Background: an optimization exercise with open tools, aiming at small area and a short achievable clock period. Do not read the settings as production practice. At most, simulation tests tie the RTL to the original design; equivalence was not proved. Not every run is shown, and edits may drop behaviour that the tests do not exercise. No functional check of the RTL was part of runs 1, 2, 22 and 23. In runs 8 to 22 the design's own scripts or RTL, not TritonCTS, make the clock network. The clock input has no modelled driver; a real chip could not lean on it and would need a root buffer or a full tree. No activity file was given, so power comes from the tool's default toggle rates.

Fig. 1: run 1, metal 1
Supply wires on this layer in grey.
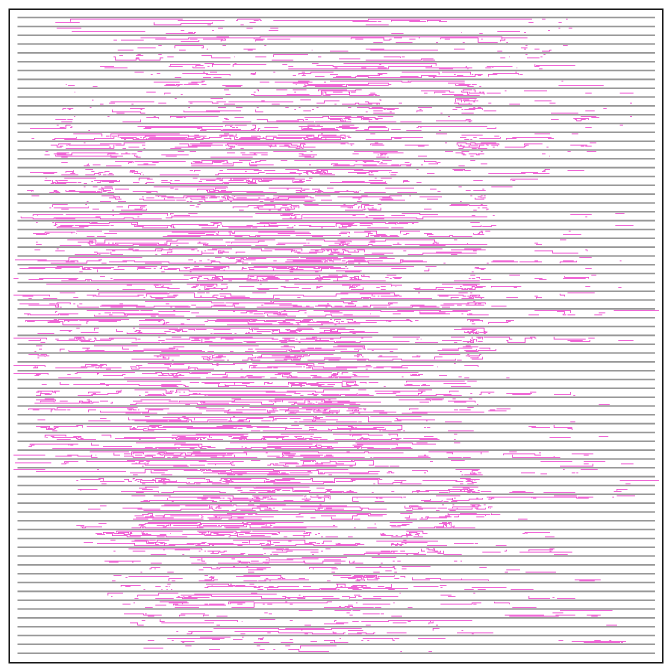
Fig. 2: run 1, routing congestion
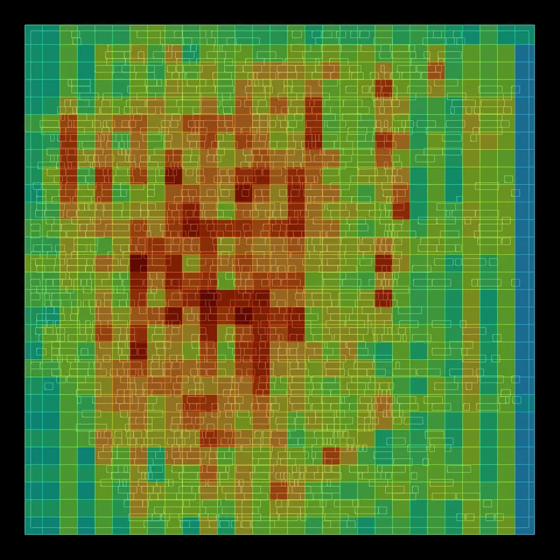
Fig. 3: run 1, metal layers overlaid
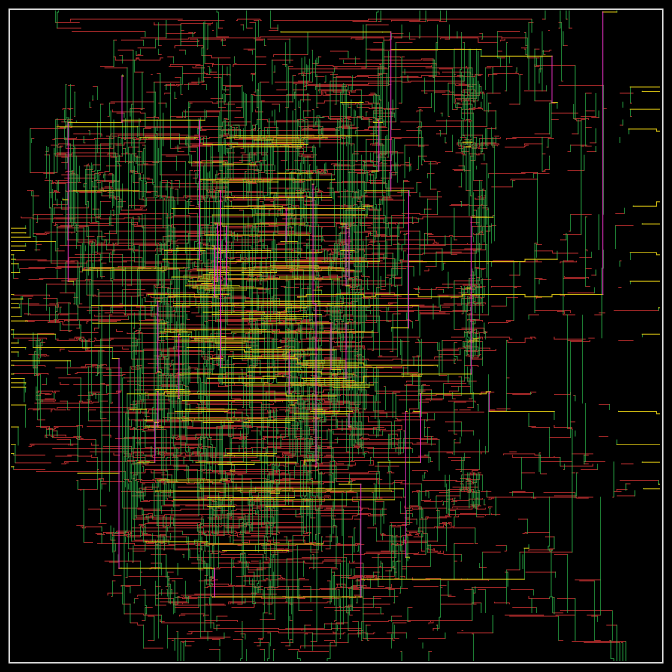
[design.v]
module mult_unsigned (
	input clk, rst,
	input [15:0] A,
	input [23:0] B,
	output [39:0] result
);
reg [7:0] r_one, r_two, r_neg;
reg r_a15;
wire [16:0] ax = {A, 1'b0};
wire [7:0] e_one, e_two, e_neg;
genvar gi;
generate for (gi = 0; gi < 8; gi = gi + 1) begin : enc
	assign e_one[gi] = ax[2*gi+1] ^ ax[2*gi];
	assign e_two[gi] = (ax[2*gi+2] & ~ax[2*gi+1] & ~ax[2*gi]) | (~ax[2*gi+2] & ax[2*gi+1] & ax[2*gi]);
	assign e_neg[gi] = ax[2*gi+2];
end endgenerate
reg [23:0] rb;
reg [115:0] r2;
reg [39:0] r3, r4, r5;
reg [3:0] v;
wire pp1;
wire pp2;
wire pp3;
wire pp4;
wire pp5;
wire pp6;
wire pp7;
wire pp8;
wire pp9;
wire pp10;
wire pp11;
wire pp12;
wire pp13;
wire pp14;
wire pp15;
wire pp16;
wire pp17;
wire pp18;
wire pp19;
wire pp20;
wire pp21;
wire pp22;
wire pp23;
wire pp24;
wire pp25;
wire ns26;
wire pp27;
wire pp28;
wire pp29;
wire pp30;
wire pp31;
wire pp32;
wire pp33;
wire pp34;
wire pp35;
wire pp36;
wire pp37;
wire pp38;
wire pp39;
wire pp40;
wire pp41;
wire pp42;
wire pp43;
wire pp44;
wire pp45;
wire pp46;
wire pp47;
wire pp48;
wire pp49;
wire pp50;
wire pp51;
wire ns52;
wire pp53;
wire pp54;
wire pp55;
wire pp56;
wire pp57;
wire pp58;
wire pp59;
wire pp60;
wire pp61;
wire pp62;
wire pp63;
wire pp64;
wire pp65;
wire pp66;
wire pp67;
wire pp68;
wire pp69;
wire pp70;
wire pp71;
wire pp72;
wire pp73;
wire pp74;
wire pp75;
wire pp76;
wire pp77;
wire ns78;
wire pp79;
wire pp80;
wire pp81;
wire pp82;
wire pp83;
wire pp84;
wire pp85;
wire pp86;
wire pp87;
wire pp88;
wire pp89;
wire pp90;
wire pp91;
wire pp92;
wire pp93;
wire pp94;
wire pp95;
wire pp96;
wire pp97;
wire pp98;
wire pp99;
wire pp100;
wire pp101;
wire pp102;
wire pp103;
wire ns104;
wire pp105;
wire pp106;
wire pp107;
wire pp108;
wire pp109;
wire pp110;
wire pp111;
wire pp112;
wire pp113;
wire pp114;
wire pp115;
wire pp116;
wire pp117;
wire pp118;
wire pp119;
wire pp120;
wire pp121;
wire pp122;
wire pp123;
wire pp124;
wire pp125;
wire pp126;
wire pp127;
wire pp128;
wire pp129;
wire ns130;
wire pp131;
wire pp132;
wire pp133;
wire pp134;
wire pp135;
wire pp136;
wire pp137;
wire pp138;
wire pp139;
wire pp140;
wire pp141;
wire pp142;
wire pp143;
wire pp144;
wire pp145;
wire pp146;
wire pp147;
wire pp148;
wire pp149;
wire pp150;
wire pp151;
wire pp152;
wire pp153;
wire pp154;
wire pp155;
wire ns156;
wire pp157;
wire pp158;
wire pp159;
wire pp160;
wire pp161;
wire pp162;
wire pp163;
wire pp164;
wire pp165;
wire pp166;
wire pp167;
wire pp168;
wire pp169;
wire pp170;
wire pp171;
wire pp172;
wire pp173;
wire pp174;
wire pp175;
wire pp176;
wire pp177;
wire pp178;
wire pp179;
wire pp180;
wire pp181;
wire ns182;
wire pp183;
wire pp184;
wire pp185;
wire pp186;
wire pp187;
wire pp188;
wire pp189;
wire pp190;
wire pp191;
wire pp192;
wire pp193;
wire pp194;
wire pp195;
wire pp196;
wire pp197;
wire pp198;
wire pp199;
wire pp200;
wire pp201;
wire pp202;
wire pp203;
wire pp204;
wire pp205;
wire pp206;
wire pp207;
wire ns208;
wire pp209;
wire pp210;
wire pp211;
wire pp212;
wire pp213;
wire pp214;
wire pp215;
wire pp216;
wire pp217;
wire pp218;
wire pp219;
wire pp220;
wire pp221;
wire pp222;
wire pp223;
wire pp224;
wire pp225;
wire pp226;
wire pp227;
wire pp228;
wire pp229;
wire pp230;
wire pp231;
wire pp232;
wire i233;
wire i234;
wire i235;
wire i236;
wire i237;
wire i238;
wire i239;
wire i240;
wire s241;
wire c242;
wire s243;
wire c244;
wire s245;
wire c246;
wire s247;
wire c248;
wire s249;
wire c250;
wire s251;
wire c252;
wire s253;
wire c254;
wire s255;
wire c256;
wire s257;
wire c258;
wire s259;
wire c260;
wire s261;
wire c262;
wire s263;
wire c264;
wire s265;
wire c266;
wire s267;
wire c268;
wire s269;
wire c270;
wire s271;
wire c272;
wire s273;
wire c274;
wire s275;
wire c276;
wire s277;
wire c278;
wire s279;
wire c280;
wire s281;
wire c282;
wire s283;
wire c284;
wire s285;
wire c286;
wire s287;
wire c288;
wire s289;
wire c290;
wire s291;
wire c292;
wire s293;
wire c294;
wire s295;
wire c296;
wire s297;
wire c298;
wire s299;
wire c300;
wire s301;
wire c302;
wire s303;
wire c304;
wire s305;
wire c306;
wire s307;
wire c308;
wire s309;
wire c310;
wire s311;
wire c312;
wire s313;
wire c314;
wire s315;
wire c316;
wire s317;
wire c318;
wire s319;
wire c320;
wire s321;
wire c322;
wire s323;
wire c324;
wire s325;
wire c326;
wire s327;
wire c328;
wire s329;
wire c330;
wire s331;
wire c332;
wire s333;
wire c334;
wire s335;
wire c336;
wire s337;
wire c338;
wire s339;
wire c340;
wire s341;
wire c342;
wire s343;
wire c344;
wire s345;
wire c346;
wire s347;
wire c348;
wire s349;
wire c350;
wire s351;
wire c352;
wire s353;
wire c354;
wire s355;
wire c356;
wire s357;
wire c358;
wire s359;
wire c360;
wire s361;
wire c362;
wire s363;
wire c364;
wire s365;
wire c366;
wire s367;
wire c368;
wire s369;
wire c370;
wire s371;
wire c372;
wire s373;
wire c374;
wire s375;
wire c376;
wire s377;
wire c378;
wire s379;
wire c380;
wire s381;
wire c382;
wire s383;
wire c384;
wire s385;
wire c386;
wire s387;
wire c388;
wire s389;
wire c390;
wire s391;
wire c392;
wire s393;
wire c394;
wire s395;
wire c396;
wire s397;
wire c398;
wire s399;
wire c400;
wire s401;
wire c402;
wire s403;
wire c404;
wire s405;
wire c406;
wire s407;
wire c408;
wire s409;
wire c410;
wire s411;
wire c412;
wire s413;
wire c414;
wire s415;
wire c416;
wire s417;
wire c418;
wire s419;
wire c420;
wire s421;
wire c422;
wire s423;
wire c424;
wire s425;
wire c426;
wire s427;
wire c428;
wire s429;
wire c430;
wire s431;
wire c432;
wire s433;
wire c434;
wire s435;
wire c436;
wire s437;
wire c438;
wire s439;
wire c440;
wire s441;
wire c442;
wire s443;
wire c444;
wire s445;
wire c446;
wire s447;
wire c448;
wire s449;
wire c450;
wire s451;
wire c452;
wire s453;
wire c454;
wire s455;
wire c456;
wire s457;
wire c458;
wire s459;
wire c460;
wire s461;
wire c462;
wire s463;
wire c464;
wire s465;
wire c466;
wire s467;
wire c468;
wire s469;
wire c470;
wire s471;
wire c472;
wire s473;
wire c474;
wire s475;
wire c476;
wire s477;
wire c478;
wire s479;
wire c480;
wire s481;
wire c482;
wire s483;
wire c484;
wire s485;
wire c486;
wire s487;
wire c488;
wire s489;
wire c490;
wire s491;
wire c492;
wire s493;
wire c494;
wire s495;
wire c496;
wire s497;
wire c498;
wire s499;
wire c500;
wire s501;
wire c502;
wire s503;
wire c504;
wire s505;
wire c506;
wire s507;
wire c508;
wire s509;
wire c510;
wire s511;
wire c512;
wire s513;
wire c514;
wire s515;
wire c516;
wire s517;
wire c518;
wire s519;
wire c520;
wire s521;
wire c522;
wire s523;
wire c524;
wire s525;
wire c526;
wire s527;
wire c528;
wire s529;
wire c530;
wire s531;
wire c532;
wire s533;
wire c534;
wire s535;
wire c536;
wire s537;
wire c538;
wire s539;
wire c540;
wire s541;
wire c542;
wire s543;
wire c544;
wire s545;
wire c546;
wire s547;
wire c548;
wire s549;
wire c550;
wire s551;
wire c552;
wire s553;
wire c554;
wire s555;
wire c556;
wire s557;
wire c558;
wire s559;
wire c560;
wire s561;
wire c562;
wire s563;
wire c564;
wire s565;
wire c566;
wire s567;
wire c568;
wire s569;
wire c570;
wire s571;
wire c572;
wire s573;
wire c574;
wire s575;
wire c576;
wire s577;
wire c578;
wire s579;
wire c580;
wire s581;
wire c582;
wire s583;
wire c584;
wire s585;
wire c586;
wire s587;
wire c588;
wire s589;
wire c590;
wire s591;
wire c592;
wire s593;
wire c594;
wire s595;
wire c596;
wire s597;
wire c598;
wire s599;
wire c600;
wire s601;
wire c602;
wire s603;
wire c604;
wire g605;
wire p606;
wire g607;
wire p608;
wire g609;
wire p610;
wire g611;
wire p612;
wire g613;
wire p614;
wire g615;
wire p616;
wire g617;
wire p618;
wire g619;
wire p620;
wire g621;
wire p622;
wire g623;
wire p624;
wire g625;
wire p626;
wire g627;
wire p628;
wire g629;
wire p630;
wire g631;
wire p632;
wire g633;
wire p634;
wire g635;
wire p636;
wire g637;
wire p638;
wire g639;
wire p640;
wire g641;
wire p642;
wire g643;
wire p644;
wire g645;
wire p646;
wire g647;
wire p648;
wire g649;
wire p650;
wire g651;
wire p652;
wire g653;
wire p654;
wire g655;
wire p656;
wire g657;
wire p658;
wire g659;
wire p660;
wire g661;
wire p662;
wire g663;
wire p664;
wire g665;
wire p666;
wire g667;
wire p668;
wire g669;
wire p670;
wire g671;
wire p672;
wire g673;
wire p674;
wire g675;
wire p676;
wire g677;
wire p678;
wire g679;
wire p680;
wire g681;
wire p682;
wire g683;
wire p684;
wire g685;
wire g686;
wire p687;
wire g688;
wire p689;
wire g690;
wire p691;
wire g692;
wire p693;
wire g694;
wire p695;
wire g696;
wire p697;
wire g698;
wire p699;
wire g700;
wire p701;
wire g702;
wire p703;
wire g704;
wire p705;
wire g706;
wire p707;
wire g708;
wire p709;
wire g710;
wire p711;
wire g712;
wire p713;
wire g714;
wire p715;
wire g716;
wire p717;
wire g718;
wire p719;
wire g720;
wire p721;
wire g722;
wire p723;
wire g724;
wire g725;
wire g726;
wire p727;
wire g728;
wire p729;
wire g730;
wire p731;
wire g732;
wire p733;
wire g734;
wire p735;
wire g736;
wire p737;
wire g738;
wire p739;
wire g740;
wire p741;
wire g742;
wire p743;
wire g744;
wire p745;
wire g746;
wire p747;
wire g748;
wire p749;
wire g750;
wire p751;
wire g752;
wire p753;
wire g754;
wire p755;
wire g756;
wire p757;
wire g758;
wire p759;
wire g760;
wire p761;
wire g762;
wire g763;
wire g764;
wire g765;
wire g766;
wire p767;
wire g768;
wire p769;
wire g770;
wire p771;
wire g772;
wire p773;
wire g774;
wire p775;
wire g776;
wire p777;
wire g778;
wire p779;
wire g780;
wire p781;
wire g782;
wire p783;
wire g784;
wire p785;
wire g786;
wire p787;
wire g788;
wire p789;
wire g790;
wire p791;
wire g792;
wire p793;
wire g794;
wire p795;
wire g796;
wire p797;
wire g798;
wire g799;
wire g800;
wire g801;
wire g802;
wire g803;
wire g804;
wire g805;
wire g806;
wire p807;
wire g808;
wire p809;
wire g810;
wire p811;
wire g812;
wire p813;
wire g814;
wire p815;
wire g816;
wire p817;
wire g818;
wire p819;
wire g820;
wire p821;
wire g822;
wire g823;
wire g824;
wire g825;
wire g826;
wire g827;
wire g828;
wire g829;
wire g830;
wire g831;
wire g832;
wire g833;
wire g834;
wire g835;
wire g836;
wire g837;
wire g838;
wire g839;
wire g840;
wire g841;
wire g842;
wire g843;
wire g844;
wire g845;
assign pp1 = ((r_one[0] & rb[0])) ^ r_neg[0];
assign pp2 = ((r_one[0] & rb[1]) | (r_two[0] & rb[0])) ^ r_neg[0];
assign pp3 = ((r_one[0] & rb[2]) | (r_two[0] & rb[1])) ^ r_neg[0];
assign pp4 = ((r_one[0] & rb[3]) | (r_two[0] & rb[2])) ^ r_neg[0];
assign pp5 = ((r_one[0] & rb[4]) | (r_two[0] & rb[3])) ^ r_neg[0];
assign pp6 = ((r_one[0] & rb[5]) | (r_two[0] & rb[4])) ^ r_neg[0];
assign pp7 = ((r_one[0] & rb[6]) | (r_two[0] & rb[5])) ^ r_neg[0];
assign pp8 = ((r_one[0] & rb[7]) | (r_two[0] & rb[6])) ^ r_neg[0];
assign pp9 = ((r_one[0] & rb[8]) | (r_two[0] & rb[7])) ^ r_neg[0];
assign pp10 = ((r_one[0] & rb[9]) | (r_two[0] & rb[8])) ^ r_neg[0];
assign pp11 = ((r_one[0] & rb[10]) | (r_two[0] & rb[9])) ^ r_neg[0];
assign pp12 = ((r_one[0] & rb[11]) | (r_two[0] & rb[10])) ^ r_neg[0];
assign pp13 = ((r_one[0] & rb[12]) | (r_two[0] & rb[11])) ^ r_neg[0];
assign pp14 = ((r_one[0] & rb[13]) | (r_two[0] & rb[12])) ^ r_neg[0];
assign pp15 = ((r_one[0] & rb[14]) | (r_two[0] & rb[13])) ^ r_neg[0];
assign pp16 = ((r_one[0] & rb[15]) | (r_two[0] & rb[14])) ^ r_neg[0];
assign pp17 = ((r_one[0] & rb[16]) | (r_two[0] & rb[15])) ^ r_neg[0];
assign pp18 = ((r_one[0] & rb[17]) | (r_two[0] & rb[16])) ^ r_neg[0];
assign pp19 = ((r_one[0] & rb[18]) | (r_two[0] & rb[17])) ^ r_neg[0];
assign pp20 = ((r_one[0] & rb[19]) | (r_two[0] & rb[18])) ^ r_neg[0];
assign pp21 = ((r_one[0] & rb[20]) | (r_two[0] & rb[19])) ^ r_neg[0];
assign pp22 = ((r_one[0] & rb[21]) | (r_two[0] & rb[20])) ^ r_neg[0];
assign pp23 = ((r_one[0] & rb[22]) | (r_two[0] & rb[21])) ^ r_neg[0];
assign pp24 = ((r_one[0] & rb[23]) | (r_two[0] & rb[22])) ^ r_neg[0];
assign pp25 = ((r_two[0] & rb[23])) ^ r_neg[0];
assign ns26 = ~r_neg[0];
assign pp27 = ((r_one[1] & rb[0])) ^ r_neg[1];
assign pp28 = ((r_one[1] & rb[1]) | (r_two[1] & rb[0])) ^ r_neg[1];
assign pp29 = ((r_one[1] & rb[2]) | (r_two[1] & rb[1])) ^ r_neg[1];
assign pp30 = ((r_one[1] & rb[3]) | (r_two[1] & rb[2])) ^ r_neg[1];
assign pp31 = ((r_one[1] & rb[4]) | (r_two[1] & rb[3])) ^ r_neg[1];
assign pp32 = ((r_one[1] & rb[5]) | (r_two[1] & rb[4])) ^ r_neg[1];
assign pp33 = ((r_one[1] & rb[6]) | (r_two[1] & rb[5])) ^ r_neg[1];
assign pp34 = ((r_one[1] & rb[7]) | (r_two[1] & rb[6])) ^ r_neg[1];
assign pp35 = ((r_one[1] & rb[8]) | (r_two[1] & rb[7])) ^ r_neg[1];
assign pp36 = ((r_one[1] & rb[9]) | (r_two[1] & rb[8])) ^ r_neg[1];
assign pp37 = ((r_one[1] & rb[10]) | (r_two[1] & rb[9])) ^ r_neg[1];
assign pp38 = ((r_one[1] & rb[11]) | (r_two[1] & rb[10])) ^ r_neg[1];
assign pp39 = ((r_one[1] & rb[12]) | (r_two[1] & rb[11])) ^ r_neg[1];
assign pp40 = ((r_one[1] & rb[13]) | (r_two[1] & rb[12])) ^ r_neg[1];
assign pp41 = ((r_one[1] & rb[14]) | (r_two[1] & rb[13])) ^ r_neg[1];
assign pp42 = ((r_one[1] & rb[15]) | (r_two[1] & rb[14])) ^ r_neg[1];
assign pp43 = ((r_one[1] & rb[16]) | (r_two[1] & rb[15])) ^ r_neg[1];
assign pp44 = ((r_one[1] & rb[17]) | (r_two[1] & rb[16])) ^ r_neg[1];
assign pp45 = ((r_one[1] & rb[18]) | (r_two[1] & rb[17])) ^ r_neg[1];
assign pp46 = ((r_one[1] & rb[19]) | (r_two[1] & rb[18])) ^ r_neg[1];
assign pp47 = ((r_one[1] & rb[20]) | (r_two[1] & rb[19])) ^ r_neg[1];
assign pp48 = ((r_one[1] & rb[21]) | (r_two[1] & rb[20])) ^ r_neg[1];
assign pp49 = ((r_one[1] & rb[22]) | (r_two[1] & rb[21])) ^ r_neg[1];
assign pp50 = ((r_one[1] & rb[23]) | (r_two[1] & rb[22])) ^ r_neg[1];
assign pp51 = ((r_two[1] & rb[23])) ^ r_neg[1];
assign ns52 = ~r_neg[1];
assign pp53 = ((r_one[2] & rb[0])) ^ r_neg[2];
assign pp54 = ((r_one[2] & rb[1]) | (r_two[2] & rb[0])) ^ r_neg[2];
assign pp55 = ((r_one[2] & rb[2]) | (r_two[2] & rb[1])) ^ r_neg[2];
assign pp56 = ((r_one[2] & rb[3]) | (r_two[2] & rb[2])) ^ r_neg[2];
assign pp57 = ((r_one[2] & rb[4]) | (r_two[2] & rb[3])) ^ r_neg[2];
assign pp58 = ((r_one[2] & rb[5]) | (r_two[2] & rb[4])) ^ r_neg[2];
assign pp59 = ((r_one[2] & rb[6]) | (r_two[2] & rb[5])) ^ r_neg[2];
assign pp60 = ((r_one[2] & rb[7]) | (r_two[2] & rb[6])) ^ r_neg[2];
assign pp61 = ((r_one[2] & rb[8]) | (r_two[2] & rb[7])) ^ r_neg[2];
assign pp62 = ((r_one[2] & rb[9]) | (r_two[2] & rb[8])) ^ r_neg[2];
assign pp63 = ((r_one[2] & rb[10]) | (r_two[2] & rb[9])) ^ r_neg[2];
assign pp64 = ((r_one[2] & rb[11]) | (r_two[2] & rb[10])) ^ r_neg[2];
assign pp65 = ((r_one[2] & rb[12]) | (r_two[2] & rb[11])) ^ r_neg[2];
assign pp66 = ((r_one[2] & rb[13]) | (r_two[2] & rb[12])) ^ r_neg[2];
assign pp67 = ((r_one[2] & rb[14]) | (r_two[2] & rb[13])) ^ r_neg[2];
assign pp68 = ((r_one[2] & rb[15]) | (r_two[2] & rb[14])) ^ r_neg[2];
assign pp69 = ((r_one[2] & rb[16]) | (r_two[2] & rb[15])) ^ r_neg[2];
assign pp70 = ((r_one[2] & rb[17]) | (r_two[2] & rb[16])) ^ r_neg[2];
assign pp71 = ((r_one[2] & rb[18]) | (r_two[2] & rb[17])) ^ r_neg[2];
assign pp72 = ((r_one[2] & rb[19]) | (r_two[2] & rb[18])) ^ r_neg[2];
assign pp73 = ((r_one[2] & rb[20]) | (r_two[2] & rb[19])) ^ r_neg[2];
assign pp74 = ((r_one[2] & rb[21]) | (r_two[2] & rb[20])) ^ r_neg[2];
assign pp75 = ((r_one[2] & rb[22]) | (r_two[2] & rb[21])) ^ r_neg[2];
assign pp76 = ((r_one[2] & rb[23]) | (r_two[2] & rb[22])) ^ r_neg[2];
assign pp77 = ((r_two[2] & rb[23])) ^ r_neg[2];
assign ns78 = ~r_neg[2];
assign pp79 = ((r_one[3] & rb[0])) ^ r_neg[3];
assign pp80 = ((r_one[3] & rb[1]) | (r_two[3] & rb[0])) ^ r_neg[3];
assign pp81 = ((r_one[3] & rb[2]) | (r_two[3] & rb[1])) ^ r_neg[3];
assign pp82 = ((r_one[3] & rb[3]) | (r_two[3] & rb[2])) ^ r_neg[3];
assign pp83 = ((r_one[3] & rb[4]) | (r_two[3] & rb[3])) ^ r_neg[3];
assign pp84 = ((r_one[3] & rb[5]) | (r_two[3] & rb[4])) ^ r_neg[3];
assign pp85 = ((r_one[3] & rb[6]) | (r_two[3] & rb[5])) ^ r_neg[3];
assign pp86 = ((r_one[3] & rb[7]) | (r_two[3] & rb[6])) ^ r_neg[3];
assign pp87 = ((r_one[3] & rb[8]) | (r_two[3] & rb[7])) ^ r_neg[3];
assign pp88 = ((r_one[3] & rb[9]) | (r_two[3] & rb[8])) ^ r_neg[3];
assign pp89 = ((r_one[3] & rb[10]) | (r_two[3] & rb[9])) ^ r_neg[3];
assign pp90 = ((r_one[3] & rb[11]) | (r_two[3] & rb[10])) ^ r_neg[3];
assign pp91 = ((r_one[3] & rb[12]) | (r_two[3] & rb[11])) ^ r_neg[3];
assign pp92 = ((r_one[3] & rb[13]) | (r_two[3] & rb[12])) ^ r_neg[3];
assign pp93 = ((r_one[3] & rb[14]) | (r_two[3] & rb[13])) ^ r_neg[3];
assign pp94 = ((r_one[3] & rb[15]) | (r_two[3] & rb[14])) ^ r_neg[3];
assign pp95 = ((r_one[3] & rb[16]) | (r_two[3] & rb[15])) ^ r_neg[3];
assign pp96 = ((r_one[3] & rb[17]) | (r_two[3] & rb[16])) ^ r_neg[3];
assign pp97 = ((r_one[3] & rb[18]) | (r_two[3] & rb[17])) ^ r_neg[3];
assign pp98 = ((r_one[3] & rb[19]) | (r_two[3] & rb[18])) ^ r_neg[3];
assign pp99 = ((r_one[3] & rb[20]) | (r_two[3] & rb[19])) ^ r_neg[3];
assign pp100 = ((r_one[3] & rb[21]) | (r_two[3] & rb[20])) ^ r_neg[3];
assign pp101 = ((r_one[3] & rb[22]) | (r_two[3] & rb[21])) ^ r_neg[3];
assign pp102 = ((r_one[3] & rb[23]) | (r_two[3] & rb[22])) ^ r_neg[3];
assign pp103 = ((r_two[3] & rb[23])) ^ r_neg[3];
assign ns104 = ~r_neg[3];
assign pp105 = ((r_one[4] & rb[0])) ^ r_neg[4];
assign pp106 = ((r_one[4] & rb[1]) | (r_two[4] & rb[0])) ^ r_neg[4];
assign pp107 = ((r_one[4] & rb[2]) | (r_two[4] & rb[1])) ^ r_neg[4];
assign pp108 = ((r_one[4] & rb[3]) | (r_two[4] & rb[2])) ^ r_neg[4];
assign pp109 = ((r_one[4] & rb[4]) | (r_two[4] & rb[3])) ^ r_neg[4];
assign pp110 = ((r_one[4] & rb[5]) | (r_two[4] & rb[4])) ^ r_neg[4];
assign pp111 = ((r_one[4] & rb[6]) | (r_two[4] & rb[5])) ^ r_neg[4];
assign pp112 = ((r_one[4] & rb[7]) | (r_two[4] & rb[6])) ^ r_neg[4];
assign pp113 = ((r_one[4] & rb[8]) | (r_two[4] & rb[7])) ^ r_neg[4];
assign pp114 = ((r_one[4] & rb[9]) | (r_two[4] & rb[8])) ^ r_neg[4];
assign pp115 = ((r_one[4] & rb[10]) | (r_two[4] & rb[9])) ^ r_neg[4];
assign pp116 = ((r_one[4] & rb[11]) | (r_two[4] & rb[10])) ^ r_neg[4];
assign pp117 = ((r_one[4] & rb[12]) | (r_two[4] & rb[11])) ^ r_neg[4];
assign pp118 = ((r_one[4] & rb[13]) | (r_two[4] & rb[12])) ^ r_neg[4];
assign pp119 = ((r_one[4] & rb[14]) | (r_two[4] & rb[13])) ^ r_neg[4];
assign pp120 = ((r_one[4] & rb[15]) | (r_two[4] & rb[14])) ^ r_neg[4];
assign pp121 = ((r_one[4] & rb[16]) | (r_two[4] & rb[15])) ^ r_neg[4];
assign pp122 = ((r_one[4] & rb[17]) | (r_two[4] & rb[16])) ^ r_neg[4];
assign pp123 = ((r_one[4] & rb[18]) | (r_two[4] & rb[17])) ^ r_neg[4];
assign pp124 = ((r_one[4] & rb[19]) | (r_two[4] & rb[18])) ^ r_neg[4];
assign pp125 = ((r_one[4] & rb[20]) | (r_two[4] & rb[19])) ^ r_neg[4];
assign pp126 = ((r_one[4] & rb[21]) | (r_two[4] & rb[20])) ^ r_neg[4];
assign pp127 = ((r_one[4] & rb[22]) | (r_two[4] & rb[21])) ^ r_neg[4];
assign pp128 = ((r_one[4] & rb[23]) | (r_two[4] & rb[22])) ^ r_neg[4];
assign pp129 = ((r_two[4] & rb[23])) ^ r_neg[4];
assign ns130 = ~r_neg[4];
assign pp131 = ((r_one[5] & rb[0])) ^ r_neg[5];
assign pp132 = ((r_one[5] & rb[1]) | (r_two[5] & rb[0])) ^ r_neg[5];
assign pp133 = ((r_one[5] & rb[2]) | (r_two[5] & rb[1])) ^ r_neg[5];
assign pp134 = ((r_one[5] & rb[3]) | (r_two[5] & rb[2])) ^ r_neg[5];
assign pp135 = ((r_one[5] & rb[4]) | (r_two[5] & rb[3])) ^ r_neg[5];
assign pp136 = ((r_one[5] & rb[5]) | (r_two[5] & rb[4])) ^ r_neg[5];
assign pp137 = ((r_one[5] & rb[6]) | (r_two[5] & rb[5])) ^ r_neg[5];
assign pp138 = ((r_one[5] & rb[7]) | (r_two[5] & rb[6])) ^ r_neg[5];
assign pp139 = ((r_one[5] & rb[8]) | (r_two[5] & rb[7])) ^ r_neg[5];
assign pp140 = ((r_one[5] & rb[9]) | (r_two[5] & rb[8])) ^ r_neg[5];
assign pp141 = ((r_one[5] & rb[10]) | (r_two[5] & rb[9])) ^ r_neg[5];
assign pp142 = ((r_one[5] & rb[11]) | (r_two[5] & rb[10])) ^ r_neg[5];
assign pp143 = ((r_one[5] & rb[12]) | (r_two[5] & rb[11])) ^ r_neg[5];
assign pp144 = ((r_one[5] & rb[13]) | (r_two[5] & rb[12])) ^ r_neg[5];
assign pp145 = ((r_one[5] & rb[14]) | (r_two[5] & rb[13])) ^ r_neg[5];
assign pp146 = ((r_one[5] & rb[15]) | (r_two[5] & rb[14])) ^ r_neg[5];
assign pp147 = ((r_one[5] & rb[16]) | (r_two[5] & rb[15])) ^ r_neg[5];
assign pp148 = ((r_one[5] & rb[17]) | (r_two[5] & rb[16])) ^ r_neg[5];
assign pp149 = ((r_one[5] & rb[18]) | (r_two[5] & rb[17])) ^ r_neg[5];
assign pp150 = ((r_one[5] & rb[19]) | (r_two[5] & rb[18])) ^ r_neg[5];
assign pp151 = ((r_one[5] & rb[20]) | (r_two[5] & rb[19])) ^ r_neg[5];
assign pp152 = ((r_one[5] & rb[21]) | (r_two[5] & rb[20])) ^ r_neg[5];
assign pp153 = ((r_one[5] & rb[22]) | (r_two[5] & rb[21])) ^ r_neg[5];
assign pp154 = ((r_one[5] & rb[23]) | (r_two[5] & rb[22])) ^ r_neg[5];
assign pp155 = ((r_two[5] & rb[23])) ^ r_neg[5];
assign ns156 = ~r_neg[5];
assign pp157 = ((r_one[6] & rb[0])) ^ r_neg[6];
assign pp158 = ((r_one[6] & rb[1]) | (r_two[6] & rb[0])) ^ r_neg[6];
assign pp159 = ((r_one[6] & rb[2]) | (r_two[6] & rb[1])) ^ r_neg[6];
assign pp160 = ((r_one[6] & rb[3]) | (r_two[6] & rb[2])) ^ r_neg[6];
assign pp161 = ((r_one[6] & rb[4]) | (r_two[6] & rb[3])) ^ r_neg[6];
assign pp162 = ((r_one[6] & rb[5]) | (r_two[6] & rb[4])) ^ r_neg[6];
assign pp163 = ((r_one[6] & rb[6]) | (r_two[6] & rb[5])) ^ r_neg[6];
assign pp164 = ((r_one[6] & rb[7]) | (r_two[6] & rb[6])) ^ r_neg[6];
assign pp165 = ((r_one[6] & rb[8]) | (r_two[6] & rb[7])) ^ r_neg[6];
assign pp166 = ((r_one[6] & rb[9]) | (r_two[6] & rb[8])) ^ r_neg[6];
assign pp167 = ((r_one[6] & rb[10]) | (r_two[6] & rb[9])) ^ r_neg[6];
assign pp168 = ((r_one[6] & rb[11]) | (r_two[6] & rb[10])) ^ r_neg[6];
assign pp169 = ((r_one[6] & rb[12]) | (r_two[6] & rb[11])) ^ r_neg[6];
assign pp170 = ((r_one[6] & rb[13]) | (r_two[6] & rb[12])) ^ r_neg[6];
assign pp171 = ((r_one[6] & rb[14]) | (r_two[6] & rb[13])) ^ r_neg[6];
assign pp172 = ((r_one[6] & rb[15]) | (r_two[6] & rb[14])) ^ r_neg[6];
assign pp173 = ((r_one[6] & rb[16]) | (r_two[6] & rb[15])) ^ r_neg[6];
assign pp174 = ((r_one[6] & rb[17]) | (r_two[6] & rb[16])) ^ r_neg[6];
assign pp175 = ((r_one[6] & rb[18]) | (r_two[6] & rb[17])) ^ r_neg[6];
assign pp176 = ((r_one[6] & rb[19]) | (r_two[6] & rb[18])) ^ r_neg[6];
assign pp177 = ((r_one[6] & rb[20]) | (r_two[6] & rb[19])) ^ r_neg[6];
assign pp178 = ((r_one[6] & rb[21]) | (r_two[6] & rb[20])) ^ r_neg[6];
assign pp179 = ((r_one[6] & rb[22]) | (r_two[6] & rb[21])) ^ r_neg[6];
assign pp180 = ((r_one[6] & rb[23]) | (r_two[6] & rb[22])) ^ r_neg[6];
assign pp181 = ((r_two[6] & rb[23])) ^ r_neg[6];
assign ns182 = ~r_neg[6];
assign pp183 = ((r_one[7] & rb[0])) ^ r_neg[7];
assign pp184 = ((r_one[7] & rb[1]) | (r_two[7] & rb[0])) ^ r_neg[7];
assign pp185 = ((r_one[7] & rb[2]) | (r_two[7] & rb[1])) ^ r_neg[7];
assign pp186 = ((r_one[7] & rb[3]) | (r_two[7] & rb[2])) ^ r_neg[7];
assign pp187 = ((r_one[7] & rb[4]) | (r_two[7] & rb[3])) ^ r_neg[7];
assign pp188 = ((r_one[7] & rb[5]) | (r_two[7] & rb[4])) ^ r_neg[7];
assign pp189 = ((r_one[7] & rb[6]) | (r_two[7] & rb[5])) ^ r_neg[7];
assign pp190 = ((r_one[7] & rb[7]) | (r_two[7] & rb[6])) ^ r_neg[7];
assign pp191 = ((r_one[7] & rb[8]) | (r_two[7] & rb[7])) ^ r_neg[7];
assign pp192 = ((r_one[7] & rb[9]) | (r_two[7] & rb[8])) ^ r_neg[7];
assign pp193 = ((r_one[7] & rb[10]) | (r_two[7] & rb[9])) ^ r_neg[7];
assign pp194 = ((r_one[7] & rb[11]) | (r_two[7] & rb[10])) ^ r_neg[7];
assign pp195 = ((r_one[7] & rb[12]) | (r_two[7] & rb[11])) ^ r_neg[7];
assign pp196 = ((r_one[7] & rb[13]) | (r_two[7] & rb[12])) ^ r_neg[7];
assign pp197 = ((r_one[7] & rb[14]) | (r_two[7] & rb[13])) ^ r_neg[7];
assign pp198 = ((r_one[7] & rb[15]) | (r_two[7] & rb[14])) ^ r_neg[7];
assign pp199 = ((r_one[7] & rb[16]) | (r_two[7] & rb[15])) ^ r_neg[7];
assign pp200 = ((r_one[7] & rb[17]) | (r_two[7] & rb[16])) ^ r_neg[7];
assign pp201 = ((r_one[7] & rb[18]) | (r_two[7] & rb[17])) ^ r_neg[7];
assign pp202 = ((r_one[7] & rb[19]) | (r_two[7] & rb[18])) ^ r_neg[7];
assign pp203 = ((r_one[7] & rb[20]) | (r_two[7] & rb[19])) ^ r_neg[7];
assign pp204 = ((r_one[7] & rb[21]) | (r_two[7] & rb[20])) ^ r_neg[7];
assign pp205 = ((r_one[7] & rb[22]) | (r_two[7] & rb[21])) ^ r_neg[7];
assign pp206 = ((r_one[7] & rb[23]) | (r_two[7] & rb[22])) ^ r_neg[7];
assign pp207 = ((r_two[7] & rb[23])) ^ r_neg[7];
assign ns208 = ~r_neg[7];
assign pp209 = r_a15 & rb[0];
assign pp210 = r_a15 & rb[1];
assign pp211 = r_a15 & rb[2];
assign pp212 = r_a15 & rb[3];
assign pp213 = r_a15 & rb[4];
assign pp214 = r_a15 & rb[5];
assign pp215 = r_a15 & rb[6];
assign pp216 = r_a15 & rb[7];
assign pp217 = r_a15 & rb[8];
assign pp218 = r_a15 & rb[9];
assign pp219 = r_a15 & rb[10];
assign pp220 = r_a15 & rb[11];
assign pp221 = r_a15 & rb[12];
assign pp222 = r_a15 & rb[13];
assign pp223 = r_a15 & rb[14];
assign pp224 = r_a15 & rb[15];
assign pp225 = r_a15 & rb[16];
assign pp226 = r_a15 & rb[17];
assign pp227 = r_a15 & rb[18];
assign pp228 = r_a15 & rb[19];
assign pp229 = r_a15 & rb[20];
assign pp230 = r_a15 & rb[21];
assign pp231 = r_a15 & rb[22];
assign pp232 = r_a15 & rb[23];
assign i233 = ~pp218;
assign i234 = ~pp219;
assign i235 = ~pp221;
assign i236 = ~pp223;
assign i237 = ~pp225;
assign i238 = ~pp227;
assign i239 = ~pp229;
assign i240 = ~pp231;
mult_ha u_ha1 (.a(r_neg[5]), .b(pp11), .s(s241), .co(c242));
mult_ha u_ha2 (.a(pp12), .b(pp36), .s(s243), .co(c244));
mult_fa u_fa3 (.a(r_neg[6]), .b(pp13), .c(pp37), .s(s245), .co(c246));
mult_ha u_ha4 (.a(pp61), .b(pp85), .s(s247), .co(c248));
mult_fa u_fa5 (.a(pp14), .b(pp38), .c(pp62), .s(s249), .co(c250));
mult_ha u_ha6 (.a(pp86), .b(pp110), .s(s251), .co(c252));
mult_fa u_fa7 (.a(r_neg[7]), .b(pp15), .c(pp39), .s(s253), .co(c254));
mult_fa u_fa8 (.a(pp63), .b(pp87), .c(pp111), .s(s255), .co(c256));
mult_ha u_ha9 (.a(pp135), .b(pp159), .s(s257), .co(c258));
mult_fa u_fa10 (.a(pp16), .b(pp40), .c(pp64), .s(s259), .co(c260));
mult_fa u_fa11 (.a(pp88), .b(pp112), .c(pp136), .s(s261), .co(c262));
mult_ha u_ha12 (.a(pp160), .b(pp184), .s(s263), .co(c264));
mult_fa u_fa13 (.a(pp209), .b(pp17), .c(pp41), .s(s265), .co(c266));
mult_fa u_fa14 (.a(pp65), .b(pp89), .c(pp113), .s(s267), .co(c268));
mult_fa u_fa15 (.a(pp137), .b(pp161), .c(pp185), .s(s269), .co(c270));
mult_fa u_fa16 (.a(pp210), .b(pp18), .c(pp42), .s(s271), .co(c272));
mult_fa u_fa17 (.a(pp66), .b(pp90), .c(pp114), .s(s273), .co(c274));
mult_fa u_fa18 (.a(pp138), .b(pp162), .c(pp186), .s(s275), .co(c276));
mult_fa u_fa19 (.a(pp211), .b(pp19), .c(pp43), .s(s277), .co(c278));
mult_fa u_fa20 (.a(pp67), .b(pp91), .c(pp115), .s(s279), .co(c280));
mult_fa u_fa21 (.a(pp139), .b(pp163), .c(pp187), .s(s281), .co(c282));
mult_fa u_fa22 (.a(pp212), .b(pp20), .c(pp44), .s(s283), .co(c284));
mult_fa u_fa23 (.a(pp68), .b(pp92), .c(pp116), .s(s285), .co(c286));
mult_fa u_fa24 (.a(pp140), .b(pp164), .c(pp188), .s(s287), .co(c288));
mult_fa u_fa25 (.a(pp213), .b(pp21), .c(pp45), .s(s289), .co(c290));
mult_fa u_fa26 (.a(pp69), .b(pp93), .c(pp117), .s(s291), .co(c292));
mult_fa u_fa27 (.a(pp141), .b(pp165), .c(pp189), .s(s293), .co(c294));
mult_fa u_fa28 (.a(pp214), .b(pp22), .c(pp46), .s(s295), .co(c296));
mult_fa u_fa29 (.a(pp70), .b(pp94), .c(pp118), .s(s297), .co(c298));
mult_fa u_fa30 (.a(pp142), .b(pp166), .c(pp190), .s(s299), .co(c300));
mult_fa u_fa31 (.a(pp215), .b(pp23), .c(pp47), .s(s301), .co(c302));
mult_fa u_fa32 (.a(pp71), .b(pp95), .c(pp119), .s(s303), .co(c304));
mult_fa u_fa33 (.a(pp143), .b(pp167), .c(pp191), .s(s305), .co(c306));
mult_fa u_fa34 (.a(pp216), .b(pp24), .c(pp48), .s(s307), .co(c308));
mult_fa u_fa35 (.a(pp72), .b(pp96), .c(pp120), .s(s309), .co(c310));
mult_fa u_fa36 (.a(pp144), .b(pp168), .c(pp192), .s(s311), .co(c312));
mult_fa u_fa37 (.a(pp217), .b(pp25), .c(pp49), .s(s313), .co(c314));
mult_fa u_fa38 (.a(pp73), .b(pp97), .c(pp121), .s(s315), .co(c316));
mult_fa u_fa39 (.a(pp145), .b(pp169), .c(pp193), .s(s317), .co(c318));
mult_fa u_fa40 (.a(i233), .b(ns26), .c(pp50), .s(s319), .co(c320));
mult_fa u_fa41 (.a(pp74), .b(pp98), .c(pp122), .s(s321), .co(c322));
mult_fa u_fa42 (.a(pp146), .b(pp170), .c(pp194), .s(s323), .co(c324));
mult_fa u_fa43 (.a(pp218), .b(i234), .c(pp51), .s(s325), .co(c326));
mult_fa u_fa44 (.a(pp75), .b(pp99), .c(pp123), .s(s327), .co(c328));
mult_fa u_fa45 (.a(pp147), .b(pp171), .c(pp195), .s(s329), .co(c330));
mult_fa u_fa46 (.a(pp220), .b(pp219), .c(ns52), .s(s331), .co(c332));
mult_fa u_fa47 (.a(pp76), .b(pp100), .c(pp124), .s(s333), .co(c334));
mult_fa u_fa48 (.a(pp148), .b(pp172), .c(pp196), .s(s335), .co(c336));
mult_fa u_fa49 (.a(i235), .b(pp77), .c(pp101), .s(s337), .co(c338));
mult_fa u_fa50 (.a(pp125), .b(pp149), .c(pp173), .s(s339), .co(c340));
mult_fa u_fa51 (.a(pp222), .b(pp221), .c(ns78), .s(s341), .co(c342));
mult_fa u_fa52 (.a(pp102), .b(pp126), .c(pp150), .s(s343), .co(c344));
mult_fa u_fa53 (.a(i236), .b(pp103), .c(pp127), .s(s345), .co(c346));
mult_fa u_fa54 (.a(pp224), .b(pp223), .c(ns104), .s(s347), .co(c348));
mult_ha u_ha55 (.a(r_neg[3]), .b(pp7), .s(s349), .co(c350));
mult_ha u_ha56 (.a(pp8), .b(pp32), .s(s351), .co(c352));
mult_fa u_fa57 (.a(r_neg[4]), .b(pp9), .c(pp33), .s(s353), .co(c354));
mult_ha u_ha58 (.a(pp57), .b(pp81), .s(s355), .co(c356));
mult_fa u_fa59 (.a(pp10), .b(pp34), .c(pp58), .s(s357), .co(c358));
mult_ha u_ha60 (.a(pp82), .b(pp106), .s(s359), .co(c360));
mult_fa u_fa61 (.a(pp35), .b(pp59), .c(pp83), .s(s361), .co(c362));
mult_fa u_fa62 (.a(pp107), .b(pp131), .c(s241), .s(s363), .co(c364));
mult_fa u_fa63 (.a(pp60), .b(pp84), .c(pp108), .s(s365), .co(c366));
mult_fa u_fa64 (.a(pp132), .b(c242), .c(s243), .s(s367), .co(c368));
mult_fa u_fa65 (.a(pp109), .b(pp133), .c(pp157), .s(s369), .co(c370));
mult_fa u_fa66 (.a(c244), .b(s245), .c(s247), .s(s371), .co(c372));
mult_fa u_fa67 (.a(pp134), .b(pp158), .c(c246), .s(s373), .co(c374));
mult_fa u_fa68 (.a(c248), .b(s249), .c(s251), .s(s375), .co(c376));
mult_fa u_fa69 (.a(pp183), .b(c250), .c(c252), .s(s377), .co(c378));
mult_fa u_fa70 (.a(s253), .b(s255), .c(s257), .s(s379), .co(c380));
mult_fa u_fa71 (.a(c254), .b(c256), .c(c258), .s(s381), .co(c382));
mult_fa u_fa72 (.a(s259), .b(s261), .c(s263), .s(s383), .co(c384));
mult_fa u_fa73 (.a(c260), .b(c262), .c(c264), .s(s385), .co(c386));
mult_fa u_fa74 (.a(s265), .b(s267), .c(s269), .s(s387), .co(c388));
mult_fa u_fa75 (.a(c266), .b(c268), .c(c270), .s(s389), .co(c390));
mult_fa u_fa76 (.a(s271), .b(s273), .c(s275), .s(s391), .co(c392));
mult_fa u_fa77 (.a(c272), .b(c274), .c(c276), .s(s393), .co(c394));
mult_fa u_fa78 (.a(s277), .b(s279), .c(s281), .s(s395), .co(c396));
mult_fa u_fa79 (.a(c278), .b(c280), .c(c282), .s(s397), .co(c398));
mult_fa u_fa80 (.a(s283), .b(s285), .c(s287), .s(s399), .co(c400));
mult_fa u_fa81 (.a(c284), .b(c286), .c(c288), .s(s401), .co(c402));
mult_fa u_fa82 (.a(s289), .b(s291), .c(s293), .s(s403), .co(c404));
mult_fa u_fa83 (.a(c290), .b(c292), .c(c294), .s(s405), .co(c406));
mult_fa u_fa84 (.a(s295), .b(s297), .c(s299), .s(s407), .co(c408));
mult_fa u_fa85 (.a(c296), .b(c298), .c(c300), .s(s409), .co(c410));
mult_fa u_fa86 (.a(s301), .b(s303), .c(s305), .s(s411), .co(c412));
mult_fa u_fa87 (.a(c302), .b(c304), .c(c306), .s(s413), .co(c414));
mult_fa u_fa88 (.a(s307), .b(s309), .c(s311), .s(s415), .co(c416));
mult_fa u_fa89 (.a(c308), .b(c310), .c(c312), .s(s417), .co(c418));
mult_fa u_fa90 (.a(s313), .b(s315), .c(s317), .s(s419), .co(c420));
mult_fa u_fa91 (.a(c314), .b(c316), .c(c318), .s(s421), .co(c422));
mult_fa u_fa92 (.a(s319), .b(s321), .c(s323), .s(s423), .co(c424));
mult_fa u_fa93 (.a(c320), .b(c322), .c(c324), .s(s425), .co(c426));
mult_fa u_fa94 (.a(s325), .b(s327), .c(s329), .s(s427), .co(c428));
mult_fa u_fa95 (.a(s331), .b(c326), .c(c328), .s(s429), .co(c430));
mult_fa u_fa96 (.a(c330), .b(s333), .c(s335), .s(s431), .co(c432));
mult_fa u_fa97 (.a(pp197), .b(c332), .c(c334), .s(s433), .co(c434));
mult_fa u_fa98 (.a(c336), .b(s337), .c(s339), .s(s435), .co(c436));
mult_fa u_fa99 (.a(pp174), .b(pp198), .c(s341), .s(s437), .co(c438));
mult_fa u_fa100 (.a(c338), .b(c340), .c(s343), .s(s439), .co(c440));
mult_fa u_fa101 (.a(pp151), .b(pp175), .c(pp199), .s(s441), .co(c442));
mult_fa u_fa102 (.a(c342), .b(c344), .c(s345), .s(s443), .co(c444));
mult_fa u_fa103 (.a(pp128), .b(pp152), .c(pp176), .s(s445), .co(c446));
mult_fa u_fa104 (.a(pp200), .b(s347), .c(c346), .s(s447), .co(c448));
mult_fa u_fa105 (.a(i237), .b(pp129), .c(pp153), .s(s449), .co(c450));
mult_fa u_fa106 (.a(pp177), .b(pp201), .c(c348), .s(s451), .co(c452));
mult_fa u_fa107 (.a(pp226), .b(pp225), .c(ns130), .s(s453), .co(c454));
mult_fa u_fa108 (.a(pp154), .b(pp178), .c(pp202), .s(s455), .co(c456));
mult_fa u_fa109 (.a(i238), .b(pp155), .c(pp179), .s(s457), .co(c458));
mult_fa u_fa110 (.a(pp228), .b(pp227), .c(ns156), .s(s459), .co(c460));
mult_ha u_ha111 (.a(r_neg[2]), .b(pp5), .s(s461), .co(c462));
mult_ha u_ha112 (.a(pp6), .b(pp30), .s(s463), .co(c464));
mult_fa u_fa113 (.a(pp31), .b(pp55), .c(pp79), .s(s465), .co(c466));
mult_fa u_fa114 (.a(pp56), .b(pp80), .c(c350), .s(s467), .co(c468));
mult_fa u_fa115 (.a(pp105), .b(c352), .c(s353), .s(s469), .co(c470));
mult_fa u_fa116 (.a(c354), .b(c356), .c(s357), .s(s471), .co(c472));
mult_fa u_fa117 (.a(c358), .b(c360), .c(s361), .s(s473), .co(c474));
mult_fa u_fa118 (.a(c362), .b(s365), .c(c364), .s(s475), .co(c476));
mult_fa u_fa119 (.a(c366), .b(s369), .c(c368), .s(s477), .co(c478));
mult_fa u_fa120 (.a(c370), .b(s373), .c(c372), .s(s479), .co(c480));
mult_fa u_fa121 (.a(c374), .b(s377), .c(c376), .s(s481), .co(c482));
mult_fa u_fa122 (.a(c378), .b(s381), .c(c380), .s(s483), .co(c484));
mult_fa u_fa123 (.a(c382), .b(s385), .c(c384), .s(s485), .co(c486));
mult_fa u_fa124 (.a(c386), .b(s389), .c(c388), .s(s487), .co(c488));
mult_fa u_fa125 (.a(c390), .b(s393), .c(c392), .s(s489), .co(c490));
mult_fa u_fa126 (.a(c394), .b(s397), .c(c396), .s(s491), .co(c492));
mult_fa u_fa127 (.a(c398), .b(s401), .c(c400), .s(s493), .co(c494));
mult_fa u_fa128 (.a(c402), .b(s405), .c(c404), .s(s495), .co(c496));
mult_fa u_fa129 (.a(c406), .b(s409), .c(c408), .s(s497), .co(c498));
mult_fa u_fa130 (.a(c410), .b(s413), .c(c412), .s(s499), .co(c500));
mult_fa u_fa131 (.a(c414), .b(s417), .c(c416), .s(s501), .co(c502));
mult_fa u_fa132 (.a(c418), .b(s421), .c(c420), .s(s503), .co(c504));
mult_fa u_fa133 (.a(c422), .b(s425), .c(c424), .s(s505), .co(c506));
mult_fa u_fa134 (.a(c426), .b(s429), .c(c428), .s(s507), .co(c508));
mult_fa u_fa135 (.a(c430), .b(s433), .c(c432), .s(s509), .co(c510));
mult_fa u_fa136 (.a(s437), .b(c434), .c(c436), .s(s511), .co(c512));
mult_fa u_fa137 (.a(s441), .b(c438), .c(c440), .s(s513), .co(c514));
mult_fa u_fa138 (.a(c442), .b(s445), .c(s447), .s(s515), .co(c516));
mult_fa u_fa139 (.a(c446), .b(s449), .c(s451), .s(s517), .co(c518));
mult_fa u_fa140 (.a(s453), .b(c450), .c(s455), .s(s519), .co(c520));
mult_fa u_fa141 (.a(pp203), .b(c454), .c(c456), .s(s521), .co(c522));
mult_fa u_fa142 (.a(pp180), .b(pp204), .c(s459), .s(s523), .co(c524));
mult_fa u_fa143 (.a(i239), .b(pp181), .c(pp205), .s(s525), .co(c526));
mult_fa u_fa144 (.a(pp230), .b(pp229), .c(ns182), .s(s527), .co(c528));
mult_ha u_ha145 (.a(r2[3]), .b(r2[4]), .s(s529), .co(c530));
mult_ha u_ha146 (.a(r2[6]), .b(r2[7]), .s(s531), .co(c532));
mult_fa u_fa147 (.a(r2[8]), .b(r2[9]), .c(r2[10]), .s(s533), .co(c534));
mult_fa u_fa148 (.a(r2[11]), .b(r2[12]), .c(r2[13]), .s(s535), .co(c536));
mult_fa u_fa149 (.a(r2[14]), .b(r2[15]), .c(r2[16]), .s(s537), .co(c538));
mult_fa u_fa150 (.a(r2[17]), .b(r2[18]), .c(r2[19]), .s(s539), .co(c540));
mult_fa u_fa151 (.a(r2[20]), .b(r2[21]), .c(r2[22]), .s(s541), .co(c542));
mult_fa u_fa152 (.a(r2[23]), .b(r2[24]), .c(r2[25]), .s(s543), .co(c544));
mult_fa u_fa153 (.a(r2[26]), .b(r2[27]), .c(r2[28]), .s(s545), .co(c546));
mult_fa u_fa154 (.a(r2[29]), .b(r2[30]), .c(r2[31]), .s(s547), .co(c548));
mult_fa u_fa155 (.a(r2[32]), .b(r2[33]), .c(r2[34]), .s(s549), .co(c550));
mult_fa u_fa156 (.a(r2[35]), .b(r2[36]), .c(r2[37]), .s(s551), .co(c552));
mult_fa u_fa157 (.a(r2[38]), .b(r2[39]), .c(r2[40]), .s(s553), .co(c554));
mult_fa u_fa158 (.a(r2[41]), .b(r2[42]), .c(r2[43]), .s(s555), .co(c556));
mult_fa u_fa159 (.a(r2[44]), .b(r2[45]), .c(r2[46]), .s(s557), .co(c558));
mult_fa u_fa160 (.a(r2[47]), .b(r2[48]), .c(r2[49]), .s(s559), .co(c560));
mult_fa u_fa161 (.a(r2[50]), .b(r2[51]), .c(r2[52]), .s(s561), .co(c562));
mult_fa u_fa162 (.a(r2[53]), .b(r2[54]), .c(r2[55]), .s(s563), .co(c564));
mult_fa u_fa163 (.a(r2[56]), .b(r2[57]), .c(r2[58]), .s(s565), .co(c566));
mult_fa u_fa164 (.a(r2[59]), .b(r2[60]), .c(r2[61]), .s(s567), .co(c568));
mult_fa u_fa165 (.a(r2[62]), .b(r2[63]), .c(r2[64]), .s(s569), .co(c570));
mult_fa u_fa166 (.a(r2[65]), .b(r2[66]), .c(r2[67]), .s(s571), .co(c572));
mult_fa u_fa167 (.a(r2[68]), .b(r2[69]), .c(r2[70]), .s(s573), .co(c574));
mult_fa u_fa168 (.a(r2[71]), .b(r2[72]), .c(r2[73]), .s(s575), .co(c576));
mult_fa u_fa169 (.a(r2[74]), .b(r2[75]), .c(r2[76]), .s(s577), .co(c578));
mult_fa u_fa170 (.a(r2[77]), .b(r2[78]), .c(r2[79]), .s(s579), .co(c580));
mult_fa u_fa171 (.a(r2[80]), .b(r2[81]), .c(r2[82]), .s(s581), .co(c582));
mult_fa u_fa172 (.a(r2[83]), .b(r2[84]), .c(r2[85]), .s(s583), .co(c584));
mult_fa u_fa173 (.a(r2[86]), .b(r2[87]), .c(r2[88]), .s(s585), .co(c586));
mult_fa u_fa174 (.a(r2[89]), .b(r2[90]), .c(r2[91]), .s(s587), .co(c588));
mult_fa u_fa175 (.a(r2[92]), .b(r2[93]), .c(r2[94]), .s(s589), .co(c590));
mult_fa u_fa176 (.a(r2[95]), .b(r2[96]), .c(r2[97]), .s(s591), .co(c592));
mult_fa u_fa177 (.a(r2[98]), .b(r2[99]), .c(r2[100]), .s(s593), .co(c594));
mult_fa u_fa178 (.a(r2[101]), .b(r2[102]), .c(r2[103]), .s(s595), .co(c596));
mult_fa u_fa179 (.a(r2[104]), .b(r2[105]), .c(r2[106]), .s(s597), .co(c598));
mult_fa u_fa180 (.a(r2[107]), .b(r2[108]), .c(r2[109]), .s(s599), .co(c600));
mult_fa u_fa181 (.a(r2[110]), .b(r2[111]), .c(r2[112]), .s(s601), .co(c602));
mult_fa u_fa182 (.a(r2[113]), .b(r2[114]), .c(r2[115]), .s(s603), .co(c604));
assign g605 = r2[0] & r2[1];
assign p606 = r2[0] ^ r2[1];
assign g607 = r2[2] & 1'b0;
assign p608 = r2[2] ^ 1'b0;
assign g609 = r2[5] & s529;
assign p610 = r2[5] ^ s529;
assign g611 = c530 & s531;
assign p612 = c530 ^ s531;
assign g613 = c532 & s533;
assign p614 = c532 ^ s533;
assign g615 = c534 & s535;
assign p616 = c534 ^ s535;
assign g617 = c536 & s537;
assign p618 = c536 ^ s537;
assign g619 = c538 & s539;
assign p620 = c538 ^ s539;
assign g621 = c540 & s541;
assign p622 = c540 ^ s541;
assign g623 = c542 & s543;
assign p624 = c542 ^ s543;
assign g625 = c544 & s545;
assign p626 = c544 ^ s545;
assign g627 = c546 & s547;
assign p628 = c546 ^ s547;
assign g629 = c548 & s549;
assign p630 = c548 ^ s549;
assign g631 = c550 & s551;
assign p632 = c550 ^ s551;
assign g633 = c552 & s553;
assign p634 = c552 ^ s553;
assign g635 = c554 & s555;
assign p636 = c554 ^ s555;
assign g637 = c556 & s557;
assign p638 = c556 ^ s557;
assign g639 = c558 & s559;
assign p640 = c558 ^ s559;
assign g641 = c560 & s561;
assign p642 = c560 ^ s561;
assign g643 = c562 & s563;
assign p644 = c562 ^ s563;
assign g645 = c564 & s565;
assign p646 = c564 ^ s565;
assign g647 = c566 & s567;
assign p648 = c566 ^ s567;
assign g649 = c568 & s569;
assign p650 = c568 ^ s569;
assign g651 = c570 & s571;
assign p652 = c570 ^ s571;
assign g653 = c572 & s573;
assign p654 = c572 ^ s573;
assign g655 = c574 & s575;
assign p656 = c574 ^ s575;
assign g657 = c576 & s577;
assign p658 = c576 ^ s577;
assign g659 = c578 & s579;
assign p660 = c578 ^ s579;
assign g661 = c580 & s581;
assign p662 = c580 ^ s581;
assign g663 = c582 & s583;
assign p664 = c582 ^ s583;
assign g665 = c584 & s585;
assign p666 = c584 ^ s585;
assign g667 = c586 & s587;
assign p668 = c586 ^ s587;
assign g669 = c588 & s589;
assign p670 = c588 ^ s589;
assign g671 = c590 & s591;
assign p672 = c590 ^ s591;
assign g673 = c592 & s593;
assign p674 = c592 ^ s593;
assign g675 = c594 & s595;
assign p676 = c594 ^ s595;
assign g677 = c596 & s597;
assign p678 = c596 ^ s597;
assign g679 = c598 & s599;
assign p680 = c598 ^ s599;
assign g681 = c600 & s601;
assign p682 = c600 ^ s601;
assign g683 = c602 & s603;
assign p684 = c602 ^ s603;
assign g685 = g607 | (p608 & g605);
assign g686 = g611 | (p612 & g609);
assign p687 = p612 & p610;
assign g688 = g615 | (p616 & g613);
assign p689 = p616 & p614;
assign g690 = g619 | (p620 & g617);
assign p691 = p620 & p618;
assign g692 = g623 | (p624 & g621);
assign p693 = p624 & p622;
assign g694 = g627 | (p628 & g625);
assign p695 = p628 & p626;
assign g696 = g631 | (p632 & g629);
assign p697 = p632 & p630;
assign g698 = g635 | (p636 & g633);
assign p699 = p636 & p634;
assign g700 = g639 | (p640 & g637);
assign p701 = p640 & p638;
assign g702 = g643 | (p644 & g641);
assign p703 = p644 & p642;
assign g704 = g647 | (p648 & g645);
assign p705 = p648 & p646;
assign g706 = g651 | (p652 & g649);
assign p707 = p652 & p650;
assign g708 = g655 | (p656 & g653);
assign p709 = p656 & p654;
assign g710 = g659 | (p660 & g657);
assign p711 = p660 & p658;
assign g712 = g663 | (p664 & g661);
assign p713 = p664 & p662;
assign g714 = g667 | (p668 & g665);
assign p715 = p668 & p666;
assign g716 = g671 | (p672 & g669);
assign p717 = p672 & p670;
assign g718 = g675 | (p676 & g673);
assign p719 = p676 & p674;
assign g720 = g679 | (p680 & g677);
assign p721 = p680 & p678;
assign g722 = g683 | (p684 & g681);
assign p723 = p684 & p682;
assign g724 = g609 | (p610 & g685);
assign g725 = g686 | (p687 & g685);
assign g726 = g617 | (p618 & g688);
assign p727 = p618 & p689;
assign g728 = g690 | (p691 & g688);
assign p729 = p691 & p689;
assign g730 = g625 | (p626 & g692);
assign p731 = p626 & p693;
assign g732 = g694 | (p695 & g692);
assign p733 = p695 & p693;
assign g734 = g633 | (p634 & g696);
assign p735 = p634 & p697;
assign g736 = g698 | (p699 & g696);
assign p737 = p699 & p697;
assign g738 = g641 | (p642 & g700);
assign p739 = p642 & p701;
assign g740 = g702 | (p703 & g700);
assign p741 = p703 & p701;
assign g742 = g649 | (p650 & g704);
assign p743 = p650 & p705;
assign g744 = g706 | (p707 & g704);
assign p745 = p707 & p705;
assign g746 = g657 | (p658 & g708);
assign p747 = p658 & p709;
assign g748 = g710 | (p711 & g708);
assign p749 = p711 & p709;
assign g750 = g665 | (p666 & g712);
assign p751 = p666 & p713;
assign g752 = g714 | (p715 & g712);
assign p753 = p715 & p713;
assign g754 = g673 | (p674 & g716);
assign p755 = p674 & p717;
assign g756 = g718 | (p719 & g716);
assign p757 = p719 & p717;
assign g758 = g681 | (p682 & g720);
assign p759 = p682 & p721;
assign g760 = g722 | (p723 & g720);
assign p761 = p723 & p721;
assign g762 = g613 | (p614 & g725);
assign g763 = g688 | (p689 & g725);
assign g764 = g726 | (p727 & g725);
assign g765 = g728 | (p729 & g725);
assign g766 = g629 | (p630 & g732);
assign p767 = p630 & p733;
assign g768 = g696 | (p697 & g732);
assign p769 = p697 & p733;
assign g770 = g734 | (p735 & g732);
assign p771 = p735 & p733;
assign g772 = g736 | (p737 & g732);
assign p773 = p737 & p733;
assign g774 = g645 | (p646 & g740);
assign p775 = p646 & p741;
assign g776 = g704 | (p705 & g740);
assign p777 = p705 & p741;
assign g778 = g742 | (p743 & g740);
assign p779 = p743 & p741;
assign g780 = g744 | (p745 & g740);
assign p781 = p745 & p741;
assign g782 = g661 | (p662 & g748);
assign p783 = p662 & p749;
assign g784 = g712 | (p713 & g748);
assign p785 = p713 & p749;
assign g786 = g750 | (p751 & g748);
assign p787 = p751 & p749;
assign g788 = g752 | (p753 & g748);
assign p789 = p753 & p749;
assign g790 = g677 | (p678 & g756);
assign p791 = p678 & p757;
assign g792 = g720 | (p721 & g756);
assign p793 = p721 & p757;
assign g794 = g758 | (p759 & g756);
assign p795 = p759 & p757;
assign g796 = g760 | (p761 & g756);
assign p797 = p761 & p757;
assign g798 = g621 | (p622 & g765);
assign g799 = g692 | (p693 & g765);
assign g800 = g730 | (p731 & g765);
assign g801 = g732 | (p733 & g765);
assign g802 = g766 | (p767 & g765);
assign g803 = g768 | (p769 & g765);
assign g804 = g770 | (p771 & g765);
assign g805 = g772 | (p773 & g765);
assign g806 = g653 | (p654 & g780);
assign p807 = p654 & p781;
assign g808 = g708 | (p709 & g780);
assign p809 = p709 & p781;
assign g810 = g746 | (p747 & g780);
assign p811 = p747 & p781;
assign g812 = g748 | (p749 & g780);
assign p813 = p749 & p781;
assign g814 = g782 | (p783 & g780);
assign p815 = p783 & p781;
assign g816 = g784 | (p785 & g780);
assign p817 = p785 & p781;
assign g818 = g786 | (p787 & g780);
assign p819 = p787 & p781;
assign g820 = g788 | (p789 & g780);
assign p821 = p789 & p781;
assign g822 = g637 | (p638 & g805);
assign g823 = g700 | (p701 & g805);
assign g824 = g738 | (p739 & g805);
assign g825 = g740 | (p741 & g805);
assign g826 = g774 | (p775 & g805);
assign g827 = g776 | (p777 & g805);
assign g828 = g778 | (p779 & g805);
assign g829 = g780 | (p781 & g805);
assign g830 = g806 | (p807 & g805);
assign g831 = g808 | (p809 & g805);
assign g832 = g810 | (p811 & g805);
assign g833 = g812 | (p813 & g805);
assign g834 = g814 | (p815 & g805);
assign g835 = g816 | (p817 & g805);
assign g836 = g818 | (p819 & g805);
assign g837 = g820 | (p821 & g805);
assign g838 = g669 | (p670 & g837);
assign g839 = g716 | (p717 & g837);
assign g840 = g754 | (p755 & g837);
assign g841 = g756 | (p757 & g837);
assign g842 = g790 | (p791 & g837);
assign g843 = g792 | (p793 & g837);
assign g844 = g794 | (p795 & g837);
assign g845 = g796 | (p797 & g837);
wire [39:0] sx = {c602, c600, c598, c596, c594, c592, c590, c588, c586, c584, c582, c580, c578, c576, c574, c572, c570, c568, c566, c564, c562, c560, c558, c556, c554, c552, c550, c548, c546, c544, c542, c540, c538, c536, c534, c532, c530, r2[5], r2[2], r2[0]};
wire [39:0] sy = {s603, s601, s599, s597, s595, s593, s591, s589, s587, s585, s583, s581, s579, s577, s575, s573, s571, s569, s567, s565, s563, s561, s559, s557, s555, s553, s551, s549, s547, s545, s543, s541, s539, s537, s535, s533, s531, s529, 1'b0, r2[1]};
wire [39:0] prod = {(p684 ^ g844), (p682 ^ g843), (p680 ^ g842), (p678 ^ g841), (p676 ^ g840), (p674 ^ g839), (p672 ^ g838), (p670 ^ g837), (p668 ^ g836), (p666 ^ g835), (p664 ^ g834), (p662 ^ g833), (p660 ^ g832), (p658 ^ g831), (p656 ^ g830), (p654 ^ g829), (p652 ^ g828), (p650 ^ g827), (p648 ^ g826), (p646 ^ g825), (p644 ^ g824), (p642 ^ g823), (p640 ^ g822), (p638 ^ g805), (p636 ^ g804), (p634 ^ g803), (p632 ^ g802), (p630 ^ g801), (p628 ^ g800), (p626 ^ g799), (p624 ^ g798), (p622 ^ g765), (p620 ^ g764), (p618 ^ g763), (p616 ^ g762), (p614 ^ g725), (p612 ^ g724), (p610 ^ g685), (p608 ^ g605), p606};
always @(posedge clk) begin
	r_one <= e_one;
	r_two <= e_two;
	r_neg <= e_neg;
	r_a15 <= A[15];
	rb <= B;
	r2 <= {ns208, pp231, pp232, pp207, i240, c528, s527, pp206, c526, s525, c460, c524, s523, c458, c522, s521, s457, c520, s519, c452, c518, s517, c448, c516, s515, c444, c514, s513, s443, c512, s511, s439, c510, s509, s435, c508, s507, s431, c506, s505, s427, c504, s503, s423, c502, s501, s419, c500, s499, s415, c498, s497, s411, c496, s495, s407, c494, s493, s403, c492, s491, s399, c490, s489, s395, c488, s487, s391, c486, s485, s387, c484, s483, s383, c482, s481, s379, c480, s479, s375, c478, s477, s371, c476, s475, s367, c474, s473, s363, c472, s471, s359, c470, s469, s355, c468, s467, s351, c466, s465, s349, c464, s463, pp54, c462, s461, pp53, pp29, pp28, pp4, pp27, pp3, r_neg[1], pp2, pp1, r_neg[0]};
	r3 <= prod;
	r4 <= r3;
end
always @(posedge clk or posedge rst) begin
	if (rst) begin
		v <= 4'b0;
		r5 <= 40'b0;
	end else begin
		v <= {v[2:0], 1'b1};
		r5 <= r4 & {40{v[3]}};
	end
end
assign result = r5;
endmodule
module mult_fa (input a, b, c, output s, co);
assign s = a ^ b ^ c;
assign co = (a & b) | (a & c) | (b & c);
endmodule
module mult_ha (input a, b, output s, co);
assign s = a ^ b;
assign co = a & b;
endmodule
[run.sh]
#!/bin/bash
# synth_recipe.tcl (not shown) runs the flow's synth.tcl, then flattens the netlist and writes it again
# the make line also repeats each setting of config.mk as NAME=value (left out here)
make -C /OpenROAD-flow-scripts/flow DESIGN_CONFIG=/design/flow/config.mk WORK_HOME=/design/flow/orfs CLKGATE_MAP_FILE= SYNTH_SCRIPT=/design/flow/synth_recipe.tcl finish
[config.mk]
export PLATFORM = sky130hd
export DESIGN_NAME = mult_unsigned
export DESIGN_NICKNAME = mult_unsigned
export VERILOG_FILES = /design/flow/design.v
export SDC_FILE = /design/flow/constraint.sdc
export NUM_CORES = 4
export LEC_CHECK = 0
export CAP_MARGIN = 20
export CORE_MARGIN = 2
export CORE_UTILIZATION = 40
export SETUP_SLACK_MARGIN = 5
export SLEW_MARGIN = 20
export SYNTH_HIERARCHICAL = 1
export SYNTH_MINIMUM_KEEP_SIZE = 0
[constraint.sdc]
create_clock -name core_clock -period 8.0 [get_ports {clk}]
set_input_delay 1.6000 -clock core_clock [delete_from_list [all_inputs] [get_ports {clk}]]
set_output_delay 1.6000 -clock core_clock [all_outputs]
set_load 0.01 [all_outputs]
==> notes.md, run 1 <==
row cnt 72; Clock-cell share 5.74%; number of diodes 0; Post-CTS Setup Inserts 3; post-synthesis xor/xnor area fraction 13.1%; clock sinks 288; area of the multi-input gates 9150 µm²; htree depth 1; commonest cells after routing, fill and taps aside dfxtp_1, xnor2_1, a22oi_1; NonClk Buf Share 5.21%; largest net degree at the start of global routing 52; post-synthesis mux area share 0.0726%; synth-to-layout area growth 15.6%; Placed Instances 1824; HP Start r3[34]$_DFF_P_; VDD IR-drop max 0.191 mV; Plain + repair buffers 104; vias in the first global route 10700; Setup crit end kind flop; number of flip-flops in the largest register 116; initial antenna violation count 0; net switching power 3120 µW; crit path cell chain a22oi_1 > xnor2_1 > fa_1 > fa_1 > fa_1; clock buffers 45; Seq pwr share 28.8%; fmax 334 MHz; vias per cell 5.25; logic gate share of total power 53.6%; setup slack, reg-to-reg 5.00 ns; RSZ-0062 raised after global routing true; Cell Pwr Density 447 nW/µm²; synth warn 7; met3 routed WL 3580 µm; GRT busiest layer met2; multi-input gate share of total cell area 51.0%; crit path from rb[7]$_DFF_P_; non-filler cells, final 1885; most common cell in the synthesized netlist dfxtp_1; power in sequential cells 2310 µW; top sig layer met4; main combinational cell family by area after synthesis adder cells; HPWL Detailed 24200 µm; Final Hold Fails 0; Initial Utilization 40.3%; Crit path arrival time 3.41 ns; Reg with most FFs r2; Critical Path RT 8.41 ns; Pwr top combinational cells; largest cells by area after synthesis dfxtp_1, fa_1, xnor2_1; largest class multi-input gates; outcome no timing/DRC/antenna violations; Starting DRT DRC Count 778; WL/cell 20.1 µm; sw frac 39.0%; clk buf depth 3; num sequential 288; post-synthesis adder-cell area fraction 26.6%; EDFF count, synth 0; Max stage delay on crit path 0.96 ns; Pre-Repair DR Iteration Count 8; cts repair resizes 56; Slew headroom 34.8%; worst path bufs/invs 0; worst hold path depth 0; I/O pin total 82; maximum fanout along the worst path 17; Die Width 201 µm; port buffer count 81; DP Worst Slack 4.67 ns; Clk pwr share 17.7%; period utilization 37.5%; global-route wire length before repair 60100 µm; placed cell area 16700 µm²; die area 40400 µm²
-- Fig. 1 (at the start) --
- nets with wire on the layer: 1445
- wire length on this layer: 16500 µm
- share of all routed wire: 44%

-- Fig. 2 (at the start) --
Post-Route Utilization: 46.6%
overall global routing resource usage: 19.0%
GR Layer Usage met1: 25.6%
GR Util met3: 5.37%

-- Fig. 3 (at the start) --
- green: M2 (wire length 16800 µm)
- yellow: M3 (wire length 3580 µm)
- magenta: M4 (wire length 894 µm)
- red: M1 (wire length 16500 µm)

==> run 2: changes to the inputs <==
==> flow/run.sh (new file) <==
#!/bin/bash
# Layout flow: the standard synthesis unchanged, then the standard ORFS
# steps with plain buffers on the ports and the setup-repair target below.
set -euo pipefail
bash standard.sh synth > synth.log 2>&1
sed -e 's/SETUP_SLACK_MARGIN=[-0-9.]*/SETUP_SLACK_MARGIN=5/' standard.sh > layout.sh
export BUFFER_PORTS_ARGS="-buffer_cell sky130_fd_sc_hd__buf_1"

bash layout.sh finish > layout.log 2>&1
==> standard.sh (new file) <==
#!/bin/bash
# synth_recipe.tcl (not shown) runs the flow's synth.tcl, then flattens the netlist and writes it again
# the make line also repeats each setting of config.mk as NAME=value (left out here)
make -C /OpenROAD-flow-scripts/flow DESIGN_CONFIG=/design/flow/config.mk WORK_HOME=/design/flow/orfs CLKGATE_MAP_FILE= SYNTH_SCRIPT=/design/flow/synth_recipe.tcl "${@:-finish}"
removed: run.sh
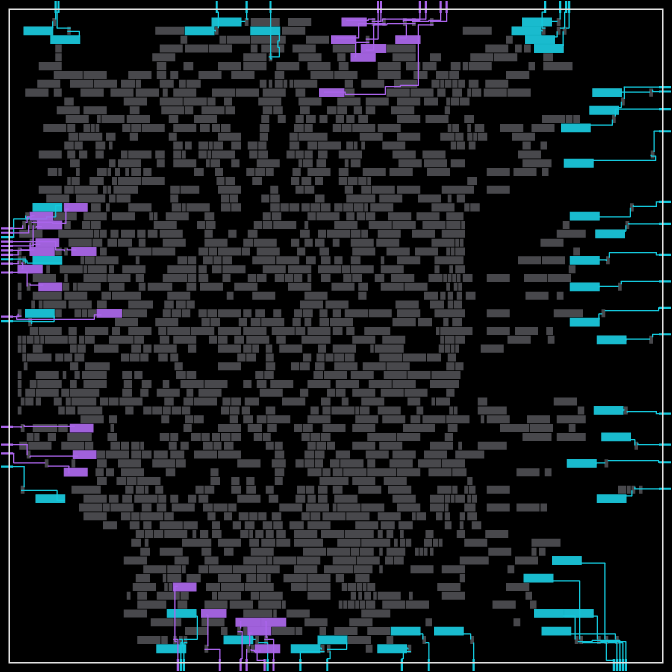
Fig. 4. Port wiring (run 2).
- purple: `B` (bits 24; direction input; edge 12 left, 6 top, 6 bottom; end cells 24; buffers 24; wire 479 µm)
- cyan: `result` (bits 40; direction output; edge 14 right, 13 bottom, 9 top, 4 left; end cells 40; buffers 40; wire 662 µm)

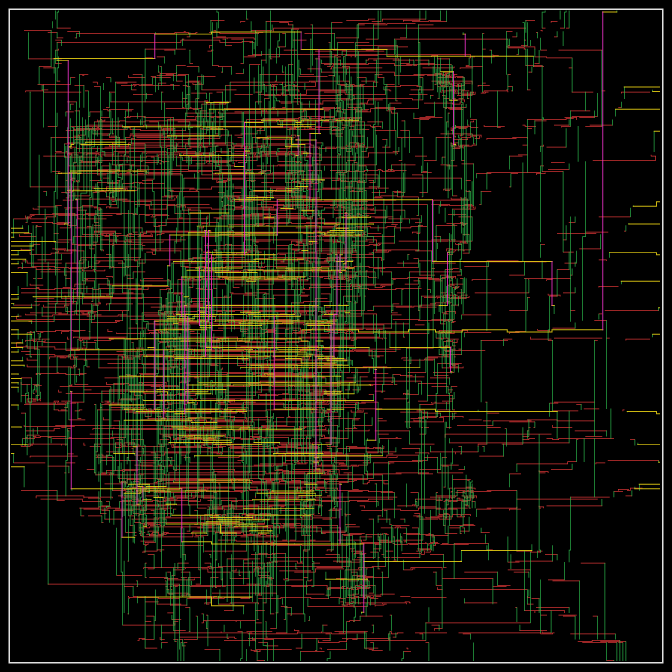
Fig. 5. Metal layers overlaid (run 2).
- green: M2 (wire length 17100 µm)
- magenta: M4 (wire length 1050 µm)
- red: M1 (wire length 17200 µm)
- yellow: M3 (wire length 3340 µm)

==> notes.md, run 2 <==
placed cell area 16100 µm²; EDFF count, synth 0; Cell Pwr Density 456 nW/µm²; non-filler cells, final 1882; CP Depth 10; GR Util met3 4.82%; insertion delay to the later sink of the worst-skew pair 0.58 ns; HPWL Detailed 24700 µm; Comb power 4200 µW; overall global routing resource usage 19.5%; clk buf depth 3; Worst path slowest cell fa_1; post-synthesis mux area share 0.0726%; Clk pwr share 18.0%; I/O pin total 82; Critical Path RT 8.46 ns; DP Worst Slack 4.63 ns; num sequential 288; Post-Route Utilization 45.3%; initial antenna violation count 0; Starting DRT DRC Count 831; GRT busiest layer met2; VDD IR-drop max 0.213 mV; Seq pwr share 29.3%; clock buffers 41; setup slack, reg-to-reg 5.01 ns; top sig layer met4; Pwr top combinational cells; synth-to-layout area growth 12.5%; area of the multi-input gates 9140 µm²; post-synthesis adder-cell area fraction 26.6%; Clock-cell share 5.92%; Synth top cells by count dfxtp_1, xnor2_1, a22oi_1, fa_1, clkbuf_1; WL/cell 20.6 µm; die area 40400 µm²; post-synthesis xor/xnor area fraction 13.1%; worst path bufs/invs 1; maximum fanout along the worst path 3; largest cells by area after synthesis dfxtp_1, fa_1, xnor2_1; cts repair resizes 21; multi-input gate share of total cell area 52.4%; Plain + repair buffers 100; Pre-Repair DR Iteration Count 6; Post-CTS Setup Inserts 2; vias in the first global route 10700; main combinational cell family by area after synthesis adder cells; most common cell in the synthesized netlist dfxtp_1; port buffer count 81; net switching power 3140 µW; htree depth 1; largest class multi-input gates; Reg2Reg Capture Point r3[33]$_DFF_P_; row cnt 72; Crit path arrival time 3.45 ns; RSZ-0062 raised after global routing true; NonClk Buf Share 2.58%; logic gate share of total power 52.7%; Final Hold Fails 0; Placed Instances 1819; power in sequential cells 2330 µW; Max stage delay on crit path 0.59 ns; clock sinks 288; cell-internal power 4820 µW; largest net degree at the start of global routing 52; outcome no timing/DRC/antenna violations; met3 routed WL 3340 µm; global-route wire length before repair 61700 µm; fmax 335 MHz; sw frac 39.5%; Slew headroom 42.4%; crit path from r2[13]$_DFF_P_; crit path cell chain fa_1 > ha_4 > a21oi_1 > o22ai_2 > o21ai_4 > a2111oi_4 > buf_6 > or2_4 > fa_1 > xor2_1; commonest cells after routing, fill and taps aside xnor2_1, dfxtp_1, a22oi_1; worst hold path depth 0; Setup crit end kind flop; synth warn 7; sequential cell area share 34.5%; Reg with most FFs r2; Die Width 201 µm; GR Layer Usage met1 26.7%; Initial Utilization 40.3%; vias per cell 5.34
==> run 3: changes to the inputs <==
--- a/design.v
+++ b/design.v
@@ -15,7 +15,7 @@
 	assign e_neg[gi] = ax[2*gi+2];
 end endgenerate
 reg [23:0] rb;
-reg [115:0] r2;
+reg [78:0] r2;
 reg [39:0] r3, r4, r5;
 reg [3:0] v;
 wire pp1;
@@ -1247,124 +1247,124 @@
 mult_fa u_fa142 (.a(pp180), .b(pp204), .c(s459), .s(s523), .co(c524));
 mult_fa u_fa143 (.a(i239), .b(pp181), .c(pp205), .s(s525), .co(c526));
 mult_fa u_fa144 (.a(pp230), .b(pp229), .c(ns182), .s(s527), .co(c528));
-mult_ha u_ha145 (.a(r2[3]), .b(r2[4]), .s(s529), .co(c530));
-mult_ha u_ha146 (.a(r2[6]), .b(r2[7]), .s(s531), .co(c532));
-mult_fa u_fa147 (.a(r2[8]), .b(r2[9]), .c(r2[10]), .s(s533), .co(c534));
-mult_fa u_fa148 (.a(r2[11]), .b(r2[12]), .c(r2[13]), .s(s535), .co(c536));
-mult_fa u_fa149 (.a(r2[14]), .b(r2[15]), .c(r2[16]), .s(s537), .co(c538));
-mult_fa u_fa150 (.a(r2[17]), .b(r2[18]), .c(r2[19]), .s(s539), .co(c540));
-mult_fa u_fa151 (.a(r2[20]), .b(r2[21]), .c(r2[22]), .s(s541), .co(c542));
-mult_fa u_fa152 (.a(r2[23]), .b(r2[24]), .c(r2[25]), .s(s543), .co(c544));
-mult_fa u_fa153 (.a(r2[26]), .b(r2[27]), .c(r2[28]), .s(s545), .co(c546));
-mult_fa u_fa154 (.a(r2[29]), .b(r2[30]), .c(r2[31]), .s(s547), .co(c548));
-mult_fa u_fa155 (.a(r2[32]), .b(r2[33]), .c(r2[34]), .s(s549), .co(c550));
-mult_fa u_fa156 (.a(r2[35]), .b(r2[36]), .c(r2[37]), .s(s551), .co(c552));
-mult_fa u_fa157 (.a(r2[38]), .b(r2[39]), .c(r2[40]), .s(s553), .co(c554));
-mult_fa u_fa158 (.a(r2[41]), .b(r2[42]), .c(r2[43]), .s(s555), .co(c556));
-mult_fa u_fa159 (.a(r2[44]), .b(r2[45]), .c(r2[46]), .s(s557), .co(c558));
-mult_fa u_fa160 (.a(r2[47]), .b(r2[48]), .c(r2[49]), .s(s559), .co(c560));
-mult_fa u_fa161 (.a(r2[50]), .b(r2[51]), .c(r2[52]), .s(s561), .co(c562));
-mult_fa u_fa162 (.a(r2[53]), .b(r2[54]), .c(r2[55]), .s(s563), .co(c564));
-mult_fa u_fa163 (.a(r2[56]), .b(r2[57]), .c(r2[58]), .s(s565), .co(c566));
-mult_fa u_fa164 (.a(r2[59]), .b(r2[60]), .c(r2[61]), .s(s567), .co(c568));
-mult_fa u_fa165 (.a(r2[62]), .b(r2[63]), .c(r2[64]), .s(s569), .co(c570));
-mult_fa u_fa166 (.a(r2[65]), .b(r2[66]), .c(r2[67]), .s(s571), .co(c572));
-mult_fa u_fa167 (.a(r2[68]), .b(r2[69]), .c(r2[70]), .s(s573), .co(c574));
-mult_fa u_fa168 (.a(r2[71]), .b(r2[72]), .c(r2[73]), .s(s575), .co(c576));
-mult_fa u_fa169 (.a(r2[74]), .b(r2[75]), .c(r2[76]), .s(s577), .co(c578));
-mult_fa u_fa170 (.a(r2[77]), .b(r2[78]), .c(r2[79]), .s(s579), .co(c580));
-mult_fa u_fa171 (.a(r2[80]), .b(r2[81]), .c(r2[82]), .s(s581), .co(c582));
-mult_fa u_fa172 (.a(r2[83]), .b(r2[84]), .c(r2[85]), .s(s583), .co(c584));
-mult_fa u_fa173 (.a(r2[86]), .b(r2[87]), .c(r2[88]), .s(s585), .co(c586));
-mult_fa u_fa174 (.a(r2[89]), .b(r2[90]), .c(r2[91]), .s(s587), .co(c588));
-mult_fa u_fa175 (.a(r2[92]), .b(r2[93]), .c(r2[94]), .s(s589), .co(c590));
-mult_fa u_fa176 (.a(r2[95]), .b(r2[96]), .c(r2[97]), .s(s591), .co(c592));
-mult_fa u_fa177 (.a(r2[98]), .b(r2[99]), .c(r2[100]), .s(s593), .co(c594));
-mult_fa u_fa178 (.a(r2[101]), .b(r2[102]), .c(r2[103]), .s(s595), .co(c596));
-mult_fa u_fa179 (.a(r2[104]), .b(r2[105]), .c(r2[106]), .s(s597), .co(c598));
-mult_fa u_fa180 (.a(r2[107]), .b(r2[108]), .c(r2[109]), .s(s599), .co(c600));
-mult_fa u_fa181 (.a(r2[110]), .b(r2[111]), .c(r2[112]), .s(s601), .co(c602));
-mult_fa u_fa182 (.a(r2[113]), .b(r2[114]), .c(r2[115]), .s(s603), .co(c604));
+mult_ha u_ha145 (.a(r_neg[1]), .b(pp3), .s(s529), .co(c530));
+mult_ha u_ha146 (.a(pp4), .b(pp28), .s(s531), .co(c532));
+mult_fa u_fa147 (.a(pp29), .b(pp53), .c(s461), .s(s533), .co(c534));
+mult_fa u_fa148 (.a(pp54), .b(c462), .c(s463), .s(s535), .co(c536));
+mult_fa u_fa149 (.a(c464), .b(s349), .c(s465), .s(s537), .co(c538));
+mult_fa u_fa150 (.a(c466), .b(s351), .c(s467), .s(s539), .co(c540));
+mult_fa u_fa151 (.a(s355), .b(c468), .c(s469), .s(s541), .co(c542));
+mult_fa u_fa152 (.a(s359), .b(c470), .c(s471), .s(s543), .co(c544));
+mult_fa u_fa153 (.a(c472), .b(s363), .c(s473), .s(s545), .co(c546));
+mult_fa u_fa154 (.a(c474), .b(s367), .c(s475), .s(s547), .co(c548));
+mult_fa u_fa155 (.a(s371), .b(c476), .c(s477), .s(s549), .co(c550));
+mult_fa u_fa156 (.a(s375), .b(c478), .c(s479), .s(s551), .co(c552));
+mult_fa u_fa157 (.a(s379), .b(c480), .c(s481), .s(s553), .co(c554));
+mult_fa u_fa158 (.a(s383), .b(c482), .c(s483), .s(s555), .co(c556));
+mult_fa u_fa159 (.a(s387), .b(c484), .c(s485), .s(s557), .co(c558));
+mult_fa u_fa160 (.a(s391), .b(c486), .c(s487), .s(s559), .co(c560));
+mult_fa u_fa161 (.a(s395), .b(c488), .c(s489), .s(s561), .co(c562));
+mult_fa u_fa162 (.a(s399), .b(c490), .c(s491), .s(s563), .co(c564));
+mult_fa u_fa163 (.a(s403), .b(c492), .c(s493), .s(s565), .co(c566));
+mult_fa u_fa164 (.a(s407), .b(c494), .c(s495), .s(s567), .co(c568));
+mult_fa u_fa165 (.a(s411), .b(c496), .c(s497), .s(s569), .co(c570));
+mult_fa u_fa166 (.a(s415), .b(c498), .c(s499), .s(s571), .co(c572));
+mult_fa u_fa167 (.a(s419), .b(c500), .c(s501), .s(s573), .co(c574));
+mult_fa u_fa168 (.a(s423), .b(c502), .c(s503), .s(s575), .co(c576));
+mult_fa u_fa169 (.a(s427), .b(c504), .c(s505), .s(s577), .co(c578));
+mult_fa u_fa170 (.a(s431), .b(c506), .c(s507), .s(s579), .co(c580));
+mult_fa u_fa171 (.a(s435), .b(c508), .c(s509), .s(s581), .co(c582));
+mult_fa u_fa172 (.a(s439), .b(c510), .c(s511), .s(s583), .co(c584));
+mult_fa u_fa173 (.a(s443), .b(c512), .c(s513), .s(s585), .co(c586));
+mult_fa u_fa174 (.a(c444), .b(c514), .c(s515), .s(s587), .co(c588));
+mult_fa u_fa175 (.a(c448), .b(s517), .c(c516), .s(s589), .co(c590));
+mult_fa u_fa176 (.a(c452), .b(s519), .c(c518), .s(s591), .co(c592));
+mult_fa u_fa177 (.a(s457), .b(s521), .c(c520), .s(s593), .co(c594));
+mult_fa u_fa178 (.a(c458), .b(s523), .c(c522), .s(s595), .co(c596));
+mult_fa u_fa179 (.a(c460), .b(s525), .c(c524), .s(s597), .co(c598));
+mult_fa u_fa180 (.a(pp206), .b(s527), .c(c526), .s(s599), .co(c600));
+mult_fa u_fa181 (.a(i240), .b(pp207), .c(c528), .s(s601), .co(c602));
+mult_fa u_fa182 (.a(pp232), .b(pp231), .c(ns208), .s(s603), .co(c604));
 assign g605 = r2[0] & r2[1];
 assign p606 = r2[0] ^ r2[1];
 assign g607 = r2[2] & 1'b0;
 assign p608 = r2[2] ^ 1'b0;
-assign g609 = r2[5] & s529;
-assign p610 = r2[5] ^ s529;
-assign g611 = c530 & s531;
-assign p612 = c530 ^ s531;
-assign g613 = c532 & s533;
-assign p614 = c532 ^ s533;
-assign g615 = c534 & s535;
-assign p616 = c534 ^ s535;
-assign g617 = c536 & s537;
-assign p618 = c536 ^ s537;
-assign g619 = c538 & s539;
-assign p620 = c538 ^ s539;
-assign g621 = c540 & s541;
-assign p622 = c540 ^ s541;
-assign g623 = c542 & s543;
-assign p624 = c542 ^ s543;
-assign g625 = c544 & s545;
-assign p626 = c544 ^ s545;
-assign g627 = c546 & s547;
-assign p628 = c546 ^ s547;
-assign g629 = c548 & s549;
-assign p630 = c548 ^ s549;
-assign g631 = c550 & s551;
-assign p632 = c550 ^ s551;
-assign g633 = c552 & s553;
-assign p634 = c552 ^ s553;
-assign g635 = c554 & s555;
-assign p636 = c554 ^ s555;
-assign g637 = c556 & s557;
-assign p638 = c556 ^ s557;
-assign g639 = c558 & s559;
-assign p640 = c558 ^ s559;
-assign g641 = c560 & s561;
-assign p642 = c560 ^ s561;
-assign g643 = c562 & s563;
-assign p644 = c562 ^ s563;
-assign g645 = c564 & s565;
-assign p646 = c564 ^ s565;
-assign g647 = c566 & s567;
-assign p648 = c566 ^ s567;
-assign g649 = c568 & s569;
-assign p650 = c568 ^ s569;
-assign g651 = c570 & s571;
-assign p652 = c570 ^ s571;
-assign g653 = c572 & s573;
-assign p654 = c572 ^ s573;
-assign g655 = c574 & s575;
-assign p656 = c574 ^ s575;
-assign g657 = c576 & s577;
-assign p658 = c576 ^ s577;
-assign g659 = c578 & s579;
-assign p660 = c578 ^ s579;
-assign g661 = c580 & s581;
-assign p662 = c580 ^ s581;
-assign g663 = c582 & s583;
-assign p664 = c582 ^ s583;
-assign g665 = c584 & s585;
-assign p666 = c584 ^ s585;
-assign g667 = c586 & s587;
-assign p668 = c586 ^ s587;
-assign g669 = c588 & s589;
-assign p670 = c588 ^ s589;
-assign g671 = c590 & s591;
-assign p672 = c590 ^ s591;
-assign g673 = c592 & s593;
-assign p674 = c592 ^ s593;
-assign g675 = c594 & s595;
-assign p676 = c594 ^ s595;
-assign g677 = c596 & s597;
-assign p678 = c596 ^ s597;
-assign g679 = c598 & s599;
-assign p680 = c598 ^ s599;
-assign g681 = c600 & s601;
-assign p682 = c600 ^ s601;
-assign g683 = c602 & s603;
-assign p684 = c602 ^ s603;
+assign g609 = r2[3] & r2[4];
+assign p610 = r2[3] ^ r2[4];
+assign g611 = r2[5] & r2[6];
+assign p612 = r2[5] ^ r2[6];
+assign g613 = r2[7] & r2[8];
+assign p614 = r2[7] ^ r2[8];
+assign g615 = r2[9] & r2[10];
+assign p616 = r2[9] ^ r2[10];
+assign g617 = r2[11] & r2[12];
+assign p618 = r2[11] ^ r2[12];
+assign g619 = r2[13] & r2[14];
+assign p620 = r2[13] ^ r2[14];
+assign g621 = r2[15] & r2[16];
+assign p622 = r2[15] ^ r2[16];
+assign g623 = r2[17] & r2[18];
+assign p624 = r2[17] ^ r2[18];
+assign g625 = r2[19] & r2[20];
+assign p626 = r2[19] ^ r2[20];
+assign g627 = r2[21] & r2[22];
+assign p628 = r2[21] ^ r2[22];
+assign g629 = r2[23] & r2[24];
+assign p630 = r2[23] ^ r2[24];
+assign g631 = r2[25] & r2[26];
+assign p632 = r2[25] ^ r2[26];
+assign g633 = r2[27] & r2[28];
+assign p634 = r2[27] ^ r2[28];
+assign g635 = r2[29] & r2[30];
+assign p636 = r2[29] ^ r2[30];
+assign g637 = r2[31] & r2[32];
+assign p638 = r2[31] ^ r2[32];
+assign g639 = r2[33] & r2[34];
+assign p640 = r2[33] ^ r2[34];
+assign g641 = r2[35] & r2[36];
+assign p642 = r2[35] ^ r2[36];
+assign g643 = r2[37] & r2[38];
+assign p644 = r2[37] ^ r2[38];
+assign g645 = r2[39] & r2[40];
+assign p646 = r2[39] ^ r2[40];
+assign g647 = r2[41] & r2[42];
+assign p648 = r2[41] ^ r2[42];
+assign g649 = r2[43] & r2[44];
+assign p650 = r2[43] ^ r2[44];
+assign g651 = r2[45] & r2[46];
+assign p652 = r2[45] ^ r2[46];
+assign g653 = r2[47] & r2[48];
+assign p654 = r2[47] ^ r2[48];
+assign g655 = r2[49] & r2[50];
+assign p656 = r2[49] ^ r2[50];
+assign g657 = r2[51] & r2[52];
+assign p658 = r2[51] ^ r2[52];
+assign g659 = r2[53] & r2[54];
+assign p660 = r2[53] ^ r2[54];
+assign g661 = r2[55] & r2[56];
+assign p662 = r2[55] ^ r2[56];
+assign g663 = r2[57] & r2[58];
+assign p664 = r2[57] ^ r2[58];
+assign g665 = r2[59] & r2[60];
+assign p666 = r2[59] ^ r2[60];
+assign g667 = r2[61] & r2[62];
+assign p668 = r2[61] ^ r2[62];
+assign g669 = r2[63] & r2[64];
+assign p670 = r2[63] ^ r2[64];
+assign g671 = r2[65] & r2[66];
+assign p672 = r2[65] ^ r2[66];
+assign g673 = r2[67] & r2[68];
+assign p674 = r2[67] ^ r2[68];
+assign g675 = r2[69] & r2[70];
+assign p676 = r2[69] ^ r2[70];
+assign g677 = r2[71] & r2[72];
+assign p678 = r2[71] ^ r2[72];
+assign g679 = r2[73] & r2[74];
+assign p680 = r2[73] ^ r2[74];
+assign g681 = r2[75] & r2[76];
+assign p682 = r2[75] ^ r2[76];
+assign g683 = r2[77] & r2[78];
+assign p684 = r2[77] ^ r2[78];
 assign g685 = g607 | (p608 & g605);
 assign g686 = g611 | (p612 & g609);
 assign p687 = p612 & p610;
@@ -1526,8 +1526,8 @@
 assign g843 = g792 | (p793 & g837);
 assign g844 = g794 | (p795 & g837);
 assign g845 = g796 | (p797 & g837);
-wire [39:0] sx = {c602, c600, c598, c596, c594, c592, c590, c588, c586, c584, c582, c580, c578, c576, c574, c572, c570, c568, c566, c564, c562, c560, c558, c556, c554, c552, c550, c548, c546, c544, c542, c540, c538, c536, c534, c532, c530, r2[5], r2[2], r2[0]};
-wire [39:0] sy = {s603, s601, s599, s597, s595, s593, s591, s589, s587, s585, s583, s581, s579, s577, s575, s573, s571, s569, s567, s565, s563, s561, s559, s557, s555, s553, s551, s549, s547, s545, s543, s541, s539, s537, s535, s533, s531, s529, 1'b0, r2[1]};
+wire [39:0] sx = {r2[77], r2[75], r2[73], r2[71], r2[69], r2[67], r2[65], r2[63], r2[61], r2[59], r2[57], r2[55], r2[53], r2[51], r2[49], r2[47], r2[45], r2[43], r2[41], r2[39], r2[37], r2[35], r2[33], r2[31], r2[29], r2[27], r2[25], r2[23], r2[21], r2[19], r2[17], r2[15], r2[13], r2[11], r2[9], r2[7], r2[5], r2[3], r2[2], r2[0]};
+wire [39:0] sy = {r2[78], r2[76], r2[74], r2[72], r2[70], r2[68], r2[66], r2[64], r2[62], r2[60], r2[58], r2[56], r2[54], r2[52], r2[50], r2[48], r2[46], r2[44], r2[42], r2[40], r2[38], r2[36], r2[34], r2[32], r2[30], r2[28], r2[26], r2[24], r2[22], r2[20], r2[18], r2[16], r2[14], r2[12], r2[10], r2[8], r2[6], r2[4], 1'b0, r2[1]};
 wire [39:0] prod = {(p684 ^ g844), (p682 ^ g843), (p680 ^ g842), (p678 ^ g841), (p676 ^ g840), (p674 ^ g839), (p672 ^ g838), (p670 ^ g837), (p668 ^ g836), (p666 ^ g835), (p664 ^ g834), (p662 ^ g833), (p660 ^ g832), (p658 ^ g831), (p656 ^ g830), (p654 ^ g829), (p652 ^ g828), (p650 ^ g827), (p648 ^ g826), (p646 ^ g825), (p644 ^ g824), (p642 ^ g823), (p640 ^ g822), (p638 ^ g805), (p636 ^ g804), (p634 ^ g803), (p632 ^ g802), (p630 ^ g801), (p628 ^ g800), (p626 ^ g799), (p624 ^ g798), (p622 ^ g765), (p620 ^ g764), (p618 ^ g763), (p616 ^ g762), (p614 ^ g725), (p612 ^ g724), (p610 ^ g685), (p608 ^ g605), p606};
 always @(posedge clk) begin
 	r_one <= e_one;
@@ -1535,7 +1535,7 @@
 	r_neg <= e_neg;
 	r_a15 <= A[15];
 	rb <= B;
-	r2 <= {ns208, pp231, pp232, pp207, i240, c528, s527, pp206, c526, s525, c460, c524, s523, c458, c522, s521, s457, c520, s519, c452, c518, s517, c448, c516, s515, c444, c514, s513, s443, c512, s511, s439, c510, s509, s435, c508, s507, s431, c506, s505, s427, c504, s503, s423, c502, s501, s419, c500, s499, s415, c498, s497, s411, c496, s495, s407, c494, s493, s403, c492, s491, s399, c490, s489, s395, c488, s487, s391, c486, s485, s387, c484, s483, s383, c482, s481, s379, c480, s479, s375, c478, s477, s371, c476, s475, s367, c474, s473, s363, c472, s471, s359, c470, s469, s355, c468, s467, s351, c466, s465, s349, c464, s463, pp54, c462, s461, pp53, pp29, pp28, pp4, pp27, pp3, r_neg[1], pp2, pp1, r_neg[0]};
+	r2 <= {s603, c602, s601, c600, s599, c598, s597, c596, s595, c594, s593, c592, s591, c590, s589, c588, s587, c586, s585, c584, s583, c582, s581, c580, s579, c578, s577, c576, s575, c574, s573, c572, s571, c570, s569, c568, s567, c566, s565, c564, s563, c562, s561, c560, s559, c558, s557, c556, s555, c554, s553, c552, s551, c550, s549, c548, s547, c546, s545, c544, s543, c542, s541, c540, s539, c538, s537, c536, s535, c534, s533, c532, s531, c530, s529, pp27, pp2, pp1, r_neg[0]};
 	r3 <= prod;
 	r4 <= r3;
 end
==> flow/run.sh (replaced) <==
#!/bin/bash
# Layout flow: the standard synthesis unchanged, then the standard ORFS
# steps with plain buffers on the ports and a tighter setup-repair target.
set -euo pipefail
bash standard.sh synth > synth.log 2>&1
sed -e 's/SETUP_SLACK_MARGIN=[-0-9.]*/SETUP_SLACK_MARGIN=5/' standard.sh > layout.sh
export BUFFER_PORTS_ARGS="-buffer_cell sky130_fd_sc_hd__buf_1"

bash layout.sh finish > layout.log 2>&1
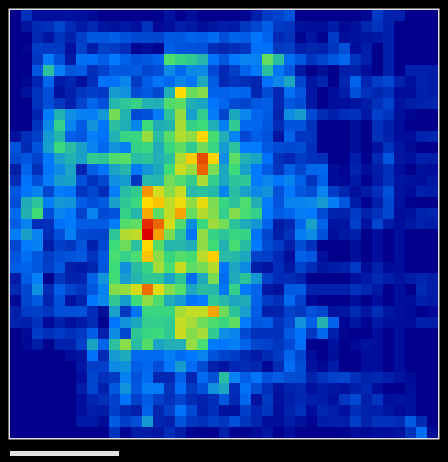
Fig. 6. Wire density map (run 3).
Bar = 50 µm. 39 x 39 tiles, from dark blue (low) to red (high), scaled to the fullest tile. Values are wire area over tile area, all layers added.
- fullest tile: 0.88
- tiles over half the peak: 7.8%
- nearly empty tiles: 17%
- densest ninth of the die: middle
DR vias: 9812
WL/cell: 20.4 µm
overall global routing resource usage: 19.4%
final wirelength: 37100 µm

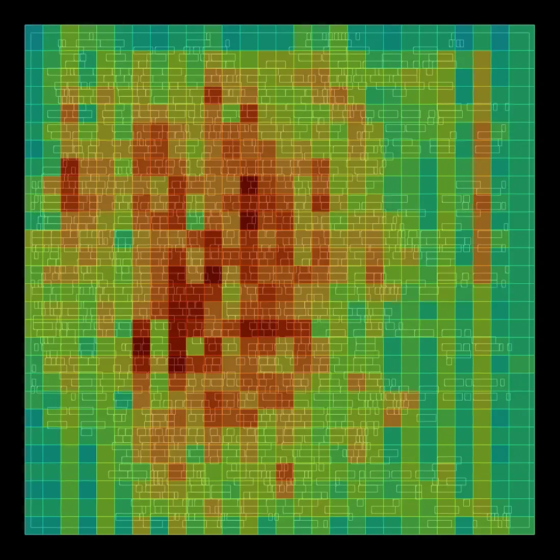
Fig. 7. Routing congestion (run 3).
GR Util met3: 4.09%
GRT busiest layer: met2
GR Layer Usage met1: 26.2%
Post-Route Utilization: 46.6%

==> notes.md, run 3 <==
Yosys reg bits 251; synth-to-layout area growth 15.2%; DRC 0; main combinational cell family by area after synthesis adder cells; register area share after synthesis 35.5%; Global Route met2 Usage 31.1%; setup slack, reg-to-reg 4.98 ns; Synth async-reset ratio 17.5%; Gate Count Post-Synth 1282; Setup crit end kind flop; Critical Path RT 8.42 ns; clock sinks 251; most frequent CP cell fa_1; Synth Area in Compound Gates 12.9%; Max Cap Viol 0; Post-CTS Setup Inserts 0; tap cells 468; post-synthesis adder-cell area fraction 27.9%; CTS clk-pin slew, worst paths 0.06 ns; VDD IR-drop max 0.192 mV; number of fill cells 3354; vias in the first global route 10300; clk root buf clkbuf_16; Pwr top combinational cells; Worst setup SP type flop; power in sequential cells 1970 µW; most common cell in the synthesized netlist xnor2_1; port buffer count 81; Plain + repair buffers 126; worst hold path depth 0; maximum fanout along the worst path 17; cell-internal power 3990 µW; fmax 331 MHz; Comb power 2980 µW; Yosys cell types 52; post-synthesis mux area share 0.0763%; worst hold endpoint r4[19]$_DFF_P_; post-synth top area cell dfxtp_1; post-synthesis xor/xnor area fraction 13.8%; Reg2Reg Capture Point r2[26]$_DFF_P_; Cell Pwr Density 371 nW/µm²; largest class multi-input gates; vias per cell 5.40; outcome no timing/DRC/antenna violations; number of diodes 1; Final Hold Fails 0; period utilization 37.7%; insertion delay to the later sink of the worst-skew pair 0.57 ns; core area 36500 µm²; initial antenna violation count 1; DP Worst Slack 4.42 ns; num sequential 251; Max stage delay on crit path 0.59 ns; commonest non-fill, non-tap cell in the layout xnor2_1; crit path from rb[12]$_DFF_P_; clock buffers 36; Die Width 196 µm; Pre-Repair DR Iteration Count 5; Storage cell area 5360 µm²; setup TNS 0 ns; Post-Syn Area per Cell 11.5 µm²; met3 routed WL 3300 µm; GPL Wtd Cong 0.858; layout cells sized above 1 11.7%; EDFF count, synth 0; Crit path arrival time 3.44 ns; Placed Instances 1738; top sig layer met4; logic gate share of total power 47.2%; clock skew 0.0270 ns; clk buf depth 3; post-route setup slack 4.98 ns; placed cell area 15400 µm²; Slew headroom 56.2%; min-delay worst type flop to flop; Num CTS Buffers 28; area of the multi-input gates 9010 µm²; RSZ-0062 raised after global routing true; Reg with most FFs r2; HPWL Detailed 23600 µm; actual slew at the worst max-slew pin 0.657 ns; Synth Area in Simple Gates 5.95%; Starting DRT DRC Count 789; synth warn 7; net switching power 2330 µW; Clk power 1360 µW; routed wl met2 16900 µm; commonest cells after routing, fill and taps aside xnor2_1, a22oi_1, dfxtp_1; Clk pwr share 21.5%; non-filler cells, final 1817; Worst path slowest cell fa_1; Lkg Pwr 0.00659 µW; largest cells by area after synthesis dfxtp_1, fa_1, xnor2_1; cts repair resizes 58; Final nets 1594; CP Capture Point r2[26]$_DFF_P_; critical path type flop to flop; CP Depth 6; CTS tree done; number of flip-flops in the largest register 79; sequential cell area share 31.5%; global-route wire length before repair 58000 µm; sw frac 36.8%; FF-to-FF Start rb[12]$_DFF_P_; Worst Reg2Reg Path Length in Cells 6; multi-input logic cell count 879; Clock-cell share 5.86%; die area 38500 µm²; htree depth 1; Metal-1 WL 15900 µm; final max-slew violation count 0; row cnt 70; Tot Pwr 6320 µW; crit path cell chain a22oi_1 > xnor2_1 > fa_1 > fa_1 > fa_1 > fa_1; post-synth top area share 28.1%; post-route cell area 17000 µm²; top_reg_cell synth dfxtp_1; grt ovf 0; fin crit period 3.02 ns; Seq pwr share 31.2%; multi-input gate share of total cell area 53.0%; Hold Worst Slack 0.316 ns; Synth top cells by count xnor2_1, dfxtp_1, a22oi_1, fa_1, clkbuf_1; Synth Cell Area 14800 µm²; NonClk Buf Share 5.28%; Initial Utilization 40.4%; I/O pin total 82; setup violators final 0; Non-Clock Inverter Count 40; worst path bufs/invs 0; hold_buf cts 0; largest net degree at the start of global routing 52; die height 196 µm; HP Start r3[19]$_DFF_P_; post-route ant nets 0; Worst path top cell family by delay adder cells
==> run 4: changes to the inputs <==
==> flow/run.sh (replaced) <==
#!/bin/bash
# Layout flow: the standard synthesis unchanged, then the standard ORFS
# steps with plain buffers on the ports and a tighter setup-repair target.
set -euo pipefail
bash standard.sh synth > synth.log 2>&1
sed -e 's/SETUP_SLACK_MARGIN=[-0-9.]*/SETUP_SLACK_MARGIN=5.5/' standard.sh > layout.sh
export BUFFER_PORTS_ARGS="-buffer_cell sky130_fd_sc_hd__buf_1"

bash layout.sh finish > layout.log 2>&1
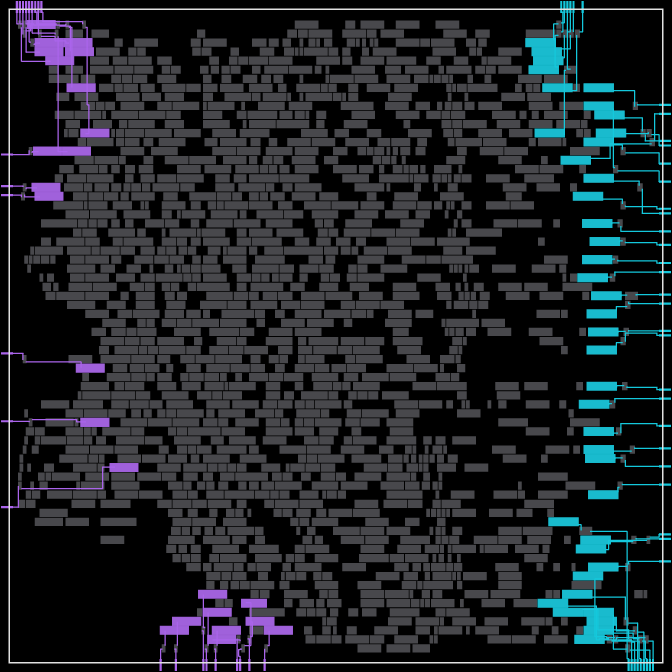
Fig. 8. Port wiring (run 4).
- cyan: `result` (bits 40; direction output; edge 25 right, 9 bottom, 6 top; end cells 40; buffers 40; wire 806 µm)
- purple: `B` (bits 24; direction input; edge 9 bottom, 9 top, 6 left; end cells 24; buffers 24; wire 470 µm)
port buffer count: 81
I/O pin total: 82

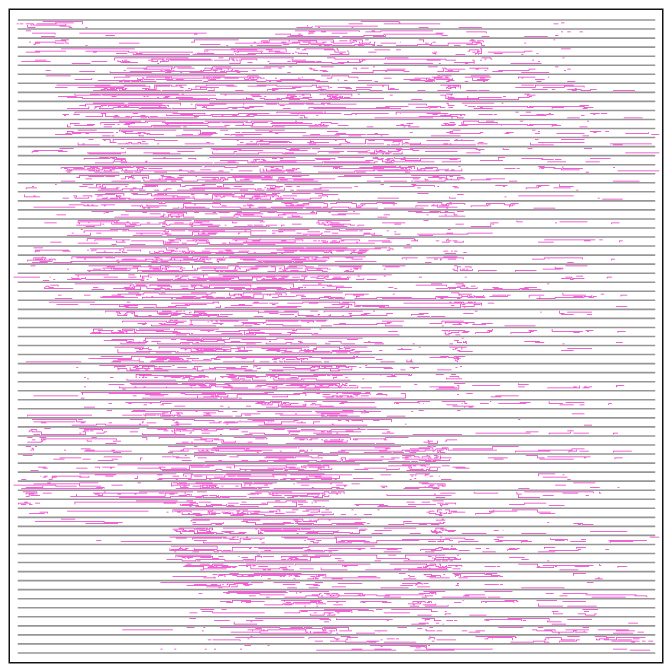
Fig. 9. Metal 1 (run 4).
Supply wires on this layer in grey.
- nets with wire on the layer: 1534
- wire length on this layer: 18300 µm
- longest straight run: 55.2 µm
- share of all routed wire: 42%
DR vias: 10400
GR Layer Usage met1: 29.8%
final wirelength: 43500 µm

==> notes.md, run 4 <==
outcome no timing/DRC/antenna violations; GPL Wtd Cong 0.844; setup violators final 0; period utilization 37.2%; number of flip-flops in the largest register 79; clock skew 0.0115 ns; DP Worst Slack 4.47 ns; top_reg_cell synth dfxtp_1; post-synthesis adder-cell area fraction 27.9%; Gate Count Post-Synth 1282; Tot Pwr 6910 µW; CP Depth 7; HP Start r3[21]$_DFF_P_; net switching power 2560 µW; sw frac 37.1%; WL/cell 22.7 µm; post-synth top area cell dfxtp_1; NonClk Buf Share 12.1%; Non-Clock Inverter Count 40; Cell Pwr Density 346 nW/µm²; Synth top cells by count xnor2_1, dfxtp_1, a22oi_1, fa_1, clkbuf_1; synth-to-layout area growth 35.2%; Synth async-reset ratio 17.5%; main combinational cell family by area after synthesis adder cells; number of fill cells 3001; GR Util met3 3.59%; CP Capture Point r2[40]$_DFF_P_; Synth Cell Area 14800 µm²; actual slew at the worst max-slew pin 0.891 ns; most common cell in the synthesized netlist xnor2_1; Pwr top combinational cells; largest class multi-input gates; post-synthesis xor/xnor area fraction 13.8%; Metal-1 WL 18300 µm; post-route ant nets 0; vias in the first global route 10800; synth warn 7; Lkg Pwr 0.00781 µW; initial antenna violation count 0; Plain + repair buffers 227; Critical Path RT 8.41 ns; row cnt 70; htree depth 1; cell-internal power 4350 µW; post-synthesis mux area share 0.0763%; num sequential 251; Worst setup SP type flop; post-route cell area 20000 µm²; die height 196 µm; commonest cells after routing, fill and taps aside dfxtp_1, xnor2_1, a22oi_2; Storage cell area 5400 µm²; routed wl met2 19500 µm; Pre-Repair DR Iteration Count 7; number of diodes 0; Clk power 1330 µW; Die Width 196 µm; clock sinks 251; post-synth top area share 28.1%; Setup crit end kind flop; clk root buf clkbuf_16; Max Cap Viol 0; Crit path arrival time 3.39 ns; RSZ-0062 raised after global routing true; post-route setup slack 5.02 ns; Worst path slowest cell fa_1; GRT busiest layer met2; worst hold path depth 0; Initial Utilization 40.4%; Final nets 1694; Clk pwr share 19.3%; sequential cell area share 27.0%; clock buffers 37; Max stage delay on crit path 0.54 ns; CTS clk-pin slew, worst paths 0.06 ns; logic gate share of total power 52.0%; worst path bufs/invs 1; setup TNS 0 ns; hold_buf cts 0; grt ovf 0; die area 38500 µm²; Hold Worst Slack 0.324 ns; final max-slew violation count 0; Seq pwr share 28.7%; commonest non-fill, non-tap cell in the layout dfxtp_1; multi-input gate share of total cell area 52.4%
==> run 5: changes to the inputs <==
==> flow/run.sh (replaced) <==
#!/bin/bash
# Layout flow: the standard synthesis unchanged, then the standard ORFS
# steps with plain buffers on the ports and the setup-repair target below.
set -euo pipefail
bash standard.sh synth > synth.log 2>&1
sed -e 's/SETUP_SLACK_MARGIN=[-0-9.]*/SETUP_SLACK_MARGIN=4.8/' standard.sh > layout.sh
export BUFFER_PORTS_ARGS="-buffer_cell sky130_fd_sc_hd__buf_1"

bash layout.sh finish > layout.log 2>&1
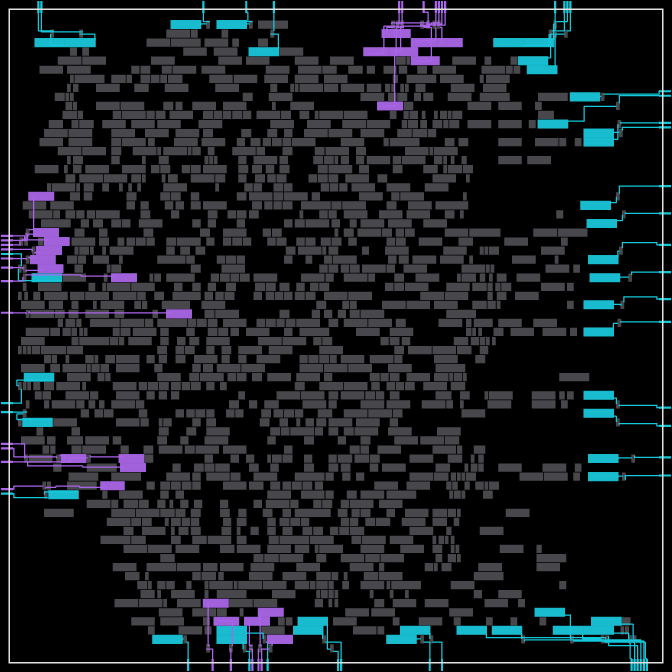
Fig. 10. Port wiring (run 5).
- purple: `B` (bits 24; direction input; edge 12 left, 7 top, 5 bottom; end cells 24; buffers 24; wire 493 µm)
- cyan: `result` (bits 40; direction output; edge 14 right, 13 bottom, 9 top, 4 left; end cells 40; buffers 40; wire 707 µm)

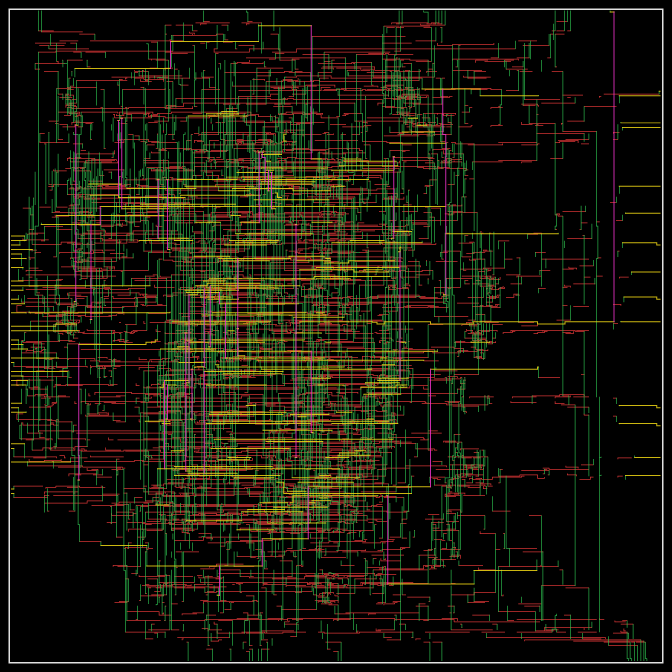
Fig. 11. Metal layers overlaid (run 5).
- yellow: M3 (wire length 3340 µm)
- red: M1 (wire length 15600 µm)
- magenta: M4 (wire length 962 µm)
- green: M2 (wire length 16200 µm)
WL/cell: 20.2 µm
DR vias: 9621
final wirelength: 36100 µm
overall global routing resource usage: 19.4%

==> notes.md, run 5 <==
outcome no timing/DRC/antenna violations; FF-to-FF Start rb[13]$_DFF_P_; Seq pwr share 32.4%; tap cells 468; logic gate share of total power 48.0%; post-synth top area cell dfxtp_1; row cnt 70; Die Width 196 µm; register area share after synthesis 35.5%; HP Start r3[29]$_DFF_P_; hold_buf cts 0; fin crit period 3.14 ns; Worst path slowest cell dfxtp_2; Synth Area in Compound Gates 12.9%; critical path type flop to flop; post-synthesis mux area share 0.0763%; Cell Pwr Density 374 nW/µm²; Final nets 1570; Yosys reg bits 251; CP Depth 6; synth warn 7; CTS clk-pin slew, worst paths 0.06 ns; Synth async-reset ratio 17.5%; GR Util met3 4.42%; Comb power 2930 µW; post-route ant nets 0; fmax 318 MHz; DP Worst Slack 4.44 ns; CTS tree done; sw frac 37.4%; DRC 0; non-filler cells, final 1791; area of the multi-input gates 8960 µm²; post-synthesis adder-cell area fraction 27.9%; Synth top cells by count xnor2_1, dfxtp_1, a22oi_1, fa_1, clkbuf_1; clk buf depth 3; Crit path arrival time 3.56 ns; Synth Area in Simple Gates 5.95%; multi-input logic cell count 879; top_reg_cell synth dfxtp_1; placed cell area 15400 µm²; Clk power 1190 µW; post-route cell area 16300 µm²; post-synthesis xor/xnor area fraction 13.8%; Clock-cell share 5.23%; largest cells by area after synthesis dfxtp_1, fa_1, xnor2_1; Worst Reg2Reg Path Length in Cells 6; clock skew 0.0168 ns; number of diodes 0; Non-Clock Inverter Count 40; Pwr top combinational cells; crit path from rb[13]$_DFF_P_; clk root buf clkbuf_16; post-route setup slack 4.86 ns; Storage cell area 5300 µm²; setup violators final 0; grt ovf 0; CP Capture Point r2[38]$_DFF_P_; Initial Utilization 40.4%; Clk pwr share 19.6%; worst hold endpoint r4[29]$_DFF_P_; Post-Syn Area per Cell 11.5 µm²; Setup crit end kind flop; sequential cell area share 32.4%; most common cell in the synthesized netlist xnor2_1; clock sinks 251; Synth Cell Area 14800 µm²; net switching power 2280 µW; GR Layer Usage met1 26.9%; multi-input gate share of total cell area 54.9%; die height 196 µm; Worst setup SP type flop; VDD IR-drop max 0.177 mV; final max-slew violation count 0; Post-Route Utilization 44.7%; HPWL Detailed 23400 µm; synth-to-layout area growth 10.6%; layout cells sized above 1 8.01%; power in sequential cells 1980 µW; Plain + repair buffers 103; Num CTS Buffers 27; Yosys cell types 52; clock buffers 39; maximum fanout along the worst path 17; setup slack, reg-to-reg 4.86 ns; Final Hold Fails 0; commonest cells after routing, fill and taps aside xnor2_1, a22oi_1, dfxtp_1; Pre-Repair DR Iteration Count 6; Tot Pwr 6100 µW; Post-CTS Setup Inserts 0; Global Route met2 Usage 29.9%; GPL Wtd Cong 0.842; worst hold path depth 0; Placed Instances 1741; setup TNS 0 ns; routed wl met2 16200 µm; period utilization 39.3%; most frequent CP cell fa_1; NonClk Buf Share 2.91%; Reg with most FFs r2; Reg2Reg Capture Point r2[38]$_DFF_P_; largest class multi-input gates; number of fill cells 3375; Max stage delay on crit path 0.65 ns; Gate Count Post-Synth 1282; Slew headroom 48.8%; core area 36500 µm²; Metal-1 WL 15600 µm; Lkg Pwr 0.00631 µW; min-delay worst type flop to flop; Critical Path RT 8.41 ns; num sequential 251; number of flip-flops in the largest register 79; EDFF count, synth 0; RSZ-0062 raised after global routing false; Max Cap Viol 0; htree depth 1; main combinational cell family by area after synthesis adder cells; port buffer count 81; I/O pin total 82; met3 routed WL 3340 µm; GRT busiest layer met2; global-route wire length before repair 58500 µm; insertion delay to the later sink of the worst-skew pair 0.55 ns; initial antenna violation count 0; crit path cell chain a22oi_1 > xnor2_1 > fa_1 > fa_1 > fa_1 > fa_1; die area 38500 µm²; Starting DRT DRC Count 854; cts repair resizes 24; Worst path top cell family by delay adder cells; Hold Worst Slack 0.323 ns; commonest non-fill, non-tap cell in the layout xnor2_1; actual slew at the worst max-slew pin 0.767 ns; top sig layer met4; largest net degree at the start of global routing 52; worst path bufs/invs 0; post-synth top area share 28.1%; vias per cell 5.37; cell-internal power 3820 µW; vias in the first global route 10300
==> run 6: changes to the inputs <==
==> flow/run.sh (replaced) <==
#!/bin/bash
# Layout flow: the standard synthesis unchanged, then the standard ORFS
# steps with plain buffers on the ports and the setup-repair target below.
set -euo pipefail
bash standard.sh synth > synth.log 2>&1
sed -e 's/SETUP_SLACK_MARGIN=[-0-9.]*/SETUP_SLACK_MARGIN=5/' standard.sh > layout.sh
export BUFFER_PORTS_ARGS="-buffer_cell sky130_fd_sc_hd__buf_1"

bash layout.sh finish > layout.log 2>&1
--- a/config.mk
+++ b/config.mk
@@ -8,6 +8,8 @@
 export CAP_MARGIN = 20
 export CORE_MARGIN = 2
 export CORE_UTILIZATION = 40
+export CTS_CLUSTER_DIAMETER = 100
+export CTS_CLUSTER_SIZE = 30
 export SETUP_SLACK_MARGIN = 5
 export SLEW_MARGIN = 20
 export SYNTH_HIERARCHICAL = 1
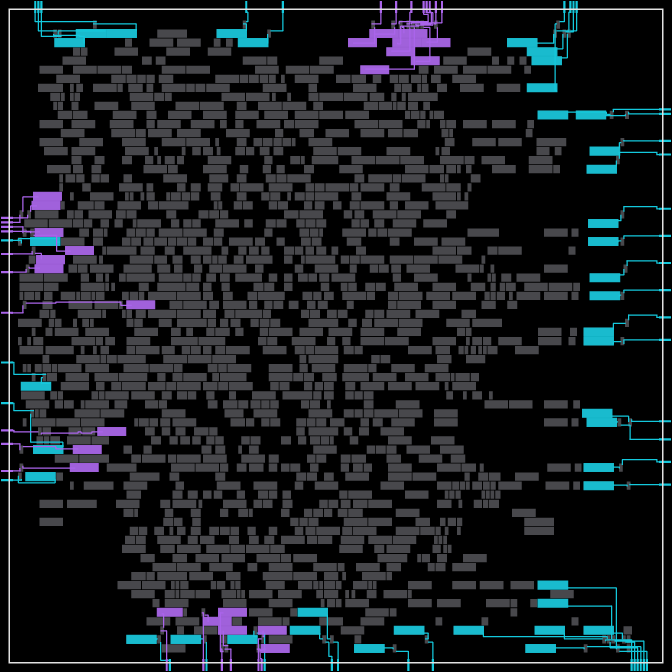
Fig. 12. Port wiring (run 6).
- cyan: `result` (bits 40; direction output; edge 14 right, 13 bottom, 9 top, 4 left; end cells 40; buffers 40; wire 771 µm)
- purple: `B` (bits 24; direction input; edge 10 left, 8 top, 6 bottom; end cells 24; buffers 24; wire 427 µm)

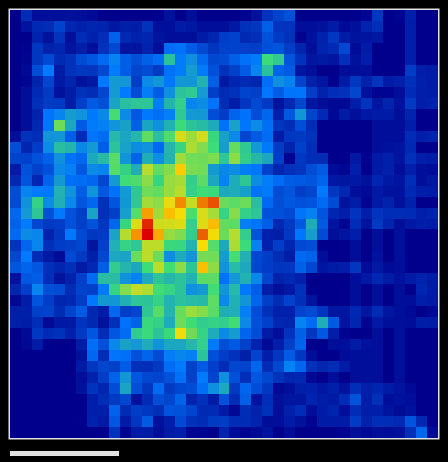
Fig. 13. Wire density map (run 6).
Bar = 50 µm. 39 x 39 tiles, from dark blue (low) to red (high), scaled to the fullest tile. Values are wire area over tile area, all layers added.
- fullest tile: 0.94
- nearly empty tiles: 17%
- mean over tiles: 0.16

==> notes.md, run 6 <==
hold_buf cts 0; Yosys cell types 52; Post-Route Utilization 45.5%; commonest cells after routing, fill and taps aside xnor2_1, a22oi_1, dfxtp_1; Pre-Repair DR Iteration Count 8; post-synthesis xor/xnor area fraction 13.8%; crit path cell chain a22oi_1 > xnor2_1 > fa_1 > fa_1 > fa_1 > fa_1; actual slew at the worst max-slew pin 0.657 ns; WL/cell 20.8 µm; post-synth top area share 28.1%; Max stage delay on crit path 0.55 ns; setup violators final 0; CP Depth 6; placed cell area 15400 µm²; power in sequential cells 1970 µW; sw frac 39.0%; synth-to-layout area growth 12.6%; worst hold endpoint r4[6]$_DFF_P_; number of flip-flops in the largest register 79; Clock-cell share 2.58%; commonest non-fill, non-tap cell in the layout xnor2_1; NonClk Buf Share 6.14%; I/O pin total 82; clock buffers 16; fmax 329 MHz; overall global routing resource usage 19.1%; GR Layer Usage met1 26.6%; HP Start r3[6]$_DFF_P_; final max-slew violation count 0; Initial Utilization 40.4%; maximum fanout along the worst path 17; RSZ-0062 raised after global routing true; largest class multi-input gates; post-synthesis adder-cell area fraction 27.9%; HPWL Detailed 23600 µm; core area 36500 µm²; die area 38500 µm²; grt ovf 0; multi-input gate share of total cell area 54.5%; FF-to-FF Start rb[16]$_DFF_P_; Post-Syn Area per Cell 11.5 µm²; Max Cap Viol 0; die height 196 µm; main combinational cell family by area after synthesis adder cells; Synth Cell Area 14800 µm²; area of the multi-input gates 9070 µm²; met3 routed WL 3570 µm; setup slack, reg-to-reg 4.96 ns; Plain + repair buffers 129; vias per cell 5.42; EDFF count, synth 0; register area share after synthesis 35.5%; Clk power 783 µW; number of fill cells 3350; Synth Area in Simple Gates 5.95%; largest cells by area after synthesis dfxtp_1, fa_1, xnor2_1; Num CTS Buffers 13; Final Hold Fails 0; worst hold path depth 0; post-route ant nets 0; DRC 0; CTS tree done; Setup crit end kind flop; fin crit period 3.04 ns; worst path bufs/invs 0; tap cells 468; Final nets 1582; Worst setup SP type flop; cell-internal power 3520 µW; Synth async-reset ratio 17.5%; Pwr top combinational cells; number of diodes 1; min-delay worst type flop to flop; setup TNS 0 ns; largest net degree at the start of global routing 52; Placed Instances 1738; top sig layer met4; GRT busiest layer met2; most frequent CP cell fa_1; synth warn 7; Seq pwr share 34.1%; critical path type flop to flop; Storage cell area 5370 µm²; Worst Reg2Reg Path Length in Cells 6; insertion delay to the later sink of the worst-skew pair 0.52 ns; post-synthesis mux area share 0.0763%; multi-input logic cell count 879; htree depth 1; Global Route met2 Usage 30.6%; Worst path top cell family by delay adder cells; most common cell in the synthesized netlist xnor2_1; Yosys reg bits 251; clk buf depth 3; Hold Worst Slack 0.337 ns; num sequential 251; crit path from rb[16]$_DFF_P_; port buffer count 81; period utilization 38.0%; clk root buf clkbuf_16; Starting DRT DRC Count 948; Cell Pwr Density 347 nW/µm²; DP Worst Slack 4.42 ns; initial antenna violation count 1; Synth top cells by count xnor2_1, dfxtp_1, a22oi_1, fa_1, clkbuf_1; Reg2Reg Capture Point r2[40]$_DFF_P_; Die Width 196 µm; sequential cell area share 32.3%; Gate Count Post-Synth 1282; non-filler cells, final 1790; Non-Clock Inverter Count 40; DR vias 9699; clock sinks 251; Crit path arrival time 3.43 ns; vias in the first global route 10200; GR Util met3 3.52%; final wirelength 37200 µm; clock skew 0.0190 ns; Metal-1 WL 15900 µm; post-synth top area cell dfxtp_1; CTS clk-pin slew, worst paths 0.11 ns; post-route setup slack 4.96 ns; Synth Area in Compound Gates 12.9%; GPL Wtd Cong 0.858; outcome no timing/DRC/antenna violations; row cnt 70; logic gate share of total power 52.4%; post-route cell area 16600 µm²; CP Capture Point r2[40]$_DFF_P_; VDD IR-drop max 0.181 mV; Comb power 3020 µW; top_reg_cell synth dfxtp_1; Reg with most FFs r2; cts repair resizes 61; layout cells sized above 1 10.7%; Lkg Pwr 0.00637 µW; global-route wire length before repair 57600 µm; Post-CTS Setup Inserts 0; Tot Pwr 5770 µW; routed wl met2 16900 µm; net switching power 2250 µW; Clk pwr share 13.6%; Worst path slowest cell fa_1; Slew headroom 56.2%; Critical Path RT 8.39 ns
==> run 7: changes to the inputs <==
==> run.sh (new file) <==
#!/bin/bash
# synth_recipe.tcl (not shown) runs the flow's synth.tcl, then flattens the netlist and writes it again
# the make line also repeats each setting of config.mk as NAME=value (left out here)
make -C /OpenROAD-flow-scripts/flow DESIGN_CONFIG=/design/flow/config.mk WORK_HOME=/design/flow/orfs CLKGATE_MAP_FILE= SYNTH_SCRIPT=/design/flow/synth_recipe.tcl finish
--- a/config.mk
+++ b/config.mk
@@ -8,8 +8,6 @@
 export CAP_MARGIN = 20
 export CORE_MARGIN = 2
 export CORE_UTILIZATION = 40
-export CTS_CLUSTER_DIAMETER = 100
-export CTS_CLUSTER_SIZE = 30
 export SETUP_SLACK_MARGIN = 5
 export SLEW_MARGIN = 20
 export SYNTH_HIERARCHICAL = 1
removed: flow/run.sh
removed: standard.sh
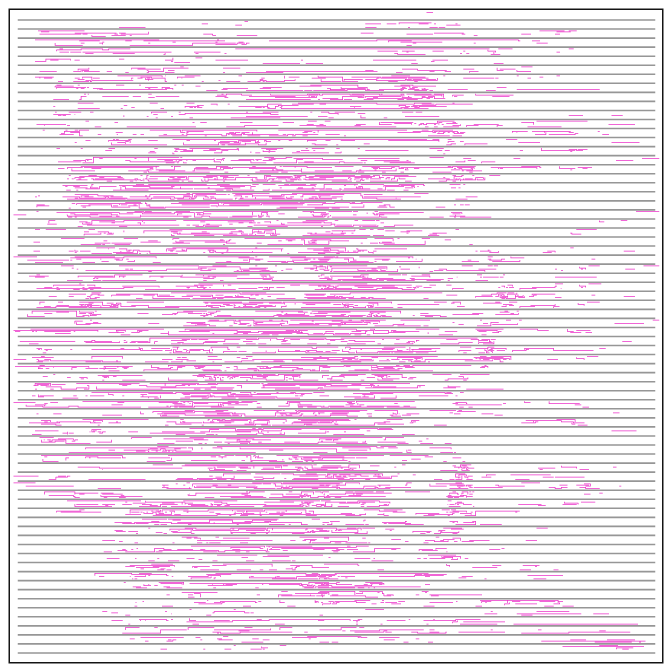
Fig. 14. Metal 1 (run 7).
Supply wires on this layer in grey.
- nets with wire on the layer: 1419
- wire length on this layer: 16300 µm
- main direction: horizontal
- longest straight run: 76.4 µm
- share of all routed wire: 43%
final wirelength: 38400 µm
GR Layer Usage met1: 26.8%

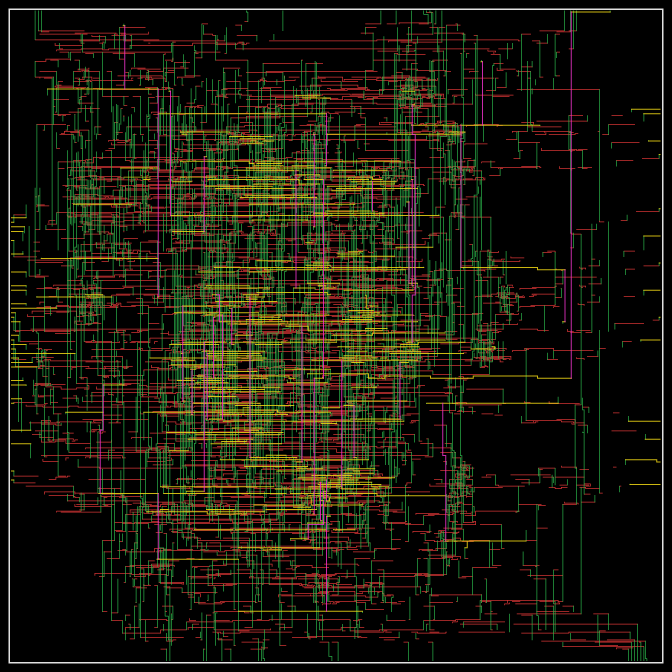
Fig. 15. Metal layers overlaid (run 7).
- green: M2 (wire length 17300 µm)
- magenta: M4 (wire length 1140 µm)
- yellow: M3 (wire length 3560 µm)
- red: M1 (wire length 16300 µm)

==> notes.md, run 7 <==
sequential cell area share 30.7%; GR Util met3 3.58%; synth-to-layout area growth 18.3%; clock sinks 251; Worst path top cell family by delay adder cells; sw frac 36.7%; Yosys cell types 52; Pre-Repair DR Iteration Count 6; outcome no timing/DRC/antenna violations; initial antenna violation count 0; largest class multi-input gates; Global Route met2 Usage 29.6%; final max-slew violation count 0; Tot Pwr 6260 µW; min-delay worst type flop to flop; clock buffers 41; row cnt 70; worst hold endpoint r4[17]$_DFF_P_; VDD IR-drop max 0.183 mV; Synth top cells by count xnor2_1, dfxtp_1, a22oi_1, fa_1, clkbuf_1; multi-input logic cell count 879; WL/cell 21.2 µm; tap cells 468; NonClk Buf Share 8.36%; DP Worst Slack 4.50 ns; vias per cell 5.46; Reg2Reg Capture Point r2[32]$_DFF_P_; net switching power 2300 µW; Clock-cell share 5.05%; Comb power 3060 µW; I/O pin total 82; EDFF count, synth 0; clock skew 0.0185 ns; die height 196 µm; DR vias 9892; top_reg_cell synth dfxtp_1; Starting DRT DRC Count 947; layout cells sized above 1 11.2%; CP Capture Point r2[32]$_DFF_P_; routed wl met2 17300 µm; post-route ant nets 0; setup TNS 0 ns; fmax 333 MHz; worst path bufs/invs 0; post-route cell area 17500 µm²; main combinational cell family by area after synthesis adder cells; num sequential 251; synth warn 7; Hold Worst Slack 0.323 ns; post-synth top area cell dfxtp_1; GPL Wtd Cong 0.846; Synth Cell Area 14800 µm²; top sig layer met4; Setup crit end kind flop; largest cells by area after synthesis dfxtp_1, fa_1, xnor2_1; crit path cell chain a22oi_1 > xnor2_1 > fa_1 > fa_1 > fa_1 > fa_1; RSZ-0062 raised after global routing true; grt ovf 0; CTS clk-pin slew, worst paths 0.07 ns; crit path from r_two[1]$_DFF_P_; Worst Reg2Reg Path Length in Cells 6; insertion delay to the later sink of the worst-skew pair 0.55 ns; Clk power 1230 µW; Worst path slowest cell dfxtp_4; multi-input gate share of total cell area 51.7%; Post-CTS Setup Inserts 0; commonest non-fill, non-tap cell in the layout xnor2_1; vias in the first global route 10100; post-route setup slack 4.99 ns; overall global routing resource usage 19.2%; post-synth top area share 28.1%; Reg with most FFs r2; fin crit period 3.01 ns; largest net degree at the start of global routing 52; Lkg Pwr 0.00690 µW; Post-Route Utilization 47.8%; CP Depth 6; power in sequential cells 1970 µW; Seq pwr share 31.4%; htree depth 1; Cell Pwr Density 358 nW/µm²; Synth async-reset ratio 17.5%; Non-Clock Inverter Count 40; clk buf depth 3; post-synthesis mux area share 0.0763%; Synth Area in Simple Gates 5.95%; Die Width 196 µm; Initial Utilization 40.4%; setup slack, reg-to-reg 4.99 ns
==> run 8: changes to the inputs <==
==> flow/run.sh (new file) <==
#!/bin/bash
# Layout flow: the standard synthesis unchanged, then the standard ORFS
# steps with plain buffers on the ports and the setup-repair target below.
set -euo pipefail
bash standard.sh synth > synth.log 2>&1
sed -e 's/SETUP_SLACK_MARGIN=[-0-9.]*/SETUP_SLACK_MARGIN=5.0/' standard.sh > layout.sh
export BUFFER_PORTS_ARGS="-buffer_cell sky130_fd_sc_hd__buf_1"
export PRE_CTS_TCL=$(pwd)/flow/manual_cts.tcl MCTS_LEAVES=12 MCTS_ROOTS=4
bash layout.sh finish > layout.log 2>&1
==> flow/manual_cts.tcl (new file) <==
# Two-level clock tree built by hand, in place of the flow's clock tree
# synthesis: the clock port drives a few root buffers; each root buffer drives
# the leaf buffers of its region, and each leaf buffer drives one cluster of
# flip-flops (k-means on their positions). Every register gets the same two
# buffer stages; no register's clock is delayed on purpose.
proc mcts_kmeans {pts k} {
  # pts: list of {x y}; returns {assign cx cy counts}
  set n [llength $pts]
  set sorted [lsort -real -index 0 $pts]
  set cx {}; set cy {}
  for {set i 0} {$i < $k} {incr i} {
    set s [lindex $sorted [expr {int(($i + 0.5) * $n / $k)}]]
    lappend cx [lindex $s 0]; lappend cy [lindex $s 1]
  }
  for {set iter 0} {$iter < 40} {incr iter} {
    set sx [lrepeat $k 0.0]; set sy [lrepeat $k 0.0]; set sc [lrepeat $k 0]
    set assign {}
    foreach s $pts {
      set best 0; set bd 1e30
      for {set i 0} {$i < $k} {incr i} {
        set d [expr {abs([lindex $s 0] - [lindex $cx $i]) + abs([lindex $s 1] - [lindex $cy $i])}]
        if {$d < $bd} { set bd $d; set best $i }
      }
      lappend assign $best
      lset sx $best [expr {[lindex $sx $best] + [lindex $s 0]}]
      lset sy $best [expr {[lindex $sy $best] + [lindex $s 1]}]
      lset sc $best [expr {[lindex $sc $best] + 1}]
    }
    for {set i 0} {$i < $k} {incr i} {
      if {[lindex $sc $i] > 0} {
        lset cx $i [expr {[lindex $sx $i] / [lindex $sc $i]}]
        lset cy $i [expr {[lindex $sy $i] / [lindex $sc $i]}]
      }
    }
  }
  return [list $assign $cx $cy $sc]
}

proc mcts_build {nleaf nroot} {
  set block [ord::get_db_block]
  set db [ord::get_db]
  set clknet [[$block findBTerm clk] getNet]
  set master [$db findMaster sky130_fd_sc_hd__clkbuf_16]
  set sinks {}; set pts {}
  foreach it [$clknet getITerms] {
    set inst [$it getInst]
    set loc [$inst getLocation]
    set m [$inst getMaster]
    lappend sinks $it
    lappend pts [list [expr {[lindex $loc 0] + [$m getWidth] / 2}] [expr {[lindex $loc 1] + [$m getHeight] / 2}]]
  }
  lassign [mcts_kmeans $pts $nleaf] assign cx cy sc
  set lpts {}; set lidx {}
  for {set i 0} {$i < $nleaf} {incr i} {
    if {[lindex $sc $i] > 0} { lappend lpts [list [lindex $cx $i] [lindex $cy $i]]; lappend lidx $i }
  }
  lassign [mcts_kmeans $lpts $nroot] rassign rcx rcy rsc
  # balance: every root buffer drives the same number of leaf buffers (+-1)
  set nl [llength $lpts]
  set cap [expr {int(ceil(double($nl) / $nroot))}]
  for {set iter 0} {$iter < 10} {incr iter} {
    set pairs {}
    for {set l 0} {$l < $nl} {incr l} {
      for {set r 0} {$r < $nroot} {incr r} {
        set p [lindex $lpts $l]
        lappend pairs [list [expr {abs([lindex $p 0] - [lindex $rcx $r]) + abs([lindex $p 1] - [lindex $rcy $r])}] $l $r]
      }
    }
    set rassign [lrepeat $nl -1]
    set rsc [lrepeat $nroot 0]
    foreach pr [lsort -real -index 0 $pairs] {
      lassign $pr d l r
      if {[lindex $rassign $l] >= 0 || [lindex $rsc $r] >= $cap} { continue }
      lset rassign $l $r
      lset rsc $r [expr {[lindex $rsc $r] + 1}]
    }
    for {set r 0} {$r < $nroot} {incr r} {
      set sx 0.0; set sy 0.0; set c 0
      for {set l 0} {$l < $nl} {incr l} {
        if {[lindex $rassign $l] == $r} {
          set sx [expr {$sx + [lindex $lpts $l 0]}]; set sy [expr {$sy + [lindex $lpts $l 1]}]; incr c
        }
      }
      if {$c > 0} { lset rcx $r [expr {$sx / $c}]; lset rcy $r [expr {$sy / $c}] }
    }
  }
  set rootnets {}
  for {set r 0} {$r < $nroot} {incr r} {
    if {[lindex $rsc $r] == 0} { lappend rootnets {}; continue }
    set root [odb::dbInst_create $block $master mcts_root_$r]
    $root setLocation [expr {int([lindex $rcx $r])}] [expr {int([lindex $rcy $r])}]
    $root setPlacementStatus PLACED
    [$root findITerm A] connect $clknet
    set rnet [odb::dbNet_create $block mcts_root_net_$r]
    $rnet setSigType CLOCK
    [$root findITerm X] connect $rnet
    lappend rootnets $rnet
  }
  set leafnets [lrepeat $nleaf {}]
  set j 0
  foreach i $lidx {
    set leaf [odb::dbInst_create $block $master mcts_leaf_$i]
    $leaf setLocation [expr {int([lindex $cx $i])}] [expr {int([lindex $cy $i])}]
    $leaf setPlacementStatus PLACED
    [$leaf findITerm A] connect [lindex $rootnets [lindex $rassign $j]]
    set lnet [odb::dbNet_create $block mcts_leaf_net_$i]
    $lnet setSigType CLOCK
    [$leaf findITerm X] connect $lnet
    lset leafnets $i $lnet
    incr j
  }
  set j 0
  foreach it $sinks {
    $it disconnect
    $it connect [lindex $leafnets [lindex $assign $j]]
    incr j
  }
  puts "manual clock tree: [llength $sinks] sinks, [llength $lidx] leaf buffers $sc, $nroot root buffers $rsc"
}

set mcts_leaves 10
set mcts_roots 3
if {[info exists ::env(MCTS_LEAVES)]} { set mcts_leaves $::env(MCTS_LEAVES) }
if {[info exists ::env(MCTS_ROOTS)]} { set mcts_roots $::env(MCTS_ROOTS) }
mcts_build $mcts_leaves $mcts_roots
set_propagated_clock [all_clocks]
# the tree is built: the flow's clock_tree_synthesis call becomes a no-op
rename clock_tree_synthesis mcts_orig_clock_tree_synthesis
proc clock_tree_synthesis {args} { puts "clock_tree_synthesis skipped: manual clock tree" }
==> standard.sh (new file) <==
#!/bin/bash
# synth_recipe.tcl (not shown) runs the flow's synth.tcl, then flattens the netlist and writes it again
# the make line also repeats each setting of config.mk as NAME=value (left out here)
make -C /OpenROAD-flow-scripts/flow DESIGN_CONFIG=/design/flow/config.mk WORK_HOME=/design/flow/orfs CLKGATE_MAP_FILE= SYNTH_SCRIPT=/design/flow/synth_recipe.tcl "${@:-finish}"
removed: run.sh
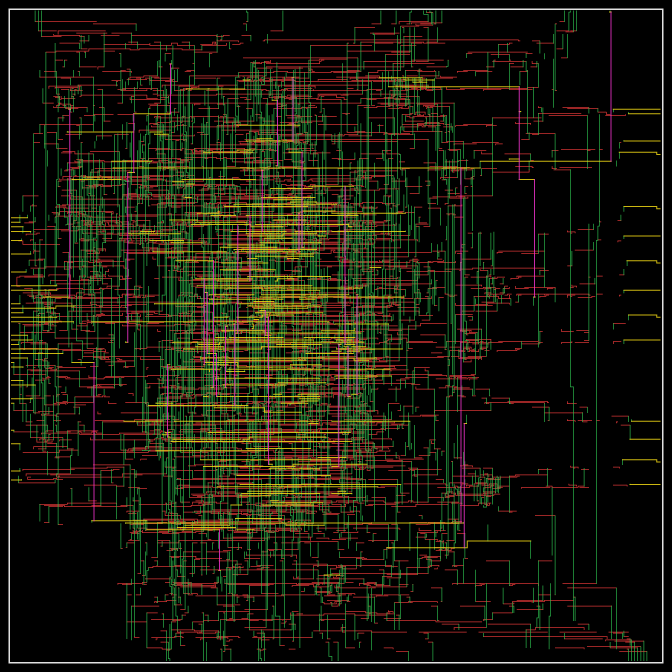
Fig. 16. Metal layers overlaid (run 8).
- yellow: M3 (wire length 3450 µm)
- red: M1 (wire length 15800 µm)
- magenta: M4 (wire length 943 µm)
- green: M2 (wire length 16900 µm)
final wirelength: 37100 µm
WL/cell: 20.8 µm
overall global routing resource usage: 18.8%
DR vias: 9728

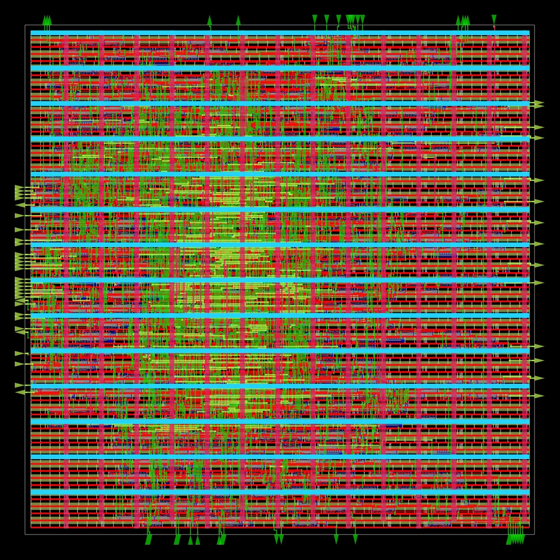
Fig. 17. Full-chip view from the flow's report step (run 8).
non-filler cells, final: 1788
die height: 196 µm
post-route cell area: 16500 µm²

==> notes.md, run 8 <==
outcome no timing/DRC/antenna violations; grt ovf 0; Slew headroom 56.4%; Crit path arrival time 3.19 ns; post-synth top area share 28.1%; clock skew 0.0361 ns; Cell Pwr Density 346 nW/µm²; Lkg Pwr 0.00633 µW; DRC 0; layout cells sized above 1 10.2%; area of the multi-input gates 9050 µm²; period utilization 37.7%; number of flip-flops in the largest register 79; main combinational cell family by area after synthesis adder cells; hold_buf cts 0; post-synthesis mux area share 0.0763%; commonest non-fill, non-tap cell in the layout xnor2_1; CTS clk-pin slew, worst paths 0.09 ns; setup violators final 0; core area 36500 µm²; met3 routed WL 3450 µm; FF-to-FF Start r_one[0]$_DFF_P_; post-route setup slack 4.99 ns; Gate Count Post-Synth 1282; vias in the first global route 10200; Storage cell area 5360 µm²; CP Capture Point r2[40]$_DFF_P_; routed wl met2 16900 µm; sequential cell area share 32.5%; global-route wire length before repair 57400 µm; Yosys cell types 52; GR Util met3 2.96%; placed cell area 15400 µm²; cts repair resizes 61; power in sequential cells 1970 µW; GRT busiest layer met2; largest net degree at the start of global routing 52; Synth Area in Simple Gates 5.95%; GPL Wtd Cong 0.858; register area share after synthesis 35.5%; worst path bufs/invs 0; Pre-Repair DR Iteration Count 6; worst hold path depth 0; Max Cap Viol 0; Non-Clock Inverter Count 40; Worst Reg2Reg Path Length in Cells 6; number of diodes 0; Clk pwr share 12.8%; CP Depth 6; setup slack, reg-to-reg 4.99 ns; Final nets 1590; worst hold endpoint r4[35]$_DFF_P_; number of fill cells 3378; post-synth top area cell dfxtp_1; Pwr top combinational cells; net switching power 2180 µW; GR Layer Usage met1 26.3%; crit path cell chain a22oi_1 > xnor2_1 > fa_1 > fa_1 > fa_1 > fa_1; most frequent CP cell fa_1; critical path type flop to flop; most common cell in the synthesized netlist xnor2_1; Yosys reg bits 251; Synth async-reset ratio 17.5%; Reg with most FFs r2; fin crit period 3.01 ns; row cnt 70; initial antenna violation count 0; Synth Cell Area 14800 µm²; Final Hold Fails 0; synth-to-layout area growth 11.6%; Synth Area in Compound Gates 12.9%; Critical Path RT 8.18 ns; VDD IR-drop max 0.193 mV; EDFF count, synth 0; post-route ant nets 0; I/O pin total 82; Tot Pwr 5710 µW; Post-Route Utilization 45.1%; Initial Utilization 40.4%; vias per cell 5.44; Die Width 196 µm; synth warn 7; post-synthesis adder-cell area fraction 27.9%; Worst path top cell family by delay adder cells; Metal-1 WL 15800 µm; top_reg_cell synth dfxtp_1; Post-Syn Area per Cell 11.5 µm²; top sig layer met4; Seq pwr share 34.4%; Starting DRT DRC Count 907; multi-input gate share of total cell area 54.9%; cell-internal power 3530 µW; insertion delay to the later sink of the worst-skew pair 0.32 ns; setup TNS 0 ns; crit path from r_one[0]$_DFF_P_
--- run 9: outline of the changes from run 8 ---
design.v: 1560 -> 1524 lines; modules unchanged: 2
  mult_unsigned: edited, 1552 -> 1512 lines
  mult_pg: new, 4 lines
==> module mult_pg as of run 9 <==
module mult_pg (input a, b, output p, g);
assign p = a ^ b;
assign g = a & b;
endmodule
==> flow/run.sh (replaced) <==
#!/bin/bash
# Layout flow: the standard synthesis unchanged, then the standard ORFS
# steps with plain buffers on the ports and the setup-repair target below.
set -euo pipefail
bash standard.sh synth > synth.log 2>&1
sed -e 's/SETUP_SLACK_MARGIN=[-0-9.]*/SETUP_SLACK_MARGIN=5.5/' standard.sh > layout.sh
export BUFFER_PORTS_ARGS="-buffer_cell sky130_fd_sc_hd__buf_1"
export PRE_CTS_TCL=$(pwd)/flow/manual_cts.tcl MCTS_LEAVES=14 MCTS_ROOTS=4 MCTS_CLASSES='r2:sky130_fd_sc_hd__dlygate4sd3_1 r3:sky130_fd_sc_hd__dlygate4sd3_1 r4:sky130_fd_sc_hd__dlygate4sd3_1'
bash layout.sh finish > layout.log 2>&1
--- a/flow/manual_cts.tcl
+++ b/flow/manual_cts.tcl
@@ -37,4 +37,38 @@
 }
 
+# capacity-limited assignment of points to centres (nearest first), with the
+# centres moved to their points' mean, repeated
+proc mcts_balance {pts cx cy cap} {
+  set n [llength $pts]
+  set k [llength $cx]
+  for {set iter 0} {$iter < 10} {incr iter} {
+    set pairs {}
+    for {set l 0} {$l < $n} {incr l} {
+      set p [lindex $pts $l]
+      for {set r 0} {$r < $k} {incr r} {
+        lappend pairs [list [expr {abs([lindex $p 0] - [lindex $cx $r]) + abs([lindex $p 1] - [lindex $cy $r])}] $l $r]
+      }
+    }
+    set assign [lrepeat $n -1]
+    set sc [lrepeat $k 0]
+    foreach pr [lsort -real -index 0 $pairs] {
+      lassign $pr d l r
+      if {[lindex $assign $l] >= 0 || [lindex $sc $r] >= $cap} { continue }
+      lset assign $l $r
+      lset sc $r [expr {[lindex $sc $r] + 1}]
+    }
+    set sx [lrepeat $k 0.0]; set sy [lrepeat $k 0.0]
+    for {set l 0} {$l < $n} {incr l} {
+      set r [lindex $assign $l]
+      lset sx $r [expr {[lindex $sx $r] + [lindex $pts $l 0]}]
+      lset sy $r [expr {[lindex $sy $r] + [lindex $pts $l 1]}]
+    }
+    for {set r 0} {$r < $k} {incr r} {
+      if {[lindex $sc $r] > 0} { lset cx $r [expr {[lindex $sx $r] / [lindex $sc $r]}]; lset cy $r [expr {[lindex $sy $r] / [lindex $sc $r]}] }
+    }
+  }
+  return [list $assign $cx $cy $sc]
+}
+
 proc mcts_build {nleaf nroot} {
   set block [ord::get_db_block]
@@ -42,47 +76,51 @@
   set clknet [[$block findBTerm clk] getNet]
   set master [$db findMaster sky130_fd_sc_hd__clkbuf_16]
-  set sinks {}; set pts {}
+  set lmaster $master
+  if {[info exists ::env(MCTS_LEAF_CELL)]} { set lmaster [$db findMaster $::env(MCTS_LEAF_CELL)] }
+  # register classes: "prefix:cell+cell ..." puts the named delay cells in
+  # front of the leaf buffers of the registers whose names start with prefix
+  set classes {{"" {}}}
+  if {[info exists ::env(MCTS_CLASSES)]} {
+    foreach c $::env(MCTS_CLASSES) {
+      lassign [split $c :] pre chain
+      lappend classes [list $pre [split $chain +]]
+    }
+  }
+  set sinks {}
   foreach it [$clknet getITerms] {
     set inst [$it getInst]
+    set name [$inst getName]
+    set cls 0
+    for {set c 1} {$c < [llength $classes]} {incr c} {
+      if {[string match "[lindex $classes $c 0]*" $name]} { set cls $c; break }
+    }
     set loc [$inst getLocation]
     set m [$inst getMaster]
-    lappend sinks $it
-    lappend pts [list [expr {[lindex $loc 0] + [$m getWidth] / 2}] [expr {[lindex $loc 1] + [$m getHeight] / 2}]]
+    lappend sinks [list $it $cls [expr {[lindex $loc 0] + [$m getWidth] / 2}] [expr {[lindex $loc 1] + [$m getHeight] / 2}]]
   }
-  lassign [mcts_kmeans $pts $nleaf] assign cx cy sc
-  set lpts {}; set lidx {}
-  for {set i 0} {$i < $nleaf} {incr i} {
-    if {[lindex $sc $i] > 0} { lappend lpts [list [lindex $cx $i] [lindex $cy $i]]; lappend lidx $i }
+  set n [llength $sinks]
+  set cap [expr {int(ceil(double($n) / $nleaf))}]
+  # leaf clusters, class by class
+  set leaves {}
+  set sink_leaf {}
+  for {set c 0} {$c < [llength $classes]} {incr c} {
+    set pts {}; set its {}
+    foreach s $sinks {
+      if {[lindex $s 1] == $c} { lappend pts [lrange $s 2 3]; lappend its [lindex $s 0] }
+    }
+    if {[llength $pts] == 0} { continue }
+    set k [expr {max(1, int(ceil(double([llength $pts]) / $cap)))}]
+    lassign [mcts_kmeans $pts $k] assign cx cy sc
+    lassign [mcts_balance $pts $cx $cy [expr {int(ceil(double([llength $pts]) / $k))}]] assign cx cy sc
+    set base [llength $leaves]
+    for {set i 0} {$i < $k} {incr i} { lappend leaves [list [lindex $cx $i] [lindex $cy $i] $c [lindex $sc $i]] }
+    set j 0
+    foreach it $its { lappend sink_leaf [list $it [expr {$base + [lindex $assign $j]}]]; incr j }
   }
+  set nl [llength $leaves]
+  set lpts {}
+  foreach l $leaves { lappend lpts [lrange $l 0 1] }
   lassign [mcts_kmeans $lpts $nroot] rassign rcx rcy rsc
-  # balance: every root buffer drives the same number of leaf buffers (+-1)
-  set nl [llength $lpts]
-  set cap [expr {int(ceil(double($nl) / $nroot))}]
-  for {set iter 0} {$iter < 10} {incr iter} {
-    set pairs {}
-    for {set l 0} {$l < $nl} {incr l} {
-      for {set r 0} {$r < $nroot} {incr r} {
-        set p [lindex $lpts $l]
-        lappend pairs [list [expr {abs([lindex $p 0] - [lindex $rcx $r]) + abs([lindex $p 1] - [lindex $rcy $r])}] $l $r]
-      }
-    }
-    set rassign [lrepeat $nl -1]
-    set rsc [lrepeat $nroot 0]
-    foreach pr [lsort -real -index 0 $pairs] {
-      lassign $pr d l r
-      if {[lindex $rassign $l] >= 0 || [lindex $rsc $r] >= $cap} { continue }
-      lset rassign $l $r
-      lset rsc $r [expr {[lindex $rsc $r] + 1}]
-    }
-    for {set r 0} {$r < $nroot} {incr r} {
-      set sx 0.0; set sy 0.0; set c 0
-      for {set l 0} {$l < $nl} {incr l} {
-        if {[lindex $rassign $l] == $r} {
-          set sx [expr {$sx + [lindex $lpts $l 0]}]; set sy [expr {$sy + [lindex $lpts $l 1]}]; incr c
-        }
-      }
-      if {$c > 0} { lset rcx $r [expr {$sx / $c}]; lset rcy $r [expr {$sy / $c}] }
-    }
-  }
+  lassign [mcts_balance $lpts $rcx $rcy [expr {int(ceil(double($nl) / $nroot))}]] rassign rcx rcy rsc
   set rootnets {}
   for {set r 0} {$r < $nroot} {incr r} {
@@ -97,24 +135,36 @@
     lappend rootnets $rnet
   }
-  set leafnets [lrepeat $nleaf {}]
-  set j 0
-  foreach i $lidx {
-    set leaf [odb::dbInst_create $block $master mcts_leaf_$i]
-    $leaf setLocation [expr {int([lindex $cx $i])}] [expr {int([lindex $cy $i])}]
+  set leafnets {}
+  for {set i 0} {$i < $nl} {incr i} {
+    lassign [lindex $leaves $i] x y c cnt
+    set x [expr {int($x)}]; set y [expr {int($y)}]
+    set drv [lindex $rootnets [lindex $rassign $i]]
+    set d 0
+    foreach cell [lindex $classes $c 1] {
+      set dl [odb::dbInst_create $block [$db findMaster $cell] mcts_dly_${i}_$d]
+      $dl setLocation $x $y
+      $dl setPlacementStatus PLACED
+      [$dl findITerm A] connect $drv
+      set dnet [odb::dbNet_create $block mcts_dly_net_${i}_$d]
+      $dnet setSigType CLOCK
+      [$dl findITerm X] connect $dnet
+      set drv $dnet
+      incr d
+    }
+    set leaf [odb::dbInst_create $block $lmaster mcts_leaf_$i]
+    $leaf setLocation $x $y
     $leaf setPlacementStatus PLACED
-    [$leaf findITerm A] connect [lindex $rootnets [lindex $rassign $j]]
+    [$leaf findITerm A] connect $drv
     set lnet [odb::dbNet_create $block mcts_leaf_net_$i]
     $lnet setSigType CLOCK
     [$leaf findITerm X] connect $lnet
-    lset leafnets $i $lnet
-    incr j
+    lappend leafnets $lnet
   }
-  set j 0
-  foreach it $sinks {
+  foreach sl $sink_leaf {
+    set it [lindex $sl 0]
     $it disconnect
-    $it connect [lindex $leafnets [lindex $assign $j]]
-    incr j
+    $it connect [lindex $leafnets [lindex $sl 1]]
   }
-  puts "manual clock tree: [llength $sinks] sinks, [llength $lidx] leaf buffers $sc, $nroot root buffers $rsc"
+  puts "manual clock tree: $n sinks, $nl leaf buffers, $nroot root buffers $rsc, classes $classes"
 }
 
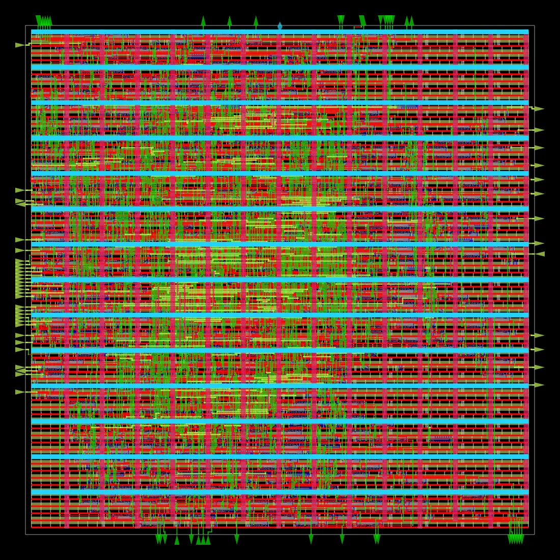
Fig. 18. Full-chip view from the flow's report step (run 9).
Post-Route Utilization: 46.7%
final wirelength: 38100 µm

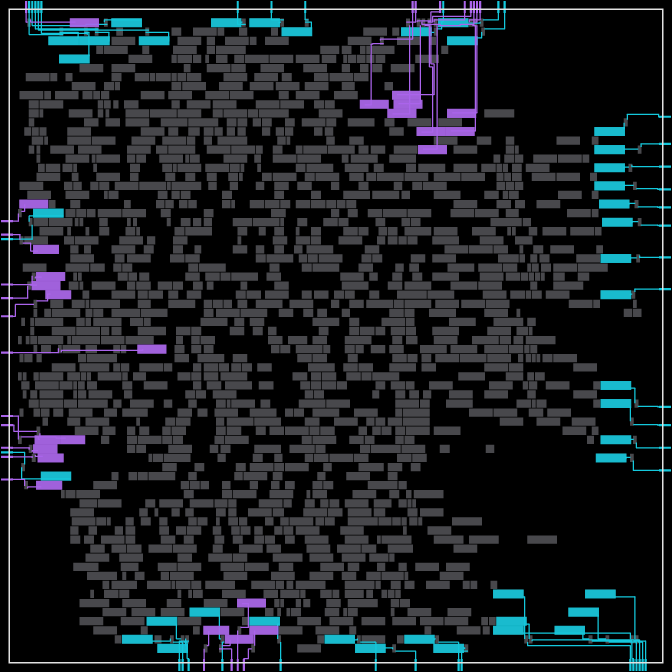
Fig. 19. Port wiring (run 9).
- cyan: `result` (bits 40; direction output; edge 15 bottom, 12 right, 11 top, 2 left; end cells 40; buffers 40; wire 719 µm)
- purple: `B` (bits 24; direction input; edge 11 left, 9 top, 4 bottom; end cells 24; buffers 24; wire 590 µm)

==> notes.md, run 9 <==
vias per cell 5.44; worst hold endpoint r2[3]$_DFF_P_; Clk pwr share 16.4%; Comb power 3200 µW; Final Hold Fails 0; sw frac 37.2%; multi-input gate share of total cell area 56.7%; global-route wire length before repair 60400 µm; main combinational cell family by area after synthesis adder cells; fin crit period 2.56 ns; post-synthesis adder-cell area fraction 28.0%; commonest cells after routing, fill and taps aside xnor2_1, dfxtp_1, a22oi_1; placed cell area 15900 µm²; port buffer count 81; number of diodes 0; number of fill cells 3287; vias in the first global route 10600; Pre-Repair DR Iteration Count 5; Synth async-reset ratio 17.5%; Clk power 1010 µW; Setup crit end kind flop; clock skew 0.664 ns; worst hold path depth 2; initial antenna violation count 0; Cell Pwr Density 366 nW/µm²; tap cells 468; hold_buf cts 0; post-route ant nets 0; Worst Reg2Reg Path Length in Cells 11; post-synthesis mux area share 0%; GR Util met3 3.25%; most common cell in the synthesized netlist xnor2_1; outcome no timing/DRC/antenna violations; row cnt 70; post-route cell area 17000 µm²; met3 routed WL 2810 µm; final max-slew violation count 0; I/O pin total 82; Metal-1 WL 17100 µm; setup slack, reg-to-reg 5.44 ns; setup TNS 0 ns; GR Layer Usage met1 28.6%; Initial Utilization 40.4%; DRC 0; Worst path top cell family by delay compound AO/OA/AOI/OAI gates; die height 196 µm; largest net degree at the start of global routing 52; layout cells sized above 1 21.6%; net switching power 2310 µW; Synth Cell Area 14700 µm²; Pwr top combinational cells; FF-to-FF Start r2[2]$_DFF_P_; actual slew at the worst max-slew pin 0.784 ns; Non-Clock Inverter Count 22; period utilization 32.0%; Worst setup SP type flop; top sig layer met4; core area 36300 µm²; crit path from r2[2]$_DFF_P_; cell-internal power 3900 µW; critical path type flop to flop; HPWL Detailed 23600 µm; Final nets 1569; synth warn 7; Slew headroom 47.6%; num sequential 251; Storage cell area 5350 µm²; post-synth top area share 28.2%; CP Capture Point r3[39]$_DFF_P_; Starting DRT DRC Count 738; Die Width 196 µm; Post-CTS Setup Inserts 11; worst path bufs/invs 0; multi-input logic cell count 869; post-synthesis xor/xnor area fraction 14.0%; Yosys cell types 49; Worst path slowest cell dfxtp_2; largest cells by area after synthesis dfxtp_1, fa_1, xnor2_1; Global Route met2 Usage 32.7%; cts repair resizes 46; GRT busiest layer met2; register area share after synthesis 35.7%; Critical Path RT 8.83 ns; Max stage delay on crit path 0.33 ns; WL/cell 21.6 µm; synth-to-layout area growth 15.6%; CTS clk-pin slew, worst paths 0.10 ns; maximum fanout along the worst path 4; fmax 391 MHz; sequential cell area share 31.5%; power in sequential cells 1990 µW; Post-Syn Area per Cell 11.7 µm²; insertion delay to the later sink of the worst-skew pair 0.92 ns; Reg with most FFs r2; RSZ-0062 raised after global routing true; overall global routing resource usage 20.2%; Seq pwr share 32.1%; Synth Area in Simple Gates 5.81%; Synth Area in Compound Gates 12.9%; Yosys reg bits 251; non-filler cells, final 1765; DR vias 9601; GPL Wtd Cong 0.825; DP Worst Slack 4.48 ns; Synth top cells by count xnor2_1, dfxtp_1, a22oi_1, fa_1, clkbuf_1; post-route setup slack 5.44 ns; logic gate share of total power 51.6%; post-synth top area cell dfxtp_1; Hold Worst Slack 0.124 ns; Tot Pwr 6210 µW; EDFF count, synth 0; crit path cell chain ha_4 > ha_4 > o211ai_4 > a21oi_4 > o21ai_4 > o211ai_4 > a31o_4 > a21oi_4 > o211ai_2 > and3_1 > a311o_1; CP Depth 11; Crit path arrival time 3.39 ns; Reg2Reg Capture Point r3[39]$_DFF_P_; Max Cap Viol 0; Lkg Pwr 0.00625 µW; die area 38200 µm²; largest class multi-input gates; top_reg_cell synth dfxtp_1; area of the multi-input gates 9620 µm²; VDD IR-drop max 0.204 mV; HP Start r_neg[1]$_DFF_P_; setup violators final 0; number of flip-flops in the largest register 79; Placed Instances 1711; Gate Count Post-Synth 1253; commonest non-fill, non-tap cell in the layout xnor2_1; routed wl met2 17600 µm; min-delay worst type flop to flop; grt ovf 0
==> run 10: changes to the inputs <==
==> flow/run.sh (replaced) <==
#!/bin/bash
# Layout flow: the standard synthesis unchanged, then the standard ORFS
# steps with plain buffers on the ports and the setup-repair target below.
set -euo pipefail
bash standard.sh synth > synth.log 2>&1
sed -e 's/SETUP_SLACK_MARGIN=[-0-9.]*/SETUP_SLACK_MARGIN=5.3/' standard.sh > layout.sh
export BUFFER_PORTS_ARGS="-buffer_cell sky130_fd_sc_hd__buf_1"
export PRE_CTS_TCL=$(pwd)/flow/manual_cts.tcl MCTS_LEAVES=14 MCTS_ROOTS=4 MCTS_CLASSES='r2:sky130_fd_sc_hd__dlygate4sd3_1 r3:sky130_fd_sc_hd__dlygate4sd3_1 r4:sky130_fd_sc_hd__dlygate4sd3_1'
bash layout.sh finish > layout.log 2>&1
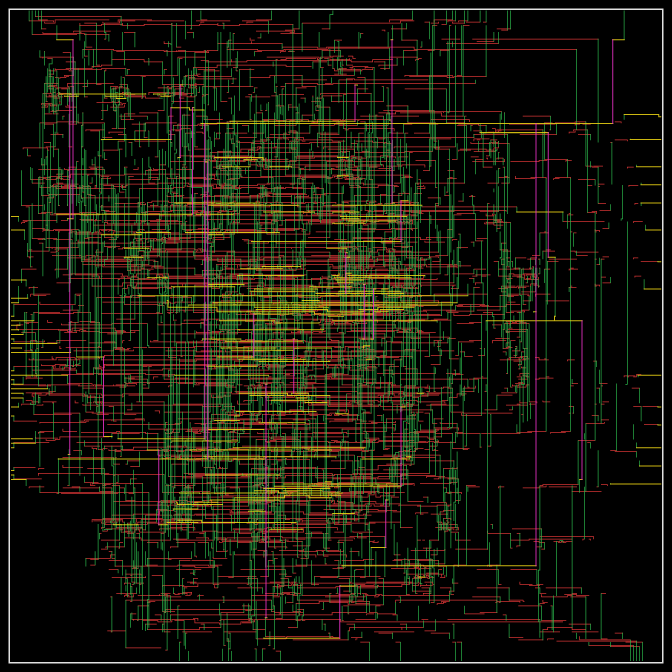
Fig. 20. Metal layers overlaid (run 10).
- magenta: M4 (wire length 966 µm)
- red: M1 (wire length 16800 µm)
- green: M2 (wire length 16900 µm)
- yellow: M3 (wire length 2660 µm)
overall global routing resource usage: 19.5%
WL/cell: 21.3 µm
final wirelength: 37200 µm

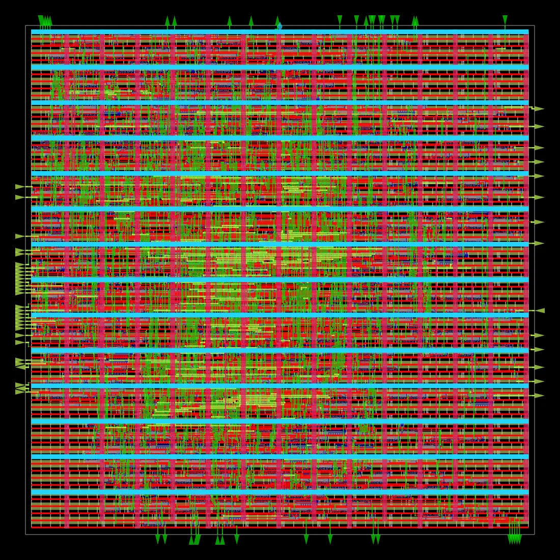
Fig. 21. Full-chip view from the flow's report step (run 10).
Post-Route Utilization: 45.5%
Die Width: 196 µm
die area: 38200 µm²
die height: 196 µm

==> notes.md, run 10 <==
number of flip-flops in the largest register 79; Post-CTS Setup Inserts 4; vias per cell 5.45; top_reg_cell synth dfxtp_1; VDD IR-drop max 0.161 mV; number of diodes 0; Final Hold Fails 0; area of the multi-input gates 9410 µm²; GPL Wtd Cong 0.834; commonest non-fill, non-tap cell in the layout xnor2_1; Synth async-reset ratio 17.5%; min-delay worst type flop to flop; Crit path arrival time 3.46 ns; Reg2Reg Capture Point r2[42]$_DFF_P_; HP Start r_neg[0]$_DFF_P_; Initial Utilization 40.4%; Max stage delay on crit path 0.84 ns; main combinational cell family by area after synthesis adder cells; Reg with most FFs r2; post-route ant nets 0; post-synthesis adder-cell area fraction 28.0%; Slew headroom 46.3%; HPWL Detailed 23500 µm; tap cells 468; actual slew at the worst max-slew pin 0.804 ns; DP Worst Slack 4.46 ns; period utilization 33.7%; EDFF count, synth 0; Synth top cells by count xnor2_1, dfxtp_1, a22oi_1, fa_1, clkbuf_1; maximum fanout along the worst path 24; cts repair resizes 25; Max Cap Viol 0; num sequential 251; Synth Area in Compound Gates 12.9%; top sig layer met4; setup TNS 0 ns; Starting DRT DRC Count 743; vias in the first global route 10300; cell-internal power 3750 µW; most common cell in the synthesized netlist xnor2_1; Storage cell area 5300 µm²; Yosys reg bits 251; post-route cell area 16500 µm²; core area 36300 µm²; layout cells sized above 1 16.9%; GR Layer Usage met1 27.6%; outcome no timing/DRC/antenna violations; synth warn 7; Synth Cell Area 14700 µm²; CP Depth 6; Tot Pwr 6000 µW; multi-input logic cell count 869; Final nets 1555; worst hold endpoint r2[0]$_DFF_P_; row cnt 70; Cell Pwr Density 363 nW/µm²; largest class multi-input gates; logic gate share of total power 50.0%; largest cells by area after synthesis dfxtp_1, fa_1, xnor2_1; Lkg Pwr 0.00617 µW; met3 routed WL 2660 µm; Setup crit end kind flop; Worst setup SP type flop; Post-Syn Area per Cell 11.7 µm²; net switching power 2250 µW; register area share after synthesis 35.7%; largest net degree at the start of global routing 52; worst hold path depth 0; routed wl met2 16900 µm; critical path type flop to flop; RSZ-0062 raised after global routing true; DRC 0; Metal-1 WL 16800 µm; non-filler cells, final 1751; Critical Path RT 8.77 ns; Worst path top cell family by delay adder cells; post-route setup slack 5.31 ns; worst path bufs/invs 0; number of fill cells 3325; Pre-Repair DR Iteration Count 5; Pwr top combinational cells; Hold Worst Slack 0.0810 ns; Comb power 3000 µW; fmax 371 MHz; placed cell area 15700 µm²; synth-to-layout area growth 12.6%; Synth Area in Simple Gates 5.81%; setup violators final 0; post-synthesis xor/xnor area fraction 14.0%; Global Route met2 Usage 31.2%; GRT busiest layer met2; Yosys cell types 49; Seq pwr share 33.1%; Non-Clock Inverter Count 22; FF-to-FF Start r_two[0]$_DFF_P_
==> run 11: changes to the inputs <==
==> flow/run.sh (replaced) <==
#!/bin/bash
# Layout flow: the standard synthesis unchanged, then the standard ORFS
# steps with plain buffers on the ports and the setup-repair target below.
set -euo pipefail
bash standard.sh synth > synth.log 2>&1
sed -e 's/SETUP_SLACK_MARGIN=[-0-9.]*/SETUP_SLACK_MARGIN=5.58/' standard.sh > layout.sh
export BUFFER_PORTS_ARGS="-buffer_cell sky130_fd_sc_hd__buf_1"
export PRE_CTS_TCL=$(pwd)/flow/manual_cts.tcl MCTS_LEAVES=14 MCTS_ROOTS=4 MCTS_CLASSES='r2:sky130_fd_sc_hd__dlygate4sd3_1+sky130_fd_sc_hd__dlygate4sd1_1 r3:sky130_fd_sc_hd__dlygate4sd3_1+sky130_fd_sc_hd__dlygate4sd3_1' REMOVE_ABC_BUFFERS=1
bash layout.sh finish > layout.log 2>&1
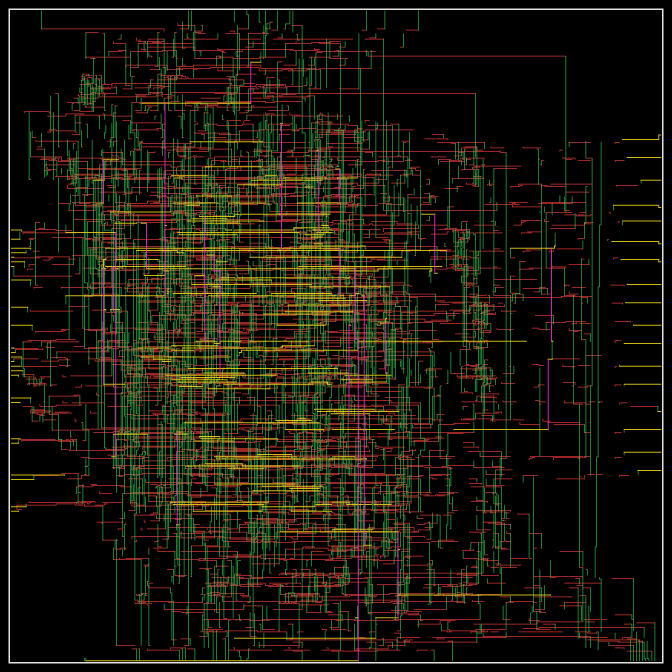
Fig. 22. Metal layers overlaid (run 11).
- green: M2 (wire length 15800 µm)
- yellow: M3 (wire length 2750 µm)
- magenta: M4 (wire length 720 µm)
- red: M1 (wire length 15800 µm)

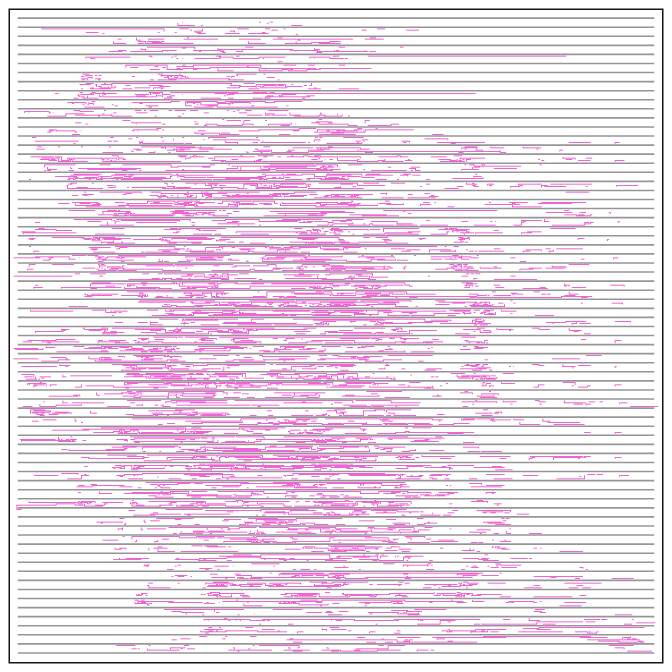
Fig. 23. Metal 1 (run 11).
Supply wires on this layer in grey.
- nets with wire on the layer: 1374
- share of all routed wire: 45%
- wire length on this layer: 15800 µm
- main direction: horizontal

==> notes.md, run 11 <==
outcome no timing/DRC/antenna violations; cts repair resizes 34; Synth top cells by count xnor2_1, dfxtp_1, a22oi_1, fa_1, clkbuf_1; Final Hold Fails 0; Starting DRT DRC Count 841; Storage cell area 5300 µm²; non-filler cells, final 1759; placed cell area 15300 µm²; power in sequential cells 1990 µW; CP Depth 1; Comb power 2920 µW; num sequential 251; multi-input gate share of total cell area 55.5%; Crit path arrival time 0.85 ns; top sig layer met4; number of fill cells 3376; EDFF count, synth 0; Hold Worst Slack 0.0605 ns; GPL Wtd Cong 0.886; number of diodes 4; Critical Path RT 6.40 ns; Worst path slowest cell dfrtp_1; Pwr top combinational cells; RSZ-0062 raised after global routing true; Reg2Reg Capture Point r2[42]$_DFF_P_; row cnt 70; Setup crit end kind output port; VDD IR-drop max 0.159 mV; Worst setup SP type flop; final max-slew violation count 0; net switching power 2200 µW; Max Cap Viol 0; largest net degree at the start of global routing 52; main combinational cell family by area after synthesis adder cells; setup slack, reg-to-reg 5.66 ns; fin crit period 2.45 ns; met3 routed WL 2750 µm; logic gate share of total power 49.4%; min-delay worst type flop to flop; Pre-Repair DR Iteration Count 5; WL/cell 20.0 µm; DRC 0; insertion delay to the later sink of the worst-skew pair 1.46 ns; CP Capture Point result[38]; post-synth top area cell dfxtp_1; Synth async-reset ratio 17.5%; HPWL Detailed 21700 µm; vias in the first global route 9994; commonest non-fill, non-tap cell in the layout xnor2_1; layout cells sized above 1 9.63%; post-route ant nets 0; tap cells 468; Reg with most FFs r2; GRT busiest layer met2; Synth Cell Area 14700 µm²; crit path cell chain buf_6; top_reg_cell synth dfxtp_1; Placed Instances 1707; Synth Area in Simple Gates 5.81%; multi-input logic cell count 869; Worst path top cell family by delay flip-flops; Non-Clock Inverter Count 22
==> run 12: changes to the inputs <==
==> flow/run.sh (replaced) <==
#!/bin/bash
# Layout flow: the standard synthesis unchanged, then the standard ORFS
# steps with plain buffers on the ports and the setup-repair target below.
set -euo pipefail
bash standard.sh synth > synth.log 2>&1
sed -e 's/SETUP_SLACK_MARGIN=[-0-9.]*/SETUP_SLACK_MARGIN=5.58/' standard.sh > layout.sh
export BUFFER_PORTS_ARGS="-buffer_cell sky130_fd_sc_hd__buf_1"
export PRE_CTS_TCL=$(pwd)/flow/manual_cts.tcl MCTS_LEAVES=12 MCTS_ROOTS=4 MCTS_CLASSES='r2:sky130_fd_sc_hd__dlygate4sd3_1+sky130_fd_sc_hd__dlygate4sd1_1 r3:sky130_fd_sc_hd__dlygate4sd3_1+sky130_fd_sc_hd__dlygate4sd3_1' REMOVE_ABC_BUFFERS=1
bash layout.sh finish > layout.log 2>&1
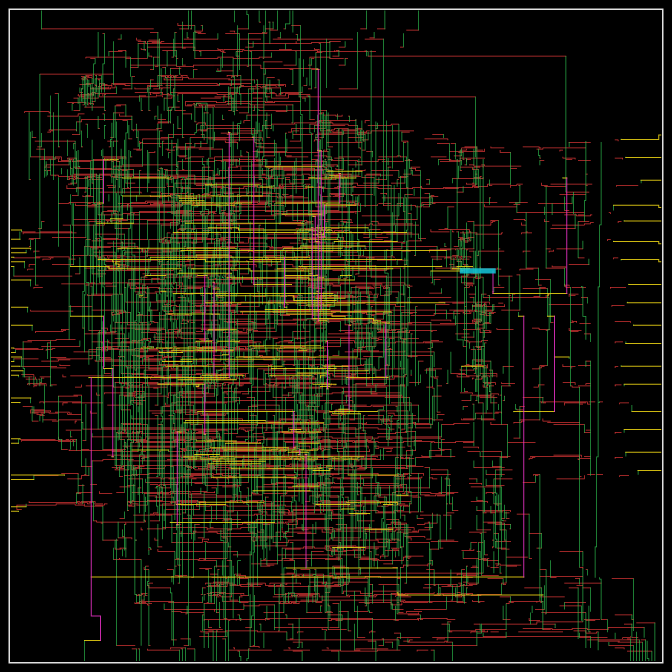
Fig. 24. Metal layers overlaid (run 12).
- red: M1 (wire length 15600 µm)
- green: M2 (wire length 15800 µm)
- yellow: M3 (wire length 2840 µm)
- cyan: M5 (wire length 9.20 µm)
- magenta: M4 (wire length 786 µm)

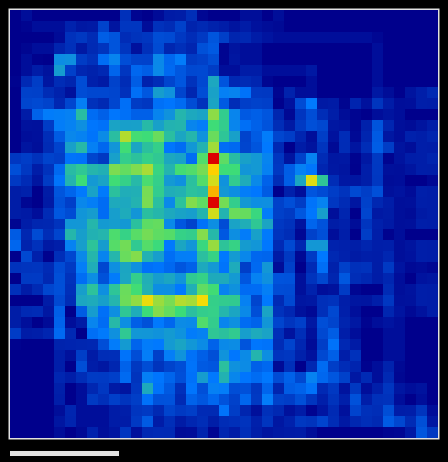
Fig. 25. Wire density map (run 12).
Bar = 50 µm. 39 x 39 tiles, from dark blue (low) to red (high), scaled to the fullest tile. Values are wire area over tile area, all layers added.
- tiles over half the peak: 4.3%
- emptiest ninth of the die: top right
- fullest tile: 0.94
- mean over tiles: 0.15
- nearly empty tiles: 18%
overall global routing resource usage: 18.5%
final wirelength: 35000 µm

==> notes.md, run 12 <==
outcome no timing/DRC/antenna violations; number of fill cells 3370; Reg with most FFs r2; post-synth top area cell dfxtp_1; post-synthesis xor/xnor area fraction 14.0%; Pre-Repair DR Iteration Count 6; Storage cell area 5300 µm²; Synth Area in Compound Gates 12.9%; port buffer count 81; post-synthesis mux area share 0%; number of diodes 0; final max-slew violation count 0; Reg2Reg Capture Point r2[49]$_DFF_P_; worst path bufs/invs 1; synth-to-layout area growth 9.62%; Yosys reg bits 251; DP Worst Slack 4.38 ns; Max Cap Viol 0; number of flip-flops in the largest register 79; most common cell in the synthesized netlist xnor2_1; Starting DRT DRC Count 820; commonest cells after routing, fill and taps aside xnor2_1, a22oi_1, dfxtp_1; sequential cell area share 33.0%; period utilization 30.1%; num sequential 251; setup slack, reg-to-reg 5.64 ns; routed wl met2 15800 µm; power in sequential cells 1990 µW; largest class multi-input gates; post-route ant nets 0; HP Start rb[1]$_DFF_P_; fin crit period 2.41 ns; clock skew 1.18 ns; worst hold path depth 2; Slew headroom 45.2%; Global Route met2 Usage 29.3%; DR vias 9378; top sig layer met5; die area 38200 µm²; actual slew at the worst max-slew pin 0.823 ns; GR Layer Usage met1 26.1%; CP Depth 1; crit path cell chain clkbuf_2; largest cells by area after synthesis dfxtp_1, fa_1, xnor2_1; layout cells sized above 1 9.52%; insertion delay to the later sink of the worst-skew pair 1.46 ns; setup TNS 0 ns; Synth Cell Area 14700 µm²; commonest non-fill, non-tap cell in the layout xnor2_1; min-delay worst type flop to flop; RSZ-0062 raised after global routing true; post-synthesis adder-cell area fraction 28.0%; register area share after synthesis 35.7%; DRC 0; fmax 415 MHz; Tot Pwr 5790 µW; multi-input gate share of total cell area 55.8%; HPWL Detailed 21700 µm; Worst path top cell family by delay flip-flops; Placed Instances 1707; Setup crit end kind output port; WL/cell 20.0 µm; Clk pwr share 15.2%; initial antenna violation count 1; Crit path arrival time 0.81 ns; core area 36300 µm²; Worst setup SP type flop; critical path type flop to output port; Lkg Pwr 0.00622 µW; FF-to-FF Start rb[12]$_DFF_P_; GR Util met3 3.47%; sw frac 37.5%; post-route cell area 16100 µm²; post-route setup slack 5.59 ns; top_reg_cell synth dfxtp_1; worst hold endpoint r2[2]$_DFF_P_; logic gate share of total power 50.4%; crit path from r5[8]$_DFF_PP0_; vias in the first global route 9991; net switching power 2170 µW; Post-Syn Area per Cell 11.7 µm²; Critical Path RT 6.40 ns; Hold Worst Slack 0.00395 ns; grt ovf 0; CTS clk-pin slew, worst paths 0.10 ns; placed cell area 15300 µm²; cell-internal power 3620 µW; Max stage delay on crit path 0.39 ns; Clk power 881 µW; Synth Area in Simple Gates 5.81%; die height 196 µm; Pwr top combinational cells; VDD IR-drop max 0.140 mV; GRT busiest layer met2; global-route wire length before repair 56100 µm; Worst path slowest cell dfrtp_1; cts repair resizes 33; EDFF count, synth 0; area of the multi-input gates 8980 µm²; GPL Wtd Cong 0.886; row cnt 70; Comb power 2920 µW; Synth top cells by count xnor2_1, dfxtp_1, a22oi_1, fa_1, clkbuf_1; met3 routed WL 2840 µm; I/O pin total 82; vias per cell 5.36; Die Width 196 µm; Initial Utilization 40.4%; main combinational cell family by area after synthesis adder cells; Metal-1 WL 15600 µm; post-synth top area share 28.2%; Final nets 1554; Post-Route Utilization 44.3%; tap cells 468; Final Hold Fails 0; synth warn 7; CP Capture Point result[8]; Synth async-reset ratio 17.5%; non-filler cells, final 1750; multi-input logic cell count 869
==> run 13: changes to the inputs <==
--- a/config.mk
+++ b/config.mk
@@ -8,6 +8,7 @@
 export CAP_MARGIN = 20
 export CORE_MARGIN = 2
 export CORE_UTILIZATION = 40
+export HOLD_SLACK_MARGIN = 0.05
 export SETUP_SLACK_MARGIN = 5
 export SLEW_MARGIN = 20
 export SYNTH_HIERARCHICAL = 1
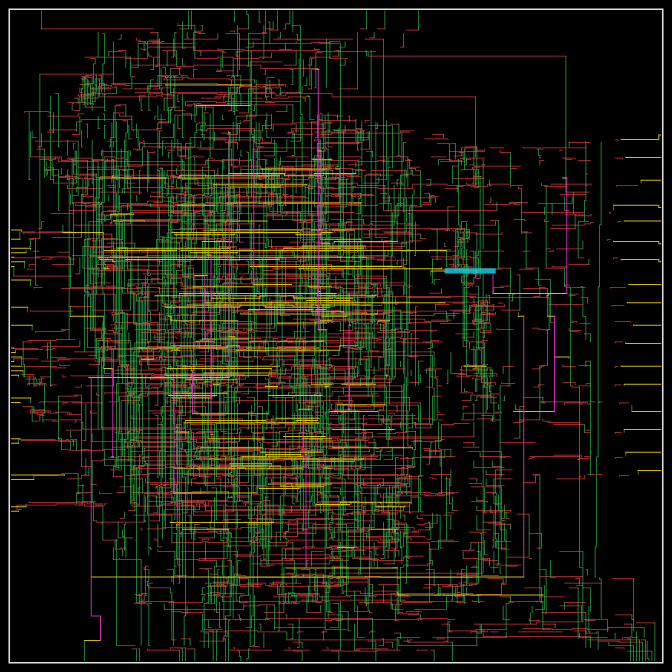
Fig. 26. Metal layers overlaid (run 13).
- green: M2 (wire length 15600 µm)
- cyan: M5 (wire length 13.8 µm)
- yellow: M3 (wire length 2900 µm)
- red: M1 (wire length 15500 µm)
- magenta: M4 (wire length 750 µm)
WL/cell: 19.9 µm
final wirelength: 34800 µm
overall global routing resource usage: 18.5%
DR vias: 9327

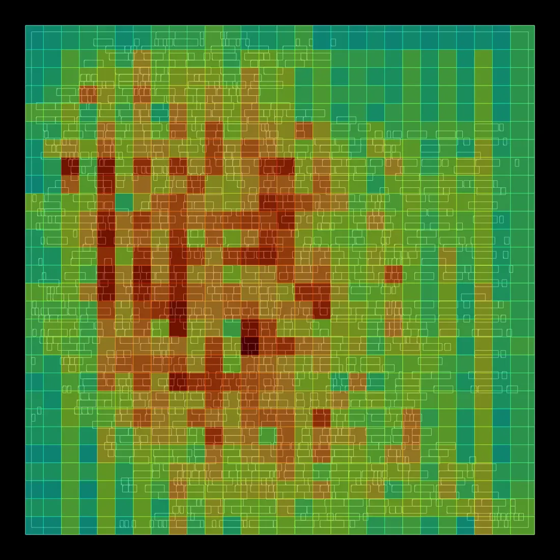
Fig. 27. Routing congestion (run 13).
Post-Route Utilization: 44.3%
Global Route met2 Usage: 29.5%
GR Layer Usage met1: 26.1%
GR Util met3: 3.54%

==> notes.md, run 13 <==
Tot Pwr 5800 µW; Crit path arrival time 0.81 ns; Storage cell area 5300 µm²; Yosys cell types 49; cts repair resizes 33; RSZ-0062 raised after global routing true; layout cells sized above 1 9.49%; worst hold endpoint r2[2]$_DFF_P_; logic gate share of total power 50.5%; FF-to-FF Start rb[12]$_DFF_P_; number of flip-flops in the largest register 79; multi-input gate share of total cell area 55.7%; actual slew at the worst max-slew pin 0.831 ns; GPL Wtd Cong 0.886; net switching power 2180 µW; Synth Cell Area 14700 µm²; Hold Worst Slack 0.00801 ns; largest net degree at the start of global routing 52; synth-to-layout area growth 9.82%; Slew headroom 44.6%; Comb power 2930 µW; outcome no timing/DRC/antenna violations; CP Capture Point result[8]; Max Cap Viol 0; Non-Clock Inverter Count 22; core area 36300 µm²; Seq pwr share 34.3%; HP Start rb[1]$_DFF_P_; insertion delay to the later sink of the worst-skew pair 1.45 ns; Final nets 1557; global-route wire length before repair 56300 µm; Die Width 196 µm; Synth top cells by count xnor2_1, dfxtp_1, a22oi_1, fa_1, clkbuf_1; cell-internal power 3620 µW; Post-CTS Setup Inserts 2; routed wl met2 15600 µm; grt ovf 0; Synth Area in Simple Gates 5.81%; row cnt 70; DRC 0; non-filler cells, final 1753; die area 38200 µm²; Worst setup SP type flop; post-route cell area 16100 µm²; post-synthesis mux area share 0%; post-synth top area cell dfxtp_1; sequential cell area share 32.9%; register area share after synthesis 35.7%; multi-input logic cell count 869; I/O pin total 82; main combinational cell family by area after synthesis adder cells; Worst path top cell family by delay flip-flops; largest class multi-input gates; die height 196 µm; tap cells 468; final max-slew violation count 0; EDFF count, synth 0; DP Worst Slack 4.38 ns; crit path from r5[8]$_DFF_PP0_; post-synthesis xor/xnor area fraction 14.0%; maximum fanout along the worst path 1; post-synthesis adder-cell area fraction 28.0%; setup slack, reg-to-reg 5.63 ns; Post-Syn Area per Cell 11.7 µm²; post-route setup slack 5.59 ns; number of diodes 0; Placed Instances 1707; top_reg_cell synth dfxtp_1; num sequential 251; CTS clk-pin slew, worst paths 0.10 ns; fmax 415 MHz; top sig layer met5; synth warn 7; Starting DRT DRC Count 896; Clk power 881 µW; sw frac 37.5%; GRT busiest layer met2; Critical Path RT 6.40 ns; Setup crit end kind output port; largest cells by area after synthesis dfxtp_1, fa_1, xnor2_1; commonest cells after routing, fill and taps aside xnor2_1, a22oi_1, dfxtp_1; Synth async-reset ratio 17.5%
==> run 14: changes to the inputs <==
==> flow/run.sh (replaced) <==
#!/bin/bash
# Layout flow: the standard synthesis unchanged, then the standard ORFS
# steps with plain buffers on the ports and the setup-repair target below.
set -euo pipefail
bash standard.sh synth > synth.log 2>&1
sed -e 's/SETUP_SLACK_MARGIN=[-0-9.]*/SETUP_SLACK_MARGIN=5.58/' standard.sh > layout.sh
export BUFFER_PORTS_ARGS="-buffer_cell sky130_fd_sc_hd__buf_1"
export PRE_CTS_TCL=$(pwd)/flow/manual_cts.tcl MCTS_LEAVES=14 MCTS_ROOTS=4 MCTS_CLASSES='r2:sky130_fd_sc_hd__dlygate4sd3_1+sky130_fd_sc_hd__dlygate4sd1_1 r3:sky130_fd_sc_hd__dlygate4sd3_1+sky130_fd_sc_hd__dlygate4sd3_1 r4:sky130_fd_sc_hd__dlygate4sd3_1+sky130_fd_sc_hd__dlygate4sd3_1' REMOVE_ABC_BUFFERS=1
bash layout.sh finish > layout.log 2>&1
--- a/config.mk
+++ b/config.mk
@@ -8,7 +8,6 @@
 export CAP_MARGIN = 20
 export CORE_MARGIN = 2
 export CORE_UTILIZATION = 40
-export HOLD_SLACK_MARGIN = 0.05
 export SETUP_SLACK_MARGIN = 5
 export SLEW_MARGIN = 20
 export SYNTH_HIERARCHICAL = 1
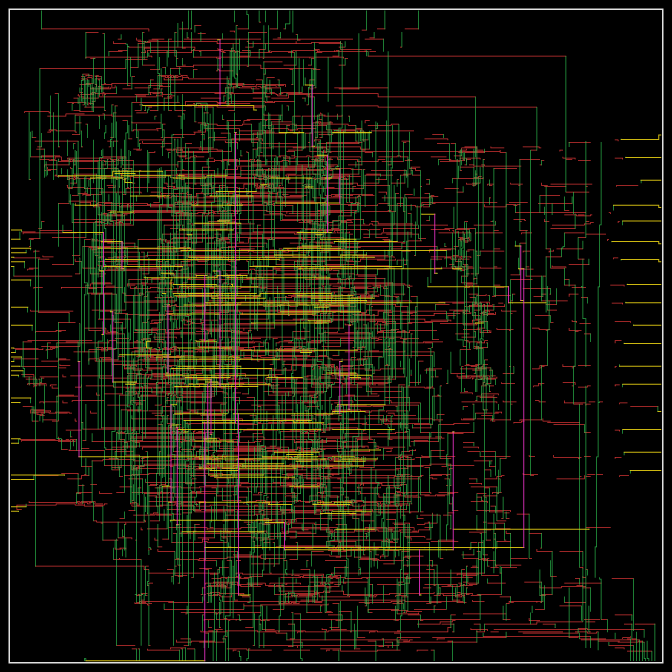
Fig. 28. Metal layers overlaid (run 14).
- red: M1 (wire length 15800 µm)
- yellow: M3 (wire length 2730 µm)
- magenta: M4 (wire length 758 µm)
- green: M2 (wire length 16000 µm)

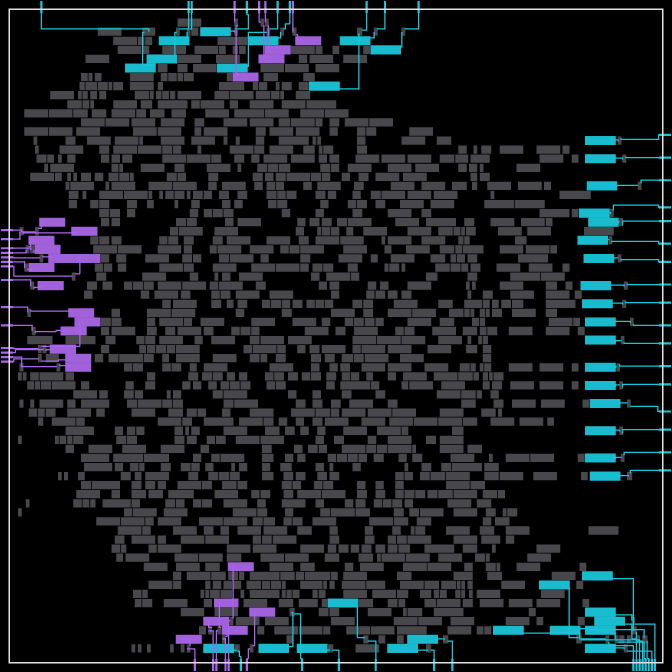
Fig. 29. Port wiring (run 14).
- cyan: `result` (bits 40; direction output; edge 17 right, 14 bottom, 9 top; end cells 40; buffers 40; wire 704 µm)
- purple: `B` (bits 24; direction input; edge 14 left, 6 bottom, 4 top; end cells 24; buffers 24; wire 370 µm)

==> notes.md, run 14 <==
cell-internal power 3760 µW; non-filler cells, final 1761; register area share after synthesis 35.7%; CP Capture Point result[15]; clock skew 1.19 ns; power in sequential cells 1990 µW; most common cell in the synthesized netlist xnor2_1; commonest cells after routing, fill and taps aside xnor2_1, a22oi_1, dfxtp_1; Yosys cell types 49; Post-Route Utilization 44.6%; final wirelength 35200 µm; DR vias 9382; GR Util met3 3.71%; WL/cell 20.0 µm; fin crit period 2.42 ns; Synth async-reset ratio 17.5%; synth-to-layout area growth 10.3%; crit path cell chain clkbuf_2; post-route cell area 16200 µm²; Worst setup SP type flop; actual slew at the worst max-slew pin 0.829 ns; routed wl met2 16000 µm; Lkg Pwr 0.00627 µW; outcome no timing/DRC/antenna violations; number of fill cells 3372; initial antenna violation count 1; post-route setup slack 5.58 ns; CTS clk-pin slew, worst paths 0.09 ns; DP Worst Slack 4.38 ns; global-route wire length before repair 56700 µm; setup violators final 0; top_reg_cell synth dfxtp_1; Die Width 196 µm; die area 38200 µm²; CP Depth 1; num sequential 251; sw frac 37.0%; Post-CTS Setup Inserts 0; Gate Count Post-Synth 1253; commonest non-fill, non-tap cell in the layout xnor2_1; crit path from r5[15]$_DFF_PP0_; worst path bufs/invs 1; Clk pwr share 17.9%; Max stage delay on crit path 0.37 ns; Hold Worst Slack 0.0547 ns; largest net degree at the start of global routing 52; Initial Utilization 40.4%; met3 routed WL 2730 µm; I/O pin total 82; post-synthesis mux area share 0%; Worst path slowest cell dfrtp_1; largest cells by area after synthesis dfxtp_1, fa_1, xnor2_1; worst hold path depth 2; multi-input logic cell count 869; post-route ant nets 0; RSZ-0062 raised after global routing true; layout cells sized above 1 8.75%; core area 36300 µm²; largest class multi-input gates; top sig layer met4; period utilization 30.3%
==> run 15: changes to the inputs <==
==> flow/run.sh (replaced) <==
#!/bin/bash
# Layout flow: the standard synthesis unchanged, then the standard ORFS
# steps with plain buffers on the ports and the setup-repair target below.
set -euo pipefail
bash standard.sh synth > synth.log 2>&1
sed -e 's/SETUP_SLACK_MARGIN=[-0-9.]*/SETUP_SLACK_MARGIN=5.5/' standard.sh > layout.sh
export BUFFER_PORTS_ARGS="-buffer_cell sky130_fd_sc_hd__buf_1"
export PRE_CTS_TCL=$(pwd)/flow/manual_cts.tcl MCTS_LEAVES=14 MCTS_ROOTS=4 MCTS_CLASSES='r2:sky130_fd_sc_hd__dlygate4sd3_1+sky130_fd_sc_hd__dlygate4sd1_1 r3:sky130_fd_sc_hd__dlygate4sd3_1+sky130_fd_sc_hd__dlygate4sd3_1 r4:sky130_fd_sc_hd__dlygate4sd3_1+sky130_fd_sc_hd__dlygate4sd3_1' REMOVE_ABC_BUFFERS=1
bash layout.sh finish > layout.log 2>&1
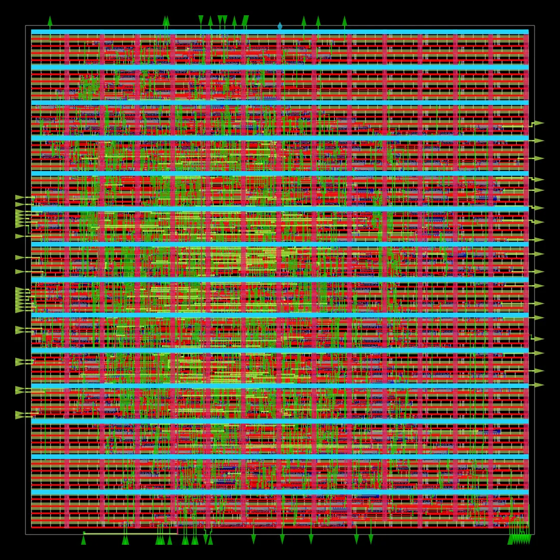
Fig. 30. Full-chip view from the flow's report step (run 15).
post-route cell area: 16100 µm²
Post-Route Utilization: 44.4%
row cnt: 70
non-filler cells, final: 1758
final wirelength: 35000 µm

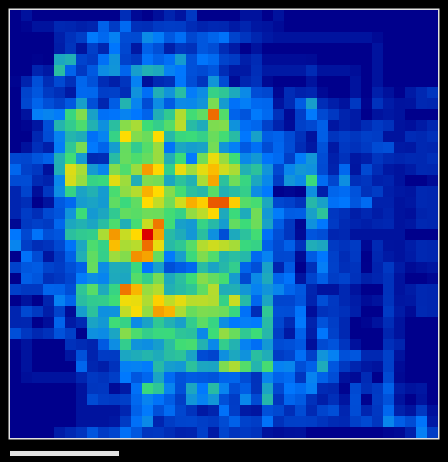
Fig. 31. Wire density map (run 15).
Bar = 50 µm. 39 x 39 tiles, from dark blue (low) to red (high), scaled to the fullest tile. Values are wire area over tile area, all layers added.
- fullest tile: 0.72
- nearly empty tiles: 16%
- tiles over half the peak: 11%
DR vias: 9347
overall global routing resource usage: 18.7%
WL/cell: 19.9 µm

==> notes.md, run 15 <==
worst path bufs/invs 0; vias in the first global route 10100; post-route setup slack 5.54 ns; final max-slew violation count 0; main combinational cell family by area after synthesis adder cells; number of flip-flops in the largest register 79; Synth async-reset ratio 17.5%; CP Capture Point r2[40]$_DFF_P_; Cell Pwr Density 367 nW/µm²; commonest non-fill, non-tap cell in the layout xnor2_1; Storage cell area 5290 µm²; top sig layer met4; vias per cell 5.32; Lkg Pwr 0.00621 µW; multi-input gate share of total cell area 55.4%; Post-Syn Area per Cell 11.7 µm²; Reg with most FFs r2; setup violators final 0; Slew headroom 44.5%; FF-to-FF Start r_two[0]$_DFF_P_; Worst setup SP type flop; largest net degree at the start of global routing 52; Non-Clock Inverter Count 22; CP Depth 6; CTS clk-pin slew, worst paths 0.07 ns; period utilization 30.7%; Gate Count Post-Synth 1253; Synth Area in Compound Gates 12.9%; grt ovf 0; die area 38200 µm²; Crit path arrival time 3.40 ns; die height 196 µm; Hold Worst Slack 0.0293 ns; Die Width 196 µm; most frequent CP cell fa_1; routed wl met2 15800 µm; Worst path slowest cell dfxtp_2; Initial Utilization 40.4%; logic gate share of total power 48.3%; Pre-Repair DR Iteration Count 5; Synth Area in Simple Gates 5.81%; Worst Reg2Reg Path Length in Cells 6; post-synthesis adder-cell area fraction 28.0%; post-synth top area cell dfxtp_1; synth warn 7; I/O pin total 82; worst hold path depth 2; DP Worst Slack 4.38 ns; Setup crit end kind flop; Tot Pwr 5920 µW; placed cell area 15300 µm²; Comb power 2860 µW; layout cells sized above 1 7.60%; power in sequential cells 1990 µW; Synth top cells by count xnor2_1, dfxtp_1, a22oi_1, fa_1, clkbuf_1; initial antenna violation count 1; critical path type flop to flop; VDD IR-drop max 0.154 mV; synth-to-layout area growth 9.86%; largest cells by area after synthesis dfxtp_1, fa_1, xnor2_1; GR Util met3 3.63%; actual slew at the worst max-slew pin 0.833 ns; maximum fanout along the worst path 24; number of fill cells 3367; RSZ-0062 raised after global routing true; setup slack, reg-to-reg 5.54 ns; Worst path top cell family by delay adder cells; setup TNS 0 ns; largest class multi-input gates; outcome no timing/DRC/antenna violations; crit path from r_two[0]$_DFF_P_; post-synth top area share 28.2%; sequential cell area share 32.8%; cts repair resizes 23; net switching power 2190 µW; tap cells 468; top_reg_cell synth dfxtp_1; most common cell in the synthesized netlist xnor2_1; insertion delay to the later sink of the worst-skew pair 1.45 ns; commonest cells after routing, fill and taps aside xnor2_1, a22oi_1, dfxtp_1; Final Hold Fails 0; min-delay worst type flop to flop; Clk pwr share 18.1%; Critical Path RT 8.94 ns; sw frac 36.9%; Post-CTS Setup Inserts 0; Metal-1 WL 15600 µm; EDFF count, synth 0; GRT busiest layer met2; post-route ant nets 0; number of diodes 1; GPL Wtd Cong 0.886; Max Cap Viol 0; met3 routed WL 2900 µm; fmax 407 MHz; HP Start r_one[1]$_DFF_P_; clock skew 1.19 ns; hold_buf cts 1; Yosys reg bits 251; register area share after synthesis 35.7%; GR Layer Usage met1 26.2%; Global Route met2 Usage 29.6%; Reg2Reg Capture Point r2[40]$_DFF_P_; post-synthesis mux area share 0%; Placed Instances 1707; fin crit period 2.46 ns; Synth Cell Area 14700 µm²; post-synthesis xor/xnor area fraction 14.0%; crit path cell chain a22oi_1 > xnor2_1 > fa_1 > fa_1 > fa_1 > fa_1; Max stage delay on crit path 0.75 ns; core area 36300 µm²; num sequential 251; worst hold endpoint r2[3]$_DFF_P_; Pwr top combinational cells; Yosys cell types 49; area of the multi-input gates 8940 µm²; HPWL Detailed 21700 µm; cell-internal power 3730 µW; Seq pwr share 33.6%; Starting DRT DRC Count 822; global-route wire length before repair 56600 µm; Final nets 1561; DRC 0
==> run 16: changes to the inputs <==
==> flow/run.sh (replaced) <==
#!/bin/bash
# Layout flow: the standard synthesis unchanged, then the standard ORFS
# steps with plain buffers on the ports and the setup-repair target below.
set -euo pipefail
bash standard.sh synth > synth.log 2>&1
sed -e 's/SETUP_SLACK_MARGIN=[-0-9.]*/SETUP_SLACK_MARGIN=5.5/' standard.sh > layout.sh
export BUFFER_PORTS_ARGS="-buffer_cell sky130_fd_sc_hd__buf_1"
export PRE_CTS_TCL=$(pwd)/flow/manual_cts.tcl MCTS_LEAVES=14 MCTS_ROOTS=4 MCTS_CLASSES='r2:sky130_fd_sc_hd__dlygate4sd3_1+sky130_fd_sc_hd__dlygate4sd1_1 r3:sky130_fd_sc_hd__dlygate4sd3_1+sky130_fd_sc_hd__dlygate4sd3_1 r4:sky130_fd_sc_hd__dlygate4sd3_1+sky130_fd_sc_hd__dlygate4sd3_1'
bash layout.sh finish > layout.log 2>&1
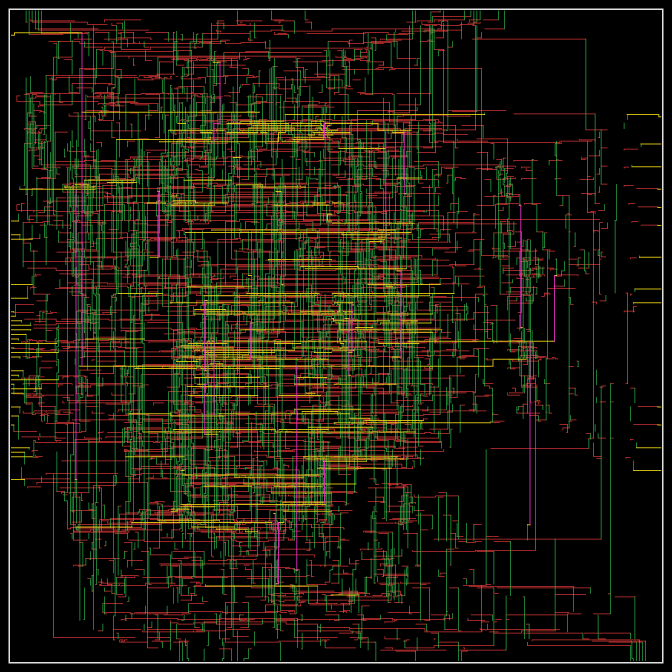
Fig. 32. Metal layers overlaid (run 16).
- green: M2 (wire length 17400 µm)
- yellow: M3 (wire length 2900 µm)
- red: M1 (wire length 16900 µm)
- magenta: M4 (wire length 683 µm)
DR vias: 9551
WL/cell: 21.5 µm

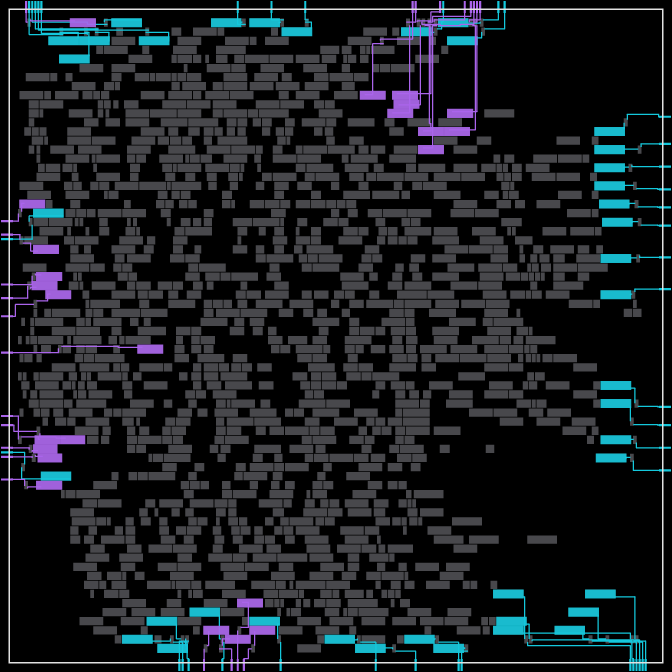
Fig. 33. Port wiring (run 16).
- cyan: `result` (bits 40; direction output; edge 15 bottom, 12 right, 11 top, 2 left; end cells 40; buffers 40; wire 718 µm)
- purple: `B` (bits 24; direction input; edge 11 left, 9 top, 4 bottom; end cells 24; buffers 24; wire 583 µm)

==> notes.md, run 16 <==
logic gate share of total power 49.2%; synth warn 7; CTS clk-pin slew, worst paths 0.10 ns; DRC 0; synth-to-layout area growth 13.8%; Yosys cell types 49; vias in the first global route 10600; EDFF count, synth 0; tap cells 468; Post-Route Utilization 46.0%; final wirelength 37900 µm; FF-to-FF Start rb[10]$_DFF_P_; largest class multi-input gates; Synth async-reset ratio 17.5%; hold_buf cts 3; Metal-1 WL 16900 µm; initial antenna violation count 0; register area share after synthesis 35.7%; net switching power 2260 µW; Max Cap Viol 0; HPWL Detailed 23600 µm; post-synth top area share 28.2%; cell-internal power 3790 µW; final max-slew violation count 0; Hold Worst Slack 0.0167 ns; crit path from r5[34]$_DFF_PP0_; non-filler cells, final 1758; vias per cell 5.43; post-synth top area cell dfxtp_1; Critical Path RT 6.40 ns; number of flip-flops in the largest register 79; Non-Clock Inverter Count 22; top sig layer met4; GRT busiest layer met2; worst hold path depth 1; multi-input gate share of total cell area 56.9%; Clk pwr share 18.0%; num sequential 251; core area 36300 µm²; Worst path slowest cell dfrtp_1; Crit path arrival time 0.85 ns; Pre-Repair DR Iteration Count 6; commonest cells after routing, fill and taps aside xnor2_1, dfxtp_1, a22oi_1; Tot Pwr 6050 µW; setup slack, reg-to-reg 5.56 ns; number of diodes 1; Placed Instances 1711; Setup crit end kind output port; GPL Wtd Cong 0.825; number of fill cells 3327; RSZ-0062 raised after global routing false; Seq pwr share 32.8%; overall global routing resource usage 20.2%; met3 routed WL 2900 µm; CP Capture Point result[34]; Clk power 1090 µW; Initial Utilization 40.4%; top_reg_cell synth dfxtp_1; post-synthesis xor/xnor area fraction 14.0%; outcome no timing/DRC/antenna violations; most common cell in the synthesized netlist xnor2_1; grt ovf 0; routed wl met2 17400 µm; Reg2Reg Capture Point r2[42]$_DFF_P_; setup TNS 0 ns; insertion delay to the later sink of the worst-skew pair 1.48 ns; period utilization 30.6%; Synth Area in Simple Gates 5.81%; actual slew at the worst max-slew pin 0.804 ns; multi-input logic cell count 869; Worst Reg2Reg Path Length in Cells 6; die area 38200 µm²; clock skew 1.20 ns; worst path bufs/invs 1; maximum fanout along the worst path 1; placed cell area 15900 µm²; post-synthesis adder-cell area fraction 28.0%; DP Worst Slack 4.48 ns; Worst path top cell family by delay flip-flops; Post-Syn Area per Cell 11.7 µm²; Synth Area in Compound Gates 12.9%; Reg with most FFs r2; sequential cell area share 31.7%
==> run 17: changes to the inputs <==
==> flow/run.sh (replaced) <==
#!/bin/bash
# Layout flow: the standard synthesis unchanged, then the standard ORFS
# steps with plain buffers on the ports and the setup-repair target below.
set -euo pipefail
bash standard.sh synth > synth.log 2>&1
sed -e 's/SETUP_SLACK_MARGIN=[-0-9.]*/SETUP_SLACK_MARGIN=5.5/' standard.sh > layout.sh
export BUFFER_PORTS_ARGS="-buffer_cell sky130_fd_sc_hd__buf_1"
export PRE_CTS_TCL=$(pwd)/flow/manual_cts.tcl MCTS_LEAVES=14 MCTS_ROOTS=4 MCTS_CLASSES='r2:sky130_fd_sc_hd__dlygate4sd3_1+sky130_fd_sc_hd__dlygate4sd1_1+sky130_fd_sc_hd__dlygate4sd1_1 r3:sky130_fd_sc_hd__dlygate4sd3_1+sky130_fd_sc_hd__dlygate4sd3_1+sky130_fd_sc_hd__dlygate4sd1_1 r4:sky130_fd_sc_hd__dlygate4sd3_1+sky130_fd_sc_hd__dlygate4sd3_1+sky130_fd_sc_hd__dlygate4sd1_1' REMOVE_ABC_BUFFERS=1
bash layout.sh finish > layout.log 2>&1
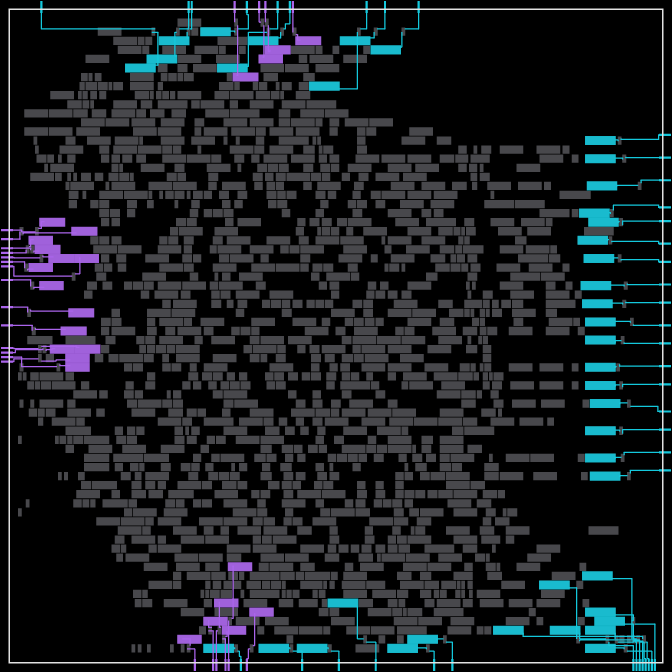
Fig. 34. Port wiring (run 17).
- purple: `B` (bits 24; direction input; edge 14 left, 6 bottom, 4 top; end cells 24; buffers 24; wire 362 µm)
- cyan: `result` (bits 40; direction output; edge 17 right, 14 bottom, 9 top; end cells 40; buffers 40; wire 678 µm)

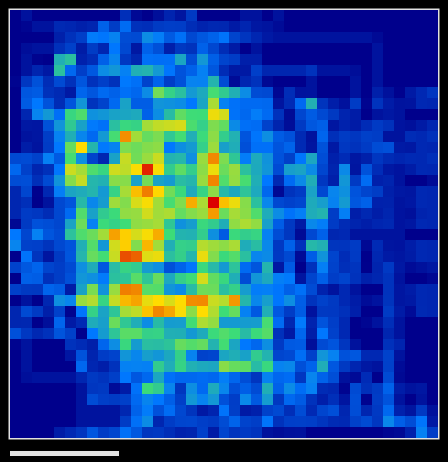
Fig. 35. Wire density map (run 17).
Bar = 50 µm. 39 x 39 tiles, from dark blue (low) to red (high), scaled to the fullest tile. Values are wire area over tile area, all layers added.
- mean over tiles: 0.15
- nearly empty tiles: 16%
- emptiest ninth of the die: top right
- fullest tile: 0.71
- tiles over half the peak: 12%

==> notes.md, run 17 <==
power in sequential cells 1990 µW; tap cells 468; Pre-Repair DR Iteration Count 8; GR Util met3 3.77%; Critical Path RT 9.10 ns; Die Width 196 µm; Synth Area in Compound Gates 12.9%; vias per cell 5.34; die area 38200 µm²; Final nets 1581; core area 36300 µm²; Synth Cell Area 14700 µm²; Initial Utilization 40.4%; grt ovf 0; number of flip-flops in the largest register 79; post-synthesis adder-cell area fraction 28.0%; number of fill cells 3360; Max stage delay on crit path 0.90 ns; Yosys reg bits 251; post-route setup slack 5.56 ns; initial antenna violation count 1; largest cells by area after synthesis dfxtp_1, fa_1, xnor2_1; Comb power 2900 µW; worst hold endpoint r2[6]$_DFF_P_; Worst setup SP type flop; synth-to-layout area growth 11.0%; row cnt 70; WL/cell 20.0 µm; post-synthesis xor/xnor area fraction 14.0%; Final Hold Fails 0; I/O pin total 82; post-route cell area 16300 µm²; Metal-1 WL 15600 µm; GRT busiest layer met2; post-route ant nets 0; RSZ-0062 raised after global routing true; outcome no timing/DRC/antenna violations; Clk power 1140 µW; crit path cell chain a22oi_1 > xnor2_1 > fa_1 > fa_1 > fa_1 > fa_1; VDD IR-drop max 0.154 mV; final max-slew violation count 0; multi-input logic cell count 869; logic gate share of total power 48.0%; Worst Reg2Reg Path Length in Cells 6; Non-Clock Inverter Count 22; layout cells sized above 1 6.72%; clock skew 1.45 ns; Hold Worst Slack 0.0329 ns; Post-Syn Area per Cell 11.7 µm²; FF-to-FF Start rb[17]$_DFF_P_; global-route wire length before repair 57300 µm; area of the multi-input gates 8940 µm²; sw frac 36.9%; Placed Instances 1707; sequential cell area share 32.4%; Max Cap Viol 0; met3 routed WL 3100 µm; Reg2Reg Capture Point r2[45]$_DFF_P_; non-filler cells, final 1778; setup violators final 0; Clk pwr share 18.9%; HPWL Detailed 21700 µm; DRC 0; cts repair resizes 5; largest class multi-input gates; number of diodes 1; Cell Pwr Density 370 nW/µm²; CTS clk-pin slew, worst paths 0.08 ns; vias in the first global route 10200; most common cell in the synthesized netlist xnor2_1; Synth async-reset ratio 17.5%; GR Layer Usage met1 26.6%; top_reg_cell synth dfxtp_1; CP Depth 6; CP Capture Point r2[45]$_DFF_P_; Yosys cell types 49; Setup crit end kind flop; routed wl met2 16000 µm
==> run 18: changes to the inputs <==
==> flow/run.sh (replaced) <==
#!/bin/bash
# Layout flow: the standard synthesis unchanged, then the standard ORFS
# steps with plain buffers on the ports and the setup-repair target below.
set -euo pipefail
bash standard.sh synth > synth.log 2>&1
sed -e 's/SETUP_SLACK_MARGIN=[-0-9.]*/SETUP_SLACK_MARGIN=5.58/' standard.sh > layout.sh
export BUFFER_PORTS_ARGS="-buffer_cell sky130_fd_sc_hd__buf_1"
export PRE_CTS_TCL=$(pwd)/flow/manual_cts.tcl MCTS_LEAVES=14 MCTS_ROOTS=4 MCTS_CLASSES='r2:sky130_fd_sc_hd__dlygate4sd3_1+sky130_fd_sc_hd__dlygate4sd1_1+sky130_fd_sc_hd__dlygate4sd1_1 r3:sky130_fd_sc_hd__dlygate4sd3_1+sky130_fd_sc_hd__dlygate4sd3_1+sky130_fd_sc_hd__dlygate4sd1_1 r4:sky130_fd_sc_hd__dlygate4sd3_1+sky130_fd_sc_hd__dlygate4sd3_1+sky130_fd_sc_hd__dlygate4sd1_1' REMOVE_ABC_BUFFERS=1
bash layout.sh finish > layout.log 2>&1
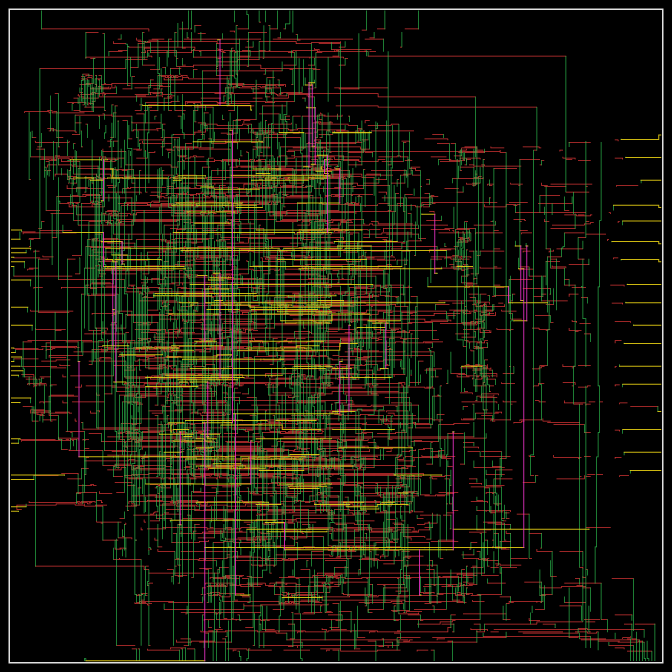
Fig. 36. Metal layers overlaid (run 18).
- red: M1 (wire length 15900 µm)
- green: M2 (wire length 16200 µm)
- magenta: M4 (wire length 813 µm)
- yellow: M3 (wire length 2880 µm)
DR vias: 9528
final wirelength: 35800 µm
overall global routing resource usage: 18.9%

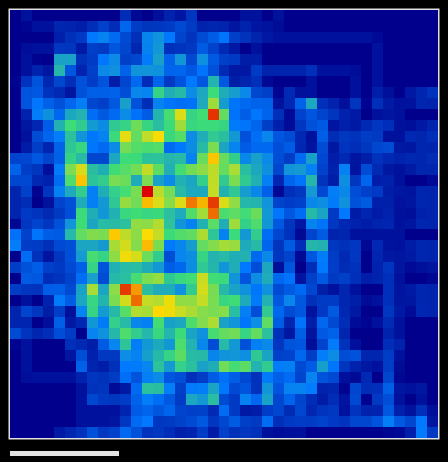
Fig. 37. Wire density map (run 18).
Bar = 50 µm. 39 x 39 tiles, from dark blue (low) to red (high), scaled to the fullest tile. Values are wire area over tile area, all layers added.
- densest ninth of the die: middle
- tiles over half the peak: 9.7%
- nearly empty tiles: 16%
- emptiest ninth of the die: top right
- fullest tile: 0.76
- mean over tiles: 0.15

==> notes.md, run 18 <==
HPWL Detailed 21700 µm; largest net degree at the start of global routing 52; setup slack, reg-to-reg 5.65 ns; Post-CTS Setup Inserts 0; port buffer count 81; Synth async-reset ratio 17.5%; Hold Worst Slack 0.0274 ns; met3 routed WL 2880 µm; largest cells by area after synthesis dfxtp_1, fa_1, xnor2_1; Global Route met2 Usage 29.7%; clock skew 1.45 ns; FF-to-FF Start rb[7]$_DFF_P_; critical path type flop to output port; Post-Syn Area per Cell 11.7 µm²; worst hold endpoint r2[78]$_DFF_P_; number of diodes 1; DP Worst Slack 4.38 ns; die height 196 µm; insertion delay to the later sink of the worst-skew pair 1.71 ns; fin crit period 2.42 ns; Critical Path RT 6.40 ns; post-route ant nets 0; Cell Pwr Density 369 nW/µm²; WL/cell 20.1 µm; register area share after synthesis 35.7%; worst hold path depth 2; Synth Cell Area 14700 µm²; CTS clk-pin slew, worst paths 0.09 ns; EDFF count, synth 0; I/O pin total 82; Gate Count Post-Synth 1253; VDD IR-drop max 0.154 mV; multi-input gate share of total cell area 54.8%; placed cell area 15300 µm²; number of flip-flops in the largest register 79; Worst path slowest cell dfrtp_1; hold_buf cts 9; CP Capture Point result[15]; most common cell in the synthesized netlist xnor2_1; actual slew at the worst max-slew pin 0.836 ns; setup TNS 0 ns; Reg2Reg Capture Point r2[45]$_DFF_P_; Storage cell area 5280 µm²; Metal-1 WL 15900 µm; outcome no timing/DRC/antenna violations; initial antenna violation count 1; Slew headroom 44.2%; Yosys cell types 49; synth-to-layout area growth 11.8%; crit path from r5[15]$_DFF_PP0_; Worst Reg2Reg Path Length in Cells 6; setup violators final 0; Pre-Repair DR Iteration Count 5; routed wl met2 16200 µm; grt ovf 0; cts repair resizes 10; Placed Instances 1707; final max-slew violation count 0; sequential cell area share 32.2%; main combinational cell family by area after synthesis adder cells; Die Width 196 µm; post-synth top area cell dfxtp_1; post-synth top area share 28.2%; layout cells sized above 1 8.61%; post-synthesis adder-cell area fraction 28.0%; cell-internal power 3830 µW; non-filler cells, final 1782; die area 38200 µm²; vias per cell 5.35; Crit path arrival time 0.82 ns; sw frac 36.9%; synth warn 7; GPL Wtd Cong 0.886; tap cells 468; logic gate share of total power 48.3%; Comb power 2930 µW; core area 36300 µm²; GRT busiest layer met2; CP Depth 1; Clk power 1140 µW; Worst path top cell family by delay flip-flops
==> run 19: changes to the inputs <==
==> flow/run.sh (replaced) <==
#!/bin/bash
# Layout flow: the standard synthesis unchanged, then the standard ORFS
# steps with plain buffers on the ports and the setup-repair target below.
set -euo pipefail
bash standard.sh synth > synth.log 2>&1
sed -e 's/SETUP_SLACK_MARGIN=[-0-9.]*/SETUP_SLACK_MARGIN=5.63/' standard.sh > layout.sh
export BUFFER_PORTS_ARGS="-buffer_cell sky130_fd_sc_hd__buf_1"
export PRE_CTS_TCL=$(pwd)/flow/manual_cts.tcl MCTS_LEAVES=14 MCTS_ROOTS=4 MCTS_CLASSES='r2:sky130_fd_sc_hd__dlygate4sd3_1+sky130_fd_sc_hd__dlygate4sd1_1+sky130_fd_sc_hd__dlygate4sd1_1 r3:sky130_fd_sc_hd__dlygate4sd3_1+sky130_fd_sc_hd__dlygate4sd3_1+sky130_fd_sc_hd__dlygate4sd1_1 r4:sky130_fd_sc_hd__dlygate4sd3_1+sky130_fd_sc_hd__dlygate4sd3_1+sky130_fd_sc_hd__dlygate4sd1_1' REMOVE_ABC_BUFFERS=1
bash layout.sh finish > layout.log 2>&1
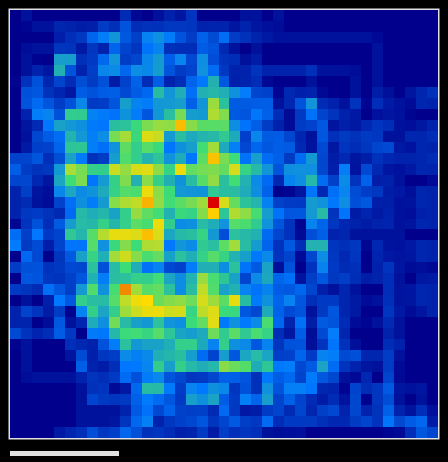
Fig. 38. Wire density map (run 19).
Bar = 50 µm. 39 x 39 tiles, from dark blue (low) to red (high), scaled to the fullest tile. Values are wire area over tile area, all layers added.
- fullest tile: 0.78
- densest ninth of the die: middle
- emptiest ninth of the die: top right
- nearly empty tiles: 16%
- mean over tiles: 0.15
- tiles over half the peak: 9.1%
DR vias: 9554
overall global routing resource usage: 19.0%
final wirelength: 35900 µm
WL/cell: 20.1 µm

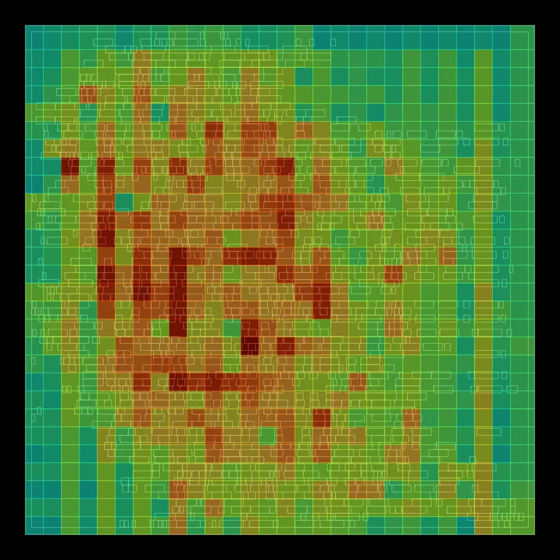
Fig. 39. Routing congestion (run 19).
Global Route met2 Usage: 29.8%
GR Layer Usage met1: 26.6%
Post-Route Utilization: 45.3%
GR Util met3: 3.77%

==> notes.md, run 19 <==
net switching power 2250 µW; Clk power 1140 µW; largest net degree at the start of global routing 52; sw frac 36.9%; synth-to-layout area growth 12.3%; num sequential 251; die height 196 µm; min-delay worst type flop to flop; Worst Reg2Reg Path Length in Cells 7; Worst path slowest cell dfrtp_1; post-synthesis xor/xnor area fraction 14.0%; number of fill cells 3339; vias in the first global route 10300; setup violators final 0; sequential cell area share 32.1%; HP Start rb[23]$_DFF_P_; Synth top cells by count xnor2_1, dfxtp_1, a22oi_1, fa_1, clkbuf_1; maximum fanout along the worst path 1; non-filler cells, final 1783; top sig layer met4; Initial Utilization 40.4%; met3 routed WL 2940 µm; CP Capture Point result[15]; DP Worst Slack 4.38 ns; Setup crit end kind output port; DRC 0; Tot Pwr 6100 µW; routed wl met2 16300 µm; worst path bufs/invs 1; Critical Path RT 6.40 ns; power in sequential cells 2000 µW; FF-to-FF Start r_neg[7]$_DFF_P_; setup TNS 0 ns; number of flip-flops in the largest register 79; cell-internal power 3850 µW; Comb power 2960 µW; worst hold endpoint r2[78]$_DFF_P_; final max-slew violation count 0; Clk pwr share 18.8%; Reg2Reg Capture Point r2[60]$_DFF_P_; Worst setup SP type flop; port buffer count 81; outcome no timing/DRC/antenna violations; most common cell in the synthesized netlist xnor2_1; Gate Count Post-Synth 1253; post-synth top area share 28.2%; I/O pin total 82; commonest cells after routing, fill and taps aside xnor2_1, a22oi_1, dfxtp_1; GRT busiest layer met2; Post-CTS Setup Inserts 2; EDFF count, synth 0; Seq pwr share 32.7%; setup slack, reg-to-reg 5.71 ns; Pwr top combinational cells; fin crit period 2.42 ns; die area 38200 µm²; logic gate share of total power 48.5%; commonest non-fill, non-tap cell in the layout xnor2_1; Hold Worst Slack 0.0280 ns; row cnt 70; GPL Wtd Cong 0.886; synth warn 7; tap cells 468; Synth Area in Simple Gates 5.81%; layout cells sized above 1 11.0%; cts repair resizes 21; Max stage delay on crit path 0.37 ns; Post-Syn Area per Cell 11.7 µm²; top_reg_cell synth dfxtp_1; post-synthesis mux area share 0%; critical path type flop to output port; global-route wire length before repair 57500 µm; CTS clk-pin slew, worst paths 0.09 ns; multi-input logic cell count 869; Max Cap Viol 0; Starting DRT DRC Count 800; area of the multi-input gates 9010 µm²; Crit path arrival time 0.82 ns; largest class multi-input gates; Yosys cell types 49; main combinational cell family by area after synthesis adder cells; vias per cell 5.36; Synth Area in Compound Gates 12.9%; hold_buf cts 9; Reg with most FFs r2; Lkg Pwr 0.00646 µW; register area share after synthesis 35.7%
==> run 20: changes to the inputs <==
==> flow/run.sh (replaced) <==
#!/bin/bash
# Layout flow: the standard synthesis unchanged, then the standard ORFS
# steps with plain buffers on the ports and the setup-repair target below.
set -euo pipefail
bash standard.sh synth > synth.log 2>&1
sed -e 's/SETUP_SLACK_MARGIN=[-0-9.]*/SETUP_SLACK_MARGIN=5.58/' standard.sh > layout.sh
export BUFFER_PORTS_ARGS="-buffer_cell sky130_fd_sc_hd__buf_1"
export PRE_CTS_TCL=$(pwd)/flow/manual_cts.tcl MCTS_LEAVES=12 MCTS_ROOTS=4 MCTS_CLASSES='r2:sky130_fd_sc_hd__dlygate4sd3_1+sky130_fd_sc_hd__dlygate4sd1_1 r3:sky130_fd_sc_hd__dlygate4sd3_1+sky130_fd_sc_hd__dlygate4sd3_1 r4:sky130_fd_sc_hd__dlygate4sd3_1+sky130_fd_sc_hd__dlygate4sd3_1' REMOVE_ABC_BUFFERS=1
bash layout.sh finish > layout.log 2>&1
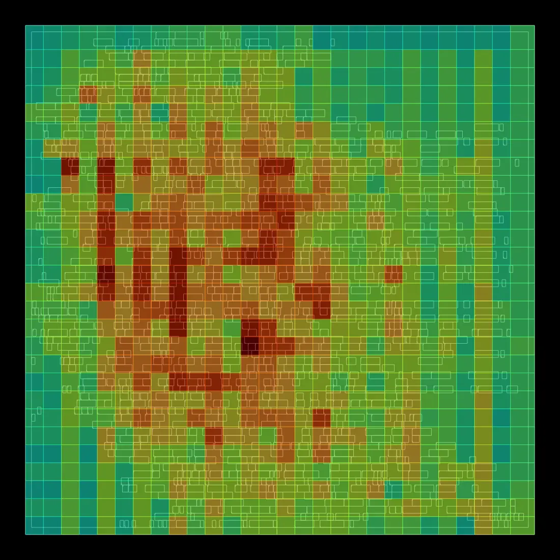
Fig. 40. Routing congestion (run 20).
Global Route met2 Usage: 29.6%
GR Util met3: 3.44%
Post-Route Utilization: 44.2%

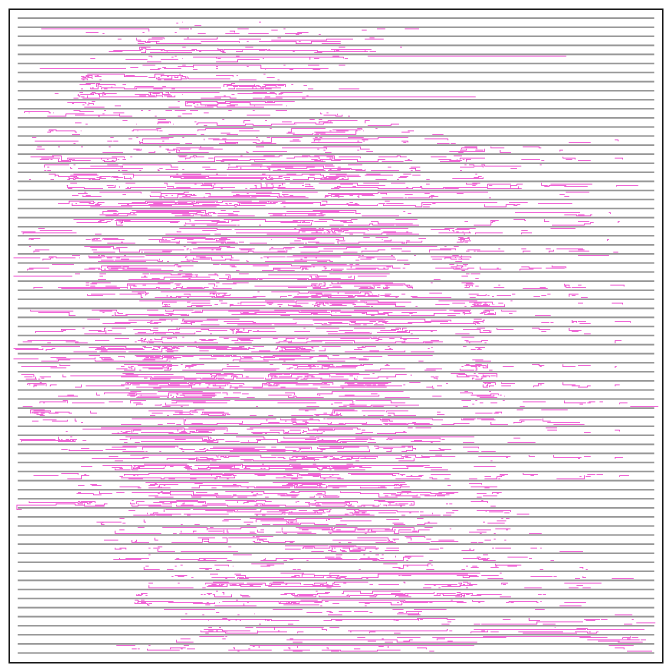
Fig. 41. Metal 1 (run 20).
Supply wires on this layer in grey.
- wire length on this layer: 15300 µm
- nets with wire on the layer: 1377

==> notes.md, run 20 <==
Hold Worst Slack 0.00120 ns; worst path bufs/invs 1; multi-input gate share of total cell area 55.7%; commonest cells after routing, fill and taps aside xnor2_1, a22oi_1, dfxtp_1; GRT busiest layer met2; Synth top cells by count xnor2_1, dfxtp_1, a22oi_1, fa_1, clkbuf_1; number of fill cells 3380; worst hold endpoint r2[2]$_DFF_P_; actual slew at the worst max-slew pin 0.829 ns; register area share after synthesis 35.7%; main combinational cell family by area after synthesis adder cells; CP Capture Point result[8]; RSZ-0062 raised after global routing true; GPL Wtd Cong 0.886; DRC 0; num sequential 251; final max-slew violation count 0; Synth Area in Compound Gates 12.9%; met3 routed WL 3030 µm; grt ovf 0; outcome no timing/DRC/antenna violations; critical path type flop to output port; core area 36300 µm²; post-route cell area 16100 µm²; fin crit period 2.42 ns; port buffer count 81; crit path cell chain clkbuf_2; synth warn 7; Storage cell area 5310 µm²; Clk pwr share 16.0%; Reg with most FFs r2; Final nets 1554; Yosys reg bits 251; top_reg_cell synth dfxtp_1; DP Worst Slack 4.38 ns; clock skew 1.25 ns; net switching power 2180 µW; post-route setup slack 5.58 ns; Pre-Repair DR Iteration Count 6; vias in the first global route 10100; cts repair resizes 35; Seq pwr share 34.3%; global-route wire length before repair 56400 µm; CP Depth 1; Metal-1 WL 15300 µm; Slew headroom 44.7%; power in sequential cells 1990 µW; Synth async-reset ratio 17.5%; Synth Cell Area 14700 µm²; WL/cell 19.9 µm; routed wl met2 15700 µm; crit path from r5[8]$_DFF_PP0_; Yosys cell types 49; logic gate share of total power 49.8%; VDD IR-drop max 0.152 mV; Die Width 196 µm; sw frac 37.5%; post-synthesis xor/xnor area fraction 14.0%; setup violators final 0; placed cell area 15300 µm²; die height 196 µm; sequential cell area share 33.1%; row cnt 70; Worst path top cell family by delay flip-flops; Critical Path RT 6.40 ns; setup TNS 0 ns; Worst setup SP type flop; Reg2Reg Capture Point r2[45]$_DFF_P_; Placed Instances 1707; post-synth top area cell dfxtp_1; commonest non-fill, non-tap cell in the layout xnor2_1; Tot Pwr 5810 µW; die area 38200 µm²; Max stage delay on crit path 0.40 ns; Post-Syn Area per Cell 11.7 µm²; post-synthesis adder-cell area fraction 28.0%; Post-CTS Setup Inserts 2; DR vias 9366; Gate Count Post-Synth 1253; I/O pin total 82; cell-internal power 3630 µW; multi-input logic cell count 869; Pwr top combinational cells; Clk power 928 µW; tap cells 468; worst hold path depth 2; largest net degree at the start of global routing 52; FF-to-FF Start rb[11]$_DFF_P_; initial antenna violation count 2; largest class multi-input gates; setup slack, reg-to-reg 5.65 ns; largest cells by area after synthesis dfxtp_1, fa_1, xnor2_1; fmax 413 MHz; post-synthesis mux area share 0%; maximum fanout along the worst path 1; vias per cell 5.35; EDFF count, synth 0; Max Cap Viol 0; Cell Pwr Density 362 nW/µm²
==> run 21: changes to the inputs <==
==> flow/run.sh (replaced) <==
#!/bin/bash
# Layout flow. Every tool's output goes to a log here (synth.log, layout.log)
# besides ORFS's own per-step logs.
#  - synthesis: the standard synthesis, unchanged (standard.sh synth)
#  - the rest: the standard ORFS steps (standard.sh finish) with
#    * a tighter setup-repair target (SETUP_SLACK_MARGIN 5.58 at the 8 ns
#      clock, i.e. repair towards about 2.42 ns),
#    * buf_1 as the port buffer (every input and output still gets one),
#    * REMOVE_ABC_BUFFERS, so floorplan does not resize against ideal clocks,
#    * the hand-built clock tree of flow/manual_cts.tcl (PRE_CTS_TCL), with
#      extra delay in front of the r2 and r3 leaf buffers (useful skew on
#      internal register-to-register paths only).
set -euo pipefail
bash standard.sh synth > synth.log 2>&1
sed -e 's/SETUP_SLACK_MARGIN=[-0-9.]*/SETUP_SLACK_MARGIN=5.58/' standard.sh > layout.sh
export BUFFER_PORTS_ARGS="-buffer_cell sky130_fd_sc_hd__buf_1"
export PRE_CTS_TCL=$(pwd)/flow/manual_cts.tcl MCTS_LEAVES=12 MCTS_ROOTS=4 MCTS_CLASSES='r2:sky130_fd_sc_hd__dlygate4sd3_1+sky130_fd_sc_hd__dlygate4sd1_1 r3:sky130_fd_sc_hd__dlygate4sd3_1+sky130_fd_sc_hd__dlygate4sd3_1' REMOVE_ABC_BUFFERS=1
bash layout.sh finish > layout.log 2>&1
--- a/flow/manual_cts.tcl
+++ b/flow/manual_cts.tcl
@@ -1,8 +1,3 @@
-# Two-level clock tree built by hand, in place of the flow's clock tree
-# synthesis: the clock port drives a few root buffers; each root buffer drives
-# the leaf buffers of its region, and each leaf buffer drives one cluster of
-# flip-flops (k-means on their positions). Every register gets the same two
-# buffer stages; no register's clock is delayed on purpose.
 proc mcts_kmeans {pts k} {
   # pts: list of {x y}; returns {assign cx cy counts}
   set n [llength $pts]
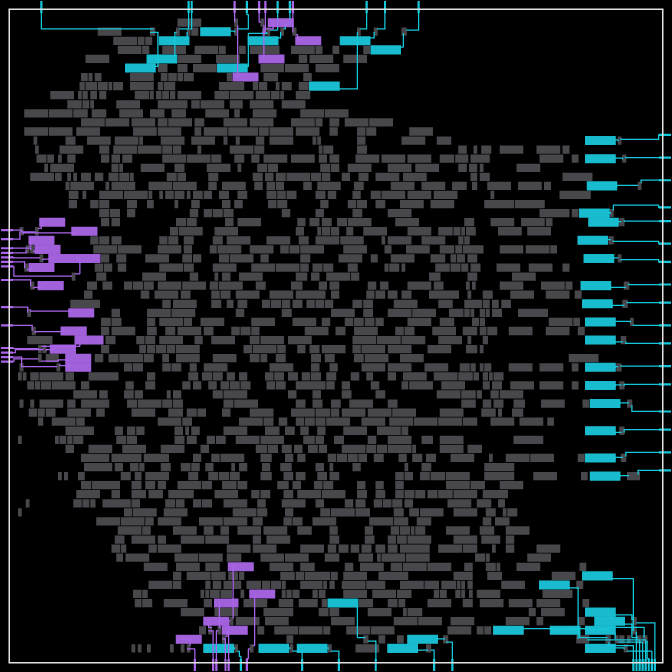
Fig. 42. Port wiring (run 21).
- cyan: `result` (bits 40; direction output; edge 17 right, 14 bottom, 9 top; end cells 40; buffers 40; wire 677 µm)
- purple: `B` (bits 24; direction input; edge 14 left, 6 bottom, 4 top; end cells 24; buffers 24; wire 370 µm)

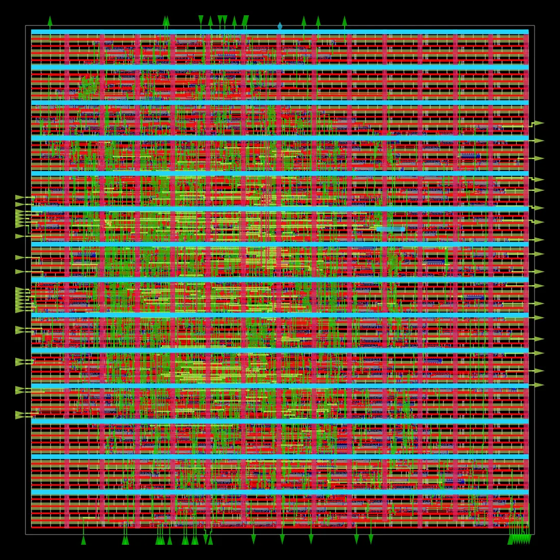
Fig. 43. Full-chip view from the flow's report step (run 21).
final wirelength: 35000 µm
post-route cell area: 16100 µm²

==> notes.md, run 21 <==
post-synth top area cell dfxtp_1; Max Cap Viol 0; largest class multi-input gates; WL/cell 20.0 µm; Post-CTS Setup Inserts 2; Storage cell area 5300 µm²; worst hold endpoint r2[2]$_DFF_P_; GR Layer Usage met1 26.1%; setup slack, reg-to-reg 5.64 ns; largest net degree at the start of global routing 52; post-route ant nets 0; I/O pin total 82; Setup crit end kind output port; clock skew 1.18 ns; hold_buf cts 4; layout cells sized above 1 9.52%; die area 38200 µm²; Gate Count Post-Synth 1253; Worst setup SP type flop; die height 196 µm; initial antenna violation count 1; sequential cell area share 33.0%; Clk pwr share 15.2%; critical path type flop to output port; synth warn 7; commonest non-fill, non-tap cell in the layout xnor2_1; crit path cell chain clkbuf_2; sw frac 37.5%; number of flip-flops in the largest register 79; Yosys cell types 49; Hold Worst Slack 0.00395 ns; Pre-Repair DR Iteration Count 6; overall global routing resource usage 18.5%; crit path from r5[8]$_DFF_PP0_; Max stage delay on crit path 0.39 ns; cts repair resizes 33; fin crit period 2.41 ns; GRT busiest layer met2; placed cell area 15300 µm²; insertion delay to the later sink of the worst-skew pair 1.46 ns; post-synth top area share 28.2%; Yosys reg bits 251; vias per cell 5.36; actual slew at the worst max-slew pin 0.823 ns; number of fill cells 3370; commonest cells after routing, fill and taps aside xnor2_1, a22oi_1, dfxtp_1; DR vias 9378; main combinational cell family by area after synthesis adder cells; CP Depth 1; min-delay worst type flop to flop; Global Route met2 Usage 29.3%; non-filler cells, final 1750; num sequential 251; top sig layer met5; final max-slew violation count 0; Lkg Pwr 0.00622 µW; net switching power 2170 µW; area of the multi-input gates 8980 µm²; routed wl met2 15800 µm; period utilization 30.1%; Synth Area in Compound Gates 12.9%; Reg2Reg Capture Point r2[49]$_DFF_P_; Worst path slowest cell dfrtp_1; outcome no timing/DRC/antenna violations; Slew headroom 45.2%; Synth Cell Area 14700 µm²; setup TNS 0 ns; maximum fanout along the worst path 1; Tot Pwr 5790 µW; top_reg_cell synth dfxtp_1; met3 routed WL 2840 µm; vias in the first global route 9991; setup violators final 0; Final nets 1554; worst hold path depth 2; synth-to-layout area growth 9.62%; CTS clk-pin slew, worst paths 0.10 ns; Comb power 2920 µW; Starting DRT DRC Count 820; VDD IR-drop max 0.140 mV; Worst Reg2Reg Path Length in Cells 6; core area 36300 µm²; Synth async-reset ratio 17.5%; HPWL Detailed 21700 µm; register area share after synthesis 35.7%; CP Capture Point result[8]; GPL Wtd Cong 0.886; grt ovf 0; EDFF count, synth 0; Synth top cells by count xnor2_1, dfxtp_1, a22oi_1, fa_1, clkbuf_1; Die Width 196 µm; post-synthesis xor/xnor area fraction 14.0%; logic gate share of total power 50.4%; Critical Path RT 6.40 ns; multi-input logic cell count 869; DP Worst Slack 4.38 ns; Pwr top combinational cells; row cnt 70; worst path bufs/invs 1; fmax 415 MHz; port buffer count 81; Synth Area in Simple Gates 5.81%; post-synthesis mux area share 0%; Cell Pwr Density 360 nW/µm²; Post-Route Utilization 44.3%; Seq pwr share 34.4%; post-synthesis adder-cell area fraction 28.0%; DRC 0; Reg with most FFs r2; Initial Utilization 40.4%; Non-Clock Inverter Count 22; FF-to-FF Start rb[12]$_DFF_P_; post-route setup slack 5.59 ns; Metal-1 WL 15600 µm; Clk power 881 µW; GR Util met3 3.47%; tap cells 468; Post-Syn Area per Cell 11.7 µm²; most common cell in the synthesized netlist xnor2_1; HP Start rb[1]$_DFF_P_; power in sequential cells 1990 µW; Final Hold Fails 0; RSZ-0062 raised after global routing true; multi-input gate share of total cell area 55.8%; number of diodes 0; Worst path top cell family by delay flip-flops; Placed Instances 1707; Crit path arrival time 0.81 ns; global-route wire length before repair 56100 µm; cell-internal power 3620 µW; largest cells by area after synthesis dfxtp_1, fa_1, xnor2_1
==> run 22: changes to the inputs <==
--- a/design.v
+++ b/design.v
@@ -7,7 +7,7 @@
 reg [23:0] rb;
 reg [7:0] r_one, r_two, r_neg;
 reg r_a15;
-reg [78:0] r2;
+reg [39:0] r2;
 reg [39:0] r3, r4, r5;
 reg [3:0] v;
 wire [16:0] ax = {A, 1'b0};
@@ -1285,46 +1285,46 @@
 mult_fa u180 (.a(pp206), .b(s527), .c(c526), .s(s599), .co(c600));
 mult_fa u181 (.a(i240), .b(pp207), .c(c528), .s(s601), .co(c602));
 mult_fa u182 (.a(ns208), .b(pp232), .c(pp231), .s(s603), .co(c604));
-mult_pg u183 (.a(r2[0]), .b(r2[1]), .p(p606), .g(g605));
-mult_pg u184 (.a(r2[2]), .b(1'b0), .p(p608), .g(g607));
-mult_pg u185 (.a(r2[3]), .b(r2[4]), .p(p610), .g(g609));
-mult_pg u186 (.a(r2[5]), .b(r2[6]), .p(p612), .g(g611));
-mult_pg u187 (.a(r2[7]), .b(r2[8]), .p(p614), .g(g613));
-mult_pg u188 (.a(r2[9]), .b(r2[10]), .p(p616), .g(g615));
-mult_pg u189 (.a(r2[11]), .b(r2[12]), .p(p618), .g(g617));
-mult_pg u190 (.a(r2[13]), .b(r2[14]), .p(p620), .g(g619));
-mult_pg u191 (.a(r2[15]), .b(r2[16]), .p(p622), .g(g621));
-mult_pg u192 (.a(r2[17]), .b(r2[18]), .p(p624), .g(g623));
-mult_pg u193 (.a(r2[19]), .b(r2[20]), .p(p626), .g(g625));
-mult_pg u194 (.a(r2[21]), .b(r2[22]), .p(p628), .g(g627));
-mult_pg u195 (.a(r2[23]), .b(r2[24]), .p(p630), .g(g629));
-mult_pg u196 (.a(r2[25]), .b(r2[26]), .p(p632), .g(g631));
-mult_pg u197 (.a(r2[27]), .b(r2[28]), .p(p634), .g(g633));
-mult_pg u198 (.a(r2[29]), .b(r2[30]), .p(p636), .g(g635));
-mult_pg u199 (.a(r2[31]), .b(r2[32]), .p(p638), .g(g637));
-mult_pg u200 (.a(r2[33]), .b(r2[34]), .p(p640), .g(g639));
-mult_pg u201 (.a(r2[35]), .b(r2[36]), .p(p642), .g(g641));
-mult_pg u202 (.a(r2[37]), .b(r2[38]), .p(p644), .g(g643));
-mult_pg u203 (.a(r2[39]), .b(r2[40]), .p(p646), .g(g645));
-mult_pg u204 (.a(r2[41]), .b(r2[42]), .p(p648), .g(g647));
-mult_pg u205 (.a(r2[43]), .b(r2[44]), .p(p650), .g(g649));
-mult_pg u206 (.a(r2[45]), .b(r2[46]), .p(p652), .g(g651));
-mult_pg u207 (.a(r2[47]), .b(r2[48]), .p(p654), .g(g653));
-mult_pg u208 (.a(r2[49]), .b(r2[50]), .p(p656), .g(g655));
-mult_pg u209 (.a(r2[51]), .b(r2[52]), .p(p658), .g(g657));
-mult_pg u210 (.a(r2[53]), .b(r2[54]), .p(p660), .g(g659));
-mult_pg u211 (.a(r2[55]), .b(r2[56]), .p(p662), .g(g661));
-mult_pg u212 (.a(r2[57]), .b(r2[58]), .p(p664), .g(g663));
-mult_pg u213 (.a(r2[59]), .b(r2[60]), .p(p666), .g(g665));
-mult_pg u214 (.a(r2[61]), .b(r2[62]), .p(p668), .g(g667));
-mult_pg u215 (.a(r2[63]), .b(r2[64]), .p(p670), .g(g669));
-mult_pg u216 (.a(r2[65]), .b(r2[66]), .p(p672), .g(g671));
-mult_pg u217 (.a(r2[67]), .b(r2[68]), .p(p674), .g(g673));
-mult_pg u218 (.a(r2[69]), .b(r2[70]), .p(p676), .g(g675));
-mult_pg u219 (.a(r2[71]), .b(r2[72]), .p(p678), .g(g677));
-mult_pg u220 (.a(r2[73]), .b(r2[74]), .p(p680), .g(g679));
-mult_pg u221 (.a(r2[75]), .b(r2[76]), .p(p682), .g(g681));
-mult_pg u222 (.a(r2[77]), .b(r2[78]), .p(p684), .g(g683));
+mult_pg u183 (.a(r_neg[0]), .b(pp1), .p(p606), .g(g605));
+mult_pg u184 (.a(pp2), .b(1'b0), .p(p608), .g(g607));
+mult_pg u185 (.a(pp27), .b(s529), .p(p610), .g(g609));
+mult_pg u186 (.a(c530), .b(s531), .p(p612), .g(g611));
+mult_pg u187 (.a(c532), .b(s533), .p(p614), .g(g613));
+mult_pg u188 (.a(c534), .b(s535), .p(p616), .g(g615));
+mult_pg u189 (.a(c536), .b(s537), .p(p618), .g(g617));
+mult_pg u190 (.a(c538), .b(s539), .p(p620), .g(g619));
+mult_pg u191 (.a(c540), .b(s541), .p(p622), .g(g621));
+mult_pg u192 (.a(c542), .b(s543), .p(p624), .g(g623));
+mult_pg u193 (.a(c544), .b(s545), .p(p626), .g(g625));
+mult_pg u194 (.a(c546), .b(s547), .p(p628), .g(g627));
+mult_pg u195 (.a(c548), .b(s549), .p(p630), .g(g629));
+mult_pg u196 (.a(c550), .b(s551), .p(p632), .g(g631));
+mult_pg u197 (.a(c552), .b(s553), .p(p634), .g(g633));
+mult_pg u198 (.a(c554), .b(s555), .p(p636), .g(g635));
+mult_pg u199 (.a(c556), .b(s557), .p(p638), .g(g637));
+mult_pg u200 (.a(c558), .b(s559), .p(p640), .g(g639));
+mult_pg u201 (.a(c560), .b(s561), .p(p642), .g(g641));
+mult_pg u202 (.a(c562), .b(s563), .p(p644), .g(g643));
+mult_pg u203 (.a(c564), .b(s565), .p(p646), .g(g645));
+mult_pg u204 (.a(c566), .b(s567), .p(p648), .g(g647));
+mult_pg u205 (.a(c568), .b(s569), .p(p650), .g(g649));
+mult_pg u206 (.a(c570), .b(s571), .p(p652), .g(g651));
+mult_pg u207 (.a(c572), .b(s573), .p(p654), .g(g653));
+mult_pg u208 (.a(c574), .b(s575), .p(p656), .g(g655));
+mult_pg u209 (.a(c576), .b(s577), .p(p658), .g(g657));
+mult_pg u210 (.a(c578), .b(s579), .p(p660), .g(g659));
+mult_pg u211 (.a(c580), .b(s581), .p(p662), .g(g661));
+mult_pg u212 (.a(c582), .b(s583), .p(p664), .g(g663));
+mult_pg u213 (.a(c584), .b(s585), .p(p666), .g(g665));
+mult_pg u214 (.a(c586), .b(s587), .p(p668), .g(g667));
+mult_pg u215 (.a(c588), .b(s589), .p(p670), .g(g669));
+mult_pg u216 (.a(c590), .b(s591), .p(p672), .g(g671));
+mult_pg u217 (.a(c592), .b(s593), .p(p674), .g(g673));
+mult_pg u218 (.a(c594), .b(s595), .p(p676), .g(g675));
+mult_pg u219 (.a(c596), .b(s597), .p(p678), .g(g677));
+mult_pg u220 (.a(c598), .b(s599), .p(p680), .g(g679));
+mult_pg u221 (.a(c600), .b(s601), .p(p682), .g(g681));
+mult_pg u222 (.a(c602), .b(s603), .p(p684), .g(g683));
 assign g685 = g607 | (p608 & g605);
 assign g686 = g611 | (p612 & g609);
 assign p687 = p612 & p610;
@@ -1486,8 +1486,8 @@
 assign g843 = g792 | (p793 & g837);
 assign g844 = g794 | (p795 & g837);
 assign g845 = g796 | (p797 & g837);
-wire [39:0] sx = {r2[77], r2[75], r2[73], r2[71], r2[69], r2[67], r2[65], r2[63], r2[61], r2[59], r2[57], r2[55], r2[53], r2[51], r2[49], r2[47], r2[45], r2[43], r2[41], r2[39], r2[37], r2[35], r2[33], r2[31], r2[29], r2[27], r2[25], r2[23], r2[21], r2[19], r2[17], r2[15], r2[13], r2[11], r2[9], r2[7], r2[5], r2[3], r2[2], r2[0]};
-wire [39:0] sy = {r2[78], r2[76], r2[74], r2[72], r2[70], r2[68], r2[66], r2[64], r2[62], r2[60], r2[58], r2[56], r2[54], r2[52], r2[50], r2[48], r2[46], r2[44], r2[42], r2[40], r2[38], r2[36], r2[34], r2[32], r2[30], r2[28], r2[26], r2[24], r2[22], r2[20], r2[18], r2[16], r2[14], r2[12], r2[10], r2[8], r2[6], r2[4], 1'b0, r2[1]};
+wire [39:0] sx = {c602, c600, c598, c596, c594, c592, c590, c588, c586, c584, c582, c580, c578, c576, c574, c572, c570, c568, c566, c564, c562, c560, c558, c556, c554, c552, c550, c548, c546, c544, c542, c540, c538, c536, c534, c532, c530, pp27, pp2, r_neg[0]};
+wire [39:0] sy = {s603, s601, s599, s597, s595, s593, s591, s589, s587, s585, s583, s581, s579, s577, s575, s573, s571, s569, s567, s565, s563, s561, s559, s557, s555, s553, s551, s549, s547, s545, s543, s541, s539, s537, s535, s533, s531, s529, 1'b0, pp1};
 wire [39:0] prod = {(p684 ^ g844), (p682 ^ g843), (p680 ^ g842), (p678 ^ g841), (p676 ^ g840), (p674 ^ g839), (p672 ^ g838), (p670 ^ g837), (p668 ^ g836), (p666 ^ g835), (p664 ^ g834), (p662 ^ g833), (p660 ^ g832), (p658 ^ g831), (p656 ^ g830), (p654 ^ g829), (p652 ^ g828), (p650 ^ g827), (p648 ^ g826), (p646 ^ g825), (p644 ^ g824), (p642 ^ g823), (p640 ^ g822), (p638 ^ g805), (p636 ^ g804), (p634 ^ g803), (p632 ^ g802), (p630 ^ g801), (p628 ^ g800), (p626 ^ g799), (p624 ^ g798), (p622 ^ g765), (p620 ^ g764), (p618 ^ g763), (p616 ^ g762), (p614 ^ g725), (p612 ^ g724), (p610 ^ g685), (p608 ^ g605), p606};
 always @(posedge clk) begin
 	rb <= B;
@@ -1495,8 +1495,8 @@
 	r_two <= e_two;
 	r_neg <= e_neg;
 	r_a15 <= A[15];
-	r2 <= {s603, c602, s601, c600, s599, c598, s597, c596, s595, c594, s593, c592, s591, c590, s589, c588, s587, c586, s585, c584, s583, c582, s581, c580, s579, c578, s577, c576, s575, c574, s573, c572, s571, c570, s569, c568, s567, c566, s565, c564, s563, c562, s561, c560, s559, c558, s557, c556, s555, c554, s553, c552, s551, c550, s549, c548, s547, c546, s545, c544, s543, c542, s541, c540, s539, c538, s537, c536, s535, c534, s533, c532, s531, c530, s529, pp27, pp2, pp1, r_neg[0]};
-	r3 <= prod;
+	r2 <= prod;
+	r3 <= r2;
 	r4 <= r3;
 end
 always @(posedge clk or posedge rst) begin
==> flow/run.sh (replaced) <==
#!/bin/bash
# Layout flow: the standard synthesis unchanged, then the standard ORFS
# steps with plain buffers on the ports and the setup-repair target below.
set -euo pipefail
bash standard.sh synth > synth.log 2>&1
sed -e 's/SETUP_SLACK_MARGIN=[-0-9.]*/SETUP_SLACK_MARGIN=5.58/' standard.sh > layout.sh
export BUFFER_PORTS_ARGS="-buffer_cell sky130_fd_sc_hd__buf_1"
export PRE_CTS_TCL=$(pwd)/flow/manual_cts.tcl MCTS_LEAVES=14 MCTS_ROOTS=4 MCTS_CLASSES='r2:sky130_fd_sc_hd__dlygate4sd3_1+sky130_fd_sc_hd__dlygate4sd3_1+sky130_fd_sc_hd__dlygate4sd3_1+sky130_fd_sc_hd__dlygate4sd3_1+sky130_fd_sc_hd__dlygate4sd1_1 r3:sky130_fd_sc_hd__dlygate4sd3_1+sky130_fd_sc_hd__dlygate4sd3_1 r4:sky130_fd_sc_hd__dlygate4sd3_1' REMOVE_ABC_BUFFERS=1
bash layout.sh finish > layout.log 2>&1
--- a/flow/manual_cts.tcl
+++ b/flow/manual_cts.tcl
@@ -1,3 +1,8 @@
+# Two-level clock tree built by hand, in place of the flow's clock tree
+# synthesis: the clock port drives a few root buffers; each root buffer drives
+# the leaf buffers of its region, and each leaf buffer drives one cluster of
+# flip-flops (k-means on their positions). Every register gets the same two
+# buffer stages; no register's clock is delayed on purpose.
 proc mcts_kmeans {pts k} {
   # pts: list of {x y}; returns {assign cx cy counts}
   set n [llength $pts]
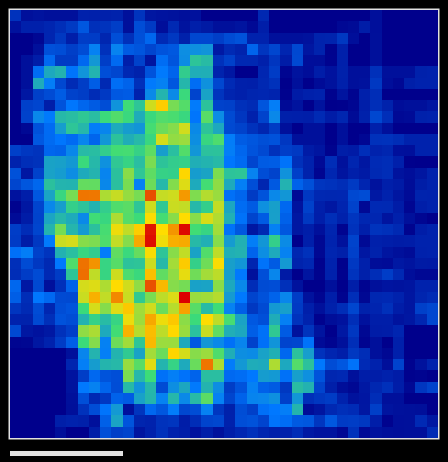
Fig. 44. Wire density map (run 22).
Bar = 50 µm. 38 x 38 tiles, from dark blue (low) to red (high), scaled to the fullest tile. Values are wire area over tile area, all layers added.
- nearly empty tiles: 14%
- emptiest ninth of the die: top right
- mean over tiles: 0.18
final wirelength: 38900 µm
DR vias: 10100
overall global routing resource usage: 21.4%
WL/cell: 20.8 µm

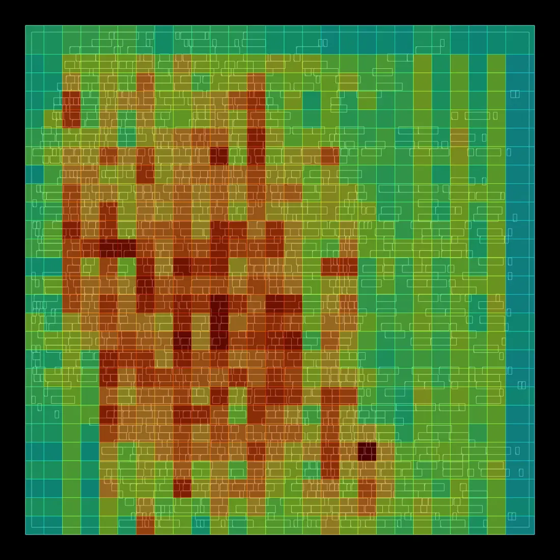
Fig. 45. Routing congestion (run 22).
Post-Route Utilization: 51.7%
Global Route met2 Usage: 34.4%
GR Layer Usage met1: 28.2%

==> notes.md, run 22 <==
outcome complete, but fails checks; layout check fault list negative hold slack; Slew headroom 46.8%; die height 190 µm; top sig layer met4; Metal-1 WL 15800 µm; commonest non-fill, non-tap cell in the layout xnor2_1; VDD IR-drop max 0.423 mV; placed cell area 14500 µm²; worst hold endpoint r2[9]$_DFF_P_; largest net degree at the start of global routing 45; GPL Wtd Cong 0.907; Yosys reg bits 212; EDFF count, synth 0; Final nets 1686; critical path type flop to flop; Comb power 7600 µW; initial antenna violation count 0; post-route ant nets 0; HPWL Detailed 22300 µm; post-synthesis adder-cell area fraction 29.7%; CP Depth 18; tap cells 455; top_reg_cell synth dfxtp_1; number of diodes 0; Tot Pwr 10300 µW; Synth top cells by count xnor2_1, a22oi_1, dfxtp_1, fa_1, clkbuf_1; cell-internal power 6090 µW; largest class multi-input gates; fmax 405 MHz; Worst setup SP type flop; Pre-Repair DR Iteration Count 5; multi-input gate share of total cell area 53.2%; power in sequential cells 1700 µW; Crit path arrival time 5.09 ns; Setup crit end kind flop; Worst path top cell family by delay adder cells; multi-input logic cell count 875; Synth Cell Area 13900 µm²; vias per cell 5.40; most common cell in the synthesized netlist xnor2_1; routed wl met2 17800 µm; GR Util met3 5.04%; HP Start r_neg[4]$_DFF_P_; post-synthesis xor/xnor area fraction 14.7%; Worst path slowest cell fa_1; Critical Path RT 10.62 ns; Post-CTS Setup Inserts 50; post-synth top area cell dfxtp_1; clock skew 2.49 ns; area of the multi-input gates 9440 µm²; CTS clk-pin slew, worst paths 0.10 ns; Clk power 989 µW; Reg2Reg Capture Point r2[39]$_DFF_P_; final max-slew violation count 0; Starting DRT DRC Count 902; core area 34400 µm²; Clk pwr share 9.6%; post-synth top area share 24.3%; setup TNS 0 ns; sequential cell area share 25.9%; layout cells sized above 1 18.4%; Final Hold Fails 32; synth-to-layout area growth 28.1%; Placed Instances 1663; logic gate share of total power 73.9%; post-route setup slack 5.53 ns; actual slew at the worst max-slew pin 0.797 ns; insertion delay to the later sink of the worst-skew pair 2.76 ns; post-route cell area 17800 µm²; crit path cell chain buf_12 > buf_16 > a22oi_1 > xnor2_1 > fa_2 > fa_1 > fa_1 > fa_1 > ha_4 > a21oi_2 > o21ai_2 > a221oi_2 > or2_1 > a21oi_4 > o21ai_4 > o21ai_4 > o21a_4 > o211ai_1; Post-Syn Area per Cell 11.4 µm²; fin crit period 2.47 ns; die area 36200 µm²; largest cells by area after synthesis dfxtp_1, fa_1, xnor2_1; period utilization 30.9%; Initial Utilization 40.3%; Pwr top combinational cells; Non-Clock Inverter Count 20; worst hold path depth 5; num sequential 212; most frequent CP cell fa_1; DRC 0; maximum fanout along the worst path 7; sw frac 40.7%; port buffer count 81; I/O pin total 82; Worst Reg2Reg Path Length in Cells 18; setup violators final 0; row cnt 68; Max Cap Viol 0; commonest cells after routing, fill and taps aside xnor2_1, a22oi_1, fa_1; post-synthesis mux area share 0%; met3 routed WL 3830 µm; GRT busiest layer met2; Cell Pwr Density 579 nW/µm²; synth warn 7; crit path from r_one[2]$_DFF_P_; Synth async-reset ratio 20.8%; FF-to-FF Start r_one[2]$_DFF_P_; Hold Worst Slack -1.07 ns; worst path bufs/invs 2; number of fill cells 2995; CP Capture Point r2[39]$_DFF_P_; main combinational cell family by area after synthesis adder cells; Synth Area in Simple Gates 6.33%; vias in the first global route 10700; cts repair resizes 160
--- run 23: outline of the changes from run 22 ---
design.v: 1524 -> 1524 lines; modules unchanged: 3
  mult_unsigned: edited, 1512 -> 1512 lines
==> flow/run.sh (replaced) <==
#!/bin/bash
# Layout flow: the standard synthesis unchanged, then the standard ORFS
# steps with plain buffers on the ports and the setup-repair target below.
set -euo pipefail
bash standard.sh synth > synth.log 2>&1
sed -e 's/SETUP_SLACK_MARGIN=[-0-9.]*/SETUP_SLACK_MARGIN=5/' standard.sh > layout.sh
export BUFFER_PORTS_ARGS="-buffer_cell sky130_fd_sc_hd__buf_1"

bash layout.sh finish > layout.log 2>&1
removed: flow/manual_cts.tcl
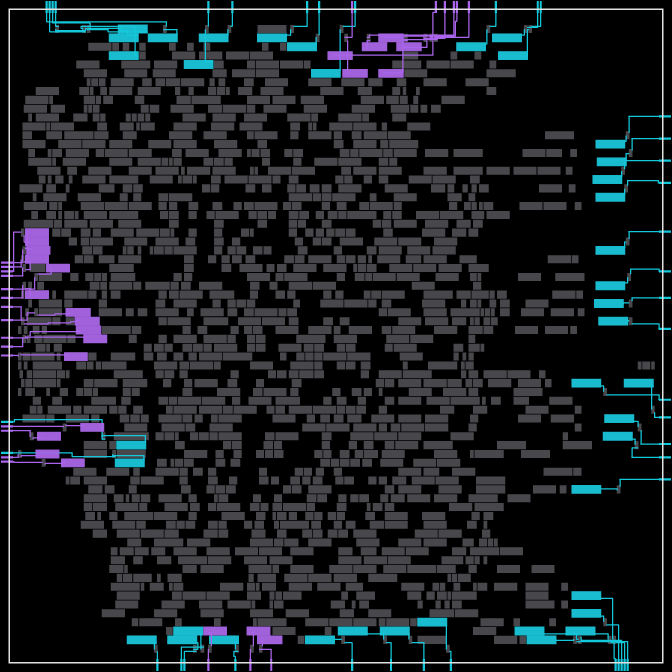
Fig. 46. Port wiring (run 23).
- cyan: `result` (bits 40; direction output; edge 13 bottom, 13 right, 12 top, 2 left; end cells 40; buffers 40; wire 760 µm)
- purple: `B` (bits 24; direction input; edge 15 left, 6 top, 3 bottom; end cells 24; buffers 24; wire 483 µm)

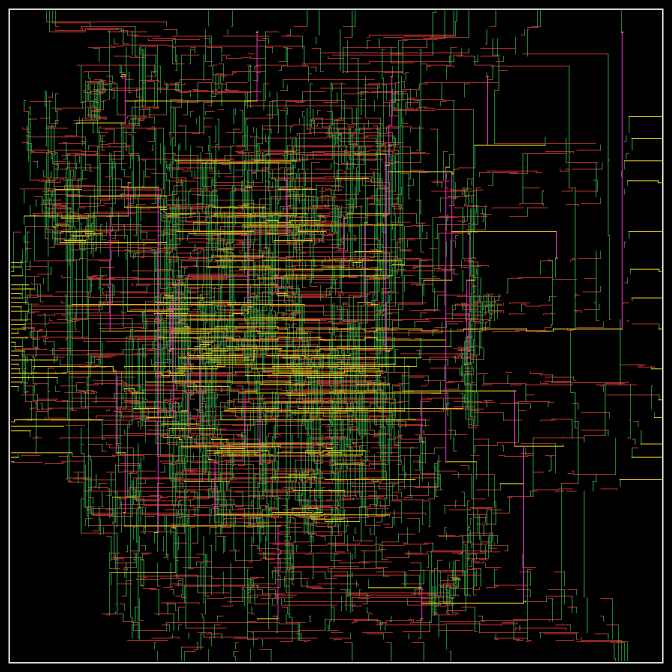
Fig. 47. Metal layers overlaid (run 23).
- green: M2 (wire length 16200 µm)
- red: M1 (wire length 16000 µm)
- yellow: M3 (wire length 3430 µm)
- magenta: M4 (wire length 1010 µm)

==> notes.md, run 23 <==
WL/cell 19.8 µm; post-synthesis adder-cell area fraction 26.7%; Storage cell area 6010 µm²; number of flip-flops in the largest register 116; I/O pin total 82; Slew headroom 41.7%; Hold Worst Slack 0.320 ns; DR vias 9839; GPL Wtd Cong 0.876; final max-slew violation count 0; register area share after synthesis 38.8%; power in sequential cells 2310 µW; Gate Count Post-Synth 1290; Post-Syn Area per Cell 12.0 µm²; num sequential 288; post-synth top area cell dfxtp_1; VDD IR-drop max 0.203 mV; synth-to-layout area growth 13.2%; EDFF count, synth 0; area of the multi-input gates 9080 µm²; Post-Route Utilization 46.1%; number of diodes 0; most common cell in the synthesized netlist dfxtp_1; Critical Path RT 8.42 ns; final wirelength 36700 µm; clk buf depth 3; Worst Reg2Reg Path Length in Cells 11; HPWL Detailed 22900 µm; number of fill cells 3549; crit path cell chain fa_1 > ha_4 > a21o_1 > a21o_1 > a21oi_2 > o211ai_4 > a31o_4 > a21oi_4 > o211ai_2 > and3_1 > a311o_1; Clock-cell share 6.62%; row cnt 71; Crit path arrival time 3.41 ns; Comb power 4020 µW; Non-Clock Inverter Count 22; CTS clk-pin slew, worst paths 0.06 ns; cts repair resizes 11; largest cells by area after synthesis dfxtp_1, fa_1, xnor2_1; HP Start r3[8]$_DFF_P_; layout cells sized above 1 10.6%; Starting DRT DRC Count 738; FF-to-FF Start r2[37]$_DFF_P_; Yosys reg bits 288; Pwr top combinational cells; Synth Area in Compound Gates 12.3%; main combinational cell family by area after synthesis adder cells; maximum fanout along the worst path 4; non-filler cells, final 1854; port buffer count 81; post-synthesis mux area share 0%; Synth async-reset ratio 15.3%; period utilization 37.4%; logic gate share of total power 51.0%; insertion delay to the later sink of the worst-skew pair 0.54 ns; Plain + repair buffers 105; largest net degree at the start of global routing 52; most frequent CP cell a21o_1; Tot Pwr 7890 µW; clock skew 0.0165 ns; post-synth top area share 31.7%; Reg with most FFs r2; critical path type flop to flop; outcome no timing/DRC/antenna violations; post-route ant nets 0; tap cells 511; post-route setup slack 5.01 ns; commonest non-fill, non-tap cell in the layout dfxtp_1; Initial Utilization 40.7%; RSZ-0062 raised after global routing true; DP Worst Slack 4.88 ns; commonest cells after routing, fill and taps aside dfxtp_1, xnor2_1, a22oi_1; setup violators final 0; setup slack, reg-to-reg 5.01 ns; hold_buf cts 0; fmax 335 MHz; largest class multi-input gates; routed wl met2 16200 µm; overall global routing resource usage 18.5%; fin crit period 2.99 ns; met3 routed WL 3430 µm; htree depth 2; multi-input logic cell count 869; Worst setup SP type flop; Max stage delay on crit path 0.59 ns; min-delay worst type flop to flop; Num CTS Buffers 34; NonClk Buf Share 2.77%; Cell Pwr Density 452 nW/µm²; Clk pwr share 19.8%; top sig layer met4; placed cell area 16100 µm²; die height 200 µm; Placed Instances 1789; Final Hold Fails 0; Worst path slowest cell fa_1; Lkg Pwr 0.00677 µW; Post-CTS Setup Inserts 4; Seq pwr share 29.3%; Yosys cell types 49; Clk power 1560 µW; net switching power 2950 µW; core area 37800 µm²; clock sinks 288; synth warn 7; Die Width 200 µm; Pre-Repair DR Iteration Count 6; sequential cell area share 34.4%; grt ovf 0; GR Util met3 5.66%; post-route cell area 17500 µm²; Synth Area in Simple Gates 5.53%; global-route wire length before repair 58000 µm; Worst path top cell family by delay compound AO/OA/AOI/OAI gates; setup TNS 0 ns; multi-input gate share of total cell area 52.0%; die area 40100 µm²; actual slew at the worst max-slew pin 0.874 ns; initial antenna violation count 0; worst hold path depth 0; vias per cell 5.31; Synth top cells by count dfxtp_1, xnor2_1, a22oi_1, fa_1, clkbuf_1; clk root buf clkbuf_16; Final nets 1590; DRC 0; vias in the first global route 10300; sw frac 37.3%; clock buffers 49; top_reg_cell synth dfxtp_1; Setup crit end kind flop; post-synthesis xor/xnor area fraction 13.3%; crit path from r2[37]$_DFF_P_; GR Layer Usage met1 24.8%; worst path bufs/invs 0; CP Depth 11; cell-internal power 4950 µW

afterwards: timing with drivers on the ports:
How much do the figures lean on ideal ports? The routed layouts below were timed once more, with nothing changed but the port constraints. Step 1 sets driving cells, clkbuf_16 on the clock port and buf_2 on the other inputs (assumed; they add their load-dependent delay and slew). Step 2, shift: input delay + t, output delay - t, t = (earliest + latest rising clock arrival at the registers) / 2. This alone moves slack from input paths to output paths. a / b / c = ideal / step 1 / step 2; a / b = the first two.
run | t, ns | setup slack, ns | hold slack, ns | latest minus earliest clock arrival (ns) | worst slew at a driven data input, ns
run 1 | 0.615 | 5.002 / 5.002 / 5.002 | 0.320 / 0.320 / 0.320 | 0.034 / 0.034 | 0.04
run 2 | 0.619 | 5.013 / 5.013 / 5.013 | 0.325 / 0.325 / 0.325 | 0.036 / 0.035 | 0.04
run 3 | 0.607 | 4.982 / 4.982 / 4.982 | 0.316 / 0.316 / 0.316 | 0.028 / 0.028 | 0.05
run 4 | 0.596 | 5.023 / 5.023 / 5.023 | 0.324 / 0.324 / 0.324 | 0.012 / 0.012 | 0.04
run 5 | 0.595 | 4.858 / 4.858 / 4.858 | 0.323 / 0.323 / 0.323 | 0.017 / 0.018 | 0.05
run 6 | 0.557 | 4.957 / 4.957 / 4.957 | 0.337 / 0.337 / 0.337 | 0.020 / 0.019 | 0.05
run 7 | 0.595 | 4.994 / 4.994 / 4.994 | 0.323 / 0.323 / 0.323 | 0.019 / 0.018 | 0.05
run 8 | 0.421 | 4.987 / 4.986 / 4.986 | 0.327 / 0.327 / 0.327 | 0.037 / 0.037 | 0.05
run 9 | 0.715 | 5.444 / 5.444 / 5.425 | 0.124 / 0.124 / 0.124 | 0.674 / 0.675 | 0.04
run 10 | 0.737 | 5.305 / 5.305 / 5.305 | 0.081 / 0.081 / 0.081 | 0.661 / 0.660 | 0.04
run 11 | 0.970 | 5.550 / 5.449 / 5.133 | 0.061 / 0.061 / 0.061 | 1.184 / 1.184 | 0.03
run 12 | 0.984 | 5.589 / 5.474 / 5.152 | 0.004 / 0.004 / 0.004 | 1.188 / 1.187 | 0.03
run 13 | 0.982 | 5.588 / 5.472 / 5.146 | 0.008 / 0.008 / 0.008 | 1.184 / 1.185 | 0.03
run 14 | 0.976 | 5.580 / 5.463 / 5.128 | 0.055 / 0.055 / 0.055 | 1.194 / 1.193 | 0.03
run 15 | 0.975 | 5.544 / 5.469 / 5.124 | 0.029 / 0.029 / 0.029 | 1.192 / 1.192 | 0.03
run 16 | 0.984 | 5.554 / 5.437 / 5.160 | 0.017 / 0.017 / 0.017 | 1.217 / 1.217 | 0.04
run 17 | 1.107 | 5.557 / 5.467 / 5.000 | 0.033 / 0.033 / 0.033 | 1.454 / 1.454 | 0.03
run 18 | 1.107 | 5.581 / 5.462 / 4.998 | 0.027 / 0.027 / 0.027 | 1.454 / 1.453 | 0.03
run 19 | 1.109 | 5.581 / 5.463 / 4.994 | 0.028 / 0.028 / 0.028 | 1.454 / 1.455 | 0.03
run 20 | 0.988 | 5.577 / 5.475 / 5.103 | 0.001 / 0.001 / 0.001 | 1.248 / 1.248 | 0.03
run 21 | 0.984 | 5.589 / 5.474 / 5.152 | 0.004 / 0.004 / 0.004 | 1.188 / 1.187 | 0.03
run 22 | 1.638 | 5.531 / 5.470 / 4.531 | -1.067 / -1.067 / -1.067 | 2.496 / 2.496 | 0.04
run 23 | 0.587 | 5.011 / 5.011 / 5.011 | 0.320 / 0.320 / 0.320 | 0.017 / 0.017 | 0.05
Clock arrivals are far apart in 14 of these runs, so t is only a midpoint there and step 2 fits no single register. The setup slack of run 22, which loses most, moves by -0.061 ns with the drivers and by -1.000 ns with both steps. Setup slack includes reset recovery checks.
